This is an optimization exercise on Yosys and OpenROAD, whose aim is small area and a short achievable clock period, not a production implementation.
Only simulation tests tie the RTL to the original design; equivalence was not proved.
Some runs may be left out. An edit can pass the tests and still lose a function that they never use.

File: flow/run.sh
#!/bin/bash
set -uo pipefail
ARGS="BUFFER_PORTS_ARGS=-buffer_cell sky130_fd_sc_hd__buf_2"
R=orfs/results/${FLOW_PLATFORM:-sky130hd}/demapper/base
bash standard.sh "$ARGS" synth > standard_synth.log 2>&1 || exit 1
cp $R/1_2_yosys.v netlist_standard.v
if python3 flow/fapol.py netlist_standard.v netlist_fapol.v > fapol.log 2>&1; then
  # rename the instances of the new netlist so that only nets are paired by name
  sed -E 's/^(  sky130_fd_sc_hd__\w+ )(\\?)([^ ]+)( +\()/\1\2p\3\4/' netlist_fapol.v > netlist_fapol_check.v
  LIB=$FLOW_HOME/platforms/sky130hd/lib/sky130_fd_sc_hd__tt_025C_1v80.lib
  YOSYS=$(command -v yosys || echo $FLOW_HOME/../tools/install/yosys/bin/yosys)
  cat > equiv.ys <<EOT
read_liberty -ignore_miss_func $LIB
read_verilog netlist_standard.v
rename $FLOW_TOP gold
read_verilog netlist_fapol_check.v
rename $FLOW_TOP gate
flatten
opt_clean
equiv_make gold gate eq
hierarchy -top eq
equiv_simple -seq 1
equiv_induct
equiv_status -assert
EOT
  if timeout 900 $YOSYS -s equiv.ys > equiv.log 2>&1; then
    echo "fapol netlist proven equivalent; using it" >> fapol.log
    cp netlist_fapol.v $R/1_2_yosys.v
    touch $R/1_2_yosys.v
  else
    echo "fapol netlist not proven; keeping the standard netlist" >> fapol.log
  fi
fi
bash standard.sh "$ARGS" finish > standard_finish.log 2>&1 || exit 1
File: flow/fapol.py
#!/usr/bin/env python3
"""Remove inverters around full adders in a gate-level netlist.

A full adder is self-dual: FA(~a, ~b, ~c) = (~cout, ~sum). Yosys's extract_fa often
builds adders whose inputs or outputs pass through inverters. This pass flips the
polarity of an adder whenever that removes more inverters than it adds, then removes
double inversions and inverters that drive nothing. Only combinational cells change;
flip-flops and ports are untouched.

usage: fapol.py IN.v OUT.v
"""
import re, sys, collections

INV = 'sky130_fd_sc_hd__inv_1'
FA_IN = ('A', 'B', 'CIN')
FA_OUT = ('COUT', 'SUM')
OUTPINS = {'X', 'Y', 'Q', 'Q_N', 'COUT', 'SUM', 'HI', 'LO'}

src = open(sys.argv[1]).read()
m = re.search(r'^module\s+(\w+)\s*\((.*?)\);', src, re.S | re.M)
head_end = None
# split the module into the declaration part and the instance part
inst_re = re.compile(r'^\s*(sky130_fd_sc_hd__\w+)\s+(\S+)\s*\((.*?)\);\s*$', re.S | re.M)
insts = []
first = None
for mm in inst_re.finditer(src):
    if first is None: first = mm.start()
    pins = {}
    for p, n in re.findall(r'\.(\w+)\(([^()]*)\)', mm.group(3)):
        pins[p] = n.strip()
    insts.append([mm.group(1), mm.group(2), pins])
last = list(inst_re.finditer(src))[-1].end()
pre = src[:first]
post = src[last:]
if re.search(r'^\s*assign\s', src[first:last], re.M):
    sys.exit('assign statements among the cells: not handled')

ports = set()
for d in re.findall(r'^\s*(?:input|output)\s+(?:\[[^\]]*\]\s*)?(.*?);', pre, re.M):
    for n in d.split(','):
        ports.add(n.strip())
def is_port(net):
    base = net.split('[')[0].strip()
    return base in ports or net in ports

alive = [True] * len(insts)
def build():
    drv = {}; loads = collections.defaultdict(list)
    for k, (t, nm, pins) in enumerate(insts):
        if not alive[k]: continue
        for p, n in pins.items():
            if p in OUTPINS: drv[n] = (k, p)
            else: loads[n].append((k, p))
    return drv, loads

newid = [0]
def newnet():
    newid[0] += 1
    return '_fapol_n%d_' % newid[0]
def newinv(a):
    newid[0] += 1
    y = '_fapol_n%d_' % newid[0]
    insts.append([INV, '_fapol_i%d_' % newid[0], {'A': a, 'Y': y}])
    alive.append(True)
    return y

def is_inv(k):
    return insts[k][0].startswith('sky130_fd_sc_hd__inv_') or insts[k][0].startswith('sky130_fd_sc_hd__clkinv_')

def flip_cost(k, drv, loads):
    t, nm, pins = insts[k]
    cost = 0
    seen = set()
    for p in FA_IN:
        n = pins[p]
        if n in seen: continue
        seen.add(n)
        d = drv.get(n)
        if d and is_inv(d[0]):
            # the inverter goes away if this adder is its only user
            if all(l[0] == k for l in loads[n]) and not is_port(n): cost -= 1
        else:
            if not any(is_inv(l[0]) for l in loads[n]): cost += 1
    for p in FA_OUT:
        o = pins[p]
        ls = loads.get(o, [])
        invl = [l for l in ls if is_inv(l[0])]
        other = [l for l in ls if not is_inv(l[0])]
        cost -= len(invl)
        if other or is_port(o): cost += 1
    return cost

def do_flip(k, drv, loads):
    t, nm, pins = insts[k]
    for p in FA_IN:
        n = pins[p]
        d = drv.get(n)
        if d and is_inv(d[0]):
            pins[p] = insts[d[0]][2]['A']
        else:
            il = [l for l in loads[n] if is_inv(l[0])]
            if il: pins[p] = insts[il[0][0]][2]['Y']
            else: pins[p] = newinv(n)
    for p in FA_OUT:
        o = pins[p]
        ls = loads.get(o, [])
        no = newnet()
        pins[p] = no
        for (j, q) in ls:
            if is_inv(j):
                # loads of that inverter now take the new output directly
                y = insts[j][2]['Y']
                alive[j] = False
                insts[j][2]['Y'] = y
                rename(y, no)
        others = [l for l in ls if not is_inv(l[0])]
        if others or is_port(o):
            # keep net o with its true value: o = ~no
            insts.append([INV, '_fapol_i%d_' % (newid[0] + 1), {'A': no, 'Y': o}])
            newid[0] += 1
            alive.append(True)

def rename(old, new):
    # every load of net old is moved to net new; old is not a port here
    if is_port(old):
        # keep the port net: drive it with a buffer-free inverter pair is wasteful;
        # instead rename the new net to the port (nets are names only)
        raise RuntimeError('port net rename')
    for k, (t, nm, pins) in enumerate(insts):
        if not alive[k]: continue
        for p, n in pins.items():
            if n == old and p not in OUTPINS: pins[p] = new

def cleanup():
    changed = True
    while changed:
        changed = False
        drv, loads = build()
        for k, (t, nm, pins) in enumerate(insts):
            if not alive[k] or not is_inv(k): continue
            y = pins['Y']
            if not loads.get(y) and not is_port(y):
                alive[k] = False; changed = True; continue
            d = drv.get(pins['A'])
            if d and is_inv(d[0]) and not is_port(y):
                # double inversion: loads of y take the first inverter's input
                a0 = insts[d[0]][2]['A']
                for (j, q) in loads[y]: insts[j][2][q] = a0
                alive[k] = False; changed = True
        if changed: continue

XOR = {'sky130_fd_sc_hd__xor2_1': ('sky130_fd_sc_hd__xnor2_1', 'X', 'Y'),
       'sky130_fd_sc_hd__xnor2_1': ('sky130_fd_sc_hd__xor2_1', 'Y', 'X')}
def swap_xor(j):
    t, nm, pins = insts[j]
    nt, op, np_ = XOR[t]
    pins[np_] = pins.pop(op)
    insts[j][0] = nt

def absorb():
    # fold inverters into xor2/xnor2 gates: xnor(a,b) = ~xor(a,b) = xor(~a,b)
    n = 0
    drv, loads = build()
    for k in range(len(insts)):
        if not alive[k] or not is_inv(k): continue
        a = insts[k][2]['A']; y = insts[k][2]['Y']
        if is_port(y) or is_port(a): continue
        d = drv.get(a)
        if d and insts[d[0]][0] in XOR and len(loads[a]) == 1:
            j = d[0]
            swap_xor(j)
            outp = 'X' if insts[j][0].endswith('xor2_1') else 'Y'
            insts[j][2][outp] = y
            alive[k] = False
            n += 1
            drv, loads = build()
            continue
        ls = loads.get(y, [])
        if ls and all(insts[j][0] in XOR for (j, q) in ls) and len(set(j for j, q in ls)) == len(ls):
            for (j, q) in ls:
                insts[j][2][q] = a
                swap_xor(j)
            alive[k] = False
            n += 1
            drv, loads = build()
    return n

before = sum(1 for k in range(len(insts)) if alive[k] and is_inv(k))
for rnd in range(6):
    nflip = 0
    drv, loads = build()
    fas = [k for k in range(len(insts)) if alive[k] and insts[k][0].startswith('sky130_fd_sc_hd__fa_')]
    for k in fas:
        c = flip_cost(k, drv, loads)
        if c < 0:
            try:
                do_flip(k, drv, loads)
            except RuntimeError:
                continue
            nflip += 1
            cleanup()
            drv, loads = build()
    na = absorb()
    cleanup()
    if nflip == 0 and na == 0: break
cleanup()
after = sum(1 for k in range(len(insts)) if alive[k] and is_inv(k))
sys.stderr.write('fapol: inverters %d -> %d\n' % (before, after))

# declare new nets
newnets = set()
for k, (t, nm, pins) in enumerate(insts):
    if not alive[k]: continue
    for n in pins.values():
        if n.startswith('_fapol_n'): newnets.add(n)
decl = ''.join('  wire %s;\n' % n for n in sorted(newnets))
body = []
for k, (t, nm, pins) in enumerate(insts):
    if not alive[k]: continue
    body.append('  %s %s (\n%s\n  );\n' % (t, nm, ',\n'.join('    .%s(%s)' % (p, n + ' ' if n.startswith('\\') else n) for p, n in pins.items())))
open(sys.argv[2], 'w').write(pre + decl + ''.join(body) + post)
File: standard.sh
#!/bin/bash
# synth_recipe.tcl (not shown) runs the flow's synth.tcl, then flattens the netlist and writes it again
# the make line also repeats each setting of config.mk as NAME=value (left out here)
make -C /OpenROAD-flow-scripts/flow DESIGN_CONFIG=/design/flow/config.mk WORK_HOME=/design/flow/orfs CLKGATE_MAP_FILE= SYNTH_SCRIPT=/design/flow/synth_recipe.tcl "${@:-finish}"
File: config.mk
export PLATFORM = sky130hd
export DESIGN_NAME = demapper
export DESIGN_NICKNAME = demapper
export VERILOG_FILES = /design/flow/design.v
export SDC_FILE = /design/flow/constraint.sdc
export NUM_CORES = 4
export LEC_CHECK = 0
export CAP_MARGIN = 20
export CORE_MARGIN = 2
export CORE_UTILIZATION = 40
export CTS_BUF_LIST = sky130_fd_sc_hd__clkbuf_16 sky130_fd_sc_hd__clkbuf_8
export CTS_CLUSTER_DIAMETER = 60
export CTS_CLUSTER_SIZE = 18
export SLEW_MARGIN = 20
File: constraint.sdc
create_clock -name core_clock -period 85.0 [get_ports {clk}]
set_input_delay 17.0000 -clock core_clock [delete_from_list [all_inputs] [get_ports {clk}]]
set_output_delay 17.0000 -clock core_clock [all_outputs]
set_load 0.01 [all_outputs]
File: design.v
`timescale 1ns / 1ps
module cadd #(parameter W = 24) (
  input [W-1:0] a,
  input [W-1:0] b,
  input m,
  input ci,
  output [W-1:0] s,
  output co
);
  wire [W:0] c;
  wire [W-1:0] bb = b ^ {W{m}};
  assign c[0] = ci;
  genvar k;
  generate for (k = 0; k < W; k = k + 1) begin : g
    assign s[k] = a[k] ^ bb[k] ^ c[k];
    assign c[k+1] = (a[k] & bb[k]) | (c[k] & (a[k] ^ bb[k]));
  end endgenerate
  assign co = c[W];
endmodule
`timescale 1ns / 1ps
module demapper #(
  parameter MAX_BITS = 5
)(
  input clk,
  input rst,                    
  input enable,                 
  input [15:0] x_real,
  input [15:0] x_imag,
  input [3:0]  coding_rate,
  output reg [MAX_BITS-1:0] bits,
  output reg valid_out
);
  reg [15:0] xr_q, xi_q;
  reg [3:0] cr_q;
  always @(posedge clk) begin
    xr_q <= x_real;
    xi_q <= x_imag;
    cr_q <= coding_rate;
  end
  reg [8:0] vp;
  always @(posedge clk) begin
    if (rst) begin
      vp <= 9'd0;
      valid_out <= 1'b0;
    end else begin
      vp <= {vp[7:0], enable};
      valid_out <= vp[8];
    end
  end
  wire [15:0] ax, ay;
  cadd #(.W(16)) u_ax (.a(16'd0), .b(xr_q), .m(xr_q[15]), .ci(xr_q[15]), .s(ax), .co());
  cadd #(.W(16)) u_ay (.a(16'd0), .b(xi_q), .m(xi_q[15]), .ci(xi_q[15]), .s(ay), .co());
  wire big = (|ax[15:8]) | (|ay[15:8]);
  wire xgt = ax[7:0] > ay[7:0];
  wire [7:0] mx = xgt ? ax[7:0] : ay[7:0];
  wire [7:0] mn = xgt ? ay[7:0] : ax[7:0];
  wire [9:0] mag = mx + (mn >> 2) + (mn >> 3) + (mn >> 4) - (mn >> 6) - (mn >> 7);
  reg [9:0] t1, t2;
  always @(*) begin
    case (cr_q)
      4'd3: begin t1 = 10'd57; t2 = 10'd175; end
      4'd4: begin t1 = 10'd59; t2 = 10'd176; end
      4'd5: begin t1 = 10'd62; t2 = 10'd178; end
      4'd6: begin t1 = 10'd63; t2 = 10'd179; end
      default: begin t1 = 10'd54; t2 = 10'd173; end
    endcase
  end
  wire ri_0 = ~big & (mag < t1);           
  wire rm_0 = ~big & ~ri_0 & (mag < t2);   
  wire qx_0 = xr_q[15];
  wire [23:0] x_0 = {ax, 8'd0};
  wire [23:0] y_0 = {xi_q, 8'd0};
  wire s_0 = y_0[23];
  wire [15:0] y1_0; wire y1_0_co;
  wire m0 = ~(s_0 ^ qx_0);
  cadd #(.W(16)) u_y1_0 (.a(y_0[23:8]), .b(xr_q[15:0]), .m(m0), .ci(m0), .s(y1_0), .co(y1_0_co));
  wire [15:0] x1_0; wire x1_0_co;
  cadd #(.W(16)) u_x1_0 (.a(x_0[23:8]), .b({y_0[23:8]}), .m(s_0), .ci(s_0), .s(x1_0), .co(x1_0_co));
  wire [23:0] y_1 = {y1_0, 8'd0};
  wire [23:0] x_1 = {x1_0, 8'd0};
  wire s_1 = y_1[23];
  wire [16:0] y2_0; wire y2_0_co;
  cadd #(.W(17)) u_y2_0 (.a(y_1[23:7]), .b({x_1[23], x_1[23:8]}), .m(~s_1), .ci(~s_1), .s(y2_0), .co(y2_0_co));
  wire [16:0] x2_0; wire x2_0_co;
  cadd #(.W(17)) u_x2_0 (.a(x_1[23:7]), .b({y_1[23], y_1[23:8]}), .m(s_1), .ci(s_1), .s(x2_0), .co(x2_0_co));
  wire [23:0] y_2 = {y2_0, 7'd0};
  wire [23:0] x_2 = {x2_0, 7'd0};
  wire s_2 = y_2[23];
  wire [2:0] y3_0; wire y3_0_co;
  cadd #(.W(3)) u_y3_0 (.a(y_2[7:5]), .b({x_2[9:7]}), .m(~s_2), .ci(~s_2), .s(y3_0), .co(y3_0_co));
  wire [2:0] x3_0; wire x3_0_co;
  cadd #(.W(3)) u_x3_0 (.a(x_2[7:5]), .b({y_2[9:7]}), .m(s_2), .ci(s_2), .s(x3_0), .co(x3_0_co));
  reg [2:0] yl_c2;
  always @(posedge clk) yl_c2 <= y3_0[2:0];
  reg [2:0] xl_c2;
  always @(posedge clk) xl_c2 <= x3_0[2:0];
  reg [0:0] cy_c2;
  always @(posedge clk) cy_c2 <= y3_0_co;
  reg [0:0] cx_c2;
  always @(posedge clk) cx_c2 <= x3_0_co;
  reg [15:0] yh_c2;
  always @(posedge clk) yh_c2 <= y_2[23:8];
  reg [15:0] xh_c2;
  always @(posedge clk) xh_c2 <= x_2[23:8];
  wire [23:0] xi_c2 = {xh_c2, 8'd0};
  wire [23:0] yi_c2 = {yh_c2, 8'd0};
  reg [0:0] s_c2;
  always @(posedge clk) s_c2 <= s_2;
  reg qx_c2;
  always @(posedge clk) qx_c2 <= qx_0;
  reg ri_c2;
  always @(posedge clk) ri_c2 <= ri_0;
  reg rm_c2;
  always @(posedge clk) rm_c2 <= rm_0;
  reg [2:0] d_c2;
  always @(posedge clk) d_c2 <= {~s_2, ~s_1, ~s_0};
  wire [15:0] y3_1; wire y3_1_co;
  cadd #(.W(16)) u_y3_1 (.a(yi_c2[23:8]), .b({{2{xi_c2[23]}}, xi_c2[23:10]}), .m(~s_c2[0]), .ci(cy_c2[0]), .s(y3_1), .co(y3_1_co));
  wire [15:0] x3_1; wire x3_1_co;
  cadd #(.W(16)) u_x3_1 (.a(xi_c2[23:8]), .b({{2{yi_c2[23]}}, yi_c2[23:10]}), .m(s_c2[0]), .ci(cx_c2[0]), .s(x3_1), .co(x3_1_co));
  wire [23:0] y_3 = {y3_1, yl_c2, 5'd0};
  wire [23:0] x_3 = {x3_1, xl_c2, 5'd0};
  wire s_3 = y_3[23];
  wire [21:0] y4_0; wire y4_0_co;
  cadd #(.W(22)) u_y4_0 (.a(y_3[23:2]), .b({{3{x_3[23]}}, x_3[23:5]}), .m(~s_3), .ci(~s_3), .s(y4_0), .co(y4_0_co));
  wire [21:0] x4_0; wire x4_0_co;
  cadd #(.W(22)) u_x4_0 (.a(x_3[23:2]), .b({{3{y_3[23]}}, y_3[23:5]}), .m(s_3), .ci(s_3), .s(x4_0), .co(x4_0_co));
  reg [21:0] yl_c3;
  always @(posedge clk) yl_c3 <= y4_0[21:0];
  reg [21:0] xl_c3;
  always @(posedge clk) xl_c3 <= x4_0[21:0];
  reg [0:0] s_c3;
  always @(posedge clk) s_c3 <= s_3;
  reg qx_c3;
  always @(posedge clk) qx_c3 <= qx_c2;
  reg ri_c3;
  always @(posedge clk) ri_c3 <= ri_c2;
  reg rm_c3;
  always @(posedge clk) rm_c3 <= rm_c2;
  reg [3:0] d_c3;
  always @(posedge clk) d_c3 <= {~s_3, ~s_c2[0], d_c2[1], d_c2[0]};
  wire [23:0] y_4 = {yl_c3, 2'd0};
  wire [23:0] x_4 = {xl_c3, 2'd0};
  wire s_4 = y_4[23];
  wire [23:0] y5_0; wire y5_0_co;
  cadd #(.W(24)) u_y5_0 (.a(y_4[23:0]), .b({{4{x_4[23]}}, x_4[23:4]}), .m(~s_4), .ci(~s_4), .s(y5_0), .co(y5_0_co));
  wire [23:0] x5_0; wire x5_0_co;
  cadd #(.W(24)) u_x5_0 (.a(x_4[23:0]), .b({{4{y_4[23]}}, y_4[23:4]}), .m(s_4), .ci(s_4), .s(x5_0), .co(x5_0_co));
  wire [23:0] y_5 = {y5_0};
  wire [23:0] x_5 = {x5_0};
  wire s_5 = y_5[23];
  wire [14:0] y6_0; wire y6_0_co;
  cadd #(.W(15)) u_y6_0 (.a(y_5[14:0]), .b({x_5[19:5]}), .m(~s_5), .ci(~s_5), .s(y6_0), .co(y6_0_co));
  wire [14:0] x6_0; wire x6_0_co;
  cadd #(.W(15)) u_x6_0 (.a(x_5[14:0]), .b({y_5[19:5]}), .m(s_5), .ci(s_5), .s(x6_0), .co(x6_0_co));
  reg [14:0] yl_c5;
  always @(posedge clk) yl_c5 <= y6_0[14:0];
  reg [14:0] xl_c5;
  always @(posedge clk) xl_c5 <= x6_0[14:0];
  reg [0:0] cy_c5;
  always @(posedge clk) cy_c5 <= y6_0_co;
  reg [0:0] cx_c5;
  always @(posedge clk) cx_c5 <= x6_0_co;
  reg [8:0] yh_c5;
  always @(posedge clk) yh_c5 <= y_5[23:15];
  reg [8:0] xh_c5;
  always @(posedge clk) xh_c5 <= x_5[23:15];
  wire [23:0] xi_c5 = {xh_c5, 15'd0};
  wire [23:0] yi_c5 = {yh_c5, 15'd0};
  reg [0:0] s_c5;
  always @(posedge clk) s_c5 <= s_5;
  reg qx_c5;
  always @(posedge clk) qx_c5 <= qx_c3;
  reg ri_c5;
  always @(posedge clk) ri_c5 <= ri_c3;
  reg rm_c5;
  always @(posedge clk) rm_c5 <= rm_c3;
  reg [5:0] d_c5;
  always @(posedge clk) d_c5 <= {~s_5, ~s_4, ~s_c3[0], d_c3[2], d_c3[1], d_c3[0]};
  wire [8:0] y6_1; wire y6_1_co;
  cadd #(.W(9)) u_y6_1 (.a(yi_c5[23:15]), .b({{5{xi_c5[23]}}, xi_c5[23:20]}), .m(~s_c5[0]), .ci(cy_c5[0]), .s(y6_1), .co(y6_1_co));
  wire [8:0] x6_1; wire x6_1_co;
  cadd #(.W(9)) u_x6_1 (.a(xi_c5[23:15]), .b({{5{yi_c5[23]}}, yi_c5[23:20]}), .m(s_c5[0]), .ci(cx_c5[0]), .s(x6_1), .co(x6_1_co));
  wire [23:0] y_6 = {y6_1, yl_c5};
  wire [23:0] x_6 = {x6_1, xl_c5};
  wire s_6 = y_6[23];
  wire [23:0] y7_0; wire y7_0_co;
  cadd #(.W(24)) u_y7_0 (.a(y_6[23:0]), .b({{6{x_6[23]}}, x_6[23:6]}), .m(~s_6), .ci(~s_6), .s(y7_0), .co(y7_0_co));
  wire [23:0] x7_0; wire x7_0_co;
  cadd #(.W(24)) u_x7_0 (.a(x_6[23:0]), .b({{6{y_6[23]}}, y_6[23:6]}), .m(s_6), .ci(s_6), .s(x7_0), .co(x7_0_co));
  wire [23:0] y_7 = {y7_0};
  wire [23:0] x_7 = {x7_0};
  wire s_7 = y_7[23];
  wire [5:0] y8_0; wire y8_0_co;
  cadd #(.W(6)) u_y8_0 (.a(y_7[5:0]), .b({x_7[12:7]}), .m(~s_7), .ci(~s_7), .s(y8_0), .co(y8_0_co));
  wire [5:0] x8_0; wire x8_0_co;
  cadd #(.W(6)) u_x8_0 (.a(x_7[5:0]), .b({y_7[12:7]}), .m(s_7), .ci(s_7), .s(x8_0), .co(x8_0_co));
  reg [5:0] yl_c7;
  always @(posedge clk) yl_c7 <= y8_0[5:0];
  reg [5:0] xl_c7;
  always @(posedge clk) xl_c7 <= x8_0[5:0];
  reg [0:0] cy_c7;
  always @(posedge clk) cy_c7 <= y8_0_co;
  reg [0:0] cx_c7;
  always @(posedge clk) cx_c7 <= x8_0_co;
  reg [17:0] yh_c7;
  always @(posedge clk) yh_c7 <= y_7[23:6];
  reg [17:0] xh_c7;
  always @(posedge clk) xh_c7 <= x_7[23:6];
  wire [23:0] xi_c7 = {xh_c7, 6'd0};
  wire [23:0] yi_c7 = {yh_c7, 6'd0};
  reg [0:0] s_c7;
  always @(posedge clk) s_c7 <= s_7;
  reg qx_c7;
  always @(posedge clk) qx_c7 <= qx_c5;
  reg ri_c7;
  always @(posedge clk) ri_c7 <= ri_c5;
  reg rm_c7;
  always @(posedge clk) rm_c7 <= rm_c5;
  reg [7:0] d_c7;
  always @(posedge clk) d_c7 <= {~s_7, ~s_6, ~s_c5[0], d_c5[4], d_c5[3], d_c5[2], d_c5[1], d_c5[0]};
  wire [17:0] y8_1; wire y8_1_co;
  cadd #(.W(18)) u_y8_1 (.a(yi_c7[23:6]), .b({{7{xi_c7[23]}}, xi_c7[23:13]}), .m(~s_c7[0]), .ci(cy_c7[0]), .s(y8_1), .co(y8_1_co));
  wire [17:0] x8_1; wire x8_1_co;
  cadd #(.W(18)) u_x8_1 (.a(xi_c7[23:6]), .b({{7{yi_c7[23]}}, yi_c7[23:13]}), .m(s_c7[0]), .ci(cx_c7[0]), .s(x8_1), .co(x8_1_co));
  wire [23:0] y_8 = {y8_1, yl_c7};
  wire [23:0] x_8 = {x8_1, xl_c7};
  wire s_8 = y_8[23];
  wire [19:0] y9_0; wire y9_0_co;
  cadd #(.W(20)) u_y9_0 (.a(y_8[19:0]), .b({{4{x_8[23]}}, x_8[23:8]}), .m(~s_8), .ci(~s_8), .s(y9_0), .co(y9_0_co));
  wire [19:0] x9_0; wire x9_0_co;
  cadd #(.W(20)) u_x9_0 (.a(x_8[19:0]), .b({{4{y_8[23]}}, y_8[23:8]}), .m(s_8), .ci(s_8), .s(x9_0), .co(x9_0_co));
  reg [19:0] yl_c8;
  always @(posedge clk) yl_c8 <= y9_0[19:0];
  reg [19:0] xl_c8;
  always @(posedge clk) xl_c8 <= x9_0[19:0];
  reg [0:0] cy_c8;
  always @(posedge clk) cy_c8 <= y9_0_co;
  reg [0:0] cx_c8;
  always @(posedge clk) cx_c8 <= x9_0_co;
  reg [3:0] yh_c8;
  always @(posedge clk) yh_c8 <= y_8[23:20];
  reg [3:0] xh_c8;
  always @(posedge clk) xh_c8 <= x_8[23:20];
  wire [23:0] xi_c8 = {xh_c8, 20'd0};
  wire [23:0] yi_c8 = {yh_c8, 20'd0};
  reg [0:0] s_c8;
  always @(posedge clk) s_c8 <= s_8;
  reg qx_c8;
  always @(posedge clk) qx_c8 <= qx_c7;
  reg ri_c8;
  always @(posedge clk) ri_c8 <= ri_c7;
  reg rm_c8;
  always @(posedge clk) rm_c8 <= rm_c7;
  reg [8:0] d_c8;
  always @(posedge clk) d_c8 <= {~s_8, ~s_c7[0], d_c7[6], d_c7[5], d_c7[4], d_c7[3], d_c7[2], d_c7[1], d_c7[0]};
  wire [3:0] y9_1; wire y9_1_co;
  cadd #(.W(4)) u_y9_1 (.a(yi_c8[23:20]), .b({{4{xi_c8[23]}}}), .m(~s_c8[0]), .ci(cy_c8[0]), .s(y9_1), .co(y9_1_co));
  wire [3:0] x9_1; wire x9_1_co;
  cadd #(.W(4)) u_x9_1 (.a(xi_c8[23:20]), .b({{4{yi_c8[23]}}}), .m(s_c8[0]), .ci(cx_c8[0]), .s(x9_1), .co(x9_1_co));
  wire [23:0] y_9 = {y9_1, yl_c8};
  wire [23:0] x_9 = {x9_1, xl_c8};
  wire s_9 = y_9[23];
  wire [23:0] y10_0; wire y10_0_co;
  cadd #(.W(24)) u_y10_0 (.a(y_9[23:0]), .b({{9{x_9[23]}}, x_9[23:9]}), .m(~s_9), .ci(~s_9), .s(y10_0), .co(y10_0_co));
  wire [23:0] x10_0; wire x10_0_co;
  cadd #(.W(24)) u_x10_0 (.a(x_9[23:0]), .b({{9{y_9[23]}}, y_9[23:9]}), .m(s_9), .ci(s_9), .s(x10_0), .co(x10_0_co));
  wire [23:0] y_10 = {y10_0};
  wire [23:0] x_10 = {x10_0};
  wire s_10 = y_10[23];
  wire [7:0] y11_0; wire y11_0_co;
  cadd #(.W(8)) u_y11_0 (.a(y_10[7:0]), .b({x_10[17:10]}), .m(~s_10), .ci(~s_10), .s(y11_0), .co(y11_0_co));
  wire [7:0] x11_0; wire x11_0_co;
  cadd #(.W(8)) u_x11_0 (.a(x_10[7:0]), .b({y_10[17:10]}), .m(s_10), .ci(s_10), .s(x11_0), .co(x11_0_co));
  reg [7:0] yl_c10;
  always @(posedge clk) yl_c10 <= y11_0[7:0];
  reg [7:0] xl_c10;
  always @(posedge clk) xl_c10 <= x11_0[7:0];
  reg [0:0] cy_c10;
  always @(posedge clk) cy_c10 <= y11_0_co;
  reg [0:0] cx_c10;
  always @(posedge clk) cx_c10 <= x11_0_co;
  reg [15:0] yh_c10;
  always @(posedge clk) yh_c10 <= y_10[23:8];
  reg [15:0] xh_c10;
  always @(posedge clk) xh_c10 <= x_10[23:8];
  wire [23:0] xi_c10 = {xh_c10, 8'd0};
  wire [23:0] yi_c10 = {yh_c10, 8'd0};
  reg [0:0] s_c10;
  always @(posedge clk) s_c10 <= s_10;
  reg qx_c10;
  always @(posedge clk) qx_c10 <= qx_c8;
  reg ri_c10;
  always @(posedge clk) ri_c10 <= ri_c8;
  reg rm_c10;
  always @(posedge clk) rm_c10 <= rm_c8;
  reg [10:0] d_c10;
  always @(posedge clk) d_c10 <= {~s_10, ~s_9, ~s_c8[0], d_c8[7], d_c8[6], d_c8[5], d_c8[4], d_c8[3], d_c8[2], d_c8[1], d_c8[0]};
  wire [15:0] y11_1; wire y11_1_co;
  cadd #(.W(16)) u_y11_1 (.a(yi_c10[23:8]), .b({{10{xi_c10[23]}}, xi_c10[23:18]}), .m(~s_c10[0]), .ci(cy_c10[0]), .s(y11_1), .co(y11_1_co));
  wire [15:0] x11_1; wire x11_1_co;
  cadd #(.W(16)) u_x11_1 (.a(xi_c10[23:8]), .b({{10{yi_c10[23]}}, yi_c10[23:18]}), .m(s_c10[0]), .ci(cx_c10[0]), .s(x11_1), .co(x11_1_co));
  wire [23:0] y_11 = {y11_1, yl_c10};
  wire [23:0] x_11 = {x11_1, xl_c10};
  wire s_11 = y_11[23];
  wire [22:0] y12_0; wire y12_0_co;
  cadd #(.W(23)) u_y12_0 (.a(y_11[22:0]), .b({{10{x_11[23]}}, x_11[23:11]}), .m(~s_11), .ci(~s_11), .s(y12_0), .co(y12_0_co));
  wire [22:0] x12_0; wire x12_0_co;
  cadd #(.W(23)) u_x12_0 (.a(x_11[22:0]), .b({{10{y_11[23]}}, y_11[23:11]}), .m(s_11), .ci(s_11), .s(x12_0), .co(x12_0_co));
  reg [22:0] yl_c11;
  always @(posedge clk) yl_c11 <= y12_0[22:0];
  reg [22:0] xl_c11;
  always @(posedge clk) xl_c11 <= x12_0[22:0];
  reg [0:0] cy_c11;
  always @(posedge clk) cy_c11 <= y12_0_co;
  reg [0:0] cx_c11;
  always @(posedge clk) cx_c11 <= x12_0_co;
  reg [0:0] yh_c11;
  always @(posedge clk) yh_c11 <= y_11[23:23];
  reg [0:0] xh_c11;
  always @(posedge clk) xh_c11 <= x_11[23:23];
  wire [23:0] xi_c11 = {xh_c11, 23'd0};
  wire [23:0] yi_c11 = {yh_c11, 23'd0};
  reg [0:0] s_c11;
  always @(posedge clk) s_c11 <= s_11;
  reg qx_c11;
  always @(posedge clk) qx_c11 <= qx_c10;
  reg ri_c11;
  always @(posedge clk) ri_c11 <= ri_c10;
  reg rm_c11;
  always @(posedge clk) rm_c11 <= rm_c10;
  reg [11:0] d_c11;
  always @(posedge clk) d_c11 <= {~s_11, ~s_c10[0], d_c10[9], d_c10[8], d_c10[7], d_c10[6], d_c10[5], d_c10[4], d_c10[3], d_c10[2], d_c10[1], d_c10[0]};
  wire [0:0] y12_1; wire y12_1_co;
  cadd #(.W(1)) u_y12_1 (.a(yi_c11[23:23]), .b({xi_c11[23]}), .m(~s_c11[0]), .ci(cy_c11[0]), .s(y12_1), .co(y12_1_co));
  wire [0:0] x12_1; wire x12_1_co;
  cadd #(.W(1)) u_x12_1 (.a(xi_c11[23:23]), .b({yi_c11[23]}), .m(s_c11[0]), .ci(cx_c11[0]), .s(x12_1), .co(x12_1_co));
  wire [23:0] y_12 = {y12_1, yl_c11};
  wire [23:0] x_12 = {x12_1, xl_c11};
  wire s_12 = y_12[23];
  wire [23:0] y13_0; wire y13_0_co;
  cadd #(.W(24)) u_y13_0 (.a(y_12[23:0]), .b({{12{x_12[23]}}, x_12[23:12]}), .m(~s_12), .ci(~s_12), .s(y13_0), .co(y13_0_co));
  wire [23:0] x13_0; wire x13_0_co;
  cadd #(.W(24)) u_x13_0 (.a(x_12[23:0]), .b({{12{y_12[23]}}, y_12[23:12]}), .m(s_12), .ci(s_12), .s(x13_0), .co(x13_0_co));
  wire [23:0] y_13 = {y13_0};
  wire [23:0] x_13 = {x13_0};
  wire s_13 = y_13[23];
  wire [11:0] y14_0; wire y14_0_co;
  cadd #(.W(12)) u_y14_0 (.a(y_13[11:0]), .b({x_13[23], x_13[23:13]}), .m(~s_13), .ci(~s_13), .s(y14_0), .co(y14_0_co));
  wire [11:0] x14_0; wire x14_0_co;
  cadd #(.W(12)) u_x14_0 (.a(x_13[11:0]), .b({y_13[23], y_13[23:13]}), .m(s_13), .ci(s_13), .s(x14_0), .co(x14_0_co));
  reg [11:0] yl_c13;
  always @(posedge clk) yl_c13 <= y14_0[11:0];
  reg [0:0] cy_c13;
  always @(posedge clk) cy_c13 <= y14_0_co;
  reg [0:0] cx_c13;
  always @(posedge clk) cx_c13 <= x14_0_co;
  reg [11:0] yh_c13;
  always @(posedge clk) yh_c13 <= y_13[23:12];
  reg [11:0] xh_c13;
  always @(posedge clk) xh_c13 <= x_13[23:12];
  wire [23:0] xi_c13 = {xh_c13, 12'd0};
  wire [23:0] yi_c13 = {yh_c13, 12'd0};
  reg [0:0] s_c13;
  always @(posedge clk) s_c13 <= s_13;
  reg qx_c13;
  always @(posedge clk) qx_c13 <= qx_c11;
  reg ri_c13;
  always @(posedge clk) ri_c13 <= ri_c11;
  reg rm_c13;
  always @(posedge clk) rm_c13 <= rm_c11;
  reg [13:0] d_c13;
  always @(posedge clk) d_c13 <= {~s_13, ~s_12, ~s_c11[0], d_c11[10], d_c11[9], d_c11[8], d_c11[7], d_c11[6], d_c11[5], d_c11[4], d_c11[3], d_c11[2], d_c11[1], d_c11[0]};
  wire [11:0] y14_1; wire y14_1_co;
  cadd #(.W(12)) u_y14_1 (.a(yi_c13[23:12]), .b({{12{xi_c13[23]}}}), .m(~s_c13[0]), .ci(cy_c13[0]), .s(y14_1), .co(y14_1_co));
  wire [11:0] x14_1; wire x14_1_co;
  cadd #(.W(12)) u_x14_1 (.a(xi_c13[23:12]), .b({{12{yi_c13[23]}}}), .m(s_c13[0]), .ci(cx_c13[0]), .s(x14_1), .co(x14_1_co));
  wire [23:0] y_14 = {y14_1, yl_c13};
  wire [23:0] x_14 = {x14_1, 12'd0};
  wire s_14 = y_14[23];
  wire [23:0] y15_0; wire y15_0_co;
  cadd #(.W(24)) u_y15_0 (.a(y_14[23:0]), .b({{14{x_14[23]}}, x_14[23:14]}), .m(~s_14), .ci(~s_14), .s(y15_0), .co(y15_0_co));
  wire [23:0] y_15 = {y15_0};
  wire s_15 = y_15[23];
  wire [15:0] dv = {~s_15, ~s_14, ~s_c13[0], d_c13[12], d_c13[11], d_c13[10], d_c13[9], d_c13[8], d_c13[7], d_c13[6], d_c13[5], d_c13[4], d_c13[3], d_c13[2], d_c13[1], d_c13[0]};
  reg [19:0] rom;
  always @(*) begin
    case (dv[5:0])
      6'd0: rom = 20'hE41B9;
      6'd1: rom = 20'hFD3D9;
      6'd2: rom = 20'hF2F1D;
      6'd3: rom = 20'h0C13D;
      6'd4: rom = 20'hEBF27;
      6'd5: rom = 20'h05147;
      6'd6: rom = 20'hFAC8B;
      6'd7: rom = 20'h13EAB;
      6'd8: rom = 20'hE8165;
      6'd9: rom = 20'h01385;
      6'd10: rom = 20'hF6EC9;
      6'd11: rom = 20'h100E9;
      6'd12: rom = 20'hEFED3;
      6'd13: rom = 20'h090F3;
      6'd14: rom = 20'hFEC37;
      6'd15: rom = 20'h17E57;
      6'd16: rom = 20'hE61AF;
      6'd17: rom = 20'hFF3CF;
      6'd18: rom = 20'hF4F13;
      6'd19: rom = 20'h0E133;
      6'd20: rom = 20'hEDF1D;
      6'd21: rom = 20'h0713D;
      6'd22: rom = 20'hFCC81;
      6'd23: rom = 20'h15EA1;
      6'd24: rom = 20'hEA15B;
      6'd25: rom = 20'h0337B;
      6'd26: rom = 20'hF8EBF;
      6'd27: rom = 20'h120DF;
      6'd28: rom = 20'hF1EC9;
      6'd29: rom = 20'h0B0E9;
      6'd30: rom = 20'h00C2D;
      6'd31: rom = 20'h19E4D;
      6'd32: rom = 20'hE51B7;
      6'd33: rom = 20'hFE3D7;
      6'd34: rom = 20'hF3F1B;
      6'd35: rom = 20'h0D13B;
      6'd36: rom = 20'hECF25;
      6'd37: rom = 20'h06145;
      6'd38: rom = 20'hFBC89;
      6'd39: rom = 20'h14EA9;
      6'd40: rom = 20'hE9163;
      6'd41: rom = 20'h02383;
      6'd42: rom = 20'hF7EC7;
      6'd43: rom = 20'h110E7;
      6'd44: rom = 20'hF0ED1;
      6'd45: rom = 20'h0A0F1;
      6'd46: rom = 20'hFFC35;
      6'd47: rom = 20'h18E55;
      6'd48: rom = 20'hE71AD;
      6'd49: rom = 20'h003CD;
      6'd50: rom = 20'hF5F11;
      6'd51: rom = 20'h0F131;
      6'd52: rom = 20'hEEF1B;
      6'd53: rom = 20'h0813B;
      6'd54: rom = 20'hFDC7F;
      6'd55: rom = 20'h16E9F;
      6'd56: rom = 20'hEB159;
      6'd57: rom = 20'h04379;
      6'd58: rom = 20'hF9EBD;
      6'd59: rom = 20'h130DD;
      6'd60: rom = 20'hF2EC7;
      6'd61: rom = 20'h0C0E7;
      6'd62: rom = 20'h01C2B;
      6'd63: rom = 20'h1AE4B;
    endcase
  end
  wire [17:0] ang_h;
  cadd #(.W(18)) u_ang (.a(rom[19:2]), .b({8'd0, dv[6], dv[7], dv[8], dv[9], dv[10], dv[11], dv[12], dv[13], dv[14], dv[15]}),
                        .m(1'b0), .ci(1'b0), .s(ang_h), .co());
  wire [19:0] ang = {ang_h, rom[1:0]};
  localparam [19:0] PI = 20'h3243F;
  wire qn = qx_c13;
  wire [19:0] qk = qn ? PI : (dv[0] ? 20'd0 : PI + PI);
  wire [19:0] angq;
  cadd #(.W(20)) u_q (.a(qk), .b(ang), .m(qn), .ci(qn), .s(angq), .co());
  wire [11:0] a12 = angq[19:8];
  reg [4:0] lab;
  always @(*) begin
    if (ri_c13) begin
      if (a12 < 12'd402) lab = 5'b10001;
      else if (a12 < 12'd804) lab = 5'b10101;
      else if (a12 < 12'd1206) lab = 5'b10111;
      else lab = 5'b10011;
    end else if (rm_c13) begin
      if (a12 < 12'd134) lab = 5'b10000;
      else if (a12 < 12'd268) lab = 5'b00000;
      else if (a12 < 12'd402) lab = 5'b00001;
      else if (a12 < 12'd536) lab = 5'b00101;
      else if (a12 < 12'd670) lab = 5'b00100;
      else if (a12 < 12'd804) lab = 5'b10100;
      else if (a12 < 12'd938) lab = 5'b10110;
      else if (a12 < 12'd1072) lab = 5'b00110;
      else if (a12 < 12'd1206) lab = 5'b00111;
      else if (a12 < 12'd1340) lab = 5'b00011;
      else if (a12 < 12'd1474) lab = 5'b00010;
      else if (a12 < 12'd1608) lab = 5'b10010;
      else lab = 5'b10000;
    end else begin
      if (a12 < 12'd50) lab = 5'b11000;
      else if (a12 < 12'd151) lab = 5'b01000;
      else if (a12 < 12'd251) lab = 5'b11001;
      else if (a12 < 12'd352) lab = 5'b01001;
      else if (a12 < 12'd452) lab = 5'b01101;
      else if (a12 < 12'd553) lab = 5'b11101;
      else if (a12 < 12'd653) lab = 5'b01100;
      else if (a12 < 12'd754) lab = 5'b11100;
      else if (a12 < 12'd854) lab = 5'b11110;
      else if (a12 < 12'd955) lab = 5'b01110;
      else if (a12 < 12'd1055) lab = 5'b11111;
      else if (a12 < 12'd1156) lab = 5'b01111;
      else if (a12 < 12'd1256) lab = 5'b01011;
      else if (a12 < 12'd1357) lab = 5'b11011;
      else if (a12 < 12'd1457) lab = 5'b01010;
      else if (a12 < 12'd1558) lab = 5'b11010;
      else if (a12 < 12'd1658) lab = 5'b11000;
      else lab = 5'b01000;
    end
  end
  always @(posedge clk) bits <= lab;
endmodule
Run 1, met1 routing:
Supply wires on this layer in grey. Cells faint in the background.
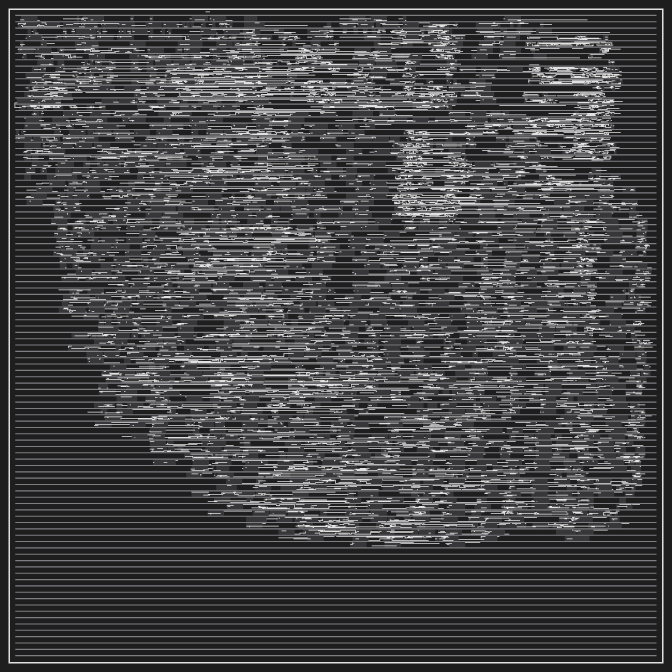
main direction: horizontal
share of all routed wire: 45%
vias: 15300
global-route met1 utilization: 18.6%

Run 1, M2 wires:
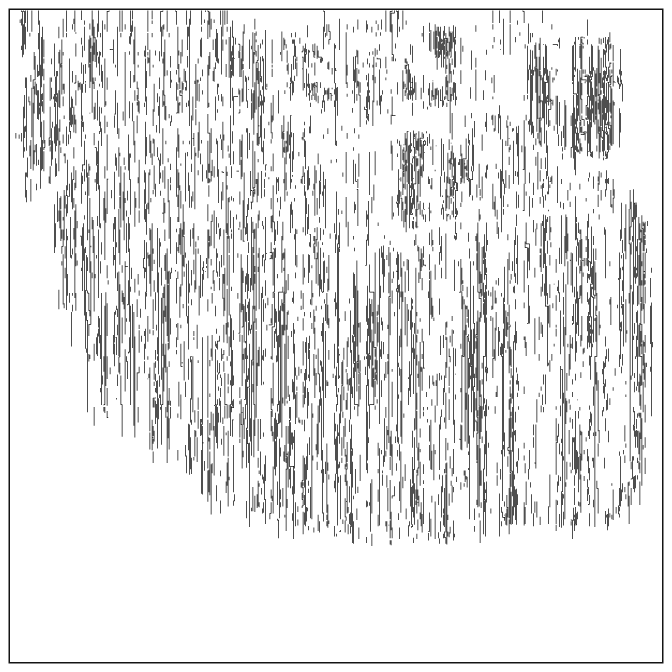
wire length on this layer: 27.1 mm
main direction: vertical
nets with wire on the layer: 2609
longest straight run: 93.2 µm
GRT met2 Usage: 25.4%
final wirelength: 53200 µm

==> results.json, run 1 <==
{
  "multi_input_area_share_pct": 58.6,
  "crit_start": "bits[4]$_SDFF_PP1_",
  "multi_input_gates": 1619,
  "critPathMaxStageDelay_ps": 310,
  "clkbuf_count": 47,
  "area_growth_pct": 9.70,
  "syn_nets": 3045,
  "yosys_warnings": 1,
  "grt_pass1_vias": 17400,
  "die_width_um": 280,
  "area_dominant_class": "multi-input combinational cells",
  "ff_latch_area_um2": 10400,
  "maxCapViolCount": 0,
  "fin_skew_ps": 32.7,
  "stdcell_count": 3349,
  "num-nonclk-buffers": 69,
  "cts_hold_buf": 0,
  "setup_viol": 0,
  "worstPathArrival_ps": 1000,
  "crit_family": "flip-flops",
  "seq_share_pct": 31.1,
  "clock_area_share_pct": 4.45,
  "viasPerCell": 4.58,
  "worstSetupEndpointType": "output port",
  "max_freq_mhz": 55.6,
  "cts_tree": "done",
  "fin_crit_sh_pct": 21.2,
  "cts_resized": 0,
  "tns_ps": 0,
  "rsz0062_at_grt": "false",
  "final.min_clock_period_ps": 18000,
  "whs_path_depth": 0,
  "grt.busiest_layer": "met2",
  "core_um2": 75600,
  "n_antenna_cell": 0,
  "layout_common_cells": "517 x dfxtp_1, 492 x fa_1, 255 x xnor2_1, 244 x xor2_1, 220 x ha_1",
  "worstMarginPinSlew_ps": 1010,
  "dpl.hpwl_um": 44900,
  "maxSlewViolCount": 0,
  "bufAreaShareNonClock_pct": 1.22,
  "r2r_start": "s_c5$_DFF_P_",
  "multi_input_area_um2": 19500,
  "finish.utilization_pct": 44.2,
  "syn-instance-count": 2294,
  "grt_pass1_wl_um": 90000,
  "crit_fanout": 1,
  "syn_area_um2": 30400,
  "hold_end": "d_c10[5]$_DFF_P_",
  "top_layer_used": "met4",
  "m1WireLength_um": 23800,
  "die_y_um": 280,
  "clkLatencyLatePin_ps": 590,
  "h-tree-depth": 2,
  "critPathKind": "flip-flop to output port",
  "drt_pass1_iterations": 4,
  "maxSlewHeadroom_pct": 32.0,
  "drc_errors": 0,
  "cts_num_sinks": 518,
  "whs_ps": 323,
  "r2r_setup_slack_ps": 67890,
  "portBuffers": 44,
  "cp_cell_sequence": "buf_2",
  "setup_ws_ps": 67000,
  "hp-class": "flip-flop to flip-flop",
  "dr_wl_met2_um": 27100,
  "rr_endpoint": "yl_c7[5]$_DFF_P_",
  "critPathSlowestCell": "dfxtp_1",
  "dpl_cell_area_um2": 31900,
  "drive_gt1_share_pct": 7.42,
  "design.seq.count": 518,
  "nFillCells": 6899,
  "post_synth.cell_area_avg_um2": 13.3,
  "inverters": 90,
  "taps": 978,
  "endpoint": "bits[4]",
  "dp.cells": 3274,
  "cts.clk_slew.worst_paths_ps": 70,
  "worst-path-buf-inv": 1,
  "nets": 3092,
  "final_common_cell": "dfxtp_1",
  "gp_congestion": 0.823,
  "met3_length_um": 1410,
  "reg.largest.list": "xl_c11: 23 flops, yl_c11: 23 flops",
  "wire_per_inst_um": 15.9,
  "rows": 101,
  "ioPinCount": 45,
  "cts-buffers-inserted": 43,
  "antenna_found_initial": 0,
  "ant_nets": 0,
  "outcome": "finished clean",
  "grt_max_degree": 42,
  "cts_setup_buffers": 0,
  "die_area_um2": 78300,
  "rr_worst_depth": 42,
  "min_from": "d_c8[5]$_DFF_P_",
  "cp.required_ps": 68000,
  "first_iter_violations": 612,
  "grt_overflow": 0,
  "clockRootBuffer": "clkbuf_16",
  "start_util_pct": 40.3,
  "dp_slack_ps": 67590,
  "design_area_um2": 33400,
  "finalHoldViolCount": 0,
  "cts_max_path_buffers": 3,
  "path_depth": 1,
  "crit_path_start_kind": "flip-flop"
}
Run 1, signal wires on met4:
Supply wires on this layer in grey. Cells faint in the background.
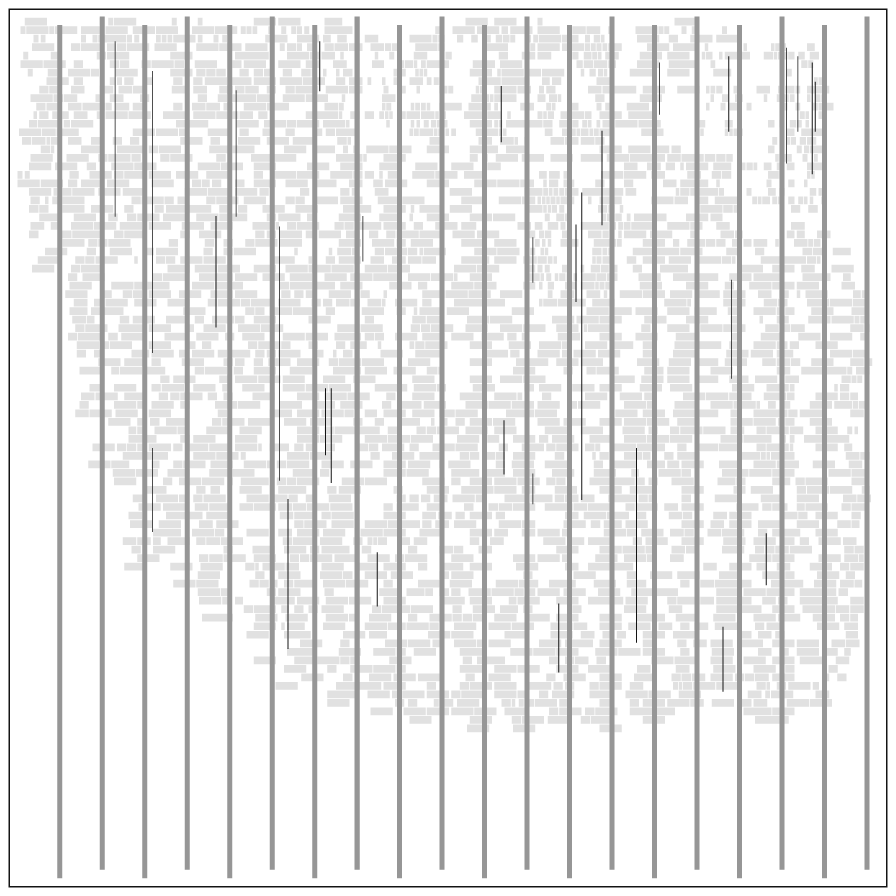
nets with wire on the layer: 15
share of all routed wire: 1.9%
main direction: vertical

Run 1, routing congestion:
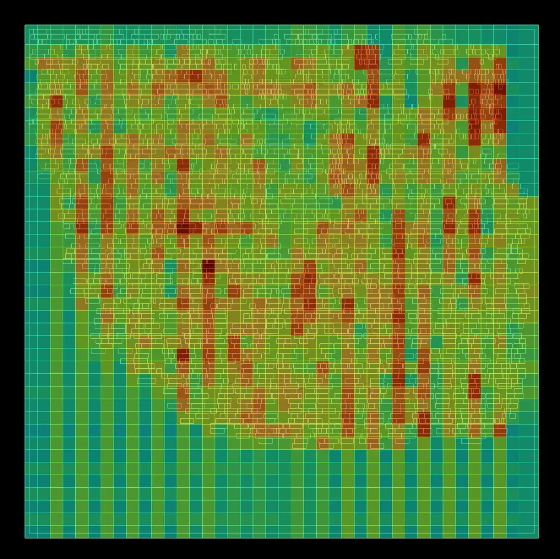
Total GRT Usage: 14.3%
met3 Track Usage GR: 1.90%

--- run 2 (diff from run 1) ---
--- a/config.mk
+++ b/config.mk
@@ -10,3 +10,3 @@
 export CORE_UTILIZATION = 40
-export CTS_BUF_LIST = sky130_fd_sc_hd__clkbuf_16 sky130_fd_sc_hd__clkbuf_8
+export CTS_BUF_LIST = sky130_fd_sc_hd__clkbuf_8
 export CTS_CLUSTER_DIAMETER = 60
Run 2, M2 wires:
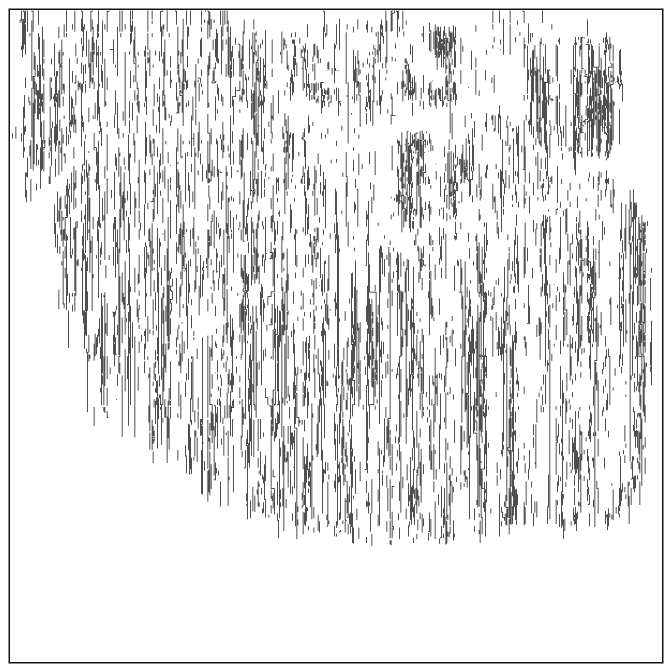
longest straight run: 93.2 µm
share of all routed wire: 51%
nets with wire on the layer: 2604
main direction: vertical
wire length on this layer: 26.7 mm
vias: 15300
GRT met2 Usage: 25.1%

Run 2, signal wires on met4:
Supply wires on this layer in grey. Cells faint in the background.
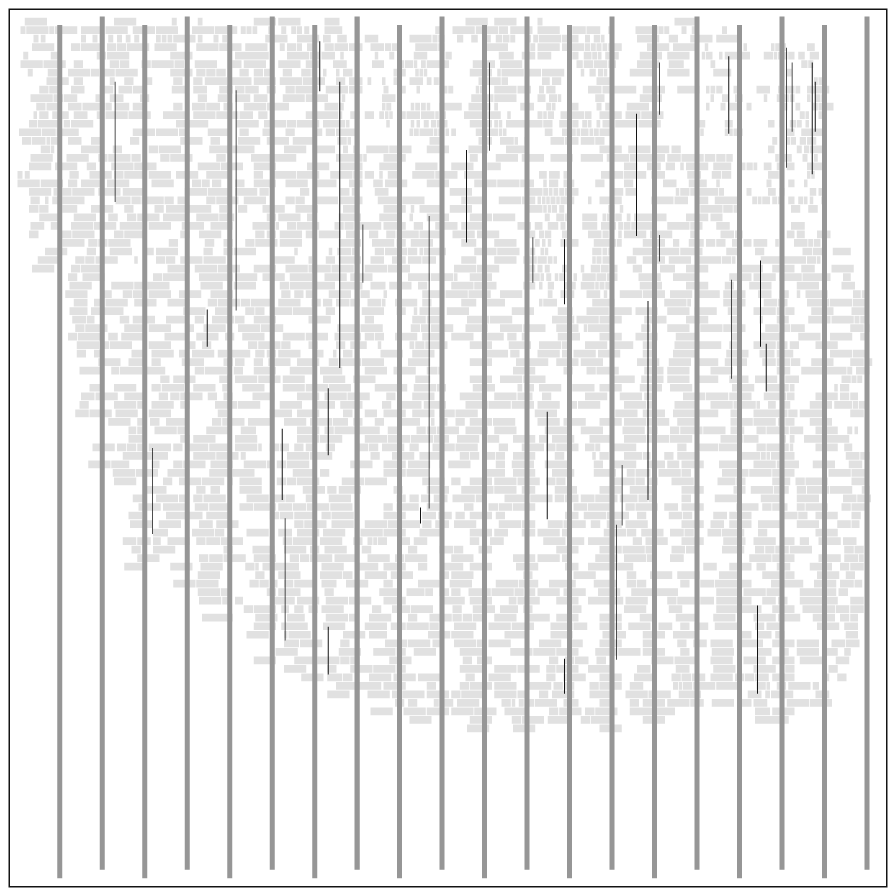
nets with wire on the layer: 16
share of all routed wire: 2.0%
main direction: vertical
longest straight run: 93.2 µm
wire length on this layer: 1030 µm
final wirelength: 52800 µm

Run 2, met1 routing:
Supply wires on this layer in grey. Cells faint in the background.
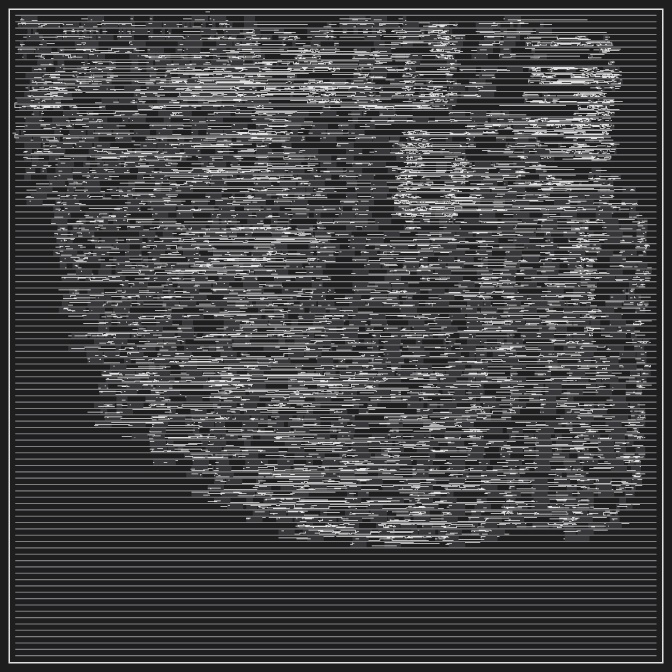
main direction: horizontal
nets with wire on the layer: 2856
share of all routed wire: 45%
global-route met1 utilization: 18.6%

==> run 2 against run 1 <==
  * Count of clock-buffer cells in the layout unchanged
  * Fmax is 0.42% lower
  * Die area stayed put
  * Non-clock buffer count unchanged
  * Critical path type unchanged
  * Highest routed layer unchanged
==> results.json, run 2 <==
{
  "critPathKind": "flip-flop to output port",
  "reg.largest.list": "xl_c11: 23 flops, yl_c11: 23 flops",
  "syn-instance-count": 2294,
  "cts_tree": "done",
  "design.seq.count": 518,
  "clock_area_share_pct": 2.99,
  "min_from": "d_c8[5]$_DFF_P_",
  "clockRootBuffer": "clkbuf_8",
  "dp_slack_ps": 67590,
  "r2r_start": "s_c5$_DFF_P_",
  "wire_per_inst_um": 15.8,
  "rr_endpoint": "yl_c7[5]$_DFF_P_",
  "core_um2": 75600,
  "final_common_cell": "dfxtp_1",
  "dr_wl_met2_um": 26700,
  "cp_cell_sequence": "buf_2",
  "maxCapViolCount": 0,
  "dpl.hpwl_um": 44900,
  "num-nonclk-buffers": 69,
  "grt_pass1_wl_um": 89500,
  "cts_num_sinks": 518,
  "outcome": "finished clean",
  "r2r_setup_slack_ps": 67940,
  "n_antenna_cell": 0,
  "grt.met3_usage_pct": 2.22,
  "drive_gt1_share_pct": 7.42,
  "fin_crit_sh_pct": 21.3,
  "cp.required_ps": 68000,
  "antenna_found_initial": 0,
  "critPathSlowestCell": "dfxtp_1",
  "path_depth": 1,
  "multi_input_gates": 1619,
  "hold_end": "d_c10[5]$_DFF_P_",
  "maxSlewHeadroom_pct": 31.5,
  "multi_input_area_share_pct": 59.5,
  "rr_worst_depth": 42,
  "viasPerCell": 4.56,
  "inverters": 90,
  "endpoint": "bits[4]",
  "nFillCells": 6969,
  "worstPathArrival_ps": 1070,
  "start_util_pct": 40.3,
  "top_layer_used": "met4",
  "finalHoldViolCount": 0,
  "cts-buffers-inserted": 43,
  "crit_path_start_kind": "flip-flop",
  "final.min_clock_period_ps": 18070,
  "stdcell_count": 3349,
  "crit_fanout": 1,
  "maxSlewViolCount": 0,
  "layout_common_cells": "517 x dfxtp_1, 492 x fa_1, 255 x xnor2_1, 244 x xor2_1, 220 x ha_1",
  "syn_area_um2": 30400,
  "dp.cells": 3274,
  "syn_nets": 3045,
  "nets": 3092,
  "seq_share_pct": 31.6,
  "first_iter_violations": 731,
  "rows": 101,
  "portBuffers": 44,
  "drc_errors": 0,
  "hp-class": "flip-flop to flip-flop",
  "gp_congestion": 0.823,
  "grt_usage_pct": 14.3,
  "die_area_um2": 78300,
  "met3_length_um": 1460,
  "dpl_cell_area_um2": 31900,
  "post_synth.cell_area_avg_um2": 13.3,
  "die_y_um": 280,
  "area_growth_pct": 8.05
}
--- run 3 (diff from run 2) ---
--- a/config.mk
+++ b/config.mk
@@ -10,5 +10,5 @@
 export CORE_UTILIZATION = 40
-export CTS_BUF_LIST = sky130_fd_sc_hd__clkbuf_8
-export CTS_CLUSTER_DIAMETER = 60
-export CTS_CLUSTER_SIZE = 18
+export CTS_BUF_LIST = sky130_fd_sc_hd__clkbuf_16
+export CTS_CLUSTER_DIAMETER = 80
+export CTS_CLUSTER_SIZE = 30
 export SLEW_MARGIN = 20
Run 3, routing congestion:
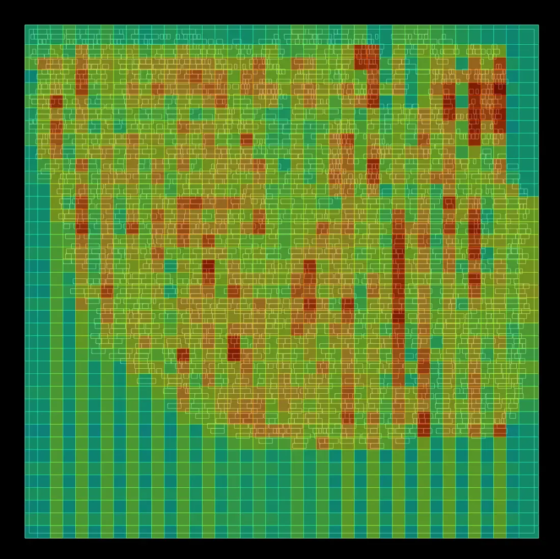
Finished Core Util: 43.6%
Total GRT Usage: 14.1%
routed length per placed instance: 15.9 µm
GRT busiest layer: met2

Run 3, met1 routing:
Supply wires on this layer in grey. Cells faint in the background.
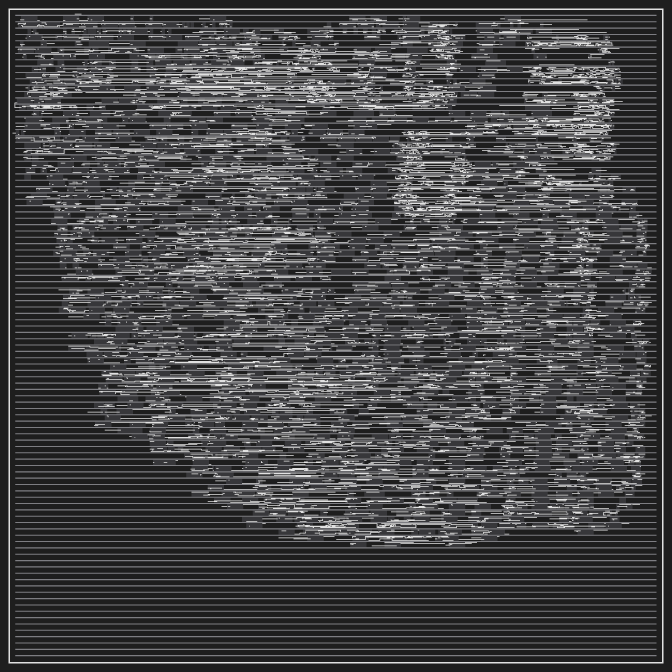
wire length on this layer: 23.9 mm
main direction: horizontal
share of all routed wire: 45%
nets with wire on the layer: 2842
longest straight run: 64.9 µm
global-route met1 utilization: 18.7%
vias: 15200
final wirelength: 52700 µm

Run 3, M2 wires:
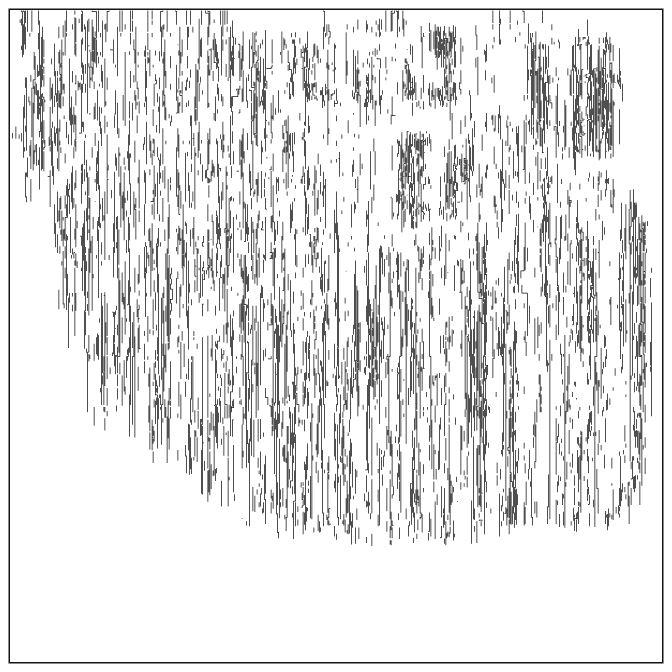
longest straight run: 93.2 µm
share of all routed wire: 51%
wire length on this layer: 26.9 mm
main direction: vertical
GRT met2 Usage: 25.1%

==> run 3 against run 2 <==
  * Still clean on timing, DRC and antenna
  * Synthesized cell count is the same
  * Final area grew 0.22%
  * Non-clock buffer count is the same
  * Via count shrank 0.16%
  * Wire length shrank 0.24%
==> results.json, run 3 <==
{
  "cts_tree": "done",
  "outcome": "finished clean",
  "crit_path_start_kind": "flip-flop",
  "die_area_um2": 78300,
  "dpl.hpwl_um": 44900,
  "clock_area_share_pct": 3.21,
  "design.seq.count": 518,
  "rr_endpoint": "yl_c7[5]$_DFF_P_",
  "final_common_cell": "dfxtp_1",
  "met3_length_um": 993,
  "dp.cells": 3274,
  "die_y_um": 280,
  "rr_worst_depth": 42,
  "grt_pass1_wl_um": 88900,
  "critPathKind": "flip-flop to output port",
  "r2r_setup_slack_ps": 67960,
  "syn_nets": 3045,
  "cp.required_ps": 68000,
  "antenna_found_initial": 0,
  "nets": 3078,
  "min_from": "d_c3[0]$_DFF_P_",
  "grt.met3_usage_pct": 1.48,
  "multi_input_gates": 1619,
  "rows": 101,
  "path_depth": 1,
  "drc_errors": 0,
  "inverters": 90,
  "dp_slack_ps": 67590,
  "fin_crit_sh_pct": 21.2,
  "area_growth_pct": 8.29,
  "r2r_start": "s_c5$_DFF_P_",
  "gp_congestion": 0.823,
  "worstPathArrival_ps": 1040,
  "critPathSlowestCell": "dfxtp_1",
  "endpoint": "valid_out",
  "multi_input_area_share_pct": 59.3,
  "maxSlewViolCount": 0,
  "cts-buffers-inserted": 29,
  "stdcell_count": 3325,
  "first_iter_violations": 623,
  "hold_end": "d_c5[0]$_DFF_P_",
  "post_synth.cell_area_avg_um2": 13.3,
  "crit_fanout": 1,
  "cp_cell_sequence": "buf_2",
  "hp-class": "flip-flop to flip-flop",
  "core_um2": 75600,
  "viasPerCell": 4.59,
  "clockRootBuffer": "clkbuf_16",
  "drive_gt1_share_pct": 6.56,
  "dr_wl_met2_um": 26900,
  "dpl_cell_area_um2": 31900,
  "start_util_pct": 40.3
}
## Run 4: files that changed since run 3, shown whole
==> design.v <==
`timescale 1ns / 1ps
module cadd #(parameter W = 24) (
  input [W-1:0] a,
  input [W-1:0] b,
  input m,
  input ci,
  output [W-1:0] s,
  output co
);
  wire [W:0] c;
  wire [W-1:0] bb = b ^ {W{m}};
  assign c[0] = ci;
  genvar k;
  generate for (k = 0; k < W; k = k + 1) begin : g
    assign s[k] = a[k] ^ bb[k] ^ c[k];
    assign c[k+1] = (a[k] & bb[k]) | (c[k] & (a[k] ^ bb[k]));
  end endgenerate
  assign co = c[W];
endmodule
`timescale 1ns / 1ps
module demapper #(
  parameter MAX_BITS = 5
)(
  input clk,
  input rst,                    
  input enable,                 
  input [15:0] x_real,
  input [15:0] x_imag,
  input [3:0]  coding_rate,
  output reg [MAX_BITS-1:0] bits,
  output reg valid_out
);
  reg [15:0] xr_q, xi_q;
  reg [3:0] cr_q;
  always @(posedge clk) begin
    xr_q <= x_real;
    xi_q <= x_imag;
    cr_q <= coding_rate;
  end
  reg [7:0] vp;
  always @(posedge clk) begin
    if (rst) begin
      vp <= 8'd0;
      valid_out <= 1'b0;
    end else begin
      vp <= {vp[6:0], enable};
      valid_out <= vp[7];
    end
  end
  wire [15:0] ax, ay;
  cadd #(.W(16)) u_ax (.a(16'd0), .b(xr_q), .m(xr_q[15]), .ci(xr_q[15]), .s(ax), .co());
  cadd #(.W(16)) u_ay (.a(16'd0), .b(xi_q), .m(xi_q[15]), .ci(xi_q[15]), .s(ay), .co());
  wire big = (|ax[15:8]) | (|ay[15:8]);
  wire xgt = ax[7:0] > ay[7:0];
  wire [7:0] mx = xgt ? ax[7:0] : ay[7:0];
  wire [7:0] mn = xgt ? ay[7:0] : ax[7:0];
  wire [9:0] mag = mx + (mn >> 2) + (mn >> 3) + (mn >> 4) - (mn >> 6) - (mn >> 7);
  reg [9:0] t1, t2;
  always @(*) begin
    case (cr_q)
      4'd3: begin t1 = 10'd57; t2 = 10'd175; end
      4'd4: begin t1 = 10'd59; t2 = 10'd176; end
      4'd5: begin t1 = 10'd62; t2 = 10'd178; end
      4'd6: begin t1 = 10'd63; t2 = 10'd179; end
      default: begin t1 = 10'd54; t2 = 10'd173; end
    endcase
  end
  wire ri_0 = ~big & (mag < t1);           
  wire rm_0 = ~big & ~ri_0 & (mag < t2);   
  wire qx_0 = xr_q[15];
  wire [23:0] x_0 = {ax, 8'd0};
  wire [23:0] y_0 = {xi_q, 8'd0};
  wire s_0 = y_0[23];
  wire [15:0] y1_0; wire y1_0_co;
  wire m0 = ~(s_0 ^ qx_0);
  cadd #(.W(16)) u_y1_0 (.a(y_0[23:8]), .b(xr_q[15:0]), .m(m0), .ci(m0), .s(y1_0), .co(y1_0_co));
  wire [15:0] x1_0; wire x1_0_co;
  cadd #(.W(16)) u_x1_0 (.a(x_0[23:8]), .b({y_0[23:8]}), .m(s_0), .ci(s_0), .s(x1_0), .co(x1_0_co));
  wire [23:0] y_1 = {y1_0, 8'd0};
  wire [23:0] x_1 = {x1_0, 8'd0};
  wire s_1 = y_1[23];
  wire [16:0] y2_0; wire y2_0_co;
  cadd #(.W(17)) u_y2_0 (.a(y_1[23:7]), .b({x_1[23], x_1[23:8]}), .m(~s_1), .ci(~s_1), .s(y2_0), .co(y2_0_co));
  wire [16:0] x2_0; wire x2_0_co;
  cadd #(.W(17)) u_x2_0 (.a(x_1[23:7]), .b({y_1[23], y_1[23:8]}), .m(s_1), .ci(s_1), .s(x2_0), .co(x2_0_co));
  wire [23:0] y_2 = {y2_0, 7'd0};
  wire [23:0] x_2 = {x2_0, 7'd0};
  wire s_2 = y_2[23];
  wire [13:0] y3_0; wire y3_0_co;
  cadd #(.W(14)) u_y3_0 (.a(y_2[18:5]), .b({x_2[20:7]}), .m(~s_2), .ci(~s_2), .s(y3_0), .co(y3_0_co));
  wire [13:0] x3_0; wire x3_0_co;
  cadd #(.W(14)) u_x3_0 (.a(x_2[18:5]), .b({y_2[20:7]}), .m(s_2), .ci(s_2), .s(x3_0), .co(x3_0_co));
  reg [13:0] yl_c2;
  always @(posedge clk) yl_c2 <= y3_0[13:0];
  reg [13:0] xl_c2;
  always @(posedge clk) xl_c2 <= x3_0[13:0];
  reg [0:0] cy_c2;
  always @(posedge clk) cy_c2 <= y3_0_co;
  reg [0:0] cx_c2;
  always @(posedge clk) cx_c2 <= x3_0_co;
  reg [4:0] yh_c2;
  always @(posedge clk) yh_c2 <= y_2[23:19];
  reg [4:0] xh_c2;
  always @(posedge clk) xh_c2 <= x_2[23:19];
  wire [23:0] xi_c2 = {xh_c2, 19'd0};
  wire [23:0] yi_c2 = {yh_c2, 19'd0};
  reg [0:0] s_c2;
  always @(posedge clk) s_c2 <= s_2;
  reg qx_c2;
  always @(posedge clk) qx_c2 <= qx_0;
  reg ri_c2;
  always @(posedge clk) ri_c2 <= ri_0;
  reg rm_c2;
  always @(posedge clk) rm_c2 <= rm_0;
  reg [2:0] d_c2;
  always @(posedge clk) d_c2 <= {~s_2, ~s_1, ~s_0};
  wire [4:0] y3_1; wire y3_1_co;
  cadd #(.W(5)) u_y3_1 (.a(yi_c2[23:19]), .b({{2{xi_c2[23]}}, xi_c2[23:21]}), .m(~s_c2[0]), .ci(cy_c2[0]), .s(y3_1), .co(y3_1_co));
  wire [4:0] x3_1; wire x3_1_co;
  cadd #(.W(5)) u_x3_1 (.a(xi_c2[23:19]), .b({{2{yi_c2[23]}}, yi_c2[23:21]}), .m(s_c2[0]), .ci(cx_c2[0]), .s(x3_1), .co(x3_1_co));
  wire [23:0] y_3 = {y3_1, yl_c2, 5'd0};
  wire [23:0] x_3 = {x3_1, xl_c2, 5'd0};
  wire s_3 = y_3[23];
  wire [21:0] y4_0; wire y4_0_co;
  cadd #(.W(22)) u_y4_0 (.a(y_3[23:2]), .b({{3{x_3[23]}}, x_3[23:5]}), .m(~s_3), .ci(~s_3), .s(y4_0), .co(y4_0_co));
  wire [21:0] x4_0; wire x4_0_co;
  cadd #(.W(22)) u_x4_0 (.a(x_3[23:2]), .b({{3{y_3[23]}}, y_3[23:5]}), .m(s_3), .ci(s_3), .s(x4_0), .co(x4_0_co));
  wire [23:0] y_4 = {y4_0, 2'd0};
  wire [23:0] x_4 = {x4_0, 2'd0};
  wire s_4 = y_4[23];
  wire [13:0] y5_0; wire y5_0_co;
  cadd #(.W(14)) u_y5_0 (.a(y_4[13:0]), .b({x_4[17:4]}), .m(~s_4), .ci(~s_4), .s(y5_0), .co(y5_0_co));
  wire [13:0] x5_0; wire x5_0_co;
  cadd #(.W(14)) u_x5_0 (.a(x_4[13:0]), .b({y_4[17:4]}), .m(s_4), .ci(s_4), .s(x5_0), .co(x5_0_co));
  reg [13:0] yl_c4;
  always @(posedge clk) yl_c4 <= y5_0[13:0];
  reg [13:0] xl_c4;
  always @(posedge clk) xl_c4 <= x5_0[13:0];
  reg [0:0] cy_c4;
  always @(posedge clk) cy_c4 <= y5_0_co;
  reg [0:0] cx_c4;
  always @(posedge clk) cx_c4 <= x5_0_co;
  reg [9:0] yh_c4;
  always @(posedge clk) yh_c4 <= y_4[23:14];
  reg [9:0] xh_c4;
  always @(posedge clk) xh_c4 <= x_4[23:14];
  wire [23:0] xi_c4 = {xh_c4, 14'd0};
  wire [23:0] yi_c4 = {yh_c4, 14'd0};
  reg [0:0] s_c4;
  always @(posedge clk) s_c4 <= s_4;
  reg qx_c4;
  always @(posedge clk) qx_c4 <= qx_c2;
  reg ri_c4;
  always @(posedge clk) ri_c4 <= ri_c2;
  reg rm_c4;
  always @(posedge clk) rm_c4 <= rm_c2;
  reg [4:0] d_c4;
  always @(posedge clk) d_c4 <= {~s_4, ~s_3, ~s_c2[0], d_c2[1], d_c2[0]};
  wire [9:0] y5_1; wire y5_1_co;
  cadd #(.W(10)) u_y5_1 (.a(yi_c4[23:14]), .b({{4{xi_c4[23]}}, xi_c4[23:18]}), .m(~s_c4[0]), .ci(cy_c4[0]), .s(y5_1), .co(y5_1_co));
  wire [9:0] x5_1; wire x5_1_co;
  cadd #(.W(10)) u_x5_1 (.a(xi_c4[23:14]), .b({{4{yi_c4[23]}}, yi_c4[23:18]}), .m(s_c4[0]), .ci(cx_c4[0]), .s(x5_1), .co(x5_1_co));
  wire [23:0] y_5 = {y5_1, yl_c4};
  wire [23:0] x_5 = {x5_1, xl_c4};
  wire s_5 = y_5[23];
  wire [23:0] y6_0; wire y6_0_co;
  cadd #(.W(24)) u_y6_0 (.a(y_5[23:0]), .b({{5{x_5[23]}}, x_5[23:5]}), .m(~s_5), .ci(~s_5), .s(y6_0), .co(y6_0_co));
  wire [23:0] x6_0; wire x6_0_co;
  cadd #(.W(24)) u_x6_0 (.a(x_5[23:0]), .b({{5{y_5[23]}}, y_5[23:5]}), .m(s_5), .ci(s_5), .s(x6_0), .co(x6_0_co));
  wire [23:0] y_6 = {y6_0};
  wire [23:0] x_6 = {x6_0};
  wire s_6 = y_6[23];
  wire [4:0] y7_0; wire y7_0_co;
  cadd #(.W(5)) u_y7_0 (.a(y_6[4:0]), .b({x_6[10:6]}), .m(~s_6), .ci(~s_6), .s(y7_0), .co(y7_0_co));
  wire [4:0] x7_0; wire x7_0_co;
  cadd #(.W(5)) u_x7_0 (.a(x_6[4:0]), .b({y_6[10:6]}), .m(s_6), .ci(s_6), .s(x7_0), .co(x7_0_co));
  reg [4:0] yl_c6;
  always @(posedge clk) yl_c6 <= y7_0[4:0];
  reg [4:0] xl_c6;
  always @(posedge clk) xl_c6 <= x7_0[4:0];
  reg [0:0] cy_c6;
  always @(posedge clk) cy_c6 <= y7_0_co;
  reg [0:0] cx_c6;
  always @(posedge clk) cx_c6 <= x7_0_co;
  reg [18:0] yh_c6;
  always @(posedge clk) yh_c6 <= y_6[23:5];
  reg [18:0] xh_c6;
  always @(posedge clk) xh_c6 <= x_6[23:5];
  wire [23:0] xi_c6 = {xh_c6, 5'd0};
  wire [23:0] yi_c6 = {yh_c6, 5'd0};
  reg [0:0] s_c6;
  always @(posedge clk) s_c6 <= s_6;
  reg qx_c6;
  always @(posedge clk) qx_c6 <= qx_c4;
  reg ri_c6;
  always @(posedge clk) ri_c6 <= ri_c4;
  reg rm_c6;
  always @(posedge clk) rm_c6 <= rm_c4;
  reg [6:0] d_c6;
  always @(posedge clk) d_c6 <= {~s_6, ~s_5, ~s_c4[0], d_c4[3], d_c4[2], d_c4[1], d_c4[0]};
  wire [18:0] y7_1; wire y7_1_co;
  cadd #(.W(19)) u_y7_1 (.a(yi_c6[23:5]), .b({{6{xi_c6[23]}}, xi_c6[23:11]}), .m(~s_c6[0]), .ci(cy_c6[0]), .s(y7_1), .co(y7_1_co));
  wire [18:0] x7_1; wire x7_1_co;
  cadd #(.W(19)) u_x7_1 (.a(xi_c6[23:5]), .b({{6{yi_c6[23]}}, yi_c6[23:11]}), .m(s_c6[0]), .ci(cx_c6[0]), .s(x7_1), .co(x7_1_co));
  wire [23:0] y_7 = {y7_1, yl_c6};
  wire [23:0] x_7 = {x7_1, xl_c6};
  wire s_7 = y_7[23];
  wire [23:0] y8_0; wire y8_0_co;
  cadd #(.W(24)) u_y8_0 (.a(y_7[23:0]), .b({{7{x_7[23]}}, x_7[23:7]}), .m(~s_7), .ci(~s_7), .s(y8_0), .co(y8_0_co));
  wire [23:0] x8_0; wire x8_0_co;
  cadd #(.W(24)) u_x8_0 (.a(x_7[23:0]), .b({{7{y_7[23]}}, y_7[23:7]}), .m(s_7), .ci(s_7), .s(x8_0), .co(x8_0_co));
  wire [23:0] y_8 = {y8_0};
  wire [23:0] x_8 = {x8_0};
  wire s_8 = y_8[23];
  wire [0:0] y9_0; wire y9_0_co;
  cadd #(.W(1)) u_y9_0 (.a(y_8[0:0]), .b({x_8[8:8]}), .m(~s_8), .ci(~s_8), .s(y9_0), .co(y9_0_co));
  wire [0:0] x9_0; wire x9_0_co;
  cadd #(.W(1)) u_x9_0 (.a(x_8[0:0]), .b({y_8[8:8]}), .m(s_8), .ci(s_8), .s(x9_0), .co(x9_0_co));
  reg [0:0] yl_c8;
  always @(posedge clk) yl_c8 <= y9_0[0:0];
  reg [0:0] xl_c8;
  always @(posedge clk) xl_c8 <= x9_0[0:0];
  reg [0:0] cy_c8;
  always @(posedge clk) cy_c8 <= y9_0_co;
  reg [0:0] cx_c8;
  always @(posedge clk) cx_c8 <= x9_0_co;
  reg [22:0] yh_c8;
  always @(posedge clk) yh_c8 <= y_8[23:1];
  reg [22:0] xh_c8;
  always @(posedge clk) xh_c8 <= x_8[23:1];
  wire [23:0] xi_c8 = {xh_c8, 1'd0};
  wire [23:0] yi_c8 = {yh_c8, 1'd0};
  reg [0:0] s_c8;
  always @(posedge clk) s_c8 <= s_8;
  reg qx_c8;
  always @(posedge clk) qx_c8 <= qx_c6;
  reg ri_c8;
  always @(posedge clk) ri_c8 <= ri_c6;
  reg rm_c8;
  always @(posedge clk) rm_c8 <= rm_c6;
  reg [8:0] d_c8;
  always @(posedge clk) d_c8 <= {~s_8, ~s_7, ~s_c6[0], d_c6[5], d_c6[4], d_c6[3], d_c6[2], d_c6[1], d_c6[0]};
  wire [22:0] y9_1; wire y9_1_co;
  cadd #(.W(23)) u_y9_1 (.a(yi_c8[23:1]), .b({{8{xi_c8[23]}}, xi_c8[23:9]}), .m(~s_c8[0]), .ci(cy_c8[0]), .s(y9_1), .co(y9_1_co));
  wire [22:0] x9_1; wire x9_1_co;
  cadd #(.W(23)) u_x9_1 (.a(xi_c8[23:1]), .b({{8{yi_c8[23]}}, yi_c8[23:9]}), .m(s_c8[0]), .ci(cx_c8[0]), .s(x9_1), .co(x9_1_co));
  wire [23:0] y_9 = {y9_1, yl_c8};
  wire [23:0] x_9 = {x9_1, xl_c8};
  wire s_9 = y_9[23];
  wire [19:0] y10_0; wire y10_0_co;
  cadd #(.W(20)) u_y10_0 (.a(y_9[19:0]), .b({{5{x_9[23]}}, x_9[23:9]}), .m(~s_9), .ci(~s_9), .s(y10_0), .co(y10_0_co));
  wire [19:0] x10_0; wire x10_0_co;
  cadd #(.W(20)) u_x10_0 (.a(x_9[19:0]), .b({{5{y_9[23]}}, y_9[23:9]}), .m(s_9), .ci(s_9), .s(x10_0), .co(x10_0_co));
  reg [19:0] yl_c9;
  always @(posedge clk) yl_c9 <= y10_0[19:0];
  reg [19:0] xl_c9;
  always @(posedge clk) xl_c9 <= x10_0[19:0];
  reg [0:0] cy_c9;
  always @(posedge clk) cy_c9 <= y10_0_co;
  reg [0:0] cx_c9;
  always @(posedge clk) cx_c9 <= x10_0_co;
  reg [3:0] yh_c9;
  always @(posedge clk) yh_c9 <= y_9[23:20];
  reg [3:0] xh_c9;
  always @(posedge clk) xh_c9 <= x_9[23:20];
  wire [23:0] xi_c9 = {xh_c9, 20'd0};
  wire [23:0] yi_c9 = {yh_c9, 20'd0};
  reg [0:0] s_c9;
  always @(posedge clk) s_c9 <= s_9;
  reg qx_c9;
  always @(posedge clk) qx_c9 <= qx_c8;
  reg ri_c9;
  always @(posedge clk) ri_c9 <= ri_c8;
  reg rm_c9;
  always @(posedge clk) rm_c9 <= rm_c8;
  reg [9:0] d_c9;
  always @(posedge clk) d_c9 <= {~s_9, ~s_c8[0], d_c8[7], d_c8[6], d_c8[5], d_c8[4], d_c8[3], d_c8[2], d_c8[1], d_c8[0]};
  wire [3:0] y10_1; wire y10_1_co;
  cadd #(.W(4)) u_y10_1 (.a(yi_c9[23:20]), .b({{4{xi_c9[23]}}}), .m(~s_c9[0]), .ci(cy_c9[0]), .s(y10_1), .co(y10_1_co));
  wire [3:0] x10_1; wire x10_1_co;
  cadd #(.W(4)) u_x10_1 (.a(xi_c9[23:20]), .b({{4{yi_c9[23]}}}), .m(s_c9[0]), .ci(cx_c9[0]), .s(x10_1), .co(x10_1_co));
  wire [23:0] y_10 = {y10_1, yl_c9};
  wire [23:0] x_10 = {x10_1, xl_c9};
  wire s_10 = y_10[23];
  wire [23:0] y11_0; wire y11_0_co;
  cadd #(.W(24)) u_y11_0 (.a(y_10[23:0]), .b({{10{x_10[23]}}, x_10[23:10]}), .m(~s_10), .ci(~s_10), .s(y11_0), .co(y11_0_co));
  wire [23:0] x11_0; wire x11_0_co;
  cadd #(.W(24)) u_x11_0 (.a(x_10[23:0]), .b({{10{y_10[23]}}, y_10[23:10]}), .m(s_10), .ci(s_10), .s(x11_0), .co(x11_0_co));
  wire [23:0] y_11 = {y11_0};
  wire [23:0] x_11 = {x11_0};
  wire s_11 = y_11[23];
  wire [9:0] y12_0; wire y12_0_co;
  cadd #(.W(10)) u_y12_0 (.a(y_11[9:0]), .b({x_11[20:11]}), .m(~s_11), .ci(~s_11), .s(y12_0), .co(y12_0_co));
  wire [9:0] x12_0; wire x12_0_co;
  cadd #(.W(10)) u_x12_0 (.a(x_11[9:0]), .b({y_11[20:11]}), .m(s_11), .ci(s_11), .s(x12_0), .co(x12_0_co));
  reg [9:0] yl_c11;
  always @(posedge clk) yl_c11 <= y12_0[9:0];
  reg [9:0] xl_c11;
  always @(posedge clk) xl_c11 <= x12_0[9:0];
  reg [0:0] cy_c11;
  always @(posedge clk) cy_c11 <= y12_0_co;
  reg [0:0] cx_c11;
  always @(posedge clk) cx_c11 <= x12_0_co;
  reg [13:0] yh_c11;
  always @(posedge clk) yh_c11 <= y_11[23:10];
  reg [13:0] xh_c11;
  always @(posedge clk) xh_c11 <= x_11[23:10];
  wire [23:0] xi_c11 = {xh_c11, 10'd0};
  wire [23:0] yi_c11 = {yh_c11, 10'd0};
  reg [0:0] s_c11;
  always @(posedge clk) s_c11 <= s_11;
  reg qx_c11;
  always @(posedge clk) qx_c11 <= qx_c9;
  reg ri_c11;
  always @(posedge clk) ri_c11 <= ri_c9;
  reg rm_c11;
  always @(posedge clk) rm_c11 <= rm_c9;
  reg [11:0] d_c11;
  always @(posedge clk) d_c11 <= {~s_11, ~s_10, ~s_c9[0], d_c9[8], d_c9[7], d_c9[6], d_c9[5], d_c9[4], d_c9[3], d_c9[2], d_c9[1], d_c9[0]};
  wire [13:0] y12_1; wire y12_1_co;
  cadd #(.W(14)) u_y12_1 (.a(yi_c11[23:10]), .b({{11{xi_c11[23]}}, xi_c11[23:21]}), .m(~s_c11[0]), .ci(cy_c11[0]), .s(y12_1), .co(y12_1_co));
  wire [13:0] x12_1; wire x12_1_co;
  cadd #(.W(14)) u_x12_1 (.a(xi_c11[23:10]), .b({{11{yi_c11[23]}}, yi_c11[23:21]}), .m(s_c11[0]), .ci(cx_c11[0]), .s(x12_1), .co(x12_1_co));
  wire [23:0] y_12 = {y12_1, yl_c11};
  wire [23:0] x_12 = {x12_1, xl_c11};
  wire s_12 = y_12[23];
  wire [23:0] y13_0; wire y13_0_co;
  cadd #(.W(24)) u_y13_0 (.a(y_12[23:0]), .b({{12{x_12[23]}}, x_12[23:12]}), .m(~s_12), .ci(~s_12), .s(y13_0), .co(y13_0_co));
  wire [23:0] x13_0; wire x13_0_co;
  cadd #(.W(24)) u_x13_0 (.a(x_12[23:0]), .b({{12{y_12[23]}}, y_12[23:12]}), .m(s_12), .ci(s_12), .s(x13_0), .co(x13_0_co));
  wire [23:0] y_13 = {y13_0};
  wire [23:0] x_13 = {x13_0};
  wire s_13 = y_13[23];
  wire [6:0] y14_0; wire y14_0_co;
  cadd #(.W(7)) u_y14_0 (.a(y_13[6:0]), .b({x_13[19:13]}), .m(~s_13), .ci(~s_13), .s(y14_0), .co(y14_0_co));
  wire [6:0] x14_0; wire x14_0_co;
  cadd #(.W(7)) u_x14_0 (.a(x_13[6:0]), .b({y_13[19:13]}), .m(s_13), .ci(s_13), .s(x14_0), .co(x14_0_co));
  reg [6:0] yl_c13;
  always @(posedge clk) yl_c13 <= y14_0[6:0];
  reg [0:0] cy_c13;
  always @(posedge clk) cy_c13 <= y14_0_co;
  reg [0:0] cx_c13;
  always @(posedge clk) cx_c13 <= x14_0_co;
  reg [16:0] yh_c13;
  always @(posedge clk) yh_c13 <= y_13[23:7];
  reg [16:0] xh_c13;
  always @(posedge clk) xh_c13 <= x_13[23:7];
  wire [23:0] xi_c13 = {xh_c13, 7'd0};
  wire [23:0] yi_c13 = {yh_c13, 7'd0};
  reg [0:0] s_c13;
  always @(posedge clk) s_c13 <= s_13;
  reg qx_c13;
  always @(posedge clk) qx_c13 <= qx_c11;
  reg ri_c13;
  always @(posedge clk) ri_c13 <= ri_c11;
  reg rm_c13;
  always @(posedge clk) rm_c13 <= rm_c11;
  reg [13:0] d_c13;
  always @(posedge clk) d_c13 <= {~s_13, ~s_12, ~s_c11[0], d_c11[10], d_c11[9], d_c11[8], d_c11[7], d_c11[6], d_c11[5], d_c11[4], d_c11[3], d_c11[2], d_c11[1], d_c11[0]};
  wire [16:0] y14_1; wire y14_1_co;
  cadd #(.W(17)) u_y14_1 (.a(yi_c13[23:7]), .b({{13{xi_c13[23]}}, xi_c13[23:20]}), .m(~s_c13[0]), .ci(cy_c13[0]), .s(y14_1), .co(y14_1_co));
  wire [16:0] x14_1; wire x14_1_co;
  cadd #(.W(17)) u_x14_1 (.a(xi_c13[23:7]), .b({{13{yi_c13[23]}}, yi_c13[23:20]}), .m(s_c13[0]), .ci(cx_c13[0]), .s(x14_1), .co(x14_1_co));
  wire [23:0] y_14 = {y14_1, yl_c13};
  wire [23:0] x_14 = {x14_1, 7'd0};
  wire s_14 = y_14[23];
  wire [23:0] y15_0; wire y15_0_co;
  cadd #(.W(24)) u_y15_0 (.a(y_14[23:0]), .b({{14{x_14[23]}}, x_14[23:14]}), .m(~s_14), .ci(~s_14), .s(y15_0), .co(y15_0_co));
  wire [23:0] y_15 = {y15_0};
  wire s_15 = y_15[23];
  wire [15:0] dv = {~s_15, ~s_14, ~s_c13[0], d_c13[12], d_c13[11], d_c13[10], d_c13[9], d_c13[8], d_c13[7], d_c13[6], d_c13[5], d_c13[4], d_c13[3], d_c13[2], d_c13[1], d_c13[0]};
  reg [19:0] rom;
  always @(*) begin
    case (dv[5:0])
      6'd0: rom = 20'hE41B9;
      6'd1: rom = 20'hFD3D9;
      6'd2: rom = 20'hF2F1D;
      6'd3: rom = 20'h0C13D;
      6'd4: rom = 20'hEBF27;
      6'd5: rom = 20'h05147;
      6'd6: rom = 20'hFAC8B;
      6'd7: rom = 20'h13EAB;
      6'd8: rom = 20'hE8165;
      6'd9: rom = 20'h01385;
      6'd10: rom = 20'hF6EC9;
      6'd11: rom = 20'h100E9;
      6'd12: rom = 20'hEFED3;
      6'd13: rom = 20'h090F3;
      6'd14: rom = 20'hFEC37;
      6'd15: rom = 20'h17E57;
      6'd16: rom = 20'hE61AF;
      6'd17: rom = 20'hFF3CF;
      6'd18: rom = 20'hF4F13;
      6'd19: rom = 20'h0E133;
      6'd20: rom = 20'hEDF1D;
      6'd21: rom = 20'h0713D;
      6'd22: rom = 20'hFCC81;
      6'd23: rom = 20'h15EA1;
      6'd24: rom = 20'hEA15B;
      6'd25: rom = 20'h0337B;
      6'd26: rom = 20'hF8EBF;
      6'd27: rom = 20'h120DF;
      6'd28: rom = 20'hF1EC9;
      6'd29: rom = 20'h0B0E9;
      6'd30: rom = 20'h00C2D;
      6'd31: rom = 20'h19E4D;
      6'd32: rom = 20'hE51B7;
      6'd33: rom = 20'hFE3D7;
      6'd34: rom = 20'hF3F1B;
      6'd35: rom = 20'h0D13B;
      6'd36: rom = 20'hECF25;
      6'd37: rom = 20'h06145;
      6'd38: rom = 20'hFBC89;
      6'd39: rom = 20'h14EA9;
      6'd40: rom = 20'hE9163;
      6'd41: rom = 20'h02383;
      6'd42: rom = 20'hF7EC7;
      6'd43: rom = 20'h110E7;
      6'd44: rom = 20'hF0ED1;
      6'd45: rom = 20'h0A0F1;
      6'd46: rom = 20'hFFC35;
      6'd47: rom = 20'h18E55;
      6'd48: rom = 20'hE71AD;
      6'd49: rom = 20'h003CD;
      6'd50: rom = 20'hF5F11;
      6'd51: rom = 20'h0F131;
      6'd52: rom = 20'hEEF1B;
      6'd53: rom = 20'h0813B;
      6'd54: rom = 20'hFDC7F;
      6'd55: rom = 20'h16E9F;
      6'd56: rom = 20'hEB159;
      6'd57: rom = 20'h04379;
      6'd58: rom = 20'hF9EBD;
      6'd59: rom = 20'h130DD;
      6'd60: rom = 20'hF2EC7;
      6'd61: rom = 20'h0C0E7;
      6'd62: rom = 20'h01C2B;
      6'd63: rom = 20'h1AE4B;
    endcase
  end
  wire [17:0] ang_h;
  cadd #(.W(18)) u_ang (.a(rom[19:2]), .b({8'd0, dv[6], dv[7], dv[8], dv[9], dv[10], dv[11], dv[12], dv[13], dv[14], dv[15]}),
                        .m(1'b0), .ci(1'b0), .s(ang_h), .co());
  wire [19:0] ang = {ang_h, rom[1:0]};
  localparam [19:0] PI = 20'h3243F;
  wire qn = qx_c13;
  wire [19:0] qk = qn ? PI : (dv[0] ? 20'd0 : PI + PI);
  wire [19:0] angq;
  cadd #(.W(20)) u_q (.a(qk), .b(ang), .m(qn), .ci(qn), .s(angq), .co());
  wire [11:0] a12 = angq[19:8];
  reg [4:0] lab;
  always @(*) begin
    if (ri_c13) begin
      if (a12 < 12'd402) lab = 5'b10001;
      else if (a12 < 12'd804) lab = 5'b10101;
      else if (a12 < 12'd1206) lab = 5'b10111;
      else lab = 5'b10011;
    end else if (rm_c13) begin
      if (a12 < 12'd134) lab = 5'b10000;
      else if (a12 < 12'd268) lab = 5'b00000;
      else if (a12 < 12'd402) lab = 5'b00001;
      else if (a12 < 12'd536) lab = 5'b00101;
      else if (a12 < 12'd670) lab = 5'b00100;
      else if (a12 < 12'd804) lab = 5'b10100;
      else if (a12 < 12'd938) lab = 5'b10110;
      else if (a12 < 12'd1072) lab = 5'b00110;
      else if (a12 < 12'd1206) lab = 5'b00111;
      else if (a12 < 12'd1340) lab = 5'b00011;
      else if (a12 < 12'd1474) lab = 5'b00010;
      else if (a12 < 12'd1608) lab = 5'b10010;
      else lab = 5'b10000;
    end else begin
      if (a12 < 12'd50) lab = 5'b11000;
      else if (a12 < 12'd151) lab = 5'b01000;
      else if (a12 < 12'd251) lab = 5'b11001;
      else if (a12 < 12'd352) lab = 5'b01001;
      else if (a12 < 12'd452) lab = 5'b01101;
      else if (a12 < 12'd553) lab = 5'b11101;
      else if (a12 < 12'd653) lab = 5'b01100;
      else if (a12 < 12'd754) lab = 5'b11100;
      else if (a12 < 12'd854) lab = 5'b11110;
      else if (a12 < 12'd955) lab = 5'b01110;
      else if (a12 < 12'd1055) lab = 5'b11111;
      else if (a12 < 12'd1156) lab = 5'b01111;
      else if (a12 < 12'd1256) lab = 5'b01011;
      else if (a12 < 12'd1357) lab = 5'b11011;
      else if (a12 < 12'd1457) lab = 5'b01010;
      else if (a12 < 12'd1558) lab = 5'b11010;
      else if (a12 < 12'd1658) lab = 5'b11000;
      else lab = 5'b01000;
    end
  end
  always @(posedge clk) bits <= lab;
endmodule
==> config.mk <==
export PLATFORM = sky130hd
export DESIGN_NAME = demapper
export DESIGN_NICKNAME = demapper
export VERILOG_FILES = /design/flow/design.v
export SDC_FILE = /design/flow/constraint.sdc
export NUM_CORES = 4
export LEC_CHECK = 0
export CAP_MARGIN = 20
export CORE_MARGIN = 2
export CORE_UTILIZATION = 40
export CTS_BUF_LIST = sky130_fd_sc_hd__clkbuf_8
export CTS_CLUSTER_DIAMETER = 60
export CTS_CLUSTER_SIZE = 18
export SLEW_MARGIN = 20
Run 4, routing congestion:
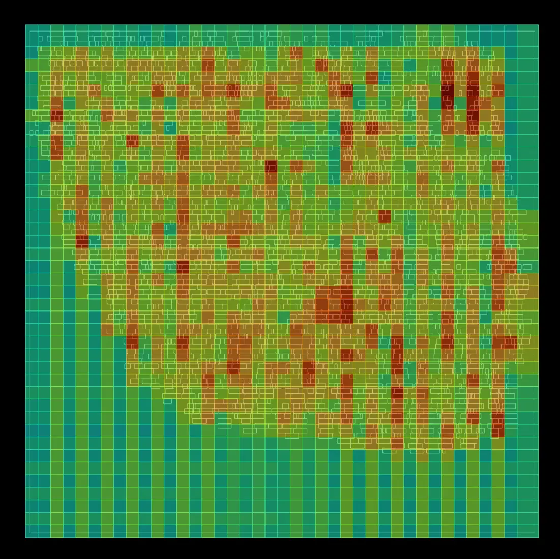
routed length per placed instance: 14.8 µm
Finished Core Util: 43.7%
met3 Track Usage GR: 2.00%
Total GRT Usage: 14.5%
global-route met1 utilization: 18.8%

Run 4, placed cells, one colour a class:
Bar = 100 µm. Fill, decap, tap and diode cells in grey.
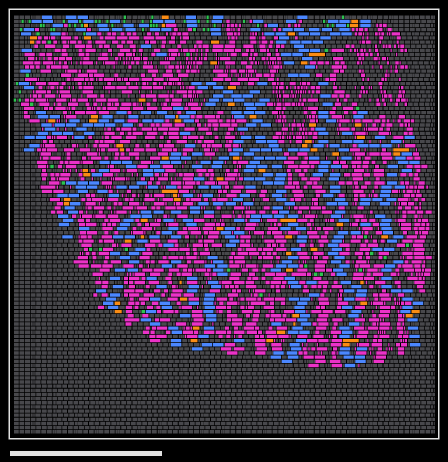
[blue] sequential cells | cells: 468
[orange] clock drivers and dummy loads | cells: 71
[green] remaining buffers and delay cells | cells: 68
[magenta] combinational and other logic | cells: 2051
total core area: 75900 µm²
post-route cell area: 33200 µm²
row cnt: 101
sequential share of cell area: 28.2%

Run 4, signal wires on met4:
Supply wires on this layer in grey. Cells faint in the background.
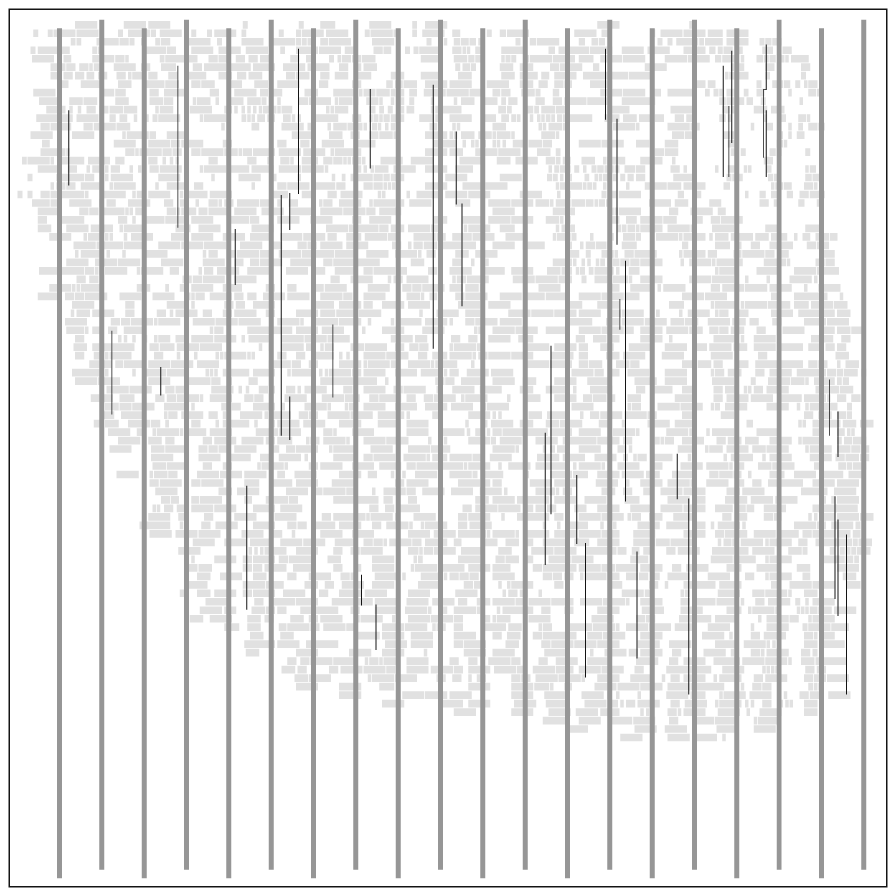
wire length on this layer: 1240 µm
longest straight run: 84.3 µm
vias: 16300
final wirelength: 54500 µm

==> run 4 against run 3 <==
  * Still clean
  * Count of clock-buffer cells in the layout is 15 higher
  * Final cell count increased by 11%
  * Wire length increased by 3.3%
==> results.json, run 4 <==
{
  "multi_input_area_share_pct": 58.9,
  "cts_max_path_buffers": 3,
  "viasPerCell": 4.41,
  "cts_setup_buffers": 0,
  "ioPinCount": 45,
  "met3_length_um": 1490,
  "taps": 1030,
  "stdcell_count": 3688,
  "yosysMostFrequentCell": "fa_1",
  "cts_hold_buf": 0,
  "die_y_um": 281,
  "ff_latch_area_um2": 9370,
  "synthSimpleGateAreaFrac_pct": 2.97,
  "ys_top_cells_by_count": "492 x fa_1, 468 x dfxtp_1, 425 x inv_1",
  "post_synth.cell_area_avg_um2": 11.9,
  "syn-instance-count": 2586,
  "portBuffers": 44,
  "maxCapViolCount": 0,
  "clkbuf_count": 44,
  "layout_common_cells": "491 x fa_1, 468 x dfxtp_1, 427 x inv_1, 303 x xnor2_1, 219 x ha_1",
  "fin_skew_ps": 41.3,
  "r2r_setup_slack_ps": 66800,
  "first_iter_violations": 686,
  "start_util_pct": 40.4,
  "grt_use_met2_pct": 25.6,
  "gp_congestion": 0.868,
  "setup_ws_ps": 66800,
  "h-tree-depth": 2,
  "antenna_found_initial": 1,
  "synth-seq-cells": 468,
  "grt_max_degree": 40,
  "crit_start": "s_c8$_DFF_P_",
  "synth_top_family_by_area": "adder cells",
  "ant_nets": 0,
  "grt.busiest_layer": "met2",
  "grt_overflow": 0,
  "hp-class": "flip-flop to flip-flop",
  "syn_area_um2": 30700,
  "endpoint": "yl_c9[19]$_DFF_P_",
  "cts_num_sinks": 468,
  "m1WireLength_um": 24400,
  "nets": 3381,
  "multi_input_gates": 1623,
  "r2r_start": "s_c8$_DFF_P_",
  "synthDistinctLibCells": 63,
  "ys_seq_area_share_pct": 30.6,
  "synthMuxAreaShare_pct": 0.620,
  "critPathMaxStageDelay_ps": 440,
  "maxSlewHeadroom_pct": 38.2,
  "synthAdderAreaFrac_pct": 41.1,
  "final_common_cell": "fa_1",
  "clock_area_share_pct": 3.00,
  "synth_xor_area_share_pct": 14.8,
  "whs_ps": 321,
  "synth_edf_count": 0,
  "max_freq_mhz": 55.0,
  "maxSlewViolCount": 0,
  "drive_gt1_share_pct": 6.28,
  "path_depth": 53,
  "crit_fanout": 30,
  "die_area_um2": 78900,
  "clkLatencyLatePin_ps": 640,
  "fin_crit_sh_pct": 21.4,
  "hold_end": "d_c8[4]$_DFF_P_",
  "worst-path-buf-inv": 9,
  "die_width_um": 281,
  "rr_endpoint": "yl_c9[19]$_DFF_P_",
  "top_register": "xh_c8",
  "setup_viol": 0,
  "reg.largest.list": "xh_c8: 23 flops, yh_c8: 22 flops",
  "critPathKind": "flip-flop to flip-flop",
  "n_antenna_cell": 0,
  "worstSetupEndpointType": "flip-flop",
  "top_layer_used": "met4",
  "dr_wl_met2_um": 27300,
  "bufAreaShareNonClock_pct": 1.21,
  "worstMarginPinSlew_ps": 924,
  "num-nonclk-buffers": 68,
  "crit_path_start_kind": "flip-flop",
  "tns_ps": 0,
  "dp.cells": 3617,
  "outcome": "finished clean",
  "clockRootBuffer": "clkbuf_8",
  "cts-buffers-inserted": 42,
  "synth_compound_area_share_pct": 3.89,
  "drt_pass1_iterations": 5,
  "cpMostUsedCell": "fa_1",
  "rr_worst_depth": 53,
  "crit_family": "adder cells",
  "cp.required_ps": 85580,
  "yosys_warnings": 1,
  "critPathSlowestCell": "fa_1",
  "cts_tree": "done",
  "synthArstFlopShare_pct": 0,
  "yosys.area.top_type": "fa_1",
  "dpl.hpwl_um": 47100,
  "grt_pass1_vias": 18400,
  "drc_errors": 0,
  "multi_input_area_um2": 19600,
  "dp_slack_ps": 66790,
  "finalHoldViolCount": 0,
  "cts_resized": 0,
  "synthTopCellsByArea": "fa_1 32%, dfxtp_1 31%, ha_1 8.9%, xnor2_1 8.9%, xor2_1 5.8%",
  "nFillCells": 7038,
  "grt_pass1_wl_um": 92600,
  "min_from": "d_c6[4]$_DFF_P_",
  "rsz0062_at_grt": "false",
  "design.seq.count": 468,
  "cts.clk_slew.worst_paths_ps": 110,
  "final.min_clock_period_ps": 18200,
  "syn_nets": 3336,
  "whs_path_depth": 0,
  "ys.flop_type": "dfxtp_1",
  "yosysTopAreaCellShare_pct": 32.1,
  "inverters": 428,
  "dpl_cell_area_um2": 32200,
  "area_growth_pct": 8.40,
  "largest_register_ffs": 23,
  "worstPathArrival_ps": 18770,
  "area_dominant_class": "multi-input combinational cells"
}
--- run 5 (diff from run 4) ---
--- a/design.v
+++ b/design.v
@@ -130,10 +130,10 @@
   wire s_4 = y_4[23];
-  wire [13:0] y5_0; wire y5_0_co;
-  cadd #(.W(14)) u_y5_0 (.a(y_4[13:0]), .b({x_4[17:4]}), .m(~s_4), .ci(~s_4), .s(y5_0), .co(y5_0_co));
-  wire [13:0] x5_0; wire x5_0_co;
-  cadd #(.W(14)) u_x5_0 (.a(x_4[13:0]), .b({y_4[17:4]}), .m(s_4), .ci(s_4), .s(x5_0), .co(x5_0_co));
-  reg [13:0] yl_c4;
-  always @(posedge clk) yl_c4 <= y5_0[13:0];
-  reg [13:0] xl_c4;
-  always @(posedge clk) xl_c4 <= x5_0[13:0];
+  wire [12:0] y5_0; wire y5_0_co;
+  cadd #(.W(13)) u_y5_0 (.a(y_4[12:0]), .b({x_4[16:4]}), .m(~s_4), .ci(~s_4), .s(y5_0), .co(y5_0_co));
+  wire [12:0] x5_0; wire x5_0_co;
+  cadd #(.W(13)) u_x5_0 (.a(x_4[12:0]), .b({y_4[16:4]}), .m(s_4), .ci(s_4), .s(x5_0), .co(x5_0_co));
+  reg [12:0] yl_c4;
+  always @(posedge clk) yl_c4 <= y5_0[12:0];
+  reg [12:0] xl_c4;
+  always @(posedge clk) xl_c4 <= x5_0[12:0];
   reg [0:0] cy_c4;
@@ -142,8 +142,8 @@
   always @(posedge clk) cx_c4 <= x5_0_co;
-  reg [9:0] yh_c4;
-  always @(posedge clk) yh_c4 <= y_4[23:14];
-  reg [9:0] xh_c4;
-  always @(posedge clk) xh_c4 <= x_4[23:14];
-  wire [23:0] xi_c4 = {xh_c4, 14'd0};
-  wire [23:0] yi_c4 = {yh_c4, 14'd0};
+  reg [10:0] yh_c4;
+  always @(posedge clk) yh_c4 <= y_4[23:13];
+  reg [10:0] xh_c4;
+  always @(posedge clk) xh_c4 <= x_4[23:13];
+  wire [23:0] xi_c4 = {xh_c4, 13'd0};
+  wire [23:0] yi_c4 = {yh_c4, 13'd0};
   reg [0:0] s_c4;
@@ -158,6 +158,6 @@
   always @(posedge clk) d_c4 <= {~s_4, ~s_3, ~s_c2[0], d_c2[1], d_c2[0]};
-  wire [9:0] y5_1; wire y5_1_co;
-  cadd #(.W(10)) u_y5_1 (.a(yi_c4[23:14]), .b({{4{xi_c4[23]}}, xi_c4[23:18]}), .m(~s_c4[0]), .ci(cy_c4[0]), .s(y5_1), .co(y5_1_co));
-  wire [9:0] x5_1; wire x5_1_co;
-  cadd #(.W(10)) u_x5_1 (.a(xi_c4[23:14]), .b({{4{yi_c4[23]}}, yi_c4[23:18]}), .m(s_c4[0]), .ci(cx_c4[0]), .s(x5_1), .co(x5_1_co));
+  wire [10:0] y5_1; wire y5_1_co;
+  cadd #(.W(11)) u_y5_1 (.a(yi_c4[23:13]), .b({{4{xi_c4[23]}}, xi_c4[23:17]}), .m(~s_c4[0]), .ci(cy_c4[0]), .s(y5_1), .co(y5_1_co));
+  wire [10:0] x5_1; wire x5_1_co;
+  cadd #(.W(11)) u_x5_1 (.a(xi_c4[23:13]), .b({{4{yi_c4[23]}}, yi_c4[23:17]}), .m(s_c4[0]), .ci(cx_c4[0]), .s(x5_1), .co(x5_1_co));
   wire [23:0] y_5 = {y5_1, yl_c4};
@@ -172,10 +172,10 @@
   wire s_6 = y_6[23];
-  wire [4:0] y7_0; wire y7_0_co;
-  cadd #(.W(5)) u_y7_0 (.a(y_6[4:0]), .b({x_6[10:6]}), .m(~s_6), .ci(~s_6), .s(y7_0), .co(y7_0_co));
-  wire [4:0] x7_0; wire x7_0_co;
-  cadd #(.W(5)) u_x7_0 (.a(x_6[4:0]), .b({y_6[10:6]}), .m(s_6), .ci(s_6), .s(x7_0), .co(x7_0_co));
-  reg [4:0] yl_c6;
-  always @(posedge clk) yl_c6 <= y7_0[4:0];
-  reg [4:0] xl_c6;
-  always @(posedge clk) xl_c6 <= x7_0[4:0];
+  wire [5:0] y7_0; wire y7_0_co;
+  cadd #(.W(6)) u_y7_0 (.a(y_6[5:0]), .b({x_6[11:6]}), .m(~s_6), .ci(~s_6), .s(y7_0), .co(y7_0_co));
+  wire [5:0] x7_0; wire x7_0_co;
+  cadd #(.W(6)) u_x7_0 (.a(x_6[5:0]), .b({y_6[11:6]}), .m(s_6), .ci(s_6), .s(x7_0), .co(x7_0_co));
+  reg [5:0] yl_c6;
+  always @(posedge clk) yl_c6 <= y7_0[5:0];
+  reg [5:0] xl_c6;
+  always @(posedge clk) xl_c6 <= x7_0[5:0];
   reg [0:0] cy_c6;
@@ -184,8 +184,8 @@
   always @(posedge clk) cx_c6 <= x7_0_co;
-  reg [18:0] yh_c6;
-  always @(posedge clk) yh_c6 <= y_6[23:5];
-  reg [18:0] xh_c6;
-  always @(posedge clk) xh_c6 <= x_6[23:5];
-  wire [23:0] xi_c6 = {xh_c6, 5'd0};
-  wire [23:0] yi_c6 = {yh_c6, 5'd0};
+  reg [17:0] yh_c6;
+  always @(posedge clk) yh_c6 <= y_6[23:6];
+  reg [17:0] xh_c6;
+  always @(posedge clk) xh_c6 <= x_6[23:6];
+  wire [23:0] xi_c6 = {xh_c6, 6'd0};
+  wire [23:0] yi_c6 = {yh_c6, 6'd0};
   reg [0:0] s_c6;
@@ -200,6 +200,6 @@
   always @(posedge clk) d_c6 <= {~s_6, ~s_5, ~s_c4[0], d_c4[3], d_c4[2], d_c4[1], d_c4[0]};
-  wire [18:0] y7_1; wire y7_1_co;
-  cadd #(.W(19)) u_y7_1 (.a(yi_c6[23:5]), .b({{6{xi_c6[23]}}, xi_c6[23:11]}), .m(~s_c6[0]), .ci(cy_c6[0]), .s(y7_1), .co(y7_1_co));
-  wire [18:0] x7_1; wire x7_1_co;
-  cadd #(.W(19)) u_x7_1 (.a(xi_c6[23:5]), .b({{6{yi_c6[23]}}, yi_c6[23:11]}), .m(s_c6[0]), .ci(cx_c6[0]), .s(x7_1), .co(x7_1_co));
+  wire [17:0] y7_1; wire y7_1_co;
+  cadd #(.W(18)) u_y7_1 (.a(yi_c6[23:6]), .b({{6{xi_c6[23]}}, xi_c6[23:12]}), .m(~s_c6[0]), .ci(cy_c6[0]), .s(y7_1), .co(y7_1_co));
+  wire [17:0] x7_1; wire x7_1_co;
+  cadd #(.W(18)) u_x7_1 (.a(xi_c6[23:6]), .b({{6{yi_c6[23]}}, yi_c6[23:12]}), .m(s_c6[0]), .ci(cx_c6[0]), .s(x7_1), .co(x7_1_co));
   wire [23:0] y_7 = {y7_1, yl_c6};
@@ -211,48 +211,34 @@
   cadd #(.W(24)) u_x8_0 (.a(x_7[23:0]), .b({{7{y_7[23]}}, y_7[23:7]}), .m(s_7), .ci(s_7), .s(x8_0), .co(x8_0_co));
-  wire [23:0] y_8 = {y8_0};
-  wire [23:0] x_8 = {x8_0};
+  reg [23:0] yl_c7;
+  always @(posedge clk) yl_c7 <= y8_0[23:0];
+  reg [23:0] xl_c7;
+  always @(posedge clk) xl_c7 <= x8_0[23:0];
+  reg [0:0] s_c7;
+  always @(posedge clk) s_c7 <= s_7;
+  reg qx_c7;
+  always @(posedge clk) qx_c7 <= qx_c6;
+  reg ri_c7;
+  always @(posedge clk) ri_c7 <= ri_c6;
+  reg rm_c7;
+  always @(posedge clk) rm_c7 <= rm_c6;
+  reg [7:0] d_c7;
+  always @(posedge clk) d_c7 <= {~s_7, ~s_c6[0], d_c6[5], d_c6[4], d_c6[3], d_c6[2], d_c6[1], d_c6[0]};
+  wire [23:0] y_8 = {yl_c7};
+  wire [23:0] x_8 = {xl_c7};
   wire s_8 = y_8[23];
-  wire [0:0] y9_0; wire y9_0_co;
-  cadd #(.W(1)) u_y9_0 (.a(y_8[0:0]), .b({x_8[8:8]}), .m(~s_8), .ci(~s_8), .s(y9_0), .co(y9_0_co));
-  wire [0:0] x9_0; wire x9_0_co;
-  cadd #(.W(1)) u_x9_0 (.a(x_8[0:0]), .b({y_8[8:8]}), .m(s_8), .ci(s_8), .s(x9_0), .co(x9_0_co));
-  reg [0:0] yl_c8;
-  always @(posedge clk) yl_c8 <= y9_0[0:0];
-  reg [0:0] xl_c8;
-  always @(posedge clk) xl_c8 <= x9_0[0:0];
-  reg [0:0] cy_c8;
-  always @(posedge clk) cy_c8 <= y9_0_co;
-  reg [0:0] cx_c8;
-  always @(posedge clk) cx_c8 <= x9_0_co;
-  reg [22:0] yh_c8;
-  always @(posedge clk) yh_c8 <= y_8[23:1];
-  reg [22:0] xh_c8;
-  always @(posedge clk) xh_c8 <= x_8[23:1];
-  wire [23:0] xi_c8 = {xh_c8, 1'd0};
-  wire [23:0] yi_c8 = {yh_c8, 1'd0};
-  reg [0:0] s_c8;
-  always @(posedge clk) s_c8 <= s_8;
-  reg qx_c8;
-  always @(posedge clk) qx_c8 <= qx_c6;
-  reg ri_c8;
-  always @(posedge clk) ri_c8 <= ri_c6;
-  reg rm_c8;
-  always @(posedge clk) rm_c8 <= rm_c6;
-  reg [8:0] d_c8;
-  always @(posedge clk) d_c8 <= {~s_8, ~s_7, ~s_c6[0], d_c6[5], d_c6[4], d_c6[3], d_c6[2], d_c6[1], d_c6[0]};
-  wire [22:0] y9_1; wire y9_1_co;
-  cadd #(.W(23)) u_y9_1 (.a(yi_c8[23:1]), .b({{8{xi_c8[23]}}, xi_c8[23:9]}), .m(~s_c8[0]), .ci(cy_c8[0]), .s(y9_1), .co(y9_1_co));
-  wire [22:0] x9_1; wire x9_1_co;
-  cadd #(.W(23)) u_x9_1 (.a(xi_c8[23:1]), .b({{8{yi_c8[23]}}, yi_c8[23:9]}), .m(s_c8[0]), .ci(cx_c8[0]), .s(x9_1), .co(x9_1_co));
-  wire [23:0] y_9 = {y9_1, yl_c8};
-  wire [23:0] x_9 = {x9_1, xl_c8};
+  wire [23:0] y9_0; wire y9_0_co;
+  cadd #(.W(24)) u_y9_0 (.a(y_8[23:0]), .b({{8{x_8[23]}}, x_8[23:8]}), .m(~s_8), .ci(~s_8), .s(y9_0), .co(y9_0_co));
+  wire [23:0] x9_0; wire x9_0_co;
+  cadd #(.W(24)) u_x9_0 (.a(x_8[23:0]), .b({{8{y_8[23]}}, y_8[23:8]}), .m(s_8), .ci(s_8), .s(x9_0), .co(x9_0_co));
+  wire [23:0] y_9 = {y9_0};
+  wire [23:0] x_9 = {x9_0};
   wire s_9 = y_9[23];
-  wire [19:0] y10_0; wire y10_0_co;
-  cadd #(.W(20)) u_y10_0 (.a(y_9[19:0]), .b({{5{x_9[23]}}, x_9[23:9]}), .m(~s_9), .ci(~s_9), .s(y10_0), .co(y10_0_co));
-  wire [19:0] x10_0; wire x10_0_co;
-  cadd #(.W(20)) u_x10_0 (.a(x_9[19:0]), .b({{5{y_9[23]}}, y_9[23:9]}), .m(s_9), .ci(s_9), .s(x10_0), .co(x10_0_co));
-  reg [19:0] yl_c9;
-  always @(posedge clk) yl_c9 <= y10_0[19:0];
-  reg [19:0] xl_c9;
-  always @(posedge clk) xl_c9 <= x10_0[19:0];
+  wire [14:0] y10_0; wire y10_0_co;
+  cadd #(.W(15)) u_y10_0 (.a(y_9[14:0]), .b({x_9[23:9]}), .m(~s_9), .ci(~s_9), .s(y10_0), .co(y10_0_co));
+  wire [14:0] x10_0; wire x10_0_co;
+  cadd #(.W(15)) u_x10_0 (.a(x_9[14:0]), .b({y_9[23:9]}), .m(s_9), .ci(s_9), .s(x10_0), .co(x10_0_co));
+  reg [14:0] yl_c9;
+  always @(posedge clk) yl_c9 <= y10_0[14:0];
+  reg [14:0] xl_c9;
+  always @(posedge clk) xl_c9 <= x10_0[14:0];
   reg [0:0] cy_c9;
@@ -261,8 +247,8 @@
   always @(posedge clk) cx_c9 <= x10_0_co;
-  reg [3:0] yh_c9;
-  always @(posedge clk) yh_c9 <= y_9[23:20];
-  reg [3:0] xh_c9;
-  always @(posedge clk) xh_c9 <= x_9[23:20];
-  wire [23:0] xi_c9 = {xh_c9, 20'd0};
-  wire [23:0] yi_c9 = {yh_c9, 20'd0};
+  reg [8:0] yh_c9;
+  always @(posedge clk) yh_c9 <= y_9[23:15];
+  reg [8:0] xh_c9;
+  always @(posedge clk) xh_c9 <= x_9[23:15];
+  wire [23:0] xi_c9 = {xh_c9, 15'd0};
+  wire [23:0] yi_c9 = {yh_c9, 15'd0};
   reg [0:0] s_c9;
@@ -270,13 +256,13 @@
   reg qx_c9;
-  always @(posedge clk) qx_c9 <= qx_c8;
+  always @(posedge clk) qx_c9 <= qx_c7;
   reg ri_c9;
-  always @(posedge clk) ri_c9 <= ri_c8;
+  always @(posedge clk) ri_c9 <= ri_c7;
   reg rm_c9;
-  always @(posedge clk) rm_c9 <= rm_c8;
+  always @(posedge clk) rm_c9 <= rm_c7;
   reg [9:0] d_c9;
-  always @(posedge clk) d_c9 <= {~s_9, ~s_c8[0], d_c8[7], d_c8[6], d_c8[5], d_c8[4], d_c8[3], d_c8[2], d_c8[1], d_c8[0]};
-  wire [3:0] y10_1; wire y10_1_co;
-  cadd #(.W(4)) u_y10_1 (.a(yi_c9[23:20]), .b({{4{xi_c9[23]}}}), .m(~s_c9[0]), .ci(cy_c9[0]), .s(y10_1), .co(y10_1_co));
-  wire [3:0] x10_1; wire x10_1_co;
-  cadd #(.W(4)) u_x10_1 (.a(xi_c9[23:20]), .b({{4{yi_c9[23]}}}), .m(s_c9[0]), .ci(cx_c9[0]), .s(x10_1), .co(x10_1_co));
+  always @(posedge clk) d_c9 <= {~s_9, ~s_8, ~s_c7[0], d_c7[6], d_c7[5], d_c7[4], d_c7[3], d_c7[2], d_c7[1], d_c7[0]};
+  wire [8:0] y10_1; wire y10_1_co;
+  cadd #(.W(9)) u_y10_1 (.a(yi_c9[23:15]), .b({{9{xi_c9[23]}}}), .m(~s_c9[0]), .ci(cy_c9[0]), .s(y10_1), .co(y10_1_co));
+  wire [8:0] x10_1; wire x10_1_co;
+  cadd #(.W(9)) u_x10_1 (.a(xi_c9[23:15]), .b({{9{yi_c9[23]}}}), .m(s_c9[0]), .ci(cx_c9[0]), .s(x10_1), .co(x10_1_co));
   wire [23:0] y_10 = {y10_1, yl_c9};
--- a/flow/fapol.py
+++ b/flow/fapol.py
@@ -14,2 +14,3 @@
 INV = 'sky130_fd_sc_hd__inv_1'
+FMAX = 3   # never leave a full adder output or other driver with more loads than this
 FA_IN = ('A', 'B', 'CIN')
@@ -90,2 +91,10 @@
         if other or is_port(o): cost += 1
+        fo = sum(len(loads.get(insts[j][2]['Y'], [])) for (j, q) in invl) + (1 if (other or is_port(o)) else 0)
+        if fo > FMAX: return 99
+    for p in FA_IN:
+        n = pins[p]
+        d = drv.get(n)
+        if d and is_inv(d[0]):
+            a = insts[d[0]][2]['A']
+            if len(loads.get(a, [])) + 1 > FMAX and not all(l[0] == k for l in loads[n]): return 99
     return cost
@@ -178,3 +187,4 @@
         ls = loads.get(y, [])
-        if ls and all(insts[j][0] in XOR for (j, q) in ls) and len(set(j for j, q in ls)) == len(ls):
+        if ls and all(insts[j][0] in XOR for (j, q) in ls) and len(set(j for j, q in ls)) == len(ls) \
+           and len(loads.get(a, [])) - 1 + len(ls) <= FMAX:
             for (j, q) in ls:
Run 5, placed cells, one colour a class:
Bar = 100 µm. Fill, decap, tap and diode cells in grey.
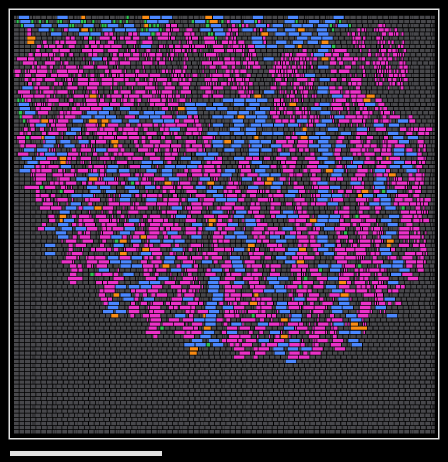
[blue] sequential cells | cells: 466
[green] remaining buffers and delay cells | cells: 66
[orange] clock drivers and dummy loads | cells: 74
[magenta] combinational and other logic | cells: 2045
sequential share of cell area: 28.2%
post-route cell area: 33100 µm²
Finished Core Util: 43.6%

Run 5, signal wires on met4:
Supply wires on this layer in grey. Cells faint in the background.
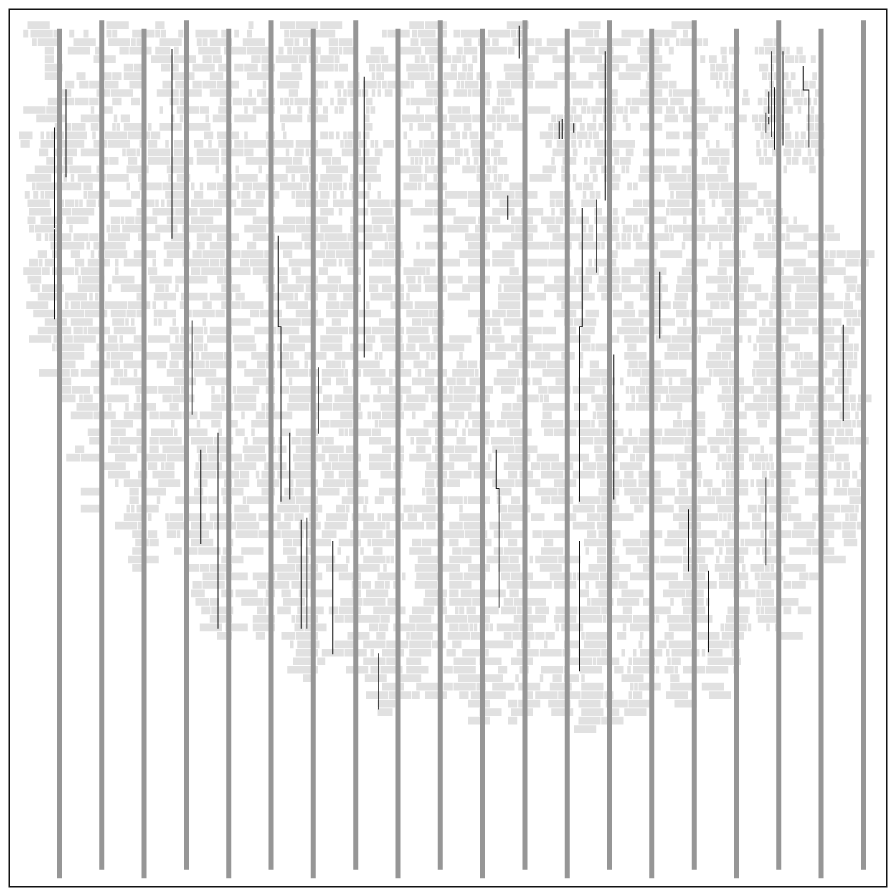
main direction: vertical
nets with wire on the layer: 24
share of all routed wire: 2.2%
final wirelength: 53900 µm
vias: 16300

Run 5, routing congestion:
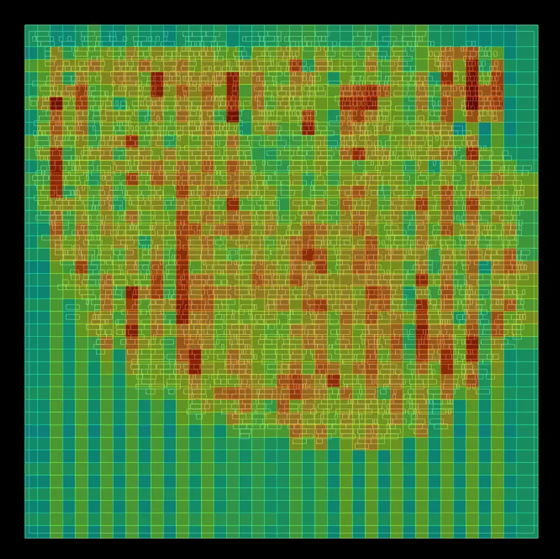
GRT met2 Usage: 25.7%
Total GRT Usage: 14.4%
global-route met1 utilization: 18.4%
routed length per placed instance: 14.6 µm
met3 Track Usage GR: 1.85%

==> run 5 against run 4 <==
  * Critical path depth decreased by 52
  * Die area about the same
  * Synthesized cell count fell by 0.12%
  * Wire length decreased by 1.0%
  * Global-route usage is 0.13 points lower
  * Final cell count down 0.19%
  * Clock skew up 28 ps
  * Fmax increased by 0.60%
  * Critical endpoint is now bits[0]
==> results.json, run 5 <==
{
  "worstPathArrival_ps": 1090,
  "finalHoldViolCount": 0,
  "dpl_cell_area_um2": 32200,
  "h-tree-depth": 2,
  "rows": 101,
  "grt.busiest_layer": "met2",
  "area_growth_pct": 7.95,
  "core_um2": 75900,
  "r2r_setup_slack_ps": 67260,
  "final_common_cell": "fa_1",
  "min_from": "rm_c11$_DFF_P_",
  "die_y_um": 281,
  "outcome": "finished clean",
  "ant_nets": 0,
  "inverters": 424,
  "setup_ws_ps": 66910,
  "cts_tree": "done",
  "nets": 3371,
  "fin_crit_sh_pct": 21.3,
  "worst-path-buf-inv": 1,
  "final.min_clock_period_ps": 18090,
  "antenna_found_initial": 0,
  "post_synth.cell_area_avg_um2": 11.9,
  "syn_nets": 3333,
  "critPathSlowestCell": "dfxtp_1",
  "synthAdderAreaFrac_pct": 41.0,
  "drive_gt1_share_pct": 6.37,
  "n_antenna_cell": 0,
  "yosys.area.top_type": "fa_1",
  "multi_input_gates": 1621,
  "yosys_warnings": 1,
  "cts_max_path_buffers": 3,
  "clockRootBuffer": "clkbuf_8",
  "synth_compound_area_share_pct": 4.08,
  "worstSetupEndpointType": "output port",
  "clkLatencyLatePin_ps": 680,
  "cts_resized": 0,
  "whs_ps": 329,
  "gp_congestion": 0.832,
  "top_layer_used": "met4",
  "r2r_start": "s_c13$_DFF_P_",
  "syn_area_um2": 30700,
  "die_area_um2": 78900,
  "first_iter_violations": 759,
  "setup_viol": 0,
  "grt_overflow": 0,
  "dp.cells": 3607,
  "hp-class": "flip-flop to flip-flop",
  "taps": 1030,
  "tns_ps": 0,
  "m1WireLength_um": 23500,
  "multi_input_area_share_pct": 59.1,
  "maxSlewHeadroom_pct": 22.5,
  "crit_path_start_kind": "flip-flop",
  "clkbuf_count": 47,
  "crit_fanout": 1,
  "worstMarginPinSlew_ps": 1150,
  "endpoint": "bits[0]",
  "reg.largest.list": "xl_c7: 24 flops, yl_c7: 24 flops, xh_c6: 18 flops",
  "grt_max_degree": 39,
  "synth-seq-cells": 466,
  "ys.flop_type": "dfxtp_1",
  "synthTopCellsByArea": "fa_1 32%, dfxtp_1 30%, xnor2_1 9.0%, ha_1 8.9%, xor2_1 5.5%",
  "dp_slack_ps": 67310,
  "clock_area_share_pct": 2.85,
  "grt_pass1_vias": 18300,
  "dr_wl_met2_um": 27900,
  "synthArstFlopShare_pct": 0,
  "num-nonclk-buffers": 66,
  "bufAreaShareNonClock_pct": 1.16,
  "synthSimpleGateAreaFrac_pct": 2.90,
  "die_width_um": 281,
  "synth_xor_area_share_pct": 14.8,
  "yosysMostFrequentCell": "fa_1",
  "dpl.hpwl_um": 46100,
  "max_freq_mhz": 55.3,
  "viasPerCell": 4.44,
  "syn-instance-count": 2583,
  "met3_length_um": 1300,
  "synthDistinctLibCells": 65,
  "critPathKind": "flip-flop to output port",
  "hold_end": "rm_c13$_DFF_P_",
  "yosysTopAreaCellShare_pct": 32.1,
  "maxSlewViolCount": 0,
  "synth_top_family_by_area": "adder cells",
  "design.seq.count": 466,
  "drt_pass1_iterations": 6,
  "path_depth": 1,
  "rsz0062_at_grt": "false",
  "synthMuxAreaShare_pct": 0.579,
  "crit_start": "bits[0]$_SDFF_PP1_",
  "cts-buffers-inserted": 42,
  "cts_hold_buf": 0,
  "rr_worst_depth": 57,
  "drc_errors": 0,
  "grt_pass1_wl_um": 91800,
  "cts_setup_buffers": 0,
  "nFillCells": 7080,
  "crit_family": "flip-flops",
  "cp_cell_sequence": "buf_2",
  "layout_common_cells": "491 x fa_1, 465 x dfxtp_1, 426 x inv_1, 307 x xnor2_1, 219 x ha_1",
  "rr_endpoint": "bits[4]$_SDFF_PP1_",
  "area_dominant_class": "multi-input combinational cells",
  "ioPinCount": 45,
  "ff_latch_area_um2": 9330,
  "ys_top_cells_by_count": "492 x fa_1, 466 x dfxtp_1, 423 x inv_1",
  "cp.required_ps": 68000,
  "multi_input_area_um2": 19600,
  "start_util_pct": 40.4,
  "cts_num_sinks": 466,
  "fin_skew_ps": 68.9,
  "maxCapViolCount": 0,
  "synth_edf_count": 0,
  "portBuffers": 44,
  "critPathMaxStageDelay_ps": 320,
  "whs_path_depth": 0,
  "ys_seq_area_share_pct": 30.4,
  "stdcell_count": 3681,
  "cts.clk_slew.worst_paths_ps": 100
}
--- run 6 (diff from run 5) ---
==> flow/run.sh (replaced) <==
#!/bin/bash
set -uo pipefail
ARGS="BUFFER_PORTS_ARGS=-buffer_cell sky130_fd_sc_hd__buf_2"
R=orfs/results/${FLOW_PLATFORM:-sky130hd}/demapper/base
bash standard.sh "$ARGS" synth > standard_synth.log 2>&1 || exit 1
cp $R/1_2_yosys.v netlist_standard.v
if python3 flow/fapol.py netlist_standard.v netlist_fapol.v > fapol.log 2>&1; then
  KEPLER=$(command -v kepler-formal || echo $FLOW_HOME/../tools/install/kepler-formal/bin/kepler-formal)
  LIB=$FLOW_HOME/platforms/sky130hd/lib/sky130_fd_sc_hd__tt_025C_1v80.lib
  mkdir -p kepler_run
  cat > kepler.yml <<EOT
format: verilog
input_paths:
  - $PWD/netlist_standard.v
  - $PWD/netlist_fapol.v
liberty_files:
  - $LIB
log_file: $PWD/kepler_detail.log
report_json: $PWD/kepler_report.json
verilog_design1_top: $FLOW_TOP
verilog_design2_top: $FLOW_TOP
EOT
  if (cd kepler_run && timeout 600 $KEPLER --config ../kepler.yml) > kepler.log 2>&1 \
     && grep -q "No difference was found." kepler.log \
     && grep -q "Verdict: EQUIVALENT" kepler.log; then
    echo "fapol netlist proven equivalent by kepler-formal; using it" >> fapol.log
    cp netlist_fapol.v $R/1_2_yosys.v
    touch $R/1_2_yosys.v
  else
    echo "fapol netlist not proven; keeping the standard netlist" >> fapol.log
  fi
fi
bash standard.sh "$ARGS" finish > standard_finish.log 2>&1 || exit 1
--- a/flow/fapol.py
+++ b/flow/fapol.py
@@ -14,3 +14,3 @@
 INV = 'sky130_fd_sc_hd__inv_1'
-FMAX = 3   # never leave a full adder output or other driver with more loads than this
+FMAX = 1000   # never leave a full adder output or other driver with more loads than this
 FA_IN = ('A', 'B', 'CIN')
@@ -47,2 +47,3 @@
 alive = [True] * len(insts)
+alias = {}   # net that disappeared -> (net, inverted)
 def build():
@@ -117,2 +118,3 @@
         pins[p] = no
+        alias[o] = (no, True)
         for (j, q) in ls:
@@ -124,2 +126,3 @@
                 rename(y, no)
+                alias[y] = (no, False)
         others = [l for l in ls if not is_inv(l[0])]
@@ -151,2 +154,3 @@
             if not loads.get(y) and not is_port(y):
+                alias[y] = (pins['A'], True)
                 alive[k] = False; changed = True; continue
@@ -157,2 +161,3 @@
                 for (j, q) in loads[y]: insts[j][2][q] = a0
+                alias[y] = (a0, False)
                 alive[k] = False; changed = True
@@ -182,2 +187,3 @@
             insts[j][2][outp] = y
+            alias[a] = (y, True)
             alive[k] = False
@@ -192,2 +198,3 @@
                 swap_xor(j)
+            alias[y] = (a, True)
             alive[k] = False
@@ -231 +238,22 @@
 open(sys.argv[2], 'w').write(pre + decl + ''.join(body) + post)
+if len(sys.argv) > 3:
+    # the same netlist plus observer cells that rebuild every net that disappeared, so
+    # that an equivalence check can pair every original net by name
+    present = set()
+    for k, (t, nm, pins) in enumerate(insts):
+        if alive[k]: present.update(pins.values())
+    obs = []; odecl = set()
+    for n in alias:
+        if n in present: continue
+        tgt, inv = alias[n]; seen = 0
+        while tgt not in present and tgt in alias and seen < 1000:
+            t2, i2 = alias[tgt]; tgt = t2; inv ^= i2; seen += 1
+        if tgt not in present: continue
+        w = n + ' ' if n.startswith('\\') else n
+        tg = tgt + ' ' if tgt.startswith('\\') else tgt
+        if inv: obs.append('  sky130_fd_sc_hd__inv_1 _fapol_o%d_ (\n    .A(%s),\n    .Y(%s)\n  );\n' % (len(obs), tg, w))
+        else: obs.append('  sky130_fd_sc_hd__buf_1 _fapol_o%d_ (\n    .A(%s),\n    .X(%s)\n  );\n' % (len(obs), tg, w))
+        if not n.startswith('\\') and '[' not in n: odecl.add(n)
+    odecl_s = ''.join('  wire %s;\n' % n for n in sorted(odecl) if ('wire %s;' % n) not in pre and ('wire %s ' % n) not in pre)
+    open(sys.argv[3], 'w').write(pre + decl + odecl_s + ''.join(body) + ''.join(obs) + post)
+    sys.stderr.write('fapol: %d observers\n' % len(obs))
Run 6, met1 routing:
Supply wires on this layer in grey. Cells faint in the background.
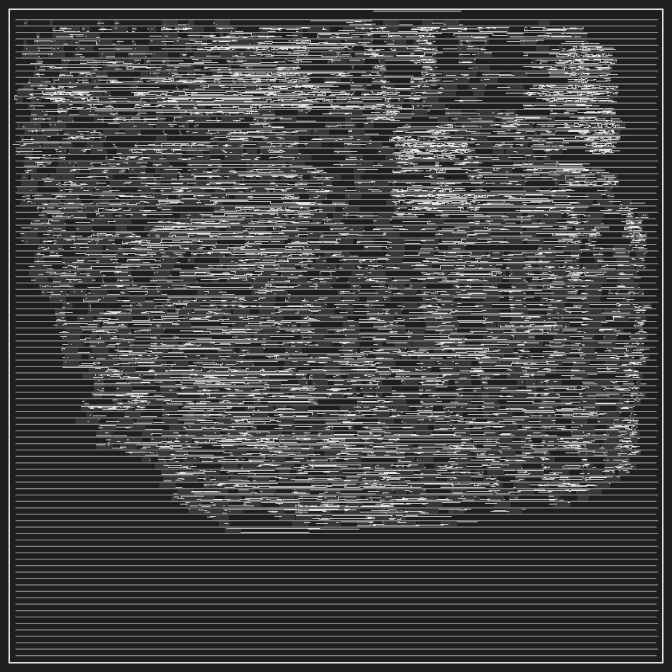
share of all routed wire: 46%
nets with wire on the layer: 2865
final wirelength: 53100 µm
global-route met1 utilization: 19.5%

Run 6, M2 wires:
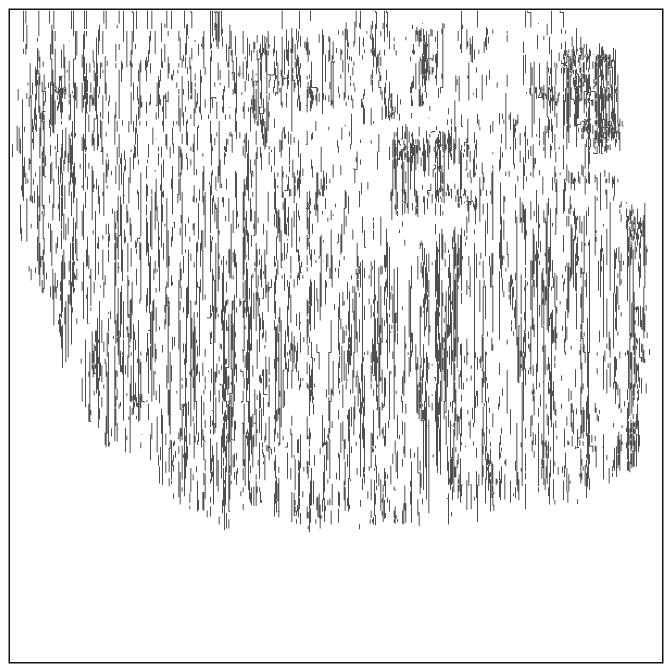
share of all routed wire: 49%
main direction: vertical
wire length on this layer: 26.2 mm
nets with wire on the layer: 2627
longest straight run: 76.2 µm
GRT met2 Usage: 25.3%
vias: 15400

Run 6, signal wires on met4:
Supply wires on this layer in grey. Cells faint in the background.
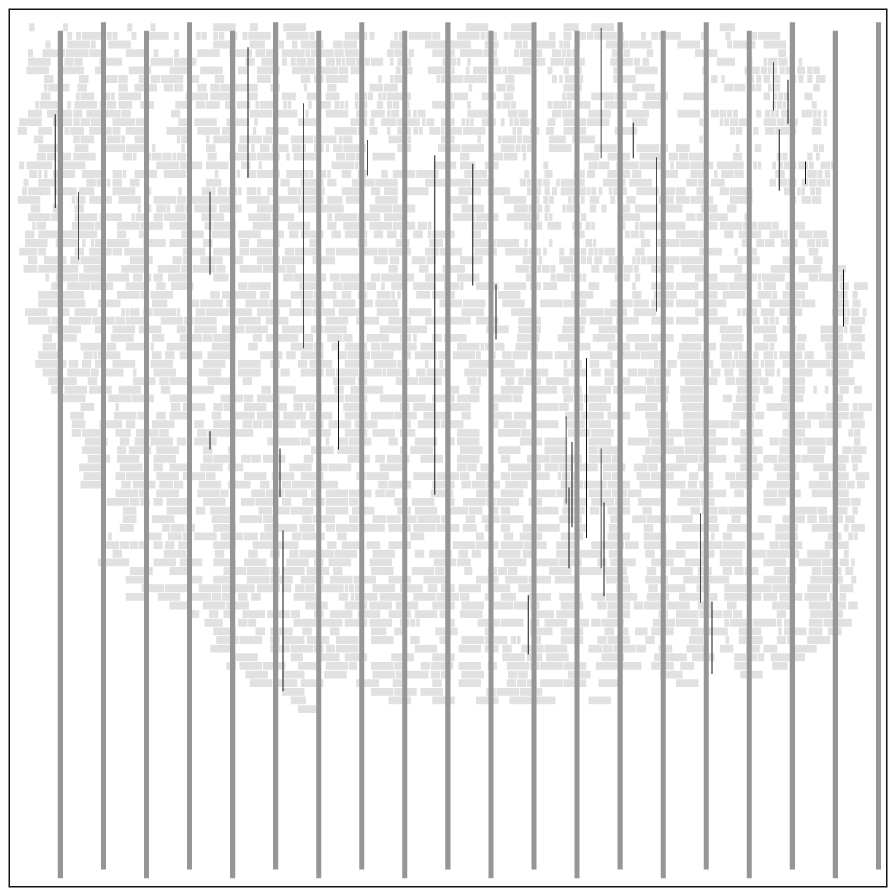
main direction: vertical
nets with wire on the layer: 16
wire length on this layer: 914 µm
longest straight run: 107 µm
share of all routed wire: 1.7%

==> run 6 against run 5 <==
  * Critical path depth grew 47
  * Via count decreased by 6.0%
  * Final area fell by 3.7%
  * Clock skew is 42 ps lower
  * Fmax fell by 6.0%
  * Synthesized cell count is 11% lower
  * Critical endpoint is now yl_c13[6]$_DFF_P_
  * Area after synthesis decreased by 3.5%
  * Largest cell class unchanged
  * Worst setup slack worse by 1200 ps
  * Final cell count is 9.8% lower
  * Sequential share of layout area up 1.1 points
  * Still clean on timing, DRC and antenna
==> results.json, run 6 <==
{
  "finish.utilization_pct": 43.7,
  "r2r_setup_slack_ps": 65750,
  "crit_family": "adder cells",
  "cts_tree": "done",
  "die_area_um2": 76200,
  "fin_skew_ps": 27.2,
  "die_y_um": 276,
  "multi_input_gates": 1621,
  "ant_nets": 0,
  "endpoint": "yl_c13[6]$_DFF_P_",
  "grt_pass1_vias": 17600,
  "grt.met3_usage_pct": 2.13,
  "tns_ps": 0,
  "min_from": "d_c9[3]$_DFF_P_",
  "dp_slack_ps": 65750,
  "dpl_cell_area_um2": 31000,
  "cts_num_sinks": 466,
  "drive_gt1_share_pct": 6.98,
  "fin_crit_sh_pct": 22.6,
  "final_common_cell": "fa_1",
  "ioPinCount": 45,
  "cts-buffers-inserted": 40,
  "portBuffers": 44,
  "rows": 99,
  "antenna_found_initial": 1,
  "post_synth.cell_area_avg_um2": 12.9,
  "worst-path-buf-inv": 2,
  "area_growth_pct": 7.75,
  "seq_share_pct": 29.2,
  "ff_latch_area_um2": 9330,
  "core_um2": 73100,
  "drt_pass1_iterations": 5,
  "finalHoldViolCount": 0,
  "stdcell_count": 3322,
  "rsz0062_at_grt": "false",
  "top_layer_used": "met4",
  "hp-class": "flip-flop to flip-flop",
  "gp_congestion": 0.820,
  "dpl.hpwl_um": 45000,
  "reg.largest.list": "xl_c7: 24 flops, yl_c7: 24 flops, xh_c6: 18 flops",
  "clkbuf_count": 43,
  "layout_common_cells": "491 x fa_1, 465 x dfxtp_1, 255 x xnor2_1, 243 x xor2_1, 219 x ha_1",
  "drc_errors": 0,
  "inverters": 139,
  "die_width_um": 276,
  "cts_max_path_buffers": 3,
  "m1WireLength_um": 24500,
  "grt_pass1_wl_um": 90100,
  "cts_setup_buffers": 0,
  "maxSlewViolCount": 0,
  "crit_fanout": 23,
  "worstMarginPinSlew_ps": 1040,
  "grt_max_degree": 39,
  "nets": 3085,
  "path_depth": 48,
  "num-nonclk-buffers": 67,
  "dr_wl_met2_um": 26200,
  "max_freq_mhz": 51.9,
  "start_util_pct": 40.5,
  "first_iter_violations": 835,
  "whs_path_depth": 0,
  "met3_length_um": 1460,
  "final.min_clock_period_ps": 19250,
  "critPathMaxStageDelay_ps": 570,
  "crit_start": "s_c11$_DFF_P_",
  "crit_path_start_kind": "flip-flop",
  "viasPerCell": 4.62,
  "clock_area_share_pct": 2.82,
  "yosys_warnings": 1,
  "critPathKind": "flip-flop to flip-flop",
  "critPathSlowestCell": "dfxtp_1",
  "worstSetupEndpointType": "flip-flop",
  "rr_worst_depth": 48,
  "cts_hold_buf": 0,
  "setup_viol": 0,
  "outcome": "finished clean",
  "whs_ps": 332,
  "clkLatencyLatePin_ps": 650,
  "taps": 959,
  "setup_ws_ps": 65750,
  "clockRootBuffer": "clkbuf_8",
  "multi_input_area_um2": 19600,
  "design.seq.count": 466,
  "nFillCells": 6669,
  "grt_overflow": 0,
  "r2r_start": "s_c11$_DFF_P_",
  "hold_end": "d_c11[3]$_DFF_P_",
  "cp.required_ps": 85530
}
--- run 7 (diff from run 6) ---
--- a/flow/fapol.py
+++ b/flow/fapol.py
@@ -14,3 +14,3 @@
 INV = 'sky130_fd_sc_hd__inv_1'
-FMAX = 1000   # never leave a full adder output or other driver with more loads than this
+FMAX = 3   # never leave a full adder output or other driver with more loads than this
 FA_IN = ('A', 'B', 'CIN')
Run 7, M2 wires:
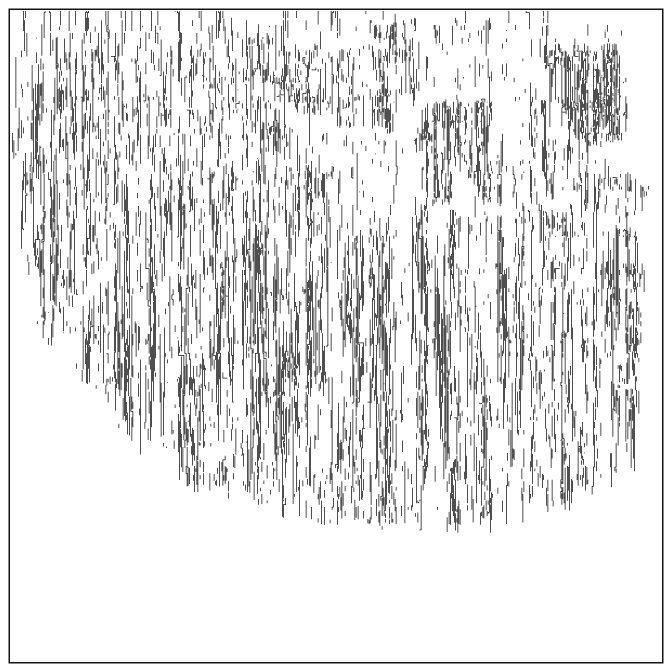
nets with wire on the layer: 2665
longest straight run: 63.9 µm
share of all routed wire: 49%
main direction: vertical
final wirelength: 52900 µm
GRT met2 Usage: 25.0%
vias: 15500

Run 7, signal wires on met4:
Supply wires on this layer in grey. Cells faint in the background.
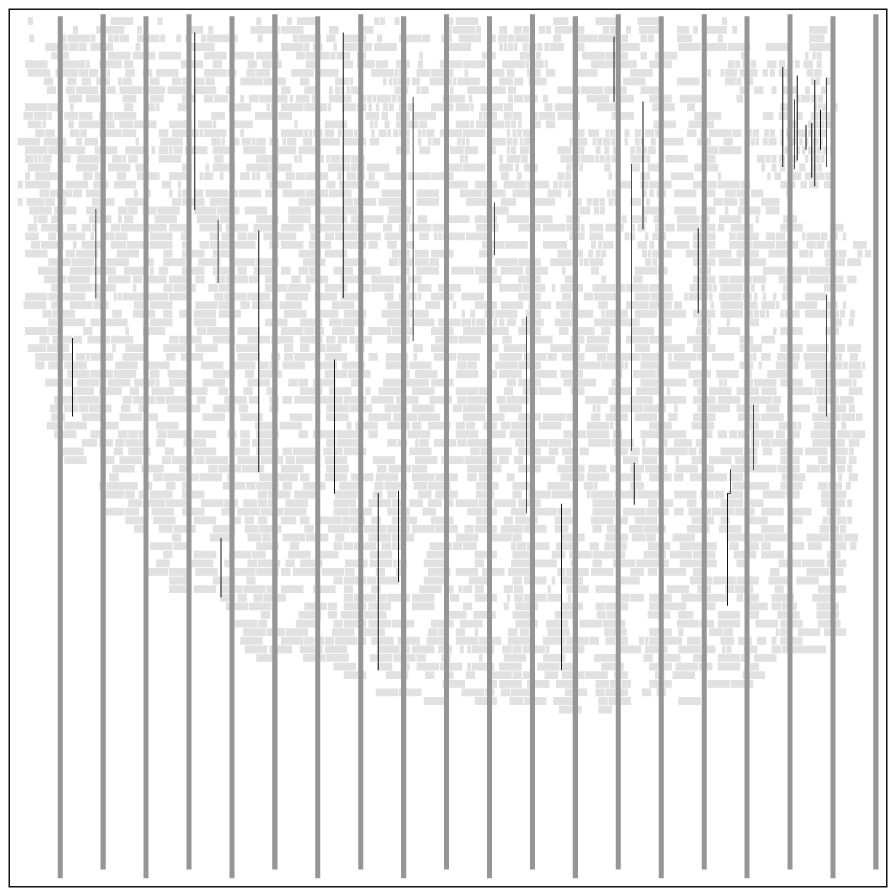
wire length on this layer: 1110 µm
nets with wire on the layer: 17
longest straight run: 90.4 µm
main direction: vertical

Run 7, placed cells, one colour a class:
Bar = 100 µm. Fill, decap, tap and diode cells in grey.
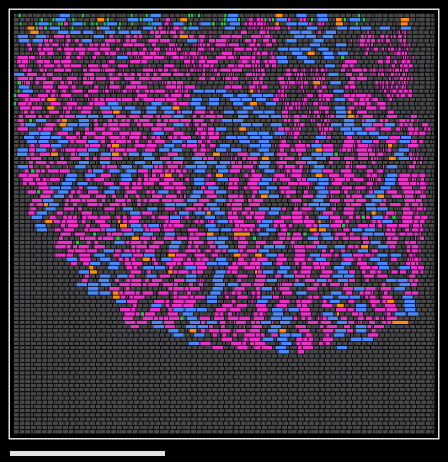
[blue] sequential cells | cells: 466
[magenta] combinational and other logic | cells: 1808
[green] remaining buffers and delay cells | cells: 64
[orange] clock drivers and dummy loads | cells: 67
Finished Core Util: 43.2%
post-route cell area: 32000 µm²
sequential share of cell area: 29.1%
row cnt: 100

==> run 7 against run 6 <==
  * Fmax grew 6.2%
  * Sequential share of layout area down 0.11 points
  * Still clean
  * First-iteration DRC count is 26% lower
  * Critical path type unchanged
  * Register-to-register slack improved by 1100 ps
  * Utilization shrank 0.42 points
  * Count of clock-buffer cells in the layout grew 1
  * Critical path depth increased by 7
  * Worst setup slack better by 1100 ps
==> results.json, run 7 <==
{
  "outcome": "finished clean",
  "core_um2": 74100,
  "cts_tree": "done",
  "rr_worst_depth": 55,
  "stdcell_count": 3374,
  "first_iter_violations": 615,
  "dr_wl_met2_um": 26200,
  "drc_errors": 0,
  "grt_pass1_vias": 17600,
  "clock_area_share_pct": 2.70,
  "grt_max_degree": 39,
  "hold_end": "d_c11[5]$_DFF_P_",
  "fin_crit_sh_pct": 21.3,
  "whs_path_depth": 0,
  "gp_congestion": 0.831,
  "die_width_um": 277,
  "worst-path-buf-inv": 2,
  "clkbuf_count": 44,
  "grt_overflow": 0,
  "cts_hold_buf": 0,
  "met3_length_um": 1440,
  "tns_ps": 0,
  "start_util_pct": 40.2,
  "ant_nets": 0,
  "r2r_setup_slack_ps": 66870,
  "crit_fanout": 10,
  "endpoint": "bits[4]$_SDFF_PP1_",
  "clockRootBuffer": "clkbuf_8",
  "setup_ws_ps": 66870,
  "worstSetupEndpointType": "flip-flop",
  "m1WireLength_um": 24200,
  "cts_max_path_buffers": 3,
  "grt_pass1_wl_um": 90400,
  "crit_family": "adder cells",
  "cts-buffers-inserted": 40,
  "finalHoldViolCount": 0,
  "ioPinCount": 45,
  "final_common_cell": "fa_1",
  "r2r_start": "s_c13$_DFF_P_",
  "hp-class": "flip-flop to flip-flop",
  "die_area_um2": 76700,
  "antenna_found_initial": 0,
  "cp.required_ps": 85480,
  "crit_start": "s_c13$_DFF_P_",
  "die_y_um": 277,
  "fin_skew_ps": 27.2,
  "multi_input_area_um2": 19500,
  "crit_path_start_kind": "flip-flop",
  "worstMarginPinSlew_ps": 1160,
  "nets": 3130,
  "viasPerCell": 4.58,
  "dp_slack_ps": 66810,
  "grt.met3_usage_pct": 1.84,
  "clkLatencyLatePin_ps": 640,
  "max_freq_mhz": 55.2,
  "maxSlewViolCount": 0,
  "use_met1_pct": 19.4
}
--- run 8 (diff from run 7) ---
--- a/design.v
+++ b/design.v
@@ -130,10 +130,10 @@
   wire s_4 = y_4[23];
-  wire [12:0] y5_0; wire y5_0_co;
-  cadd #(.W(13)) u_y5_0 (.a(y_4[12:0]), .b({x_4[16:4]}), .m(~s_4), .ci(~s_4), .s(y5_0), .co(y5_0_co));
-  wire [12:0] x5_0; wire x5_0_co;
-  cadd #(.W(13)) u_x5_0 (.a(x_4[12:0]), .b({y_4[16:4]}), .m(s_4), .ci(s_4), .s(x5_0), .co(x5_0_co));
-  reg [12:0] yl_c4;
-  always @(posedge clk) yl_c4 <= y5_0[12:0];
-  reg [12:0] xl_c4;
-  always @(posedge clk) xl_c4 <= x5_0[12:0];
+  wire [14:0] y5_0; wire y5_0_co;
+  cadd #(.W(15)) u_y5_0 (.a(y_4[14:0]), .b({x_4[18:4]}), .m(~s_4), .ci(~s_4), .s(y5_0), .co(y5_0_co));
+  wire [14:0] x5_0; wire x5_0_co;
+  cadd #(.W(15)) u_x5_0 (.a(x_4[14:0]), .b({y_4[18:4]}), .m(s_4), .ci(s_4), .s(x5_0), .co(x5_0_co));
+  reg [14:0] yl_c4;
+  always @(posedge clk) yl_c4 <= y5_0[14:0];
+  reg [14:0] xl_c4;
+  always @(posedge clk) xl_c4 <= x5_0[14:0];
   reg [0:0] cy_c4;
@@ -142,8 +142,8 @@
   always @(posedge clk) cx_c4 <= x5_0_co;
-  reg [10:0] yh_c4;
-  always @(posedge clk) yh_c4 <= y_4[23:13];
-  reg [10:0] xh_c4;
-  always @(posedge clk) xh_c4 <= x_4[23:13];
-  wire [23:0] xi_c4 = {xh_c4, 13'd0};
-  wire [23:0] yi_c4 = {yh_c4, 13'd0};
+  reg [8:0] yh_c4;
+  always @(posedge clk) yh_c4 <= y_4[23:15];
+  reg [8:0] xh_c4;
+  always @(posedge clk) xh_c4 <= x_4[23:15];
+  wire [23:0] xi_c4 = {xh_c4, 15'd0};
+  wire [23:0] yi_c4 = {yh_c4, 15'd0};
   reg [0:0] s_c4;
@@ -158,6 +158,6 @@
   always @(posedge clk) d_c4 <= {~s_4, ~s_3, ~s_c2[0], d_c2[1], d_c2[0]};
-  wire [10:0] y5_1; wire y5_1_co;
-  cadd #(.W(11)) u_y5_1 (.a(yi_c4[23:13]), .b({{4{xi_c4[23]}}, xi_c4[23:17]}), .m(~s_c4[0]), .ci(cy_c4[0]), .s(y5_1), .co(y5_1_co));
-  wire [10:0] x5_1; wire x5_1_co;
-  cadd #(.W(11)) u_x5_1 (.a(xi_c4[23:13]), .b({{4{yi_c4[23]}}, yi_c4[23:17]}), .m(s_c4[0]), .ci(cx_c4[0]), .s(x5_1), .co(x5_1_co));
+  wire [8:0] y5_1; wire y5_1_co;
+  cadd #(.W(9)) u_y5_1 (.a(yi_c4[23:15]), .b({{4{xi_c4[23]}}, xi_c4[23:19]}), .m(~s_c4[0]), .ci(cy_c4[0]), .s(y5_1), .co(y5_1_co));
+  wire [8:0] x5_1; wire x5_1_co;
+  cadd #(.W(9)) u_x5_1 (.a(xi_c4[23:15]), .b({{4{yi_c4[23]}}, yi_c4[23:19]}), .m(s_c4[0]), .ci(cx_c4[0]), .s(x5_1), .co(x5_1_co));
   wire [23:0] y_5 = {y5_1, yl_c4};
@@ -319,8 +319,8 @@
   wire s_13 = y_13[23];
-  wire [6:0] y14_0; wire y14_0_co;
-  cadd #(.W(7)) u_y14_0 (.a(y_13[6:0]), .b({x_13[19:13]}), .m(~s_13), .ci(~s_13), .s(y14_0), .co(y14_0_co));
-  wire [6:0] x14_0; wire x14_0_co;
-  cadd #(.W(7)) u_x14_0 (.a(x_13[6:0]), .b({y_13[19:13]}), .m(s_13), .ci(s_13), .s(x14_0), .co(x14_0_co));
-  reg [6:0] yl_c13;
-  always @(posedge clk) yl_c13 <= y14_0[6:0];
+  wire [7:0] y14_0; wire y14_0_co;
+  cadd #(.W(8)) u_y14_0 (.a(y_13[7:0]), .b({x_13[20:13]}), .m(~s_13), .ci(~s_13), .s(y14_0), .co(y14_0_co));
+  wire [7:0] x14_0; wire x14_0_co;
+  cadd #(.W(8)) u_x14_0 (.a(x_13[7:0]), .b({y_13[20:13]}), .m(s_13), .ci(s_13), .s(x14_0), .co(x14_0_co));
+  reg [7:0] yl_c13;
+  always @(posedge clk) yl_c13 <= y14_0[7:0];
   reg [0:0] cy_c13;
@@ -329,8 +329,8 @@
   always @(posedge clk) cx_c13 <= x14_0_co;
-  reg [16:0] yh_c13;
-  always @(posedge clk) yh_c13 <= y_13[23:7];
-  reg [16:0] xh_c13;
-  always @(posedge clk) xh_c13 <= x_13[23:7];
-  wire [23:0] xi_c13 = {xh_c13, 7'd0};
-  wire [23:0] yi_c13 = {yh_c13, 7'd0};
+  reg [15:0] yh_c13;
+  always @(posedge clk) yh_c13 <= y_13[23:8];
+  reg [15:0] xh_c13;
+  always @(posedge clk) xh_c13 <= x_13[23:8];
+  wire [23:0] xi_c13 = {xh_c13, 8'd0};
+  wire [23:0] yi_c13 = {yh_c13, 8'd0};
   reg [0:0] s_c13;
@@ -345,8 +345,8 @@
   always @(posedge clk) d_c13 <= {~s_13, ~s_12, ~s_c11[0], d_c11[10], d_c11[9], d_c11[8], d_c11[7], d_c11[6], d_c11[5], d_c11[4], d_c11[3], d_c11[2], d_c11[1], d_c11[0]};
-  wire [16:0] y14_1; wire y14_1_co;
-  cadd #(.W(17)) u_y14_1 (.a(yi_c13[23:7]), .b({{13{xi_c13[23]}}, xi_c13[23:20]}), .m(~s_c13[0]), .ci(cy_c13[0]), .s(y14_1), .co(y14_1_co));
-  wire [16:0] x14_1; wire x14_1_co;
-  cadd #(.W(17)) u_x14_1 (.a(xi_c13[23:7]), .b({{13{yi_c13[23]}}, yi_c13[23:20]}), .m(s_c13[0]), .ci(cx_c13[0]), .s(x14_1), .co(x14_1_co));
+  wire [15:0] y14_1; wire y14_1_co;
+  cadd #(.W(16)) u_y14_1 (.a(yi_c13[23:8]), .b({{13{xi_c13[23]}}, xi_c13[23:21]}), .m(~s_c13[0]), .ci(cy_c13[0]), .s(y14_1), .co(y14_1_co));
+  wire [15:0] x14_1; wire x14_1_co;
+  cadd #(.W(16)) u_x14_1 (.a(xi_c13[23:8]), .b({{13{yi_c13[23]}}, yi_c13[23:21]}), .m(s_c13[0]), .ci(cx_c13[0]), .s(x14_1), .co(x14_1_co));
   wire [23:0] y_14 = {y14_1, yl_c13};
-  wire [23:0] x_14 = {x14_1, 7'd0};
+  wire [23:0] x_14 = {x14_1, 8'd0};
   wire s_14 = y_14[23];
Run 8, signal wires on met4:
Supply wires on this layer in grey. Cells faint in the background.
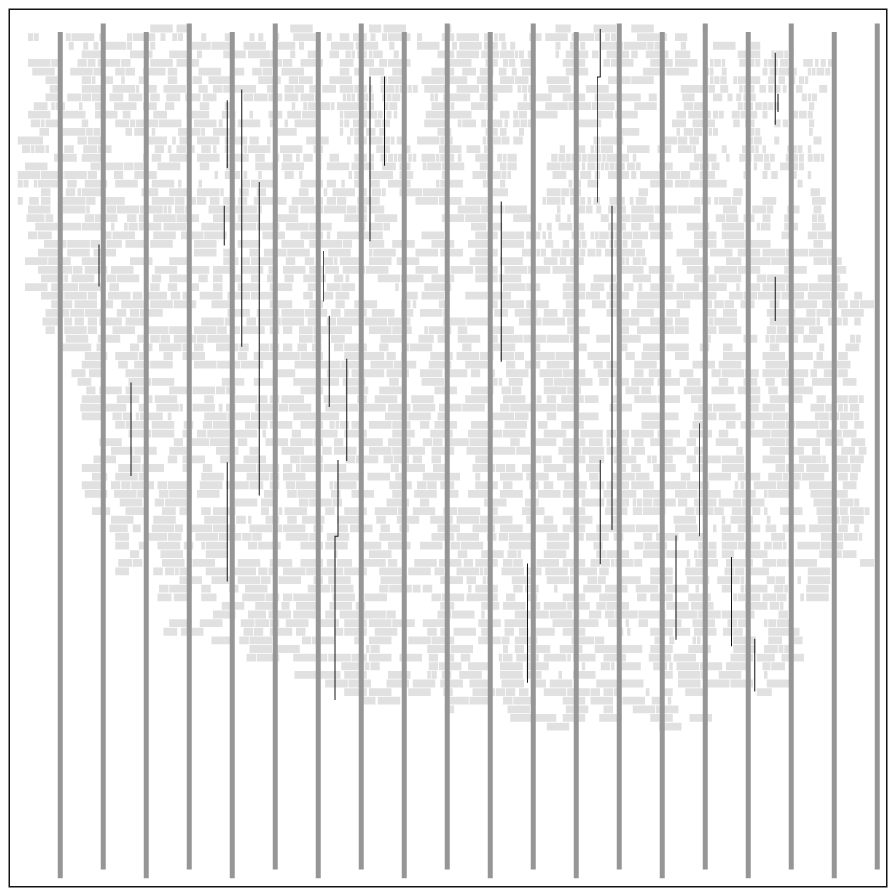
longest straight run: 102 µm
share of all routed wire: 1.8%
main direction: vertical
wire length on this layer: 956 µm
final wirelength: 52800 µm
vias: 15300

Run 8, M2 wires:
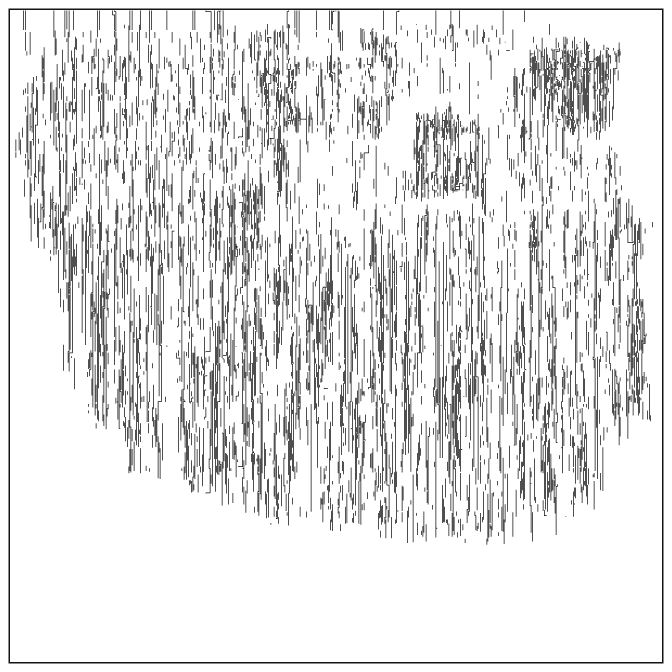
share of all routed wire: 51%
longest straight run: 71.1 µm
nets with wire on the layer: 2653
wire length on this layer: 27.0 mm
GRT met2 Usage: 25.9%

Run 8, met1 routing:
Supply wires on this layer in grey. Cells faint in the background.
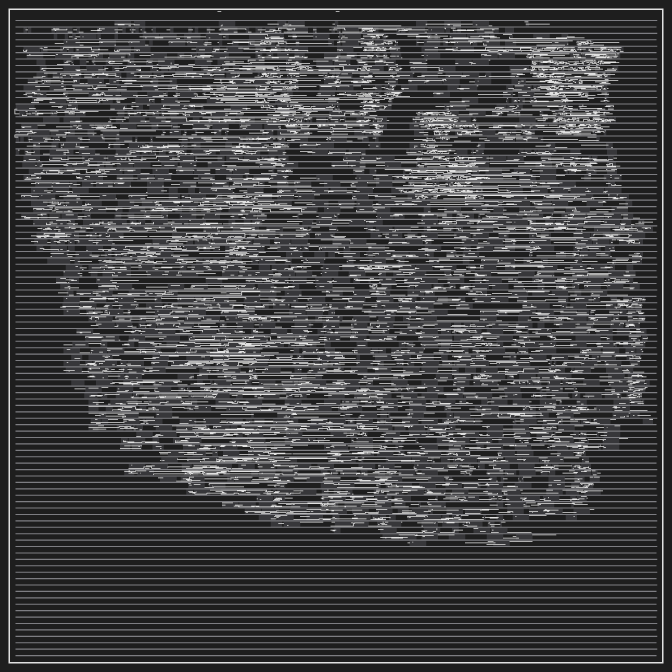
main direction: horizontal
longest straight run: 72.2 µm
global-route met1 utilization: 19.2%

==> run 8 against run 7 <==
  * Still clean
  * Clock skew about the same
  * Worst setup slack improved by 23 ps
  * Via count fell by 1.2%
  * Critical path depth is 54 lower
  * Critical path type is now flip-flop to output port
  * Critical endpoint is now bits[4]
  * Highest routed layer unchanged
==> results.json, run 8 <==
{
  "drc_errors": 0,
  "stdcell_count": 3355,
  "nFillCells": 6698,
  "maxCapViolCount": 0,
  "bufAreaShareNonClock_pct": 1.21,
  "grt.met3_usage_pct": 1.66,
  "die_width_um": 276,
  "cts_resized": 0,
  "rsz0062_at_grt": "false",
  "ant_nets": 0,
  "top_layer_used": "met4",
  "taps": 959,
  "cts_setup_buffers": 0,
  "critPathSlowestCell": "dfxtp_1",
  "dp.cells": 3288,
  "critPathMaxStageDelay_ps": 340,
  "multi_input_area_um2": 19500,
  "outcome": "finished clean",
  "multi_input_area_share_pct": 61.0,
  "seq_share_pct": 29.1,
  "grt.busiest_layer": "met2",
  "critPathKind": "flip-flop to output port",
  "portBuffers": 44,
  "hold_end": "d_c11[8]$_DFF_P_",
  "crit_family": "flip-flops",
  "final.min_clock_period_ps": 18100,
  "yosys_warnings": 1,
  "fin_crit_sh_pct": 21.3,
  "n_antenna_cell": 0,
  "syn_area_um2": 29700,
  "r2r_setup_slack_ps": 67090,
  "clock_area_share_pct": 2.72,
  "wire_per_inst_um": 15.7,
  "h-tree-depth": 2,
  "multi_input_gates": 1610,
  "maxSlewViolCount": 0,
  "worstPathArrival_ps": 1100,
  "clkLatencyLatePin_ps": 650,
  "max_freq_mhz": 55.2,
  "path_depth": 1,
  "die_y_um": 276,
  "final_common_cell": "fa_1",
  "nets": 3121,
  "grt_pass1_vias": 17600,
  "antenna_found_initial": 0,
  "maxSlewHeadroom_pct": 37.2,
  "grt_max_degree": 39,
  "drt_pass1_iterations": 5,
  "dr_wl_met2_um": 27000,
  "clockRootBuffer": "clkbuf_8",
  "num-nonclk-buffers": 66,
  "setup_ws_ps": 66900,
  "whs_path_depth": 0,
  "cts_hold_buf": 0,
  "tns_ps": 0,
  "gp_congestion": 0.844,
  "crit_path_start_kind": "flip-flop",
  "cp_cell_sequence": "buf_2",
  "design_area_um2": 32000,
  "cts-buffers-inserted": 40,
  "clkbuf_count": 43,
  "grt_usage_pct": 14.7,
  "cts_num_sinks": 465,
  "inverters": 188,
  "endpoint": "bits[4]",
  "drive_gt1_share_pct": 6.68,
  "cts_tree": "done",
  "rr_worst_depth": 47,
  "whs_ps": 328,
  "met3_length_um": 1370,
  "grt_overflow": 0,
  "dpl.hpwl_um": 45100,
  "post_synth.cell_area_avg_um2": 12.7,
  "rr_endpoint": "yl_c4[14]$_DFF_P_",
  "finalHoldViolCount": 0,
  "cts.clk_slew.worst_paths_ps": 110,
  "ioPinCount": 45,
  "syn-instance-count": 2335,
  "area_growth_pct": 7.66,
  "worst-path-buf-inv": 1,
  "dpl_cell_area_um2": 31100,
  "reg.largest.list": "xl_c7: 24 flops, yl_c7: 24 flops, xh_c6: 18 flops",
  "rows": 99,
  "die_area_um2": 76400,
  "core_um2": 73200,
  "crit_start": "bits[4]$_SDFF_PP1_",
  "grt_pass1_wl_um": 91300,
  "cts_max_path_buffers": 3,
  "worstMarginPinSlew_ps": 935,
  "r2r_start": "s_c2$_DFF_P_",
  "hp-class": "flip-flop to flip-flop",
  "start_util_pct": 40.6,
  "fin_skew_ps": 27.1,
  "crit_fanout": 1,
  "dp_slack_ps": 66990,
  "syn_nets": 3085,
  "ff_latch_area_um2": 9310,
  "design.seq.count": 465,
  "layout_common_cells": "491 x fa_1, 465 x dfxtp_1, 270 x xnor2_1, 228 x xor2_1, 219 x ha_1",
  "first_iter_violations": 659,
  "worstSetupEndpointType": "output port",
  "min_from": "d_c9[8]$_DFF_P_",
  "area_dominant_class": "multi-input combinational cells",
  "setup_viol": 0,
  "m1WireLength_um": 23500,
  "viasPerCell": 4.55,
  "finish.utilization_pct": 43.7,
  "cp.required_ps": 68000
}
--- run 9 (diff from run 8) ---
--- a/config.mk
+++ b/config.mk
@@ -9,3 +9,3 @@
 export CORE_MARGIN = 2
-export CORE_UTILIZATION = 40
+export CORE_UTILIZATION = 55
 export CTS_BUF_LIST = sky130_fd_sc_hd__clkbuf_8
Run 9, met1 routing:
Supply wires on this layer in grey. Cells faint in the background.
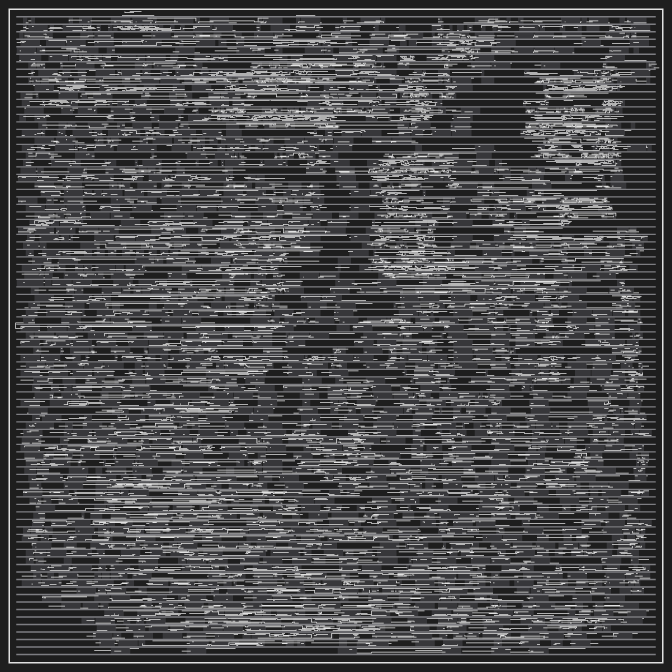
nets with wire on the layer: 2896
longest straight run: 71.3 µm
main direction: horizontal
global-route met1 utilization: 27.5%
vias: 15400
final wirelength: 53700 µm

Run 9, placed cells, one colour a class:
Bar = 50 µm. Fill, decap, tap and diode cells in grey.
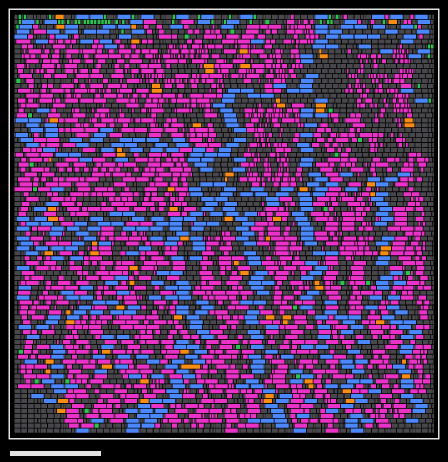
[green] remaining buffers and delay cells | cells: 66
[blue] sequential cells | cells: 465
[magenta] combinational and other logic | cells: 1798
[orange] clock drivers and dummy loads | cells: 74
sequential share of cell area: 29.3%
Finished Core Util: 59.2%
total core area: 53600 µm²

Run 9, routing congestion:
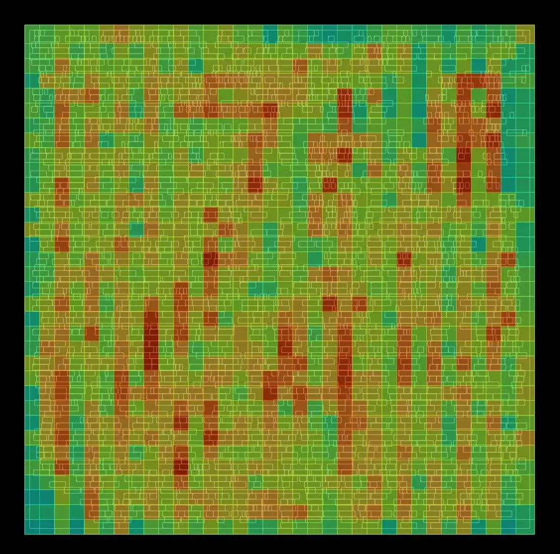
Total GRT Usage: 20.4%
GRT met2 Usage: 35.5%

==> run 9 against run 8 <==
  * Worst setup slack better by 12 ps
  * Clock skew up 5.7 ps
  * Fmax about the same
  * Synthesized cell count unchanged
  * Wire length up 1.6%
  * Count of clock-buffer cells in the layout up 3
  * Critical path depth unchanged
  * Critical endpoint is now valid_out
==> results.json, run 9 <==
{
  "cts_tree": "done",
  "reg.largest.list": "xl_c7: 24 flops, yl_c7: 24 flops, xh_c6: 18 flops",
  "first_iter_violations": 582,
  "dr_wl_met2_um": 27100,
  "cts_hold_buf": 0,
  "stdcell_count": 3101,
  "whs_ps": 313,
  "gp_congestion": 0.863,
  "n_antenna_cell": 2,
  "worstSetupEndpointType": "output port",
  "rsz0062_at_grt": "false",
  "min_from": "d_c2[1]$_DFF_P_",
  "fin_crit_sh_pct": 21.3,
  "drive_gt1_share_pct": 6.99,
  "cts-buffers-inserted": 42,
  "cts_setup_buffers": 0,
  "multi_input_gates": 1610,
  "outcome": "finished clean",
  "grt.met3_usage_pct": 2.76,
  "cts_resized": 0,
  "cp_cell_sequence": "buf_2",
  "taps": 696,
  "worstMarginPinSlew_ps": 976,
  "final_common_cell": "fa_1",
  "area_growth_pct": 6.86,
  "drc_errors": 0,
  "multi_input_area_share_pct": 61.5,
  "design_area_um2": 31700,
  "m1WireLength_um": 24200,
  "portBuffers": 44,
  "yosys_warnings": 1,
  "critPathKind": "flip-flop to output port",
  "clockRootBuffer": "clkbuf_8",
  "syn_nets": 3085,
  "inverters": 188,
  "hp-class": "flip-flop to flip-flop",
  "grt_pass1_vias": 17500,
  "design.seq.count": 465,
  "grt_overflow": 0,
  "tns_ps": 0,
  "post_synth.cell_area_avg_um2": 12.7,
  "cp.required_ps": 68000,
  "multi_input_area_um2": 19500,
  "nFillCells": 4453,
  "met3_length_um": 1390,
  "grt.busiest_layer": "met2",
  "ant_nets": 0,
  "area_dominant_class": "multi-input combinational cells",
  "top_layer_used": "met4",
  "setup_viol": 0,
  "critPathSlowestCell": "dfxtp_1",
  "die_width_um": 236,
  "wire_per_inst_um": 17.3,
  "dpl_cell_area_um2": 30800,
  "endpoint": "valid_out"
}
--- run 10 (diff from run 9) ---
--- a/flow/run.sh
+++ b/flow/run.sh
@@ -3,2 +3,3 @@
 ARGS="BUFFER_PORTS_ARGS=-buffer_cell sky130_fd_sc_hd__buf_2"
+CTS="CTS_ARGS=-sink_clustering_enable -repair_clock_nets -dont_use_dummy_load -sink_clustering_size 18 -sink_clustering_max_diameter 60 -buf_list sky130_fd_sc_hd__clkbuf_8"
 R=orfs/results/${FLOW_PLATFORM:-sky130hd}/demapper/base
@@ -32,2 +33,2 @@
 fi
-bash standard.sh "$ARGS" finish > standard_finish.log 2>&1 || exit 1
+bash standard.sh "$ARGS" "$CTS" finish > standard_finish.log 2>&1 || exit 1
--- a/config.mk
+++ b/config.mk
@@ -9,3 +9,3 @@
 export CORE_MARGIN = 2
-export CORE_UTILIZATION = 55
+export CORE_UTILIZATION = 40
 export CTS_BUF_LIST = sky130_fd_sc_hd__clkbuf_8
Run 10, routing congestion:
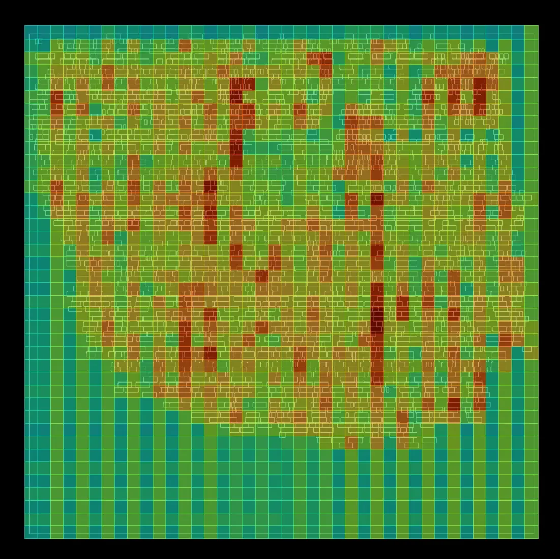
GRT met2 Usage: 25.9%
Total GRT Usage: 14.6%
global-route met1 utilization: 19.1%

Run 10, placed cells, one colour a class:
Bar = 100 µm. Fill, decap, tap and diode cells in grey.
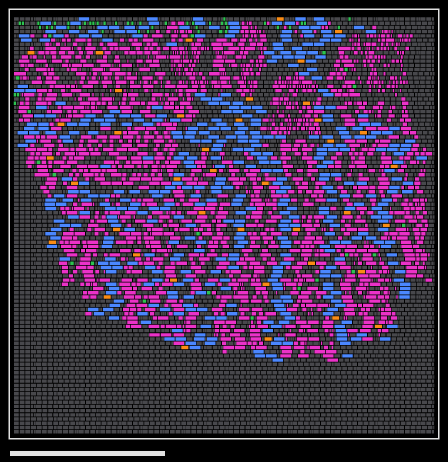
[magenta] combinational and other logic | cells: 1798
[green] remaining buffers and delay cells | cells: 66
[blue] sequential cells | cells: 465
[orange] clock drivers | cells: 40
sequential share of cell area: 29.4%
total core area: 73200 µm²
row cnt: 99
Finished Core Util: 43.2%
post-route cell area: 31700 µm²

Run 10, met1 routing:
Supply wires on this layer in grey. Cells faint in the background.
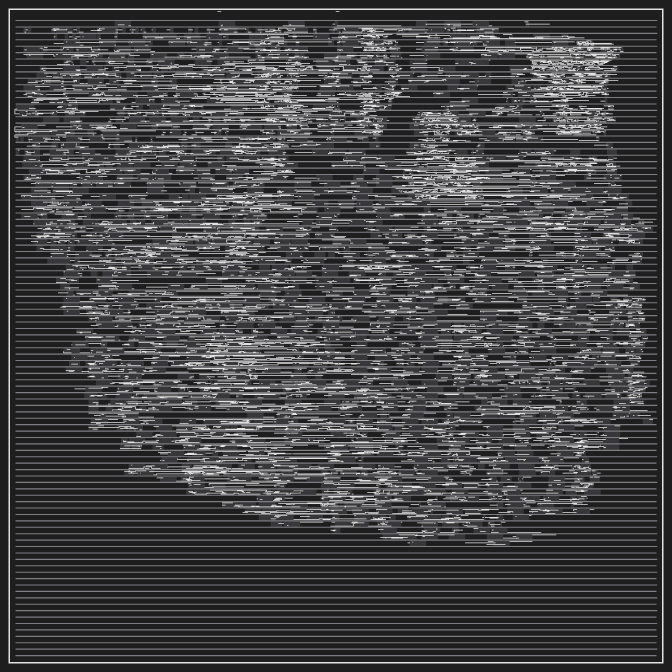
longest straight run: 72.2 µm
main direction: horizontal
share of all routed wire: 45%
final wirelength: 52700 µm
vias: 15300

==> run 10 against run 9 <==
  * Count of clock-buffer cells in the layout shrank 6
  * Largest cell class unchanged
  * Worst hold slack lost 22 ps
  * Wire length shrank 1.8%
  * Still clean
  * Via count shrank 0.83%
  * Sequential share of layout area grew 0.076 points
  * Global-route usage shrank 5.8 points
==> results.json, run 10 <==
{
  "outcome": "finished clean",
  "dr_wl_met2_um": 26800,
  "wire_per_inst_um": 15.8,
  "hp-class": "flip-flop to flip-flop",
  "cts_resized": 0,
  "n_antenna_cell": 0,
  "reg.largest.list": "xl_c7: 24 flops, yl_c7: 24 flops, xh_c6: 18 flops",
  "maxSlewViolCount": 0,
  "rr_worst_depth": 47,
  "finalHoldViolCount": 0,
  "design.seq.count": 465,
  "portBuffers": 44,
  "syn-instance-count": 2335,
  "antenna_found_initial": 0,
  "path_depth": 1,
  "whs_ps": 291,
  "fin_crit_sh_pct": 21.3,
  "drc_errors": 0,
  "final.min_clock_period_ps": 18080,
  "critPathMaxStageDelay_ps": 320,
  "worstSetupEndpointType": "output port",
  "rr_endpoint": "yl_c4[14]$_DFF_P_",
  "worstPathArrival_ps": 1080,
  "cp_cell_sequence": "buf_2",
  "worst-path-buf-inv": 1,
  "yosys_warnings": 1,
  "cts-buffers-inserted": 40,
  "cts_hold_buf": 0,
  "setup_viol": 0,
  "grt.met3_usage_pct": 1.69,
  "r2r_setup_slack_ps": 67050,
  "multi_input_area_um2": 19500,
  "nFillCells": 6735,
  "first_iter_violations": 633,
  "critPathKind": "flip-flop to output port",
  "crit_fanout": 1,
  "cts_tree": "done",
  "grt_pass1_vias": 17500,
  "dp.cells": 3288,
  "viasPerCell": 4.59,
  "ant_nets": 0,
  "rsz0062_at_grt": "false",
  "multi_input_area_share_pct": 61.6,
  "clkLatencyLatePin_ps": 630,
  "grt.busiest_layer": "met2",
  "die_y_um": 276,
  "min_from": "d_c11[10]$_DFF_P_",
  "cts.clk_slew.worst_paths_ps": 100,
  "ff_latch_area_um2": 9310,
  "grt_pass1_wl_um": 91000,
  "maxSlewHeadroom_pct": 36.4,
  "nets": 3121,
  "ioPinCount": 45,
  "taps": 959,
  "worstMarginPinSlew_ps": 948,
  "max_freq_mhz": 55.3,
  "die_width_um": 276,
  "setup_ws_ps": 66920,
  "bufAreaShareNonClock_pct": 1.22,
  "clockRootBuffer": "clkbuf_8",
  "dpl_cell_area_um2": 31100,
  "top_layer_used": "met4",
  "critPathSlowestCell": "dfxtp_1",
  "whs_path_depth": 0,
  "grt_max_degree": 39,
  "num-nonclk-buffers": 66,
  "gp_congestion": 0.844,
  "cts_max_path_buffers": 3,
  "area_dominant_class": "multi-input combinational cells",
  "start_util_pct": 40.6,
  "met3_length_um": 1360,
  "m1WireLength_um": 23600,
  "grt_overflow": 0,
  "cts_num_sinks": 465,
  "area_growth_pct": 6.59,
  "die_area_um2": 76400,
  "final_common_cell": "fa_1",
  "syn_area_um2": 29700,
  "maxCapViolCount": 0,
  "stdcell_count": 3328,
  "r2r_start": "s_c2$_DFF_P_",
  "dp_slack_ps": 66990,
  "cts_setup_buffers": 0,
  "post_synth.cell_area_avg_um2": 12.7,
  "layout_common_cells": "491 x fa_1, 465 x dfxtp_1, 270 x xnor2_1, 228 x xor2_1, 219 x ha_1",
  "crit_start": "valid_out$_SDFF_PP0_",
  "cp.required_ps": 68000,
  "fin_skew_ps": 56.2,
  "crit_family": "flip-flops",
  "crit_path_start_kind": "flip-flop",
  "syn_nets": 3085,
  "multi_input_gates": 1610,
  "dpl.hpwl_um": 45100,
  "h-tree-depth": 2,
  "clkbuf_count": 40,
  "drt_pass1_iterations": 5,
  "tns_ps": 0,
  "inverters": 188,
  "endpoint": "valid_out",
  "drive_gt1_share_pct": 5.74,
  "clock_area_share_pct": 1.74,
  "hold_end": "d_c13[10]$_DFF_P_"
}
--- run 11 (diff from run 10) ---
--- a/flow/run.sh
+++ b/flow/run.sh
@@ -3,3 +3,3 @@
 ARGS="BUFFER_PORTS_ARGS=-buffer_cell sky130_fd_sc_hd__buf_2"
-CTS="CTS_ARGS=-sink_clustering_enable -repair_clock_nets -dont_use_dummy_load -sink_clustering_size 18 -sink_clustering_max_diameter 60 -buf_list sky130_fd_sc_hd__clkbuf_8"
+CTS="CTS_ARGS=-sink_clustering_enable -repair_clock_nets -dont_use_dummy_load -sink_clustering_size 20 -sink_clustering_max_diameter 90 -buf_list sky130_fd_sc_hd__clkbuf_8"
 R=orfs/results/${FLOW_PLATFORM:-sky130hd}/demapper/base
--- a/config.mk
+++ b/config.mk
@@ -11,4 +11,4 @@
 export CTS_BUF_LIST = sky130_fd_sc_hd__clkbuf_8
-export CTS_CLUSTER_DIAMETER = 60
-export CTS_CLUSTER_SIZE = 18
+export CTS_CLUSTER_DIAMETER = 90
+export CTS_CLUSTER_SIZE = 20
 export SLEW_MARGIN = 20
Run 11, M2 wires:
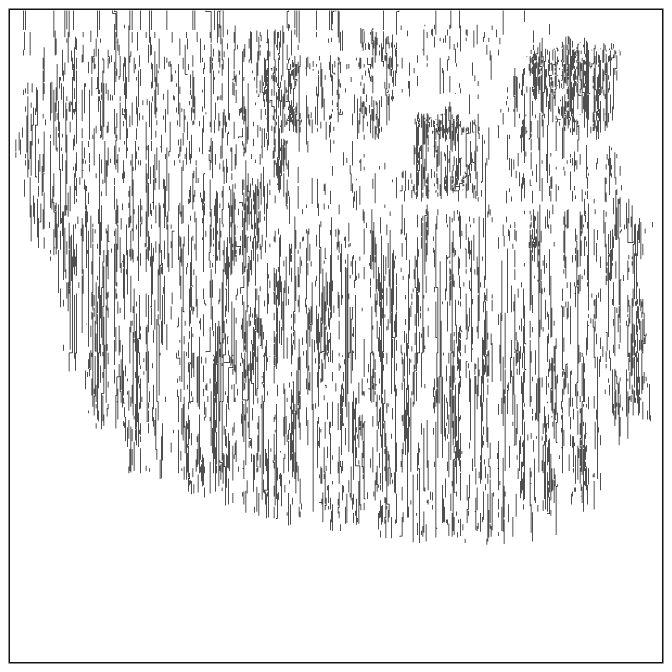
share of all routed wire: 51%
wire length on this layer: 26.8 mm
main direction: vertical
GRT met2 Usage: 25.8%
final wirelength: 52400 µm
vias: 15300

Run 11, signal wires on met4:
Supply wires on this layer in grey. Cells faint in the background.
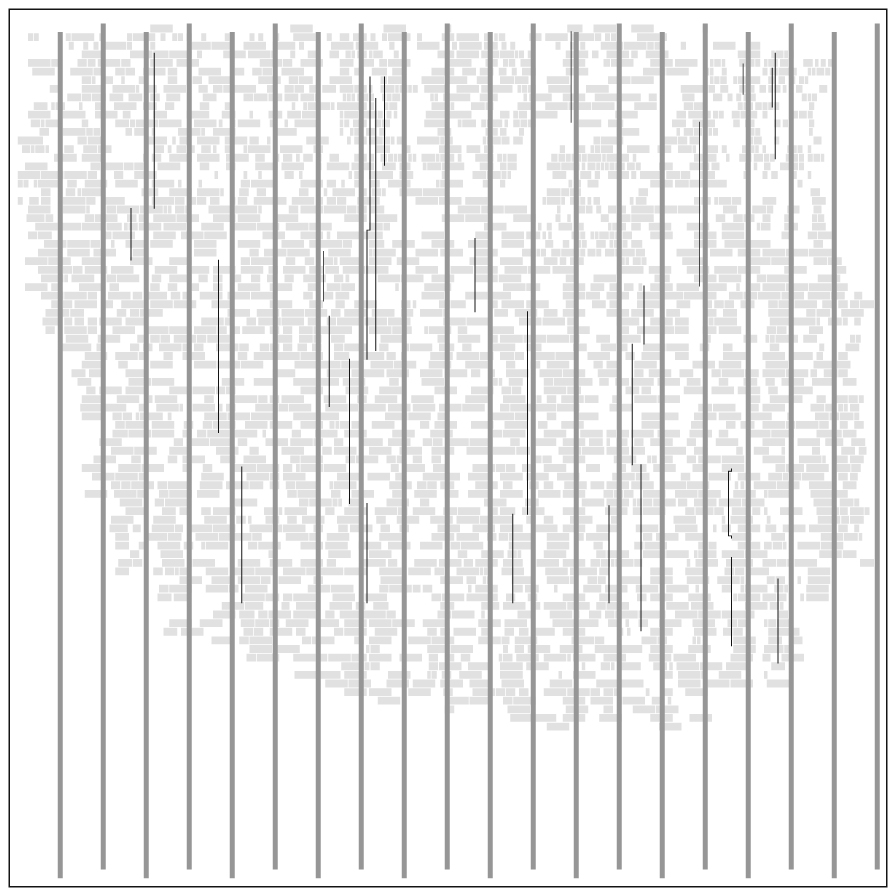
wire length on this layer: 949 µm
nets with wire on the layer: 12
main direction: vertical

Run 11, placed cells, one colour a class:
Bar = 100 µm. Fill, decap, tap and diode cells in grey.
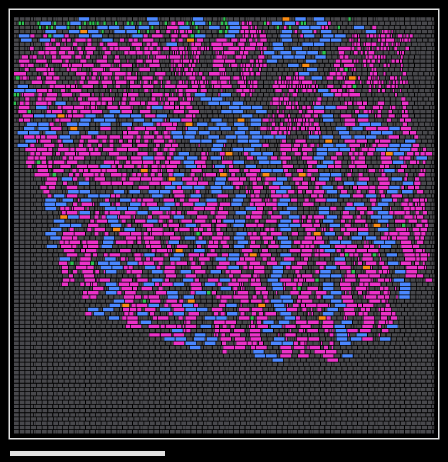
[orange] clock drivers | cells: 28
[green] remaining buffers and delay cells | cells: 66
[blue] sequential cells | cells: 465
[magenta] combinational and other logic | cells: 1798
Finished Core Util: 43.0%
post-route cell area: 31500 µm²
sequential share of cell area: 29.6%

==> run 11 against run 10 <==
  * Largest cell class unchanged
  * First-iteration DRC count grew 9.6%
  * Worst setup slack lost 30 ps
  * Still clean
  * Utilization shrank 0.23 points
  * Final area is 0.52% lower
==> results.json, run 11 <==
{
  "whs_ps": 283,
  "maxSlewViolCount": 0,
  "fin_skew_ps": 52.2,
  "cts_tree": "done",
  "yosys_warnings": 1,
  "drt_pass1_iterations": 5,
  "ff_latch_area_um2": 9310,
  "num-nonclk-buffers": 66,
  "multi_input_gates": 1610,
  "crit_fanout": 1,
  "die_area_um2": 76400,
  "hold_end": "d_c6[0]$_DFF_P_",
  "dp.cells": 3288,
  "ant_nets": 0,
  "rows": 99,
  "post_synth.cell_area_avg_um2": 12.7,
  "fin_crit_sh_pct": 21.3,
  "dpl_cell_area_um2": 31100,
  "critPathSlowestCell": "dfxtp_1",
  "max_freq_mhz": 55.2,
  "cts-buffers-inserted": 28,
  "clockRootBuffer": "clkbuf_8",
  "nFillCells": 6734,
  "setup_viol": 0,
  "rsz0062_at_grt": "false",
  "cp_cell_sequence": "buf_2",
  "antenna_found_initial": 0,
  "top_layer_used": "met4",
  "min_from": "d_c4[0]$_DFF_P_",
  "worst-path-buf-inv": 1,
  "rr_endpoint": "yl_c4[14]$_DFF_P_",
  "m1WireLength_um": 23600,
  "n_antenna_cell": 0,
  "grt_pass1_wl_um": 90500,
  "bufAreaShareNonClock_pct": 1.22,
  "finalHoldViolCount": 0,
  "critPathKind": "flip-flop to output port",
  "grt.met3_usage_pct": 1.38,
  "h-tree-depth": 1,
  "nets": 3109,
  "cts_hold_buf": 0,
  "design.seq.count": 465,
  "grt.busiest_layer": "met2",
  "cts.clk_slew.worst_paths_ps": 110,
  "hp-class": "flip-flop to flip-flop",
  "use_met1_pct": 19.2,
  "syn-instance-count": 2335,
  "multi_input_area_um2": 19500,
  "critPathMaxStageDelay_ps": 330,
  "drive_gt1_share_pct": 5.26,
  "clock_area_share_pct": 1.22,
  "gp_congestion": 0.844,
  "start_util_pct": 40.6,
  "whs_path_depth": 0,
  "setup_ws_ps": 66890,
  "final_common_cell": "fa_1",
  "crit_start": "valid_out$_SDFF_PP0_",
  "portBuffers": 44,
  "outcome": "finished clean",
  "worstSetupEndpointType": "output port",
  "maxSlewHeadroom_pct": 36.8,
  "syn_area_um2": 29700,
  "endpoint": "valid_out"
}
--- run 12 (diff from run 11) ---
--- a/flow/run.sh
+++ b/flow/run.sh
@@ -3,3 +3,3 @@
 ARGS="BUFFER_PORTS_ARGS=-buffer_cell sky130_fd_sc_hd__buf_2"
-CTS="CTS_ARGS=-sink_clustering_enable -repair_clock_nets -dont_use_dummy_load -sink_clustering_size 20 -sink_clustering_max_diameter 90 -buf_list sky130_fd_sc_hd__clkbuf_8"
+CTS="CTS_ARGS=-sink_clustering_enable -repair_clock_nets -dont_use_dummy_load -sink_clustering_size 18 -sink_clustering_max_diameter 90 -buf_list sky130_fd_sc_hd__clkbuf_8"
 R=orfs/results/${FLOW_PLATFORM:-sky130hd}/demapper/base
--- a/config.mk
+++ b/config.mk
@@ -12,3 +12,3 @@
 export CTS_CLUSTER_DIAMETER = 90
-export CTS_CLUSTER_SIZE = 20
+export CTS_CLUSTER_SIZE = 18
 export SLEW_MARGIN = 20
Run 12, signal wires on met4:
Supply wires on this layer in grey. Cells faint in the background.
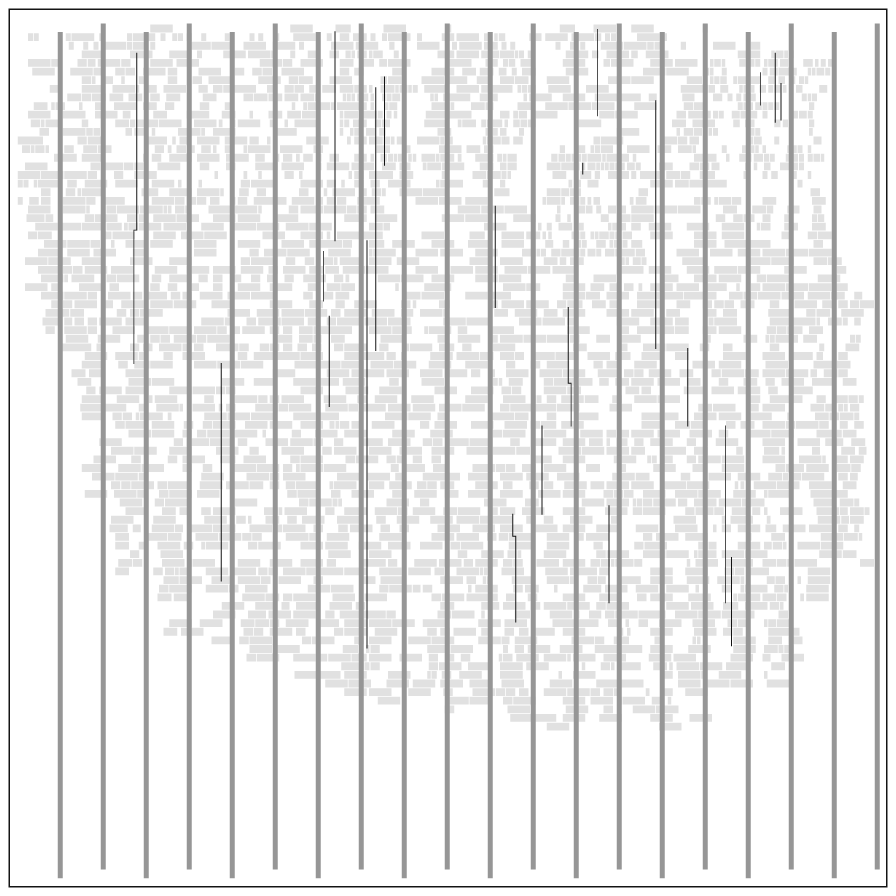
share of all routed wire: 1.8%
wire length on this layer: 941 µm
longest straight run: 129 µm
nets with wire on the layer: 12
main direction: vertical
vias: 15200
final wirelength: 52300 µm

Run 12, M2 wires:
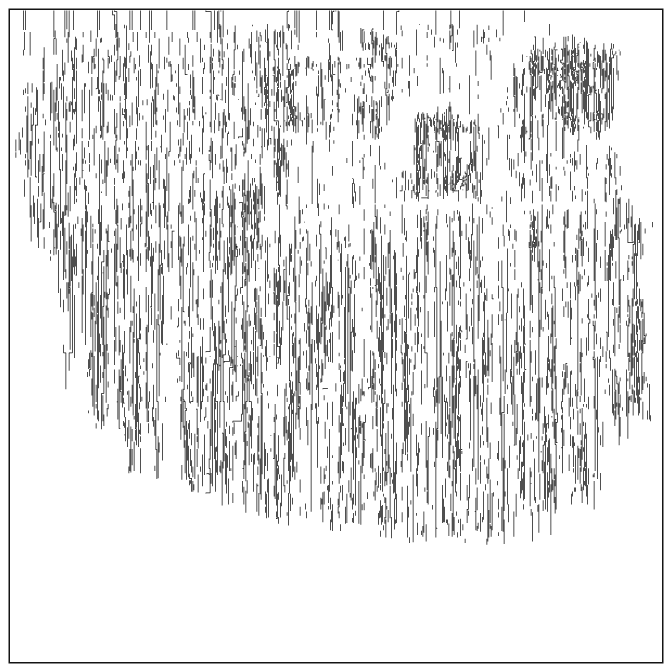
longest straight run: 89.4 µm
nets with wire on the layer: 2637
wire length on this layer: 26.7 mm
GRT met2 Usage: 25.8%

Run 12, routing congestion:
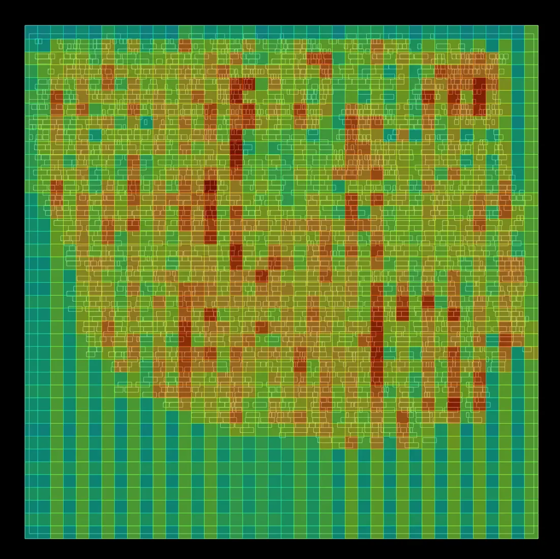
Total GRT Usage: 14.4%
routed length per placed instance: 15.8 µm
global-route met1 utilization: 19.3%
met3 Track Usage GR: 1.33%
Finished Core Util: 43.1%

==> run 12 against run 11 <==
  * Global-route usage about the same
  * Final area grew 0.13%
  * Fmax hardly changed
  * Sequential share of layout area barely moved
  * Clock skew up 1.8 ps
  * Die area unchanged
  * Largest cell class unchanged
  * Synthesized cell count did not move
  * Critical endpoint is now bits[4]
  * First-iteration DRC count fell by 1.9%
  * Still clean on timing, DRC and antenna
  * Via count down 0.50%
  * Highest routed layer unchanged
==> results.json, run 12 <==
{
  "grt_pass1_wl_um": 90700,
  "maxSlewViolCount": 0,
  "yosys_warnings": 1,
  "outcome": "finished clean",
  "syn-instance-count": 2335,
  "viasPerCell": 4.58,
  "hp-class": "flip-flop to flip-flop",
  "multi_input_area_um2": 19500,
  "crit_family": "flip-flops",
  "h-tree-depth": 1,
  "ant_nets": 0,
  "critPathSlowestCell": "dfxtp_1",
  "dr_wl_met2_um": 26700,
  "drive_gt1_share_pct": 5.38,
  "r2r_start": "s_c2$_DFF_P_",
  "hold_end": "d_c9[1]$_DFF_P_",
  "dpl_cell_area_um2": 31100,
  "final_common_cell": "fa_1",
  "design.seq.count": 465,
  "gp_congestion": 0.844,
  "drt_pass1_iterations": 5,
  "num-nonclk-buffers": 66,
  "post_synth.cell_area_avg_um2": 12.7,
  "crit_fanout": 1,
  "clockRootBuffer": "clkbuf_8",
  "top_layer_used": "met4",
  "cts.clk_slew.worst_paths_ps": 100,
  "r2r_setup_slack_ps": 67090,
  "die_area_um2": 76400,
  "worstMarginPinSlew_ps": 932,
  "ff_latch_area_um2": 9310,
  "multi_input_gates": 1610,
  "finalHoldViolCount": 0,
  "cts-buffers-inserted": 31,
  "area_growth_pct": 6.17,
  "critPathKind": "flip-flop to output port",
  "critPathMaxStageDelay_ps": 330,
  "bufAreaShareNonClock_pct": 1.22,
  "max_freq_mhz": 55.2,
  "core_um2": 73200,
  "nets": 3112,
  "whs_ps": 302,
  "clkbuf_count": 31,
  "clock_area_share_pct": 1.35,
  "design_area_um2": 31500,
  "crit_start": "bits[4]$_SDFF_PP1_",
  "setup_ws_ps": 66880,
  "maxCapViolCount": 0,
  "cts_setup_buffers": 0,
  "dp.cells": 3288,
  "first_iter_violations": 681,
  "met3_length_um": 1070,
  "whs_path_depth": 0,
  "maxSlewHeadroom_pct": 37.4,
  "worstSetupEndpointType": "output port",
  "start_util_pct": 40.6,
  "m1WireLength_um": 23600,
  "area_dominant_class": "multi-input combinational cells",
  "portBuffers": 44,
  "cts_hold_buf": 0,
  "grt.busiest_layer": "met2",
  "cp.required_ps": 68000,
  "syn_nets": 3085,
  "die_width_um": 276,
  "n_antenna_cell": 0,
  "cts_max_path_buffers": 3,
  "endpoint": "bits[4]",
  "setup_viol": 0,
  "rr_endpoint": "yl_c4[14]$_DFF_P_",
  "cts_tree": "done",
  "seq_share_pct": 29.5,
  "min_from": "d_c7[1]$_DFF_P_",
  "worst-path-buf-inv": 1,
  "rsz0062_at_grt": "false",
  "syn_area_um2": 29700,
  "antenna_found_initial": 0,
  "rows": 99,
  "stdcell_count": 3319,
  "inverters": 188,
  "fin_skew_ps": 54.0,
  "ioPinCount": 45,
  "cp_cell_sequence": "buf_2",
  "fin_crit_sh_pct": 21.3,
  "nFillCells": 6738
}
--- run 13 (changed files replaced; the others as in run 12) ---
==> design.v <==
`timescale 1ns / 1ps
module cadd #(parameter W = 24) (
  input [W-1:0] a,
  input [W-1:0] b,
  input m,
  input ci,
  output [W-1:0] s,
  output co
);
  wire [W:0] c;
  wire [W-1:0] bb = b ^ {W{m}};
  assign c[0] = ci;
  genvar k;
  generate for (k = 0; k < W; k = k + 1) begin : g
    assign s[k] = a[k] ^ bb[k] ^ c[k];
    assign c[k+1] = (a[k] & bb[k]) | (c[k] & (a[k] ^ bb[k]));
  end endgenerate
  assign co = c[W];
endmodule
`timescale 1ns / 1ps
module demapper #(
  parameter MAX_BITS = 5
)(
  input clk,
  input rst,                    
  input enable,                 
  input [15:0] x_real,
  input [15:0] x_imag,
  input [3:0]  coding_rate,
  output reg [MAX_BITS-1:0] bits,
  output reg valid_out
);
  reg [15:0] xr_q, xi_q;
  reg [3:0] cr_q;
  always @(posedge clk) begin
    xr_q <= x_real;
    xi_q <= x_imag;
    cr_q <= coding_rate;
  end
  reg [7:0] vp;
  always @(posedge clk) begin
    if (rst) begin
      vp <= 8'd0;
      valid_out <= 1'b0;
    end else begin
      vp <= {vp[6:0], enable};
      valid_out <= vp[7];
    end
  end
  wire [15:0] ax, ay;
  cadd #(.W(16)) u_ax (.a(16'd0), .b(xr_q), .m(xr_q[15]), .ci(xr_q[15]), .s(ax), .co());
  cadd #(.W(16)) u_ay (.a(16'd0), .b(xi_q), .m(xi_q[15]), .ci(xi_q[15]), .s(ay), .co());
  wire big = (|ax[15:8]) | (|ay[15:8]);
  wire xgt = ax[7:0] > ay[7:0];
  wire [7:0] mx = xgt ? ax[7:0] : ay[7:0];
  wire [7:0] mn = xgt ? ay[7:0] : ax[7:0];
  wire [9:0] mag = mx + (mn >> 2) + (mn >> 3) + (mn >> 4) - (mn >> 6) - (mn >> 7);
  reg [9:0] t1, t2;
  always @(*) begin
    case (cr_q)
      4'd3: begin t1 = 10'd57; t2 = 10'd175; end
      4'd4: begin t1 = 10'd59; t2 = 10'd176; end
      4'd5: begin t1 = 10'd62; t2 = 10'd178; end
      4'd6: begin t1 = 10'd63; t2 = 10'd179; end
      default: begin t1 = 10'd54; t2 = 10'd173; end
    endcase
  end
  wire ri_0 = ~big & (mag < t1);           
  wire rm_0 = ~big & ~ri_0 & (mag < t2);   
  wire qx_0 = xr_q[15];
  wire [23:0] x_0 = {ax, 8'd0};
  wire [23:0] y_0 = {xi_q, 8'd0};
  wire s_0 = y_0[23];
  wire [15:0] y1_0; wire y1_0_co;
  wire m0 = ~(s_0 ^ qx_0);
  cadd #(.W(16)) u_y1_0 (.a(y_0[23:8]), .b(xr_q[15:0]), .m(m0), .ci(m0), .s(y1_0), .co(y1_0_co));
  wire [15:0] x1_0; wire x1_0_co;
  cadd #(.W(16)) u_x1_0 (.a(x_0[23:8]), .b({y_0[23:8]}), .m(s_0), .ci(s_0), .s(x1_0), .co(x1_0_co));
  wire [23:0] y_1 = {y1_0, 8'd0};
  wire [23:0] x_1 = {x1_0, 8'd0};
  wire s_1 = y_1[23];
  wire [16:0] y2_0; wire y2_0_co;
  cadd #(.W(17)) u_y2_0 (.a(y_1[23:7]), .b({x_1[23], x_1[23:8]}), .m(~s_1), .ci(~s_1), .s(y2_0), .co(y2_0_co));
  wire [16:0] x2_0; wire x2_0_co;
  cadd #(.W(17)) u_x2_0 (.a(x_1[23:7]), .b({y_1[23], y_1[23:8]}), .m(s_1), .ci(s_1), .s(x2_0), .co(x2_0_co));
  wire [23:0] y_2 = {y2_0, 7'd0};
  wire [23:0] x_2 = {x2_0, 7'd0};
  wire s_2 = y_2[23];
  wire [12:0] y3_0; wire y3_0_co;
  cadd #(.W(13)) u_y3_0 (.a(y_2[17:5]), .b({x_2[19:7]}), .m(~s_2), .ci(~s_2), .s(y3_0), .co(y3_0_co));
  wire [12:0] x3_0; wire x3_0_co;
  cadd #(.W(13)) u_x3_0 (.a(x_2[17:5]), .b({y_2[19:7]}), .m(s_2), .ci(s_2), .s(x3_0), .co(x3_0_co));
  reg [12:0] yl_c2;
  always @(posedge clk) yl_c2 <= y3_0[12:0];
  reg [12:0] xl_c2;
  always @(posedge clk) xl_c2 <= x3_0[12:0];
  reg [0:0] cy_c2;
  always @(posedge clk) cy_c2 <= y3_0_co;
  reg [0:0] cx_c2;
  always @(posedge clk) cx_c2 <= x3_0_co;
  reg [5:0] yh_c2;
  always @(posedge clk) yh_c2 <= y_2[23:18];
  reg [5:0] xh_c2;
  always @(posedge clk) xh_c2 <= x_2[23:18];
  wire [23:0] xi_c2 = {xh_c2, 18'd0};
  wire [23:0] yi_c2 = {yh_c2, 18'd0};
  reg [0:0] s_c2;
  always @(posedge clk) s_c2 <= s_2;
  reg qx_c2;
  always @(posedge clk) qx_c2 <= qx_0;
  reg ri_c2;
  always @(posedge clk) ri_c2 <= ri_0;
  reg rm_c2;
  always @(posedge clk) rm_c2 <= rm_0;
  reg [2:0] d_c2;
  always @(posedge clk) d_c2 <= {~s_2, ~s_1, ~s_0};
  wire [5:0] y3_1; wire y3_1_co;
  cadd #(.W(6)) u_y3_1 (.a(yi_c2[23:18]), .b({{2{xi_c2[23]}}, xi_c2[23:20]}), .m(~s_c2[0]), .ci(cy_c2[0]), .s(y3_1), .co(y3_1_co));
  wire [5:0] x3_1; wire x3_1_co;
  cadd #(.W(6)) u_x3_1 (.a(xi_c2[23:18]), .b({{2{yi_c2[23]}}, yi_c2[23:20]}), .m(s_c2[0]), .ci(cx_c2[0]), .s(x3_1), .co(x3_1_co));
  wire [23:0] y_3 = {y3_1, yl_c2, 5'd0};
  wire [23:0] x_3 = {x3_1, xl_c2, 5'd0};
  wire s_3 = y_3[23];
  wire [21:0] y4_0; wire y4_0_co;
  cadd #(.W(22)) u_y4_0 (.a(y_3[23:2]), .b({{3{x_3[23]}}, x_3[23:5]}), .m(~s_3), .ci(~s_3), .s(y4_0), .co(y4_0_co));
  wire [21:0] x4_0; wire x4_0_co;
  cadd #(.W(22)) u_x4_0 (.a(x_3[23:2]), .b({{3{y_3[23]}}, y_3[23:5]}), .m(s_3), .ci(s_3), .s(x4_0), .co(x4_0_co));
  wire [23:0] y_4 = {y4_0, 2'd0};
  wire [23:0] x_4 = {x4_0, 2'd0};
  wire s_4 = y_4[23];
  wire [13:0] y5_0; wire y5_0_co;
  cadd #(.W(14)) u_y5_0 (.a(y_4[13:0]), .b({x_4[17:4]}), .m(~s_4), .ci(~s_4), .s(y5_0), .co(y5_0_co));
  wire [13:0] x5_0; wire x5_0_co;
  cadd #(.W(14)) u_x5_0 (.a(x_4[13:0]), .b({y_4[17:4]}), .m(s_4), .ci(s_4), .s(x5_0), .co(x5_0_co));
  reg [13:0] yl_c4;
  always @(posedge clk) yl_c4 <= y5_0[13:0];
  reg [13:0] xl_c4;
  always @(posedge clk) xl_c4 <= x5_0[13:0];
  reg [0:0] cy_c4;
  always @(posedge clk) cy_c4 <= y5_0_co;
  reg [0:0] cx_c4;
  always @(posedge clk) cx_c4 <= x5_0_co;
  reg [9:0] yh_c4;
  always @(posedge clk) yh_c4 <= y_4[23:14];
  reg [9:0] xh_c4;
  always @(posedge clk) xh_c4 <= x_4[23:14];
  wire [23:0] xi_c4 = {xh_c4, 14'd0};
  wire [23:0] yi_c4 = {yh_c4, 14'd0};
  reg [0:0] s_c4;
  always @(posedge clk) s_c4 <= s_4;
  reg qx_c4;
  always @(posedge clk) qx_c4 <= qx_c2;
  reg ri_c4;
  always @(posedge clk) ri_c4 <= ri_c2;
  reg rm_c4;
  always @(posedge clk) rm_c4 <= rm_c2;
  reg [4:0] d_c4;
  always @(posedge clk) d_c4 <= {~s_4, ~s_3, ~s_c2[0], d_c2[1], d_c2[0]};
  wire [9:0] y5_1; wire y5_1_co;
  cadd #(.W(10)) u_y5_1 (.a(yi_c4[23:14]), .b({{4{xi_c4[23]}}, xi_c4[23:18]}), .m(~s_c4[0]), .ci(cy_c4[0]), .s(y5_1), .co(y5_1_co));
  wire [9:0] x5_1; wire x5_1_co;
  cadd #(.W(10)) u_x5_1 (.a(xi_c4[23:14]), .b({{4{yi_c4[23]}}, yi_c4[23:18]}), .m(s_c4[0]), .ci(cx_c4[0]), .s(x5_1), .co(x5_1_co));
  wire [23:0] y_5 = {y5_1, yl_c4};
  wire [23:0] x_5 = {x5_1, xl_c4};
  wire s_5 = y_5[23];
  wire [23:0] y6_0; wire y6_0_co;
  cadd #(.W(24)) u_y6_0 (.a(y_5[23:0]), .b({{5{x_5[23]}}, x_5[23:5]}), .m(~s_5), .ci(~s_5), .s(y6_0), .co(y6_0_co));
  wire [23:0] x6_0; wire x6_0_co;
  cadd #(.W(24)) u_x6_0 (.a(x_5[23:0]), .b({{5{y_5[23]}}, y_5[23:5]}), .m(s_5), .ci(s_5), .s(x6_0), .co(x6_0_co));
  wire [23:0] y_6 = {y6_0};
  wire [23:0] x_6 = {x6_0};
  wire s_6 = y_6[23];
  wire [5:0] y7_0; wire y7_0_co;
  cadd #(.W(6)) u_y7_0 (.a(y_6[5:0]), .b({x_6[11:6]}), .m(~s_6), .ci(~s_6), .s(y7_0), .co(y7_0_co));
  wire [5:0] x7_0; wire x7_0_co;
  cadd #(.W(6)) u_x7_0 (.a(x_6[5:0]), .b({y_6[11:6]}), .m(s_6), .ci(s_6), .s(x7_0), .co(x7_0_co));
  reg [5:0] yl_c6;
  always @(posedge clk) yl_c6 <= y7_0[5:0];
  reg [5:0] xl_c6;
  always @(posedge clk) xl_c6 <= x7_0[5:0];
  reg [0:0] cy_c6;
  always @(posedge clk) cy_c6 <= y7_0_co;
  reg [0:0] cx_c6;
  always @(posedge clk) cx_c6 <= x7_0_co;
  reg [17:0] yh_c6;
  always @(posedge clk) yh_c6 <= y_6[23:6];
  reg [17:0] xh_c6;
  always @(posedge clk) xh_c6 <= x_6[23:6];
  wire [23:0] xi_c6 = {xh_c6, 6'd0};
  wire [23:0] yi_c6 = {yh_c6, 6'd0};
  reg [0:0] s_c6;
  always @(posedge clk) s_c6 <= s_6;
  reg qx_c6;
  always @(posedge clk) qx_c6 <= qx_c4;
  reg ri_c6;
  always @(posedge clk) ri_c6 <= ri_c4;
  reg rm_c6;
  always @(posedge clk) rm_c6 <= rm_c4;
  reg [6:0] d_c6;
  always @(posedge clk) d_c6 <= {~s_6, ~s_5, ~s_c4[0], d_c4[3], d_c4[2], d_c4[1], d_c4[0]};
  wire [17:0] y7_1; wire y7_1_co;
  cadd #(.W(18)) u_y7_1 (.a(yi_c6[23:6]), .b({{6{xi_c6[23]}}, xi_c6[23:12]}), .m(~s_c6[0]), .ci(cy_c6[0]), .s(y7_1), .co(y7_1_co));
  wire [17:0] x7_1; wire x7_1_co;
  cadd #(.W(18)) u_x7_1 (.a(xi_c6[23:6]), .b({{6{yi_c6[23]}}, yi_c6[23:12]}), .m(s_c6[0]), .ci(cx_c6[0]), .s(x7_1), .co(x7_1_co));
  wire [23:0] y_7 = {y7_1, yl_c6};
  wire [23:0] x_7 = {x7_1, xl_c6};
  wire s_7 = y_7[23];
  wire [21:0] y8_0; wire y8_0_co;
  cadd #(.W(22)) u_y8_0 (.a(y_7[21:0]), .b({{5{x_7[23]}}, x_7[23:7]}), .m(~s_7), .ci(~s_7), .s(y8_0), .co(y8_0_co));
  wire [21:0] x8_0; wire x8_0_co;
  cadd #(.W(22)) u_x8_0 (.a(x_7[21:0]), .b({{5{y_7[23]}}, y_7[23:7]}), .m(s_7), .ci(s_7), .s(x8_0), .co(x8_0_co));
  reg [21:0] yl_c7;
  always @(posedge clk) yl_c7 <= y8_0[21:0];
  reg [21:0] xl_c7;
  always @(posedge clk) xl_c7 <= x8_0[21:0];
  reg [0:0] cy_c7;
  always @(posedge clk) cy_c7 <= y8_0_co;
  reg [0:0] cx_c7;
  always @(posedge clk) cx_c7 <= x8_0_co;
  reg [1:0] yh_c7;
  always @(posedge clk) yh_c7 <= y_7[23:22];
  reg [1:0] xh_c7;
  always @(posedge clk) xh_c7 <= x_7[23:22];
  wire [23:0] xi_c7 = {xh_c7, 22'd0};
  wire [23:0] yi_c7 = {yh_c7, 22'd0};
  reg [0:0] s_c7;
  always @(posedge clk) s_c7 <= s_7;
  reg qx_c7;
  always @(posedge clk) qx_c7 <= qx_c6;
  reg ri_c7;
  always @(posedge clk) ri_c7 <= ri_c6;
  reg rm_c7;
  always @(posedge clk) rm_c7 <= rm_c6;
  reg [7:0] d_c7;
  always @(posedge clk) d_c7 <= {~s_7, ~s_c6[0], d_c6[5], d_c6[4], d_c6[3], d_c6[2], d_c6[1], d_c6[0]};
  wire [1:0] y8_1; wire y8_1_co;
  cadd #(.W(2)) u_y8_1 (.a(yi_c7[23:22]), .b({{2{xi_c7[23]}}}), .m(~s_c7[0]), .ci(cy_c7[0]), .s(y8_1), .co(y8_1_co));
  wire [1:0] x8_1; wire x8_1_co;
  cadd #(.W(2)) u_x8_1 (.a(xi_c7[23:22]), .b({{2{yi_c7[23]}}}), .m(s_c7[0]), .ci(cx_c7[0]), .s(x8_1), .co(x8_1_co));
  wire [23:0] y_8 = {y8_1, yl_c7};
  wire [23:0] x_8 = {x8_1, xl_c7};
  wire s_8 = y_8[23];
  wire [23:0] y9_0; wire y9_0_co;
  cadd #(.W(24)) u_y9_0 (.a(y_8[23:0]), .b({{8{x_8[23]}}, x_8[23:8]}), .m(~s_8), .ci(~s_8), .s(y9_0), .co(y9_0_co));
  wire [23:0] x9_0; wire x9_0_co;
  cadd #(.W(24)) u_x9_0 (.a(x_8[23:0]), .b({{8{y_8[23]}}, y_8[23:8]}), .m(s_8), .ci(s_8), .s(x9_0), .co(x9_0_co));
  wire [23:0] y_9 = {y9_0};
  wire [23:0] x_9 = {x9_0};
  wire s_9 = y_9[23];
  wire [14:0] y10_0; wire y10_0_co;
  cadd #(.W(15)) u_y10_0 (.a(y_9[14:0]), .b({x_9[23:9]}), .m(~s_9), .ci(~s_9), .s(y10_0), .co(y10_0_co));
  wire [14:0] x10_0; wire x10_0_co;
  cadd #(.W(15)) u_x10_0 (.a(x_9[14:0]), .b({y_9[23:9]}), .m(s_9), .ci(s_9), .s(x10_0), .co(x10_0_co));
  reg [14:0] yl_c9;
  always @(posedge clk) yl_c9 <= y10_0[14:0];
  reg [14:0] xl_c9;
  always @(posedge clk) xl_c9 <= x10_0[14:0];
  reg [0:0] cy_c9;
  always @(posedge clk) cy_c9 <= y10_0_co;
  reg [0:0] cx_c9;
  always @(posedge clk) cx_c9 <= x10_0_co;
  reg [8:0] yh_c9;
  always @(posedge clk) yh_c9 <= y_9[23:15];
  reg [8:0] xh_c9;
  always @(posedge clk) xh_c9 <= x_9[23:15];
  wire [23:0] xi_c9 = {xh_c9, 15'd0};
  wire [23:0] yi_c9 = {yh_c9, 15'd0};
  reg [0:0] s_c9;
  always @(posedge clk) s_c9 <= s_9;
  reg qx_c9;
  always @(posedge clk) qx_c9 <= qx_c7;
  reg ri_c9;
  always @(posedge clk) ri_c9 <= ri_c7;
  reg rm_c9;
  always @(posedge clk) rm_c9 <= rm_c7;
  reg [9:0] d_c9;
  always @(posedge clk) d_c9 <= {~s_9, ~s_8, ~s_c7[0], d_c7[6], d_c7[5], d_c7[4], d_c7[3], d_c7[2], d_c7[1], d_c7[0]};
  wire [8:0] y10_1; wire y10_1_co;
  cadd #(.W(9)) u_y10_1 (.a(yi_c9[23:15]), .b({{9{xi_c9[23]}}}), .m(~s_c9[0]), .ci(cy_c9[0]), .s(y10_1), .co(y10_1_co));
  wire [8:0] x10_1; wire x10_1_co;
  cadd #(.W(9)) u_x10_1 (.a(xi_c9[23:15]), .b({{9{yi_c9[23]}}}), .m(s_c9[0]), .ci(cx_c9[0]), .s(x10_1), .co(x10_1_co));
  wire [23:0] y_10 = {y10_1, yl_c9};
  wire [23:0] x_10 = {x10_1, xl_c9};
  wire s_10 = y_10[23];
  wire [23:0] y11_0; wire y11_0_co;
  cadd #(.W(24)) u_y11_0 (.a(y_10[23:0]), .b({{10{x_10[23]}}, x_10[23:10]}), .m(~s_10), .ci(~s_10), .s(y11_0), .co(y11_0_co));
  wire [23:0] x11_0; wire x11_0_co;
  cadd #(.W(24)) u_x11_0 (.a(x_10[23:0]), .b({{10{y_10[23]}}, y_10[23:10]}), .m(s_10), .ci(s_10), .s(x11_0), .co(x11_0_co));
  wire [23:0] y_11 = {y11_0};
  wire [23:0] x_11 = {x11_0};
  wire s_11 = y_11[23];
  wire [10:0] y12_0; wire y12_0_co;
  cadd #(.W(11)) u_y12_0 (.a(y_11[10:0]), .b({x_11[21:11]}), .m(~s_11), .ci(~s_11), .s(y12_0), .co(y12_0_co));
  wire [10:0] x12_0; wire x12_0_co;
  cadd #(.W(11)) u_x12_0 (.a(x_11[10:0]), .b({y_11[21:11]}), .m(s_11), .ci(s_11), .s(x12_0), .co(x12_0_co));
  reg [10:0] yl_c11;
  always @(posedge clk) yl_c11 <= y12_0[10:0];
  reg [10:0] xl_c11;
  always @(posedge clk) xl_c11 <= x12_0[10:0];
  reg [0:0] cy_c11;
  always @(posedge clk) cy_c11 <= y12_0_co;
  reg [0:0] cx_c11;
  always @(posedge clk) cx_c11 <= x12_0_co;
  reg [12:0] yh_c11;
  always @(posedge clk) yh_c11 <= y_11[23:11];
  reg [12:0] xh_c11;
  always @(posedge clk) xh_c11 <= x_11[23:11];
  wire [23:0] xi_c11 = {xh_c11, 11'd0};
  wire [23:0] yi_c11 = {yh_c11, 11'd0};
  reg [0:0] s_c11;
  always @(posedge clk) s_c11 <= s_11;
  reg qx_c11;
  always @(posedge clk) qx_c11 <= qx_c9;
  reg ri_c11;
  always @(posedge clk) ri_c11 <= ri_c9;
  reg rm_c11;
  always @(posedge clk) rm_c11 <= rm_c9;
  reg [11:0] d_c11;
  always @(posedge clk) d_c11 <= {~s_11, ~s_10, ~s_c9[0], d_c9[8], d_c9[7], d_c9[6], d_c9[5], d_c9[4], d_c9[3], d_c9[2], d_c9[1], d_c9[0]};
  wire [12:0] y12_1; wire y12_1_co;
  cadd #(.W(13)) u_y12_1 (.a(yi_c11[23:11]), .b({{11{xi_c11[23]}}, xi_c11[23:22]}), .m(~s_c11[0]), .ci(cy_c11[0]), .s(y12_1), .co(y12_1_co));
  wire [12:0] x12_1; wire x12_1_co;
  cadd #(.W(13)) u_x12_1 (.a(xi_c11[23:11]), .b({{11{yi_c11[23]}}, yi_c11[23:22]}), .m(s_c11[0]), .ci(cx_c11[0]), .s(x12_1), .co(x12_1_co));
  wire [23:0] y_12 = {y12_1, yl_c11};
  wire [23:0] x_12 = {x12_1, xl_c11};
  wire s_12 = y_12[23];
  wire [23:0] y13_0; wire y13_0_co;
  cadd #(.W(24)) u_y13_0 (.a(y_12[23:0]), .b({{12{x_12[23]}}, x_12[23:12]}), .m(~s_12), .ci(~s_12), .s(y13_0), .co(y13_0_co));
  wire [23:0] x13_0; wire x13_0_co;
  cadd #(.W(24)) u_x13_0 (.a(x_12[23:0]), .b({{12{y_12[23]}}, y_12[23:12]}), .m(s_12), .ci(s_12), .s(x13_0), .co(x13_0_co));
  wire [23:0] y_13 = {y13_0};
  wire [23:0] x_13 = {x13_0};
  wire s_13 = y_13[23];
  wire [5:0] y14_0; wire y14_0_co;
  cadd #(.W(6)) u_y14_0 (.a(y_13[5:0]), .b({x_13[18:13]}), .m(~s_13), .ci(~s_13), .s(y14_0), .co(y14_0_co));
  wire [5:0] x14_0; wire x14_0_co;
  cadd #(.W(6)) u_x14_0 (.a(x_13[5:0]), .b({y_13[18:13]}), .m(s_13), .ci(s_13), .s(x14_0), .co(x14_0_co));
  reg [5:0] yl_c13;
  always @(posedge clk) yl_c13 <= y14_0[5:0];
  reg [0:0] cy_c13;
  always @(posedge clk) cy_c13 <= y14_0_co;
  reg [0:0] cx_c13;
  always @(posedge clk) cx_c13 <= x14_0_co;
  reg [17:0] yh_c13;
  always @(posedge clk) yh_c13 <= y_13[23:6];
  reg [17:0] xh_c13;
  always @(posedge clk) xh_c13 <= x_13[23:6];
  wire [23:0] xi_c13 = {xh_c13, 6'd0};
  wire [23:0] yi_c13 = {yh_c13, 6'd0};
  reg [0:0] s_c13;
  always @(posedge clk) s_c13 <= s_13;
  reg qx_c13;
  always @(posedge clk) qx_c13 <= qx_c11;
  reg ri_c13;
  always @(posedge clk) ri_c13 <= ri_c11;
  reg rm_c13;
  always @(posedge clk) rm_c13 <= rm_c11;
  reg [13:0] d_c13;
  always @(posedge clk) d_c13 <= {~s_13, ~s_12, ~s_c11[0], d_c11[10], d_c11[9], d_c11[8], d_c11[7], d_c11[6], d_c11[5], d_c11[4], d_c11[3], d_c11[2], d_c11[1], d_c11[0]};
  wire [17:0] y14_1; wire y14_1_co;
  cadd #(.W(18)) u_y14_1 (.a(yi_c13[23:6]), .b({{13{xi_c13[23]}}, xi_c13[23:19]}), .m(~s_c13[0]), .ci(cy_c13[0]), .s(y14_1), .co(y14_1_co));
  wire [17:0] x14_1; wire x14_1_co;
  cadd #(.W(18)) u_x14_1 (.a(xi_c13[23:6]), .b({{13{yi_c13[23]}}, yi_c13[23:19]}), .m(s_c13[0]), .ci(cx_c13[0]), .s(x14_1), .co(x14_1_co));
  wire [23:0] y_14 = {y14_1, yl_c13};
  wire [23:0] x_14 = {x14_1, 6'd0};
  wire s_14 = y_14[23];
  wire [23:0] y15_0; wire y15_0_co;
  cadd #(.W(24)) u_y15_0 (.a(y_14[23:0]), .b({{14{x_14[23]}}, x_14[23:14]}), .m(~s_14), .ci(~s_14), .s(y15_0), .co(y15_0_co));
  wire [23:0] y_15 = {y15_0};
  wire s_15 = y_15[23];
  wire [15:0] dv = {~s_15, ~s_14, ~s_c13[0], d_c13[12], d_c13[11], d_c13[10], d_c13[9], d_c13[8], d_c13[7], d_c13[6], d_c13[5], d_c13[4], d_c13[3], d_c13[2], d_c13[1], d_c13[0]};
  wire [19:0] rom =
    (dv[5:0] == 6'd0) ? 20'hE41B9 :
    (dv[5:0] == 6'd1) ? 20'hFD3D9 :
    (dv[5:0] == 6'd2) ? 20'hF2F1D :
    (dv[5:0] == 6'd3) ? 20'h0C13D :
    (dv[5:0] == 6'd4) ? 20'hEBF27 :
    (dv[5:0] == 6'd5) ? 20'h05147 :
    (dv[5:0] == 6'd6) ? 20'hFAC8B :
    (dv[5:0] == 6'd7) ? 20'h13EAB :
    (dv[5:0] == 6'd8) ? 20'hE8165 :
    (dv[5:0] == 6'd9) ? 20'h01385 :
    (dv[5:0] == 6'd10) ? 20'hF6EC9 :
    (dv[5:0] == 6'd11) ? 20'h100E9 :
    (dv[5:0] == 6'd12) ? 20'hEFED3 :
    (dv[5:0] == 6'd13) ? 20'h090F3 :
    (dv[5:0] == 6'd14) ? 20'hFEC37 :
    (dv[5:0] == 6'd15) ? 20'h17E57 :
    (dv[5:0] == 6'd16) ? 20'hE61AF :
    (dv[5:0] == 6'd17) ? 20'hFF3CF :
    (dv[5:0] == 6'd18) ? 20'hF4F13 :
    (dv[5:0] == 6'd19) ? 20'h0E133 :
    (dv[5:0] == 6'd20) ? 20'hEDF1D :
    (dv[5:0] == 6'd21) ? 20'h0713D :
    (dv[5:0] == 6'd22) ? 20'hFCC81 :
    (dv[5:0] == 6'd23) ? 20'h15EA1 :
    (dv[5:0] == 6'd24) ? 20'hEA15B :
    (dv[5:0] == 6'd25) ? 20'h0337B :
    (dv[5:0] == 6'd26) ? 20'hF8EBF :
    (dv[5:0] == 6'd27) ? 20'h120DF :
    (dv[5:0] == 6'd28) ? 20'hF1EC9 :
    (dv[5:0] == 6'd29) ? 20'h0B0E9 :
    (dv[5:0] == 6'd30) ? 20'h00C2D :
    (dv[5:0] == 6'd31) ? 20'h19E4D :
    (dv[5:0] == 6'd32) ? 20'hE51B7 :
    (dv[5:0] == 6'd33) ? 20'hFE3D7 :
    (dv[5:0] == 6'd34) ? 20'hF3F1B :
    (dv[5:0] == 6'd35) ? 20'h0D13B :
    (dv[5:0] == 6'd36) ? 20'hECF25 :
    (dv[5:0] == 6'd37) ? 20'h06145 :
    (dv[5:0] == 6'd38) ? 20'hFBC89 :
    (dv[5:0] == 6'd39) ? 20'h14EA9 :
    (dv[5:0] == 6'd40) ? 20'hE9163 :
    (dv[5:0] == 6'd41) ? 20'h02383 :
    (dv[5:0] == 6'd42) ? 20'hF7EC7 :
    (dv[5:0] == 6'd43) ? 20'h110E7 :
    (dv[5:0] == 6'd44) ? 20'hF0ED1 :
    (dv[5:0] == 6'd45) ? 20'h0A0F1 :
    (dv[5:0] == 6'd46) ? 20'hFFC35 :
    (dv[5:0] == 6'd47) ? 20'h18E55 :
    (dv[5:0] == 6'd48) ? 20'hE71AD :
    (dv[5:0] == 6'd49) ? 20'h003CD :
    (dv[5:0] == 6'd50) ? 20'hF5F11 :
    (dv[5:0] == 6'd51) ? 20'h0F131 :
    (dv[5:0] == 6'd52) ? 20'hEEF1B :
    (dv[5:0] == 6'd53) ? 20'h0813B :
    (dv[5:0] == 6'd54) ? 20'hFDC7F :
    (dv[5:0] == 6'd55) ? 20'h16E9F :
    (dv[5:0] == 6'd56) ? 20'hEB159 :
    (dv[5:0] == 6'd57) ? 20'h04379 :
    (dv[5:0] == 6'd58) ? 20'hF9EBD :
    (dv[5:0] == 6'd59) ? 20'h130DD :
    (dv[5:0] == 6'd60) ? 20'hF2EC7 :
    (dv[5:0] == 6'd61) ? 20'h0C0E7 :
    (dv[5:0] == 6'd62) ? 20'h01C2B :
    20'h1AE4B;
  wire [17:0] ang_h;
  cadd #(.W(18)) u_ang (.a(rom[19:2]), .b({8'd0, dv[6], dv[7], dv[8], dv[9], dv[10], dv[11], dv[12], dv[13], dv[14], dv[15]}),
                        .m(1'b0), .ci(1'b0), .s(ang_h), .co());
  wire [19:0] ang = {ang_h, rom[1:0]};
  localparam [19:0] PI = 20'h3243F;
  wire qn = qx_c13;
  wire [19:0] qk = qn ? PI : (dv[0] ? 20'd0 : PI + PI);
  wire [19:0] angq;
  cadd #(.W(20)) u_q (.a(qk), .b(ang), .m(qn), .ci(qn), .s(angq), .co());
  wire [11:0] a12 = angq[19:8];
  reg [4:0] lab;
  always @(*) begin
    if (ri_c13) begin
      if (a12 < 12'd402) lab = 5'b10001;
      else if (a12 < 12'd804) lab = 5'b10101;
      else if (a12 < 12'd1206) lab = 5'b10111;
      else lab = 5'b10011;
    end else if (rm_c13) begin
      if (a12 < 12'd134) lab = 5'b10000;
      else if (a12 < 12'd268) lab = 5'b00000;
      else if (a12 < 12'd402) lab = 5'b00001;
      else if (a12 < 12'd536) lab = 5'b00101;
      else if (a12 < 12'd670) lab = 5'b00100;
      else if (a12 < 12'd804) lab = 5'b10100;
      else if (a12 < 12'd938) lab = 5'b10110;
      else if (a12 < 12'd1072) lab = 5'b00110;
      else if (a12 < 12'd1206) lab = 5'b00111;
      else if (a12 < 12'd1340) lab = 5'b00011;
      else if (a12 < 12'd1474) lab = 5'b00010;
      else if (a12 < 12'd1608) lab = 5'b10010;
      else lab = 5'b10000;
    end else begin
      if (a12 < 12'd50) lab = 5'b11000;
      else if (a12 < 12'd151) lab = 5'b01000;
      else if (a12 < 12'd251) lab = 5'b11001;
      else if (a12 < 12'd352) lab = 5'b01001;
      else if (a12 < 12'd452) lab = 5'b01101;
      else if (a12 < 12'd553) lab = 5'b11101;
      else if (a12 < 12'd653) lab = 5'b01100;
      else if (a12 < 12'd754) lab = 5'b11100;
      else if (a12 < 12'd854) lab = 5'b11110;
      else if (a12 < 12'd955) lab = 5'b01110;
      else if (a12 < 12'd1055) lab = 5'b11111;
      else if (a12 < 12'd1156) lab = 5'b01111;
      else if (a12 < 12'd1256) lab = 5'b01011;
      else if (a12 < 12'd1357) lab = 5'b11011;
      else if (a12 < 12'd1457) lab = 5'b01010;
      else if (a12 < 12'd1558) lab = 5'b11010;
      else if (a12 < 12'd1658) lab = 5'b11000;
      else lab = 5'b01000;
    end
  end
  always @(posedge clk) bits <= lab;
endmodule
==> flow/run.sh <==
#!/bin/bash
set -uo pipefail
ARGS="BUFFER_PORTS_ARGS=-buffer_cell sky130_fd_sc_hd__buf_2"
CTS="CTS_ARGS=-sink_clustering_enable -repair_clock_nets -dont_use_dummy_load -sink_clustering_size 18 -sink_clustering_max_diameter 60 -buf_list sky130_fd_sc_hd__clkbuf_8"
R=orfs/results/${FLOW_PLATFORM:-sky130hd}/demapper/base
bash standard.sh "$ARGS" synth > standard_synth.log 2>&1 || exit 1
cp $R/1_2_yosys.v netlist_standard.v
if python3 flow/fapol.py netlist_standard.v netlist_fapol.v > fapol.log 2>&1; then
  KEPLER=$(command -v kepler-formal || echo $FLOW_HOME/../tools/install/kepler-formal/bin/kepler-formal)
  LIB=$FLOW_HOME/platforms/sky130hd/lib/sky130_fd_sc_hd__tt_025C_1v80.lib
  mkdir -p kepler_run
  cat > kepler.yml <<EOT
format: verilog
input_paths:
  - $PWD/netlist_standard.v
  - $PWD/netlist_fapol.v
liberty_files:
  - $LIB
log_file: $PWD/kepler_detail.log
report_json: $PWD/kepler_report.json
verilog_design1_top: $FLOW_TOP
verilog_design2_top: $FLOW_TOP
EOT
  if (cd kepler_run && timeout 600 $KEPLER --config ../kepler.yml) > kepler.log 2>&1 \
     && grep -q "No difference was found." kepler.log \
     && grep -q "Verdict: EQUIVALENT" kepler.log; then
    echo "fapol netlist proven equivalent by kepler-formal; using it" >> fapol.log
    cp netlist_fapol.v $R/1_2_yosys.v
    touch $R/1_2_yosys.v
  else
    echo "fapol netlist not proven; keeping the standard netlist" >> fapol.log
  fi
fi
bash standard.sh "$ARGS" "$CTS" finish > standard_finish.log 2>&1 || exit 1
==> config.mk <==
export PLATFORM = sky130hd
export DESIGN_NAME = demapper
export DESIGN_NICKNAME = demapper
export VERILOG_FILES = /design/flow/design.v
export SDC_FILE = /design/flow/constraint.sdc
export NUM_CORES = 4
export LEC_CHECK = 0
export CAP_MARGIN = 20
export CORE_MARGIN = 2
export CORE_UTILIZATION = 40
export CTS_BUF_LIST = sky130_fd_sc_hd__clkbuf_8
export CTS_CLUSTER_DIAMETER = 60
export CTS_CLUSTER_SIZE = 18
export SLEW_MARGIN = 20
Run 13, met1 routing:
Supply wires on this layer in grey. Cells faint in the background.
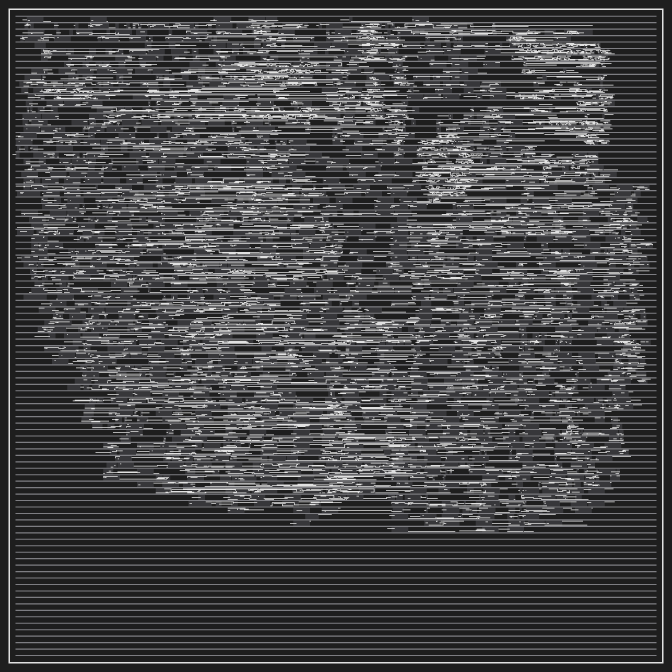
main direction: horizontal
nets with wire on the layer: 2862
wire length on this layer: 24.6 mm
share of all routed wire: 47%
longest straight run: 68.5 µm
vias: 15100
global-route met1 utilization: 20.1%
final wirelength: 52700 µm

Run 13, placed cells, one colour a class:
Bar = 100 µm. Fill, decap, tap and diode cells in grey.
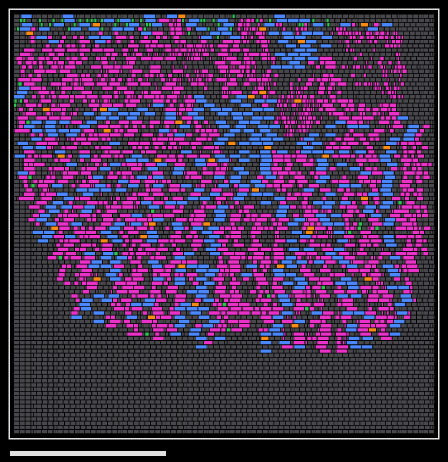
[magenta] combinational and other logic | cells: 1776
[blue] sequential cells | cells: 457
[green] remaining buffers and delay cells | cells: 62
[orange] clock drivers | cells: 38
Finished Core Util: 42.9%
total core area: 72700 µm²
sequential share of cell area: 29.3%

Run 13, M2 wires:
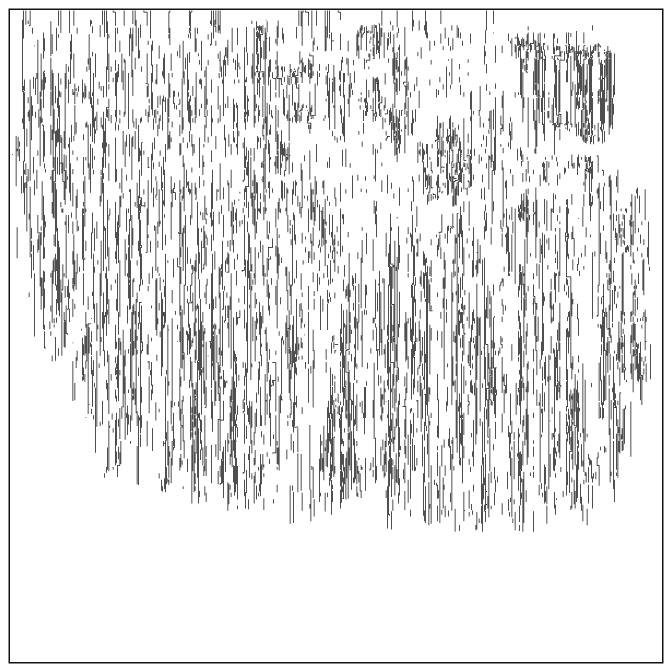
nets with wire on the layer: 2663
share of all routed wire: 49%
longest straight run: 101 µm
main direction: vertical
wire length on this layer: 26.0 mm
GRT met2 Usage: 25.1%

==> run 13 against run 12 <==
  * Utilization down 0.14 points
  * Die area down 1.3%
  * Critical endpoint is now yl_c9[14]$_DFF_P_
  * Synthesized cell count down 1.5%
  * Final area down 1.0%
  * Still clean
==> results.json, run 13 <==
{
  "rr_endpoint": "yl_c9[14]$_DFF_P_",
  "whs_path_depth": 0,
  "endpoint": "yl_c9[14]$_DFF_P_",
  "dp.cells": 3254,
  "critPathSlowestCell": "fa_1",
  "ff_latch_area_um2": 9150,
  "min_from": "qx_c2$_DFF_P_",
  "critPathMaxStageDelay_ps": 470,
  "post_synth.cell_area_avg_um2": 12.7,
  "design.seq.count": 457,
  "nFillCells": 6723,
  "final_common_cell": "fa_1",
  "r2r_start": "xh_c7[1]$_DFF_P_",
  "outcome": "finished clean",
  "cts_max_path_buffers": 3,
  "cts-buffers-inserted": 38,
  "crit_fanout": 24,
  "area_growth_pct": 6.55,
  "worst-path-buf-inv": 2,
  "ant_nets": 0,
  "finalHoldViolCount": 0,
  "yosys_warnings": 1,
  "wire_per_inst_um": 16.0,
  "h-tree-depth": 2,
  "multi_input_area_um2": 19300,
  "syn-instance-count": 2301,
  "cts_tree": "done",
  "clock_area_share_pct": 1.68,
  "gp_congestion": 0.858,
  "rows": 99,
  "met3_length_um": 1180,
  "worstSetupEndpointType": "flip-flop",
  "clkbuf_count": 38,
  "cp.required_ps": 85470,
  "antenna_found_initial": 0,
  "dr_wl_met2_um": 26000,
  "fin_crit_sh_pct": 21.8,
  "rsz0062_at_grt": "false",
  "stdcell_count": 3292,
  "maxCapViolCount": 0,
  "syn_nets": 3037,
  "grt_usage_pct": 14.7,
  "maxSlewHeadroom_pct": 35.7,
  "whs_ps": 273,
  "multi_input_gates": 1592,
  "worstMarginPinSlew_ps": 965,
  "hp-class": "flip-flop to flip-flop",
  "top_layer_used": "met4",
  "die_width_um": 275,
  "nets": 3071,
  "crit_start": "xh_c7[1]$_DFF_P_",
  "m1WireLength_um": 24600,
  "cts_hold_buf": 0,
  "r2r_setup_slack_ps": 66440,
  "crit_family": "adder cells",
  "fin_skew_ps": 54.3,
  "start_util_pct": 40.3,
  "viasPerCell": 4.58,
  "bufAreaShareNonClock_pct": 1.14,
  "hold_end": "qx_c4$_DFF_P_",
  "die_area_um2": 75400,
  "drive_gt1_share_pct": 5.83,
  "cts_setup_buffers": 0,
  "critPathKind": "flip-flop to flip-flop",
  "grt.met3_usage_pct": 1.71,
  "ioPinCount": 45
}
--- run 14 (diff from run 13) ---
--- a/design.v
+++ b/design.v
@@ -88,10 +88,10 @@
   wire s_2 = y_2[23];
-  wire [12:0] y3_0; wire y3_0_co;
-  cadd #(.W(13)) u_y3_0 (.a(y_2[17:5]), .b({x_2[19:7]}), .m(~s_2), .ci(~s_2), .s(y3_0), .co(y3_0_co));
-  wire [12:0] x3_0; wire x3_0_co;
-  cadd #(.W(13)) u_x3_0 (.a(x_2[17:5]), .b({y_2[19:7]}), .m(s_2), .ci(s_2), .s(x3_0), .co(x3_0_co));
-  reg [12:0] yl_c2;
-  always @(posedge clk) yl_c2 <= y3_0[12:0];
-  reg [12:0] xl_c2;
-  always @(posedge clk) xl_c2 <= x3_0[12:0];
+  wire [11:0] y3_0; wire y3_0_co;
+  cadd #(.W(12)) u_y3_0 (.a(y_2[16:5]), .b({x_2[18:7]}), .m(~s_2), .ci(~s_2), .s(y3_0), .co(y3_0_co));
+  wire [11:0] x3_0; wire x3_0_co;
+  cadd #(.W(12)) u_x3_0 (.a(x_2[16:5]), .b({y_2[18:7]}), .m(s_2), .ci(s_2), .s(x3_0), .co(x3_0_co));
+  reg [11:0] yl_c2;
+  always @(posedge clk) yl_c2 <= y3_0[11:0];
+  reg [11:0] xl_c2;
+  always @(posedge clk) xl_c2 <= x3_0[11:0];
   reg [0:0] cy_c2;
@@ -100,8 +100,8 @@
   always @(posedge clk) cx_c2 <= x3_0_co;
-  reg [5:0] yh_c2;
-  always @(posedge clk) yh_c2 <= y_2[23:18];
-  reg [5:0] xh_c2;
-  always @(posedge clk) xh_c2 <= x_2[23:18];
-  wire [23:0] xi_c2 = {xh_c2, 18'd0};
-  wire [23:0] yi_c2 = {yh_c2, 18'd0};
+  reg [6:0] yh_c2;
+  always @(posedge clk) yh_c2 <= y_2[23:17];
+  reg [6:0] xh_c2;
+  always @(posedge clk) xh_c2 <= x_2[23:17];
+  wire [23:0] xi_c2 = {xh_c2, 17'd0};
+  wire [23:0] yi_c2 = {yh_c2, 17'd0};
   reg [0:0] s_c2;
@@ -116,6 +116,6 @@
   always @(posedge clk) d_c2 <= {~s_2, ~s_1, ~s_0};
-  wire [5:0] y3_1; wire y3_1_co;
-  cadd #(.W(6)) u_y3_1 (.a(yi_c2[23:18]), .b({{2{xi_c2[23]}}, xi_c2[23:20]}), .m(~s_c2[0]), .ci(cy_c2[0]), .s(y3_1), .co(y3_1_co));
-  wire [5:0] x3_1; wire x3_1_co;
-  cadd #(.W(6)) u_x3_1 (.a(xi_c2[23:18]), .b({{2{yi_c2[23]}}, yi_c2[23:20]}), .m(s_c2[0]), .ci(cx_c2[0]), .s(x3_1), .co(x3_1_co));
+  wire [6:0] y3_1; wire y3_1_co;
+  cadd #(.W(7)) u_y3_1 (.a(yi_c2[23:17]), .b({{2{xi_c2[23]}}, xi_c2[23:19]}), .m(~s_c2[0]), .ci(cy_c2[0]), .s(y3_1), .co(y3_1_co));
+  wire [6:0] x3_1; wire x3_1_co;
+  cadd #(.W(7)) u_x3_1 (.a(xi_c2[23:17]), .b({{2{yi_c2[23]}}, yi_c2[23:19]}), .m(s_c2[0]), .ci(cx_c2[0]), .s(x3_1), .co(x3_1_co));
   wire [23:0] y_3 = {y3_1, yl_c2, 5'd0};
@@ -291,10 +291,10 @@
   wire s_11 = y_11[23];
-  wire [10:0] y12_0; wire y12_0_co;
-  cadd #(.W(11)) u_y12_0 (.a(y_11[10:0]), .b({x_11[21:11]}), .m(~s_11), .ci(~s_11), .s(y12_0), .co(y12_0_co));
-  wire [10:0] x12_0; wire x12_0_co;
-  cadd #(.W(11)) u_x12_0 (.a(x_11[10:0]), .b({y_11[21:11]}), .m(s_11), .ci(s_11), .s(x12_0), .co(x12_0_co));
-  reg [10:0] yl_c11;
-  always @(posedge clk) yl_c11 <= y12_0[10:0];
-  reg [10:0] xl_c11;
-  always @(posedge clk) xl_c11 <= x12_0[10:0];
+  wire [9:0] y12_0; wire y12_0_co;
+  cadd #(.W(10)) u_y12_0 (.a(y_11[9:0]), .b({x_11[20:11]}), .m(~s_11), .ci(~s_11), .s(y12_0), .co(y12_0_co));
+  wire [9:0] x12_0; wire x12_0_co;
+  cadd #(.W(10)) u_x12_0 (.a(x_11[9:0]), .b({y_11[20:11]}), .m(s_11), .ci(s_11), .s(x12_0), .co(x12_0_co));
+  reg [9:0] yl_c11;
+  always @(posedge clk) yl_c11 <= y12_0[9:0];
+  reg [9:0] xl_c11;
+  always @(posedge clk) xl_c11 <= x12_0[9:0];
   reg [0:0] cy_c11;
@@ -303,8 +303,8 @@
   always @(posedge clk) cx_c11 <= x12_0_co;
-  reg [12:0] yh_c11;
-  always @(posedge clk) yh_c11 <= y_11[23:11];
-  reg [12:0] xh_c11;
-  always @(posedge clk) xh_c11 <= x_11[23:11];
-  wire [23:0] xi_c11 = {xh_c11, 11'd0};
-  wire [23:0] yi_c11 = {yh_c11, 11'd0};
+  reg [13:0] yh_c11;
+  always @(posedge clk) yh_c11 <= y_11[23:10];
+  reg [13:0] xh_c11;
+  always @(posedge clk) xh_c11 <= x_11[23:10];
+  wire [23:0] xi_c11 = {xh_c11, 10'd0};
+  wire [23:0] yi_c11 = {yh_c11, 10'd0};
   reg [0:0] s_c11;
@@ -319,6 +319,6 @@
   always @(posedge clk) d_c11 <= {~s_11, ~s_10, ~s_c9[0], d_c9[8], d_c9[7], d_c9[6], d_c9[5], d_c9[4], d_c9[3], d_c9[2], d_c9[1], d_c9[0]};
-  wire [12:0] y12_1; wire y12_1_co;
-  cadd #(.W(13)) u_y12_1 (.a(yi_c11[23:11]), .b({{11{xi_c11[23]}}, xi_c11[23:22]}), .m(~s_c11[0]), .ci(cy_c11[0]), .s(y12_1), .co(y12_1_co));
-  wire [12:0] x12_1; wire x12_1_co;
-  cadd #(.W(13)) u_x12_1 (.a(xi_c11[23:11]), .b({{11{yi_c11[23]}}, yi_c11[23:22]}), .m(s_c11[0]), .ci(cx_c11[0]), .s(x12_1), .co(x12_1_co));
+  wire [13:0] y12_1; wire y12_1_co;
+  cadd #(.W(14)) u_y12_1 (.a(yi_c11[23:10]), .b({{11{xi_c11[23]}}, xi_c11[23:21]}), .m(~s_c11[0]), .ci(cy_c11[0]), .s(y12_1), .co(y12_1_co));
+  wire [13:0] x12_1; wire x12_1_co;
+  cadd #(.W(14)) u_x12_1 (.a(xi_c11[23:10]), .b({{11{yi_c11[23]}}, yi_c11[23:21]}), .m(s_c11[0]), .ci(cx_c11[0]), .s(x12_1), .co(x12_1_co));
   wire [23:0] y_12 = {y12_1, yl_c11};
@@ -357,4 +357,74 @@
   always @(posedge clk) rm_c13 <= rm_c11;
-  reg [13:0] d_c13;
-  always @(posedge clk) d_c13 <= {~s_13, ~s_12, ~s_c11[0], d_c11[10], d_c11[9], d_c11[8], d_c11[7], d_c11[6], d_c11[5], d_c11[4], d_c11[3], d_c11[2], d_c11[1], d_c11[0]};
+  wire [5:0] romc_a = {d_c11[5], d_c11[4], d_c11[3], d_c11[2], d_c11[1], d_c11[0]};
+  wire [19:0] romc =
+    (romc_a == 6'd0) ? 20'hE41B9 :
+    (romc_a == 6'd1) ? 20'hFD3D9 :
+    (romc_a == 6'd2) ? 20'hF2F1D :
+    (romc_a == 6'd3) ? 20'h0C13D :
+    (romc_a == 6'd4) ? 20'hEBF27 :
+    (romc_a == 6'd5) ? 20'h05147 :
+    (romc_a == 6'd6) ? 20'hFAC8B :
+    (romc_a == 6'd7) ? 20'h13EAB :
+    (romc_a == 6'd8) ? 20'hE8165 :
+    (romc_a == 6'd9) ? 20'h01385 :
+    (romc_a == 6'd10) ? 20'hF6EC9 :
+    (romc_a == 6'd11) ? 20'h100E9 :
+    (romc_a == 6'd12) ? 20'hEFED3 :
+    (romc_a == 6'd13) ? 20'h090F3 :
+    (romc_a == 6'd14) ? 20'hFEC37 :
+    (romc_a == 6'd15) ? 20'h17E57 :
+    (romc_a == 6'd16) ? 20'hE61AF :
+    (romc_a == 6'd17) ? 20'hFF3CF :
+    (romc_a == 6'd18) ? 20'hF4F13 :
+    (romc_a == 6'd19) ? 20'h0E133 :
+    (romc_a == 6'd20) ? 20'hEDF1D :
+    (romc_a == 6'd21) ? 20'h0713D :
+    (romc_a == 6'd22) ? 20'hFCC81 :
+    (romc_a == 6'd23) ? 20'h15EA1 :
+    (romc_a == 6'd24) ? 20'hEA15B :
+    (romc_a == 6'd25) ? 20'h0337B :
+    (romc_a == 6'd26) ? 20'hF8EBF :
+    (romc_a == 6'd27) ? 20'h120DF :
+    (romc_a == 6'd28) ? 20'hF1EC9 :
+    (romc_a == 6'd29) ? 20'h0B0E9 :
+    (romc_a == 6'd30) ? 20'h00C2D :
+    (romc_a == 6'd31) ? 20'h19E4D :
+    (romc_a == 6'd32) ? 20'hE51B7 :
+    (romc_a == 6'd33) ? 20'hFE3D7 :
+    (romc_a == 6'd34) ? 20'hF3F1B :
+    (romc_a == 6'd35) ? 20'h0D13B :
+    (romc_a == 6'd36) ? 20'hECF25 :
+    (romc_a == 6'd37) ? 20'h06145 :
+    (romc_a == 6'd38) ? 20'hFBC89 :
+    (romc_a == 6'd39) ? 20'h14EA9 :
+    (romc_a == 6'd40) ? 20'hE9163 :
+    (romc_a == 6'd41) ? 20'h02383 :
+    (romc_a == 6'd42) ? 20'hF7EC7 :
+    (romc_a == 6'd43) ? 20'h110E7 :
+    (romc_a == 6'd44) ? 20'hF0ED1 :
+    (romc_a == 6'd45) ? 20'h0A0F1 :
+    (romc_a == 6'd46) ? 20'hFFC35 :
+    (romc_a == 6'd47) ? 20'h18E55 :
+    (romc_a == 6'd48) ? 20'hE71AD :
+    (romc_a == 6'd49) ? 20'h003CD :
+    (romc_a == 6'd50) ? 20'hF5F11 :
+    (romc_a == 6'd51) ? 20'h0F131 :
+    (romc_a == 6'd52) ? 20'hEEF1B :
+    (romc_a == 6'd53) ? 20'h0813B :
+    (romc_a == 6'd54) ? 20'hFDC7F :
+    (romc_a == 6'd55) ? 20'h16E9F :
+    (romc_a == 6'd56) ? 20'hEB159 :
+    (romc_a == 6'd57) ? 20'h04379 :
+    (romc_a == 6'd58) ? 20'hF9EBD :
+    (romc_a == 6'd59) ? 20'h130DD :
+    (romc_a == 6'd60) ? 20'hF2EC7 :
+    (romc_a == 6'd61) ? 20'h0C0E7 :
+    (romc_a == 6'd62) ? 20'h01C2B :
+    20'h1AE4B;
+  reg [18:0] rom_q;
+  always @(posedge clk) rom_q <= {romc[19], romc[18], romc[17], romc[16], romc[15], romc[14], romc[13], romc[12], romc[11], romc[10], romc[9], romc[8], romc[7], romc[6], romc[5], romc[4], romc[3], romc[2], romc[1]};
+  reg [0:0] d0_c13;
+  always @(posedge clk) d0_c13 <= d_c11[0];
+  reg [7:0] d_c13;
+  always @(posedge clk) d_c13 <= {~s_13, ~s_12, ~s_c11[0], d_c11[10], d_c11[9], d_c11[8], d_c11[7], d_c11[6]};
   wire [17:0] y14_1; wire y14_1_co;
@@ -370,68 +440,4 @@
   wire s_15 = y_15[23];
-  wire [15:0] dv = {~s_15, ~s_14, ~s_c13[0], d_c13[12], d_c13[11], d_c13[10], d_c13[9], d_c13[8], d_c13[7], d_c13[6], d_c13[5], d_c13[4], d_c13[3], d_c13[2], d_c13[1], d_c13[0]};
-  wire [19:0] rom =
-    (dv[5:0] == 6'd0) ? 20'hE41B9 :
-    (dv[5:0] == 6'd1) ? 20'hFD3D9 :
-    (dv[5:0] == 6'd2) ? 20'hF2F1D :
-    (dv[5:0] == 6'd3) ? 20'h0C13D :
-    (dv[5:0] == 6'd4) ? 20'hEBF27 :
-    (dv[5:0] == 6'd5) ? 20'h05147 :
-    (dv[5:0] == 6'd6) ? 20'hFAC8B :
-    (dv[5:0] == 6'd7) ? 20'h13EAB :
-    (dv[5:0] == 6'd8) ? 20'hE8165 :
-    (dv[5:0] == 6'd9) ? 20'h01385 :
-    (dv[5:0] == 6'd10) ? 20'hF6EC9 :
-    (dv[5:0] == 6'd11) ? 20'h100E9 :
-    (dv[5:0] == 6'd12) ? 20'hEFED3 :
-    (dv[5:0] == 6'd13) ? 20'h090F3 :
-    (dv[5:0] == 6'd14) ? 20'hFEC37 :
-    (dv[5:0] == 6'd15) ? 20'h17E57 :
-    (dv[5:0] == 6'd16) ? 20'hE61AF :
-    (dv[5:0] == 6'd17) ? 20'hFF3CF :
-    (dv[5:0] == 6'd18) ? 20'hF4F13 :
-    (dv[5:0] == 6'd19) ? 20'h0E133 :
-    (dv[5:0] == 6'd20) ? 20'hEDF1D :
-    (dv[5:0] == 6'd21) ? 20'h0713D :
-    (dv[5:0] == 6'd22) ? 20'hFCC81 :
-    (dv[5:0] == 6'd23) ? 20'h15EA1 :
-    (dv[5:0] == 6'd24) ? 20'hEA15B :
-    (dv[5:0] == 6'd25) ? 20'h0337B :
-    (dv[5:0] == 6'd26) ? 20'hF8EBF :
-    (dv[5:0] == 6'd27) ? 20'h120DF :
-    (dv[5:0] == 6'd28) ? 20'hF1EC9 :
-    (dv[5:0] == 6'd29) ? 20'h0B0E9 :
-    (dv[5:0] == 6'd30) ? 20'h00C2D :
-    (dv[5:0] == 6'd31) ? 20'h19E4D :
-    (dv[5:0] == 6'd32) ? 20'hE51B7 :
-    (dv[5:0] == 6'd33) ? 20'hFE3D7 :
-    (dv[5:0] == 6'd34) ? 20'hF3F1B :
-    (dv[5:0] == 6'd35) ? 20'h0D13B :
-    (dv[5:0] == 6'd36) ? 20'hECF25 :
-    (dv[5:0] == 6'd37) ? 20'h06145 :
-    (dv[5:0] == 6'd38) ? 20'hFBC89 :
-    (dv[5:0] == 6'd39) ? 20'h14EA9 :
-    (dv[5:0] == 6'd40) ? 20'hE9163 :
-    (dv[5:0] == 6'd41) ? 20'h02383 :
-    (dv[5:0] == 6'd42) ? 20'hF7EC7 :
-    (dv[5:0] == 6'd43) ? 20'h110E7 :
-    (dv[5:0] == 6'd44) ? 20'hF0ED1 :
-    (dv[5:0] == 6'd45) ? 20'h0A0F1 :
-    (dv[5:0] == 6'd46) ? 20'hFFC35 :
-    (dv[5:0] == 6'd47) ? 20'h18E55 :
-    (dv[5:0] == 6'd48) ? 20'hE71AD :
-    (dv[5:0] == 6'd49) ? 20'h003CD :
-    (dv[5:0] == 6'd50) ? 20'hF5F11 :
-    (dv[5:0] == 6'd51) ? 20'h0F131 :
-    (dv[5:0] == 6'd52) ? 20'hEEF1B :
-    (dv[5:0] == 6'd53) ? 20'h0813B :
-    (dv[5:0] == 6'd54) ? 20'hFDC7F :
-    (dv[5:0] == 6'd55) ? 20'h16E9F :
-    (dv[5:0] == 6'd56) ? 20'hEB159 :
-    (dv[5:0] == 6'd57) ? 20'h04379 :
-    (dv[5:0] == 6'd58) ? 20'hF9EBD :
-    (dv[5:0] == 6'd59) ? 20'h130DD :
-    (dv[5:0] == 6'd60) ? 20'hF2EC7 :
-    (dv[5:0] == 6'd61) ? 20'h0C0E7 :
-    (dv[5:0] == 6'd62) ? 20'h01C2B :
-    20'h1AE4B;
+  wire [15:0] dv = {~s_15, ~s_14, ~s_c13[0], d_c13[6], d_c13[5], d_c13[4], d_c13[3], d_c13[2], d_c13[1], d_c13[0], 1'b0, 1'b0, 1'b0, 1'b0, 1'b0, d0_c13[0]};
+  wire [19:0] rom = {rom_q[18], rom_q[17], rom_q[16], rom_q[15], rom_q[14], rom_q[13], rom_q[12], rom_q[11], rom_q[10], rom_q[9], rom_q[8], rom_q[7], rom_q[6], rom_q[5], rom_q[4], rom_q[3], rom_q[2], rom_q[1], rom_q[0], 1'b1};
   wire [17:0] ang_h;
Run 14, placed cells, one colour a class:
Bar = 100 µm. Fill, decap, tap and diode cells in grey.
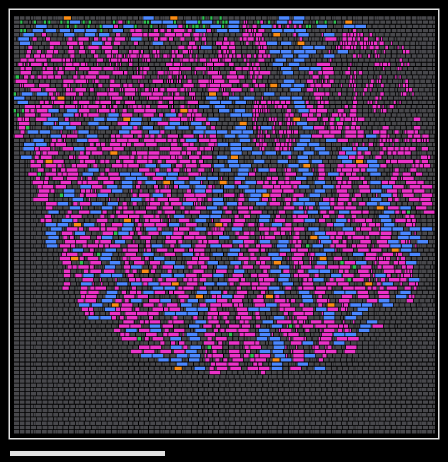
[orange] clock drivers | cells: 38
[magenta] combinational and other logic | cells: 1781
[green] remaining buffers and delay cells | cells: 63
[blue] sequential cells | cells: 468
total core area: 73100 µm²
post-route cell area: 31500 µm²
sequential share of cell area: 29.8%
Finished Core Util: 43.0%

Run 14, M2 wires:
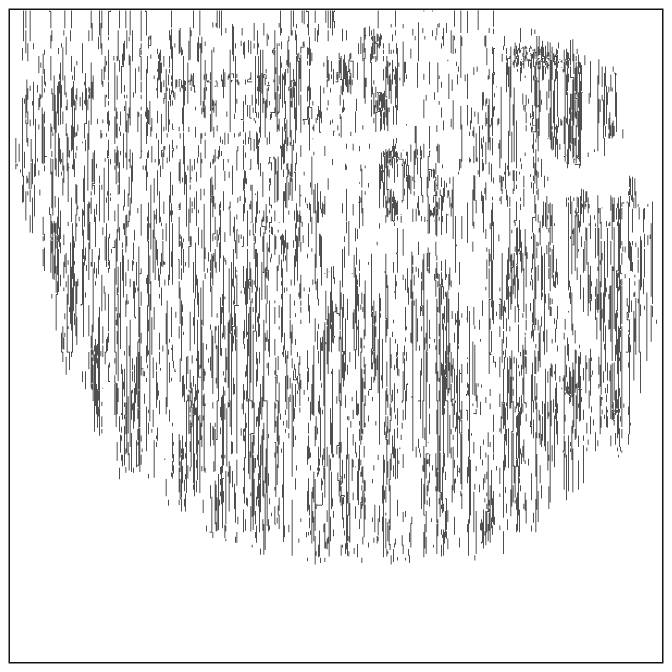
longest straight run: 70.2 µm
share of all routed wire: 50%
wire length on this layer: 27.1 mm
nets with wire on the layer: 2648
main direction: vertical
final wirelength: 54300 µm
GRT met2 Usage: 26.0%
vias: 15300

Run 14, routing congestion:
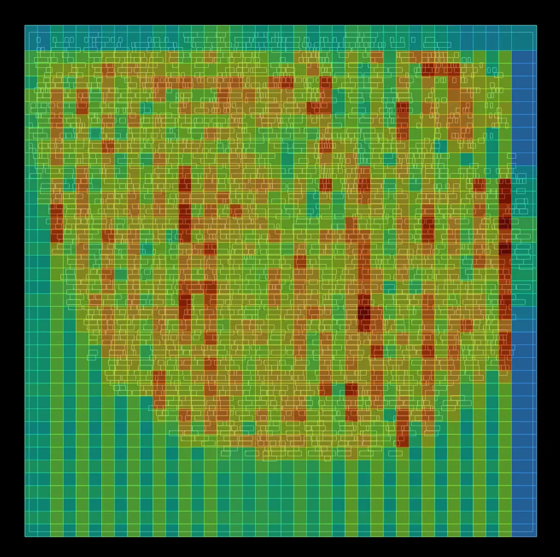
met3 Track Usage GR: 1.66%
Total GRT Usage: 14.9%
global-route met1 utilization: 19.6%
routed length per placed instance: 16.4 µm

==> run 14 against run 13 <==
  * Non-clock buffer count is 1 higher
  * Register-to-register slack hardly changed
  * Worst setup slack better by 9.5 ps
  * Clock skew is 3.7 ps higher
  * Die area is 0.82% higher
  * Sequential share of layout area is 0.47 points higher
  * Synthesized cell count is 0.78% higher
  * Global-route usage is 0.22 points higher
==> results.json, run 14 <==
{
  "outcome": "finished clean",
  "multi_input_area_share_pct": 61.4,
  "die_y_um": 276,
  "endpoint": "yl_c13[5]$_DFF_P_",
  "r2r_start": "s_c11$_DFF_P_",
  "clkbuf_count": 38,
  "gp_congestion": 0.868,
  "worst-path-buf-inv": 3,
  "met3_length_um": 1260,
  "layout_common_cells": "489 x fa_1, 467 x dfxtp_1, 273 x xnor2_1, 226 x xor2_1, 207 x ha_1",
  "maxSlewHeadroom_pct": 29.4,
  "drc_errors": 0,
  "cp.required_ps": 85500,
  "area_growth_pct": 6.49,
  "start_util_pct": 40.4,
  "dp_slack_ps": 66440,
  "crit_family": "adder cells",
  "drt_pass1_iterations": 5,
  "final.min_clock_period_ps": 18550,
  "grt_pass1_vias": 17200,
  "cts_num_sinks": 468,
  "setup_viol": 0,
  "crit_start": "s_c11$_DFF_P_",
  "num-nonclk-buffers": 63,
  "fin_skew_ps": 58.1,
  "max_freq_mhz": 53.9,
  "crit_path_start_kind": "flip-flop",
  "post_synth.cell_area_avg_um2": 12.7,
  "hp-class": "flip-flop to flip-flop",
  "clkLatencyLatePin_ps": 630,
  "cts-buffers-inserted": 38,
  "dp.cells": 3271,
  "multi_input_gates": 1599,
  "min_from": "d_c2[0]$_DFF_P_",
  "dpl.hpwl_um": 45800,
  "die_area_um2": 76000,
  "n_antenna_cell": 0,
  "maxSlewViolCount": 0,
  "bufAreaShareNonClock_pct": 1.15,
  "clock_area_share_pct": 1.66,
  "tns_ps": 0,
  "viasPerCell": 4.61,
  "grt_overflow": 0,
  "rows": 99,
  "critPathSlowestCell": "xnor3_1",
  "crit_fanout": 23,
  "whs_path_depth": 0,
  "cts_resized": 0,
  "portBuffers": 44,
  "whs_ps": 260,
  "fin_crit_sh_pct": 21.8,
  "stdcell_count": 3309,
  "cpMostUsedCell": "fa_1",
  "nets": 3088,
  "nFillCells": 6809,
  "maxCapViolCount": 0,
  "hold_end": "d_c4[0]$_DFF_P_",
  "design.seq.count": 468,
  "inverters": 182,
  "drive_gt1_share_pct": 5.53,
  "die_width_um": 276,
  "worstSetupEndpointType": "flip-flop",
  "h-tree-depth": 2,
  "cts_tree": "done",
  "rr_worst_depth": 48,
  "reg.largest.list": "xl_c7: 22 flops, yl_c7: 22 flops",
  "grt_pass1_wl_um": 89900,
  "rr_endpoint": "yl_c13[5]$_DFF_P_",
  "worstMarginPinSlew_ps": 1060,
  "final_common_cell": "fa_1",
  "yosys_warnings": 1,
  "antenna_found_initial": 1,
  "cts_max_path_buffers": 3,
  "syn_area_um2": 29500,
  "taps": 959,
  "grt.busiest_layer": "met2",
  "cts.clk_slew.worst_paths_ps": 110,
  "syn-instance-count": 2319,
  "dpl_cell_area_um2": 30900,
  "setup_ws_ps": 66450,
  "syn_nets": 3055,
  "worstPathArrival_ps": 19040,
  "ff_latch_area_um2": 9370,
  "clockRootBuffer": "clkbuf_8",
  "cts_setup_buffers": 0,
  "ioPinCount": 45,
  "cts_hold_buf": 0,
  "ant_nets": 0,
  "r2r_setup_slack_ps": 66450,
  "multi_input_area_um2": 19300,
  "dr_wl_met2_um": 27100,
  "path_depth": 48,
  "area_dominant_class": "multi-input combinational cells",
  "critPathKind": "flip-flop to flip-flop",
  "m1WireLength_um": 24500,
  "rsz0062_at_grt": "false",
  "first_iter_violations": 592,
  "finalHoldViolCount": 0,
  "grt_max_degree": 39,
  "top_layer_used": "met4",
  "critPathMaxStageDelay_ps": 700
}

port drivers added, routing unchanged:
The results above use ideal ports. As a check the final layouts listed here were re-extracted and re-timed, cells and wires unchanged.
Step 1 assumes that a clkbuf_16 drives the clock port and a buf_2 every other input.
Step 2 moves the port delays by t, midway between the first and last clock arrival at a register: inputs arrive t later, outputs are due t later. That takes back most of the time a late clock gives input paths.
Slacks: ideal ports / drivers / drivers and shift; pairs: ideal ports / drivers.
run | t, ns | setup slack, ns | hold slack, ns | worst setup path at the end | clock arrival spread, ns
run 1 | 0.631 | 67.001 / 66.941 / 67.572 | 0.323 / 0.323 / 0.323 | register to output | 0.033 / 0.034
run 2 | 0.691 | 66.925 / 66.868 / 67.559 | 0.327 / 0.327 / 0.327 | register to output | 0.065 / 0.066
run 3 | 0.661 | 66.957 / 66.897 / 67.558 | 0.318 / 0.318 / 0.318 | register to output | 0.044 / 0.043
run 4 | 0.680 | 66.804 / 66.804 / 66.804 | 0.321 / 0.321 / 0.321 | register to register | 0.042 / 0.041
run 5 | 0.702 | 66.913 / 66.856 / 67.259 | 0.329 / 0.329 / 0.329 | register to register | 0.069 / 0.069
run 6 | 0.682 | 65.750 / 65.750 / 65.750 | 0.332 / 0.332 / 0.332 | register to register | 0.034 / 0.034
run 7 | 0.676 | 66.873 / 66.835 / 66.873 | 0.328 / 0.328 / 0.328 | register to register | 0.036 / 0.037
run 8 | 0.686 | 66.896 / 66.842 / 67.088 | 0.328 / 0.328 / 0.328 | register to register | 0.027 / 0.028
run 9 | 0.705 | 66.908 / 66.858 / 67.235 | 0.313 / 0.313 / 0.313 | register to register | 0.046 / 0.045
run 10 | 0.663 | 66.915 / 66.860 / 67.053 | 0.291 / 0.291 / 0.291 | register to register | 0.068 / 0.068
run 11 | 0.692 | 66.885 / 66.830 / 67.090 | 0.283 / 0.283 / 0.283 | register to register | 0.063 / 0.063
run 12 | 0.697 | 66.883 / 66.827 / 67.092 | 0.302 / 0.302 / 0.302 | register to register | 0.061 / 0.060
run 13 | 0.641 | 66.445 / 66.445 / 66.445 | 0.273 / 0.273 / 0.273 | register to register | 0.059 / 0.060
run 14 | 0.653 | 66.454 / 66.454 / 66.454 | 0.260 / 0.260 / 0.260 | register to register | 0.064 / 0.064
After both steps every run listed still meets setup and hold.
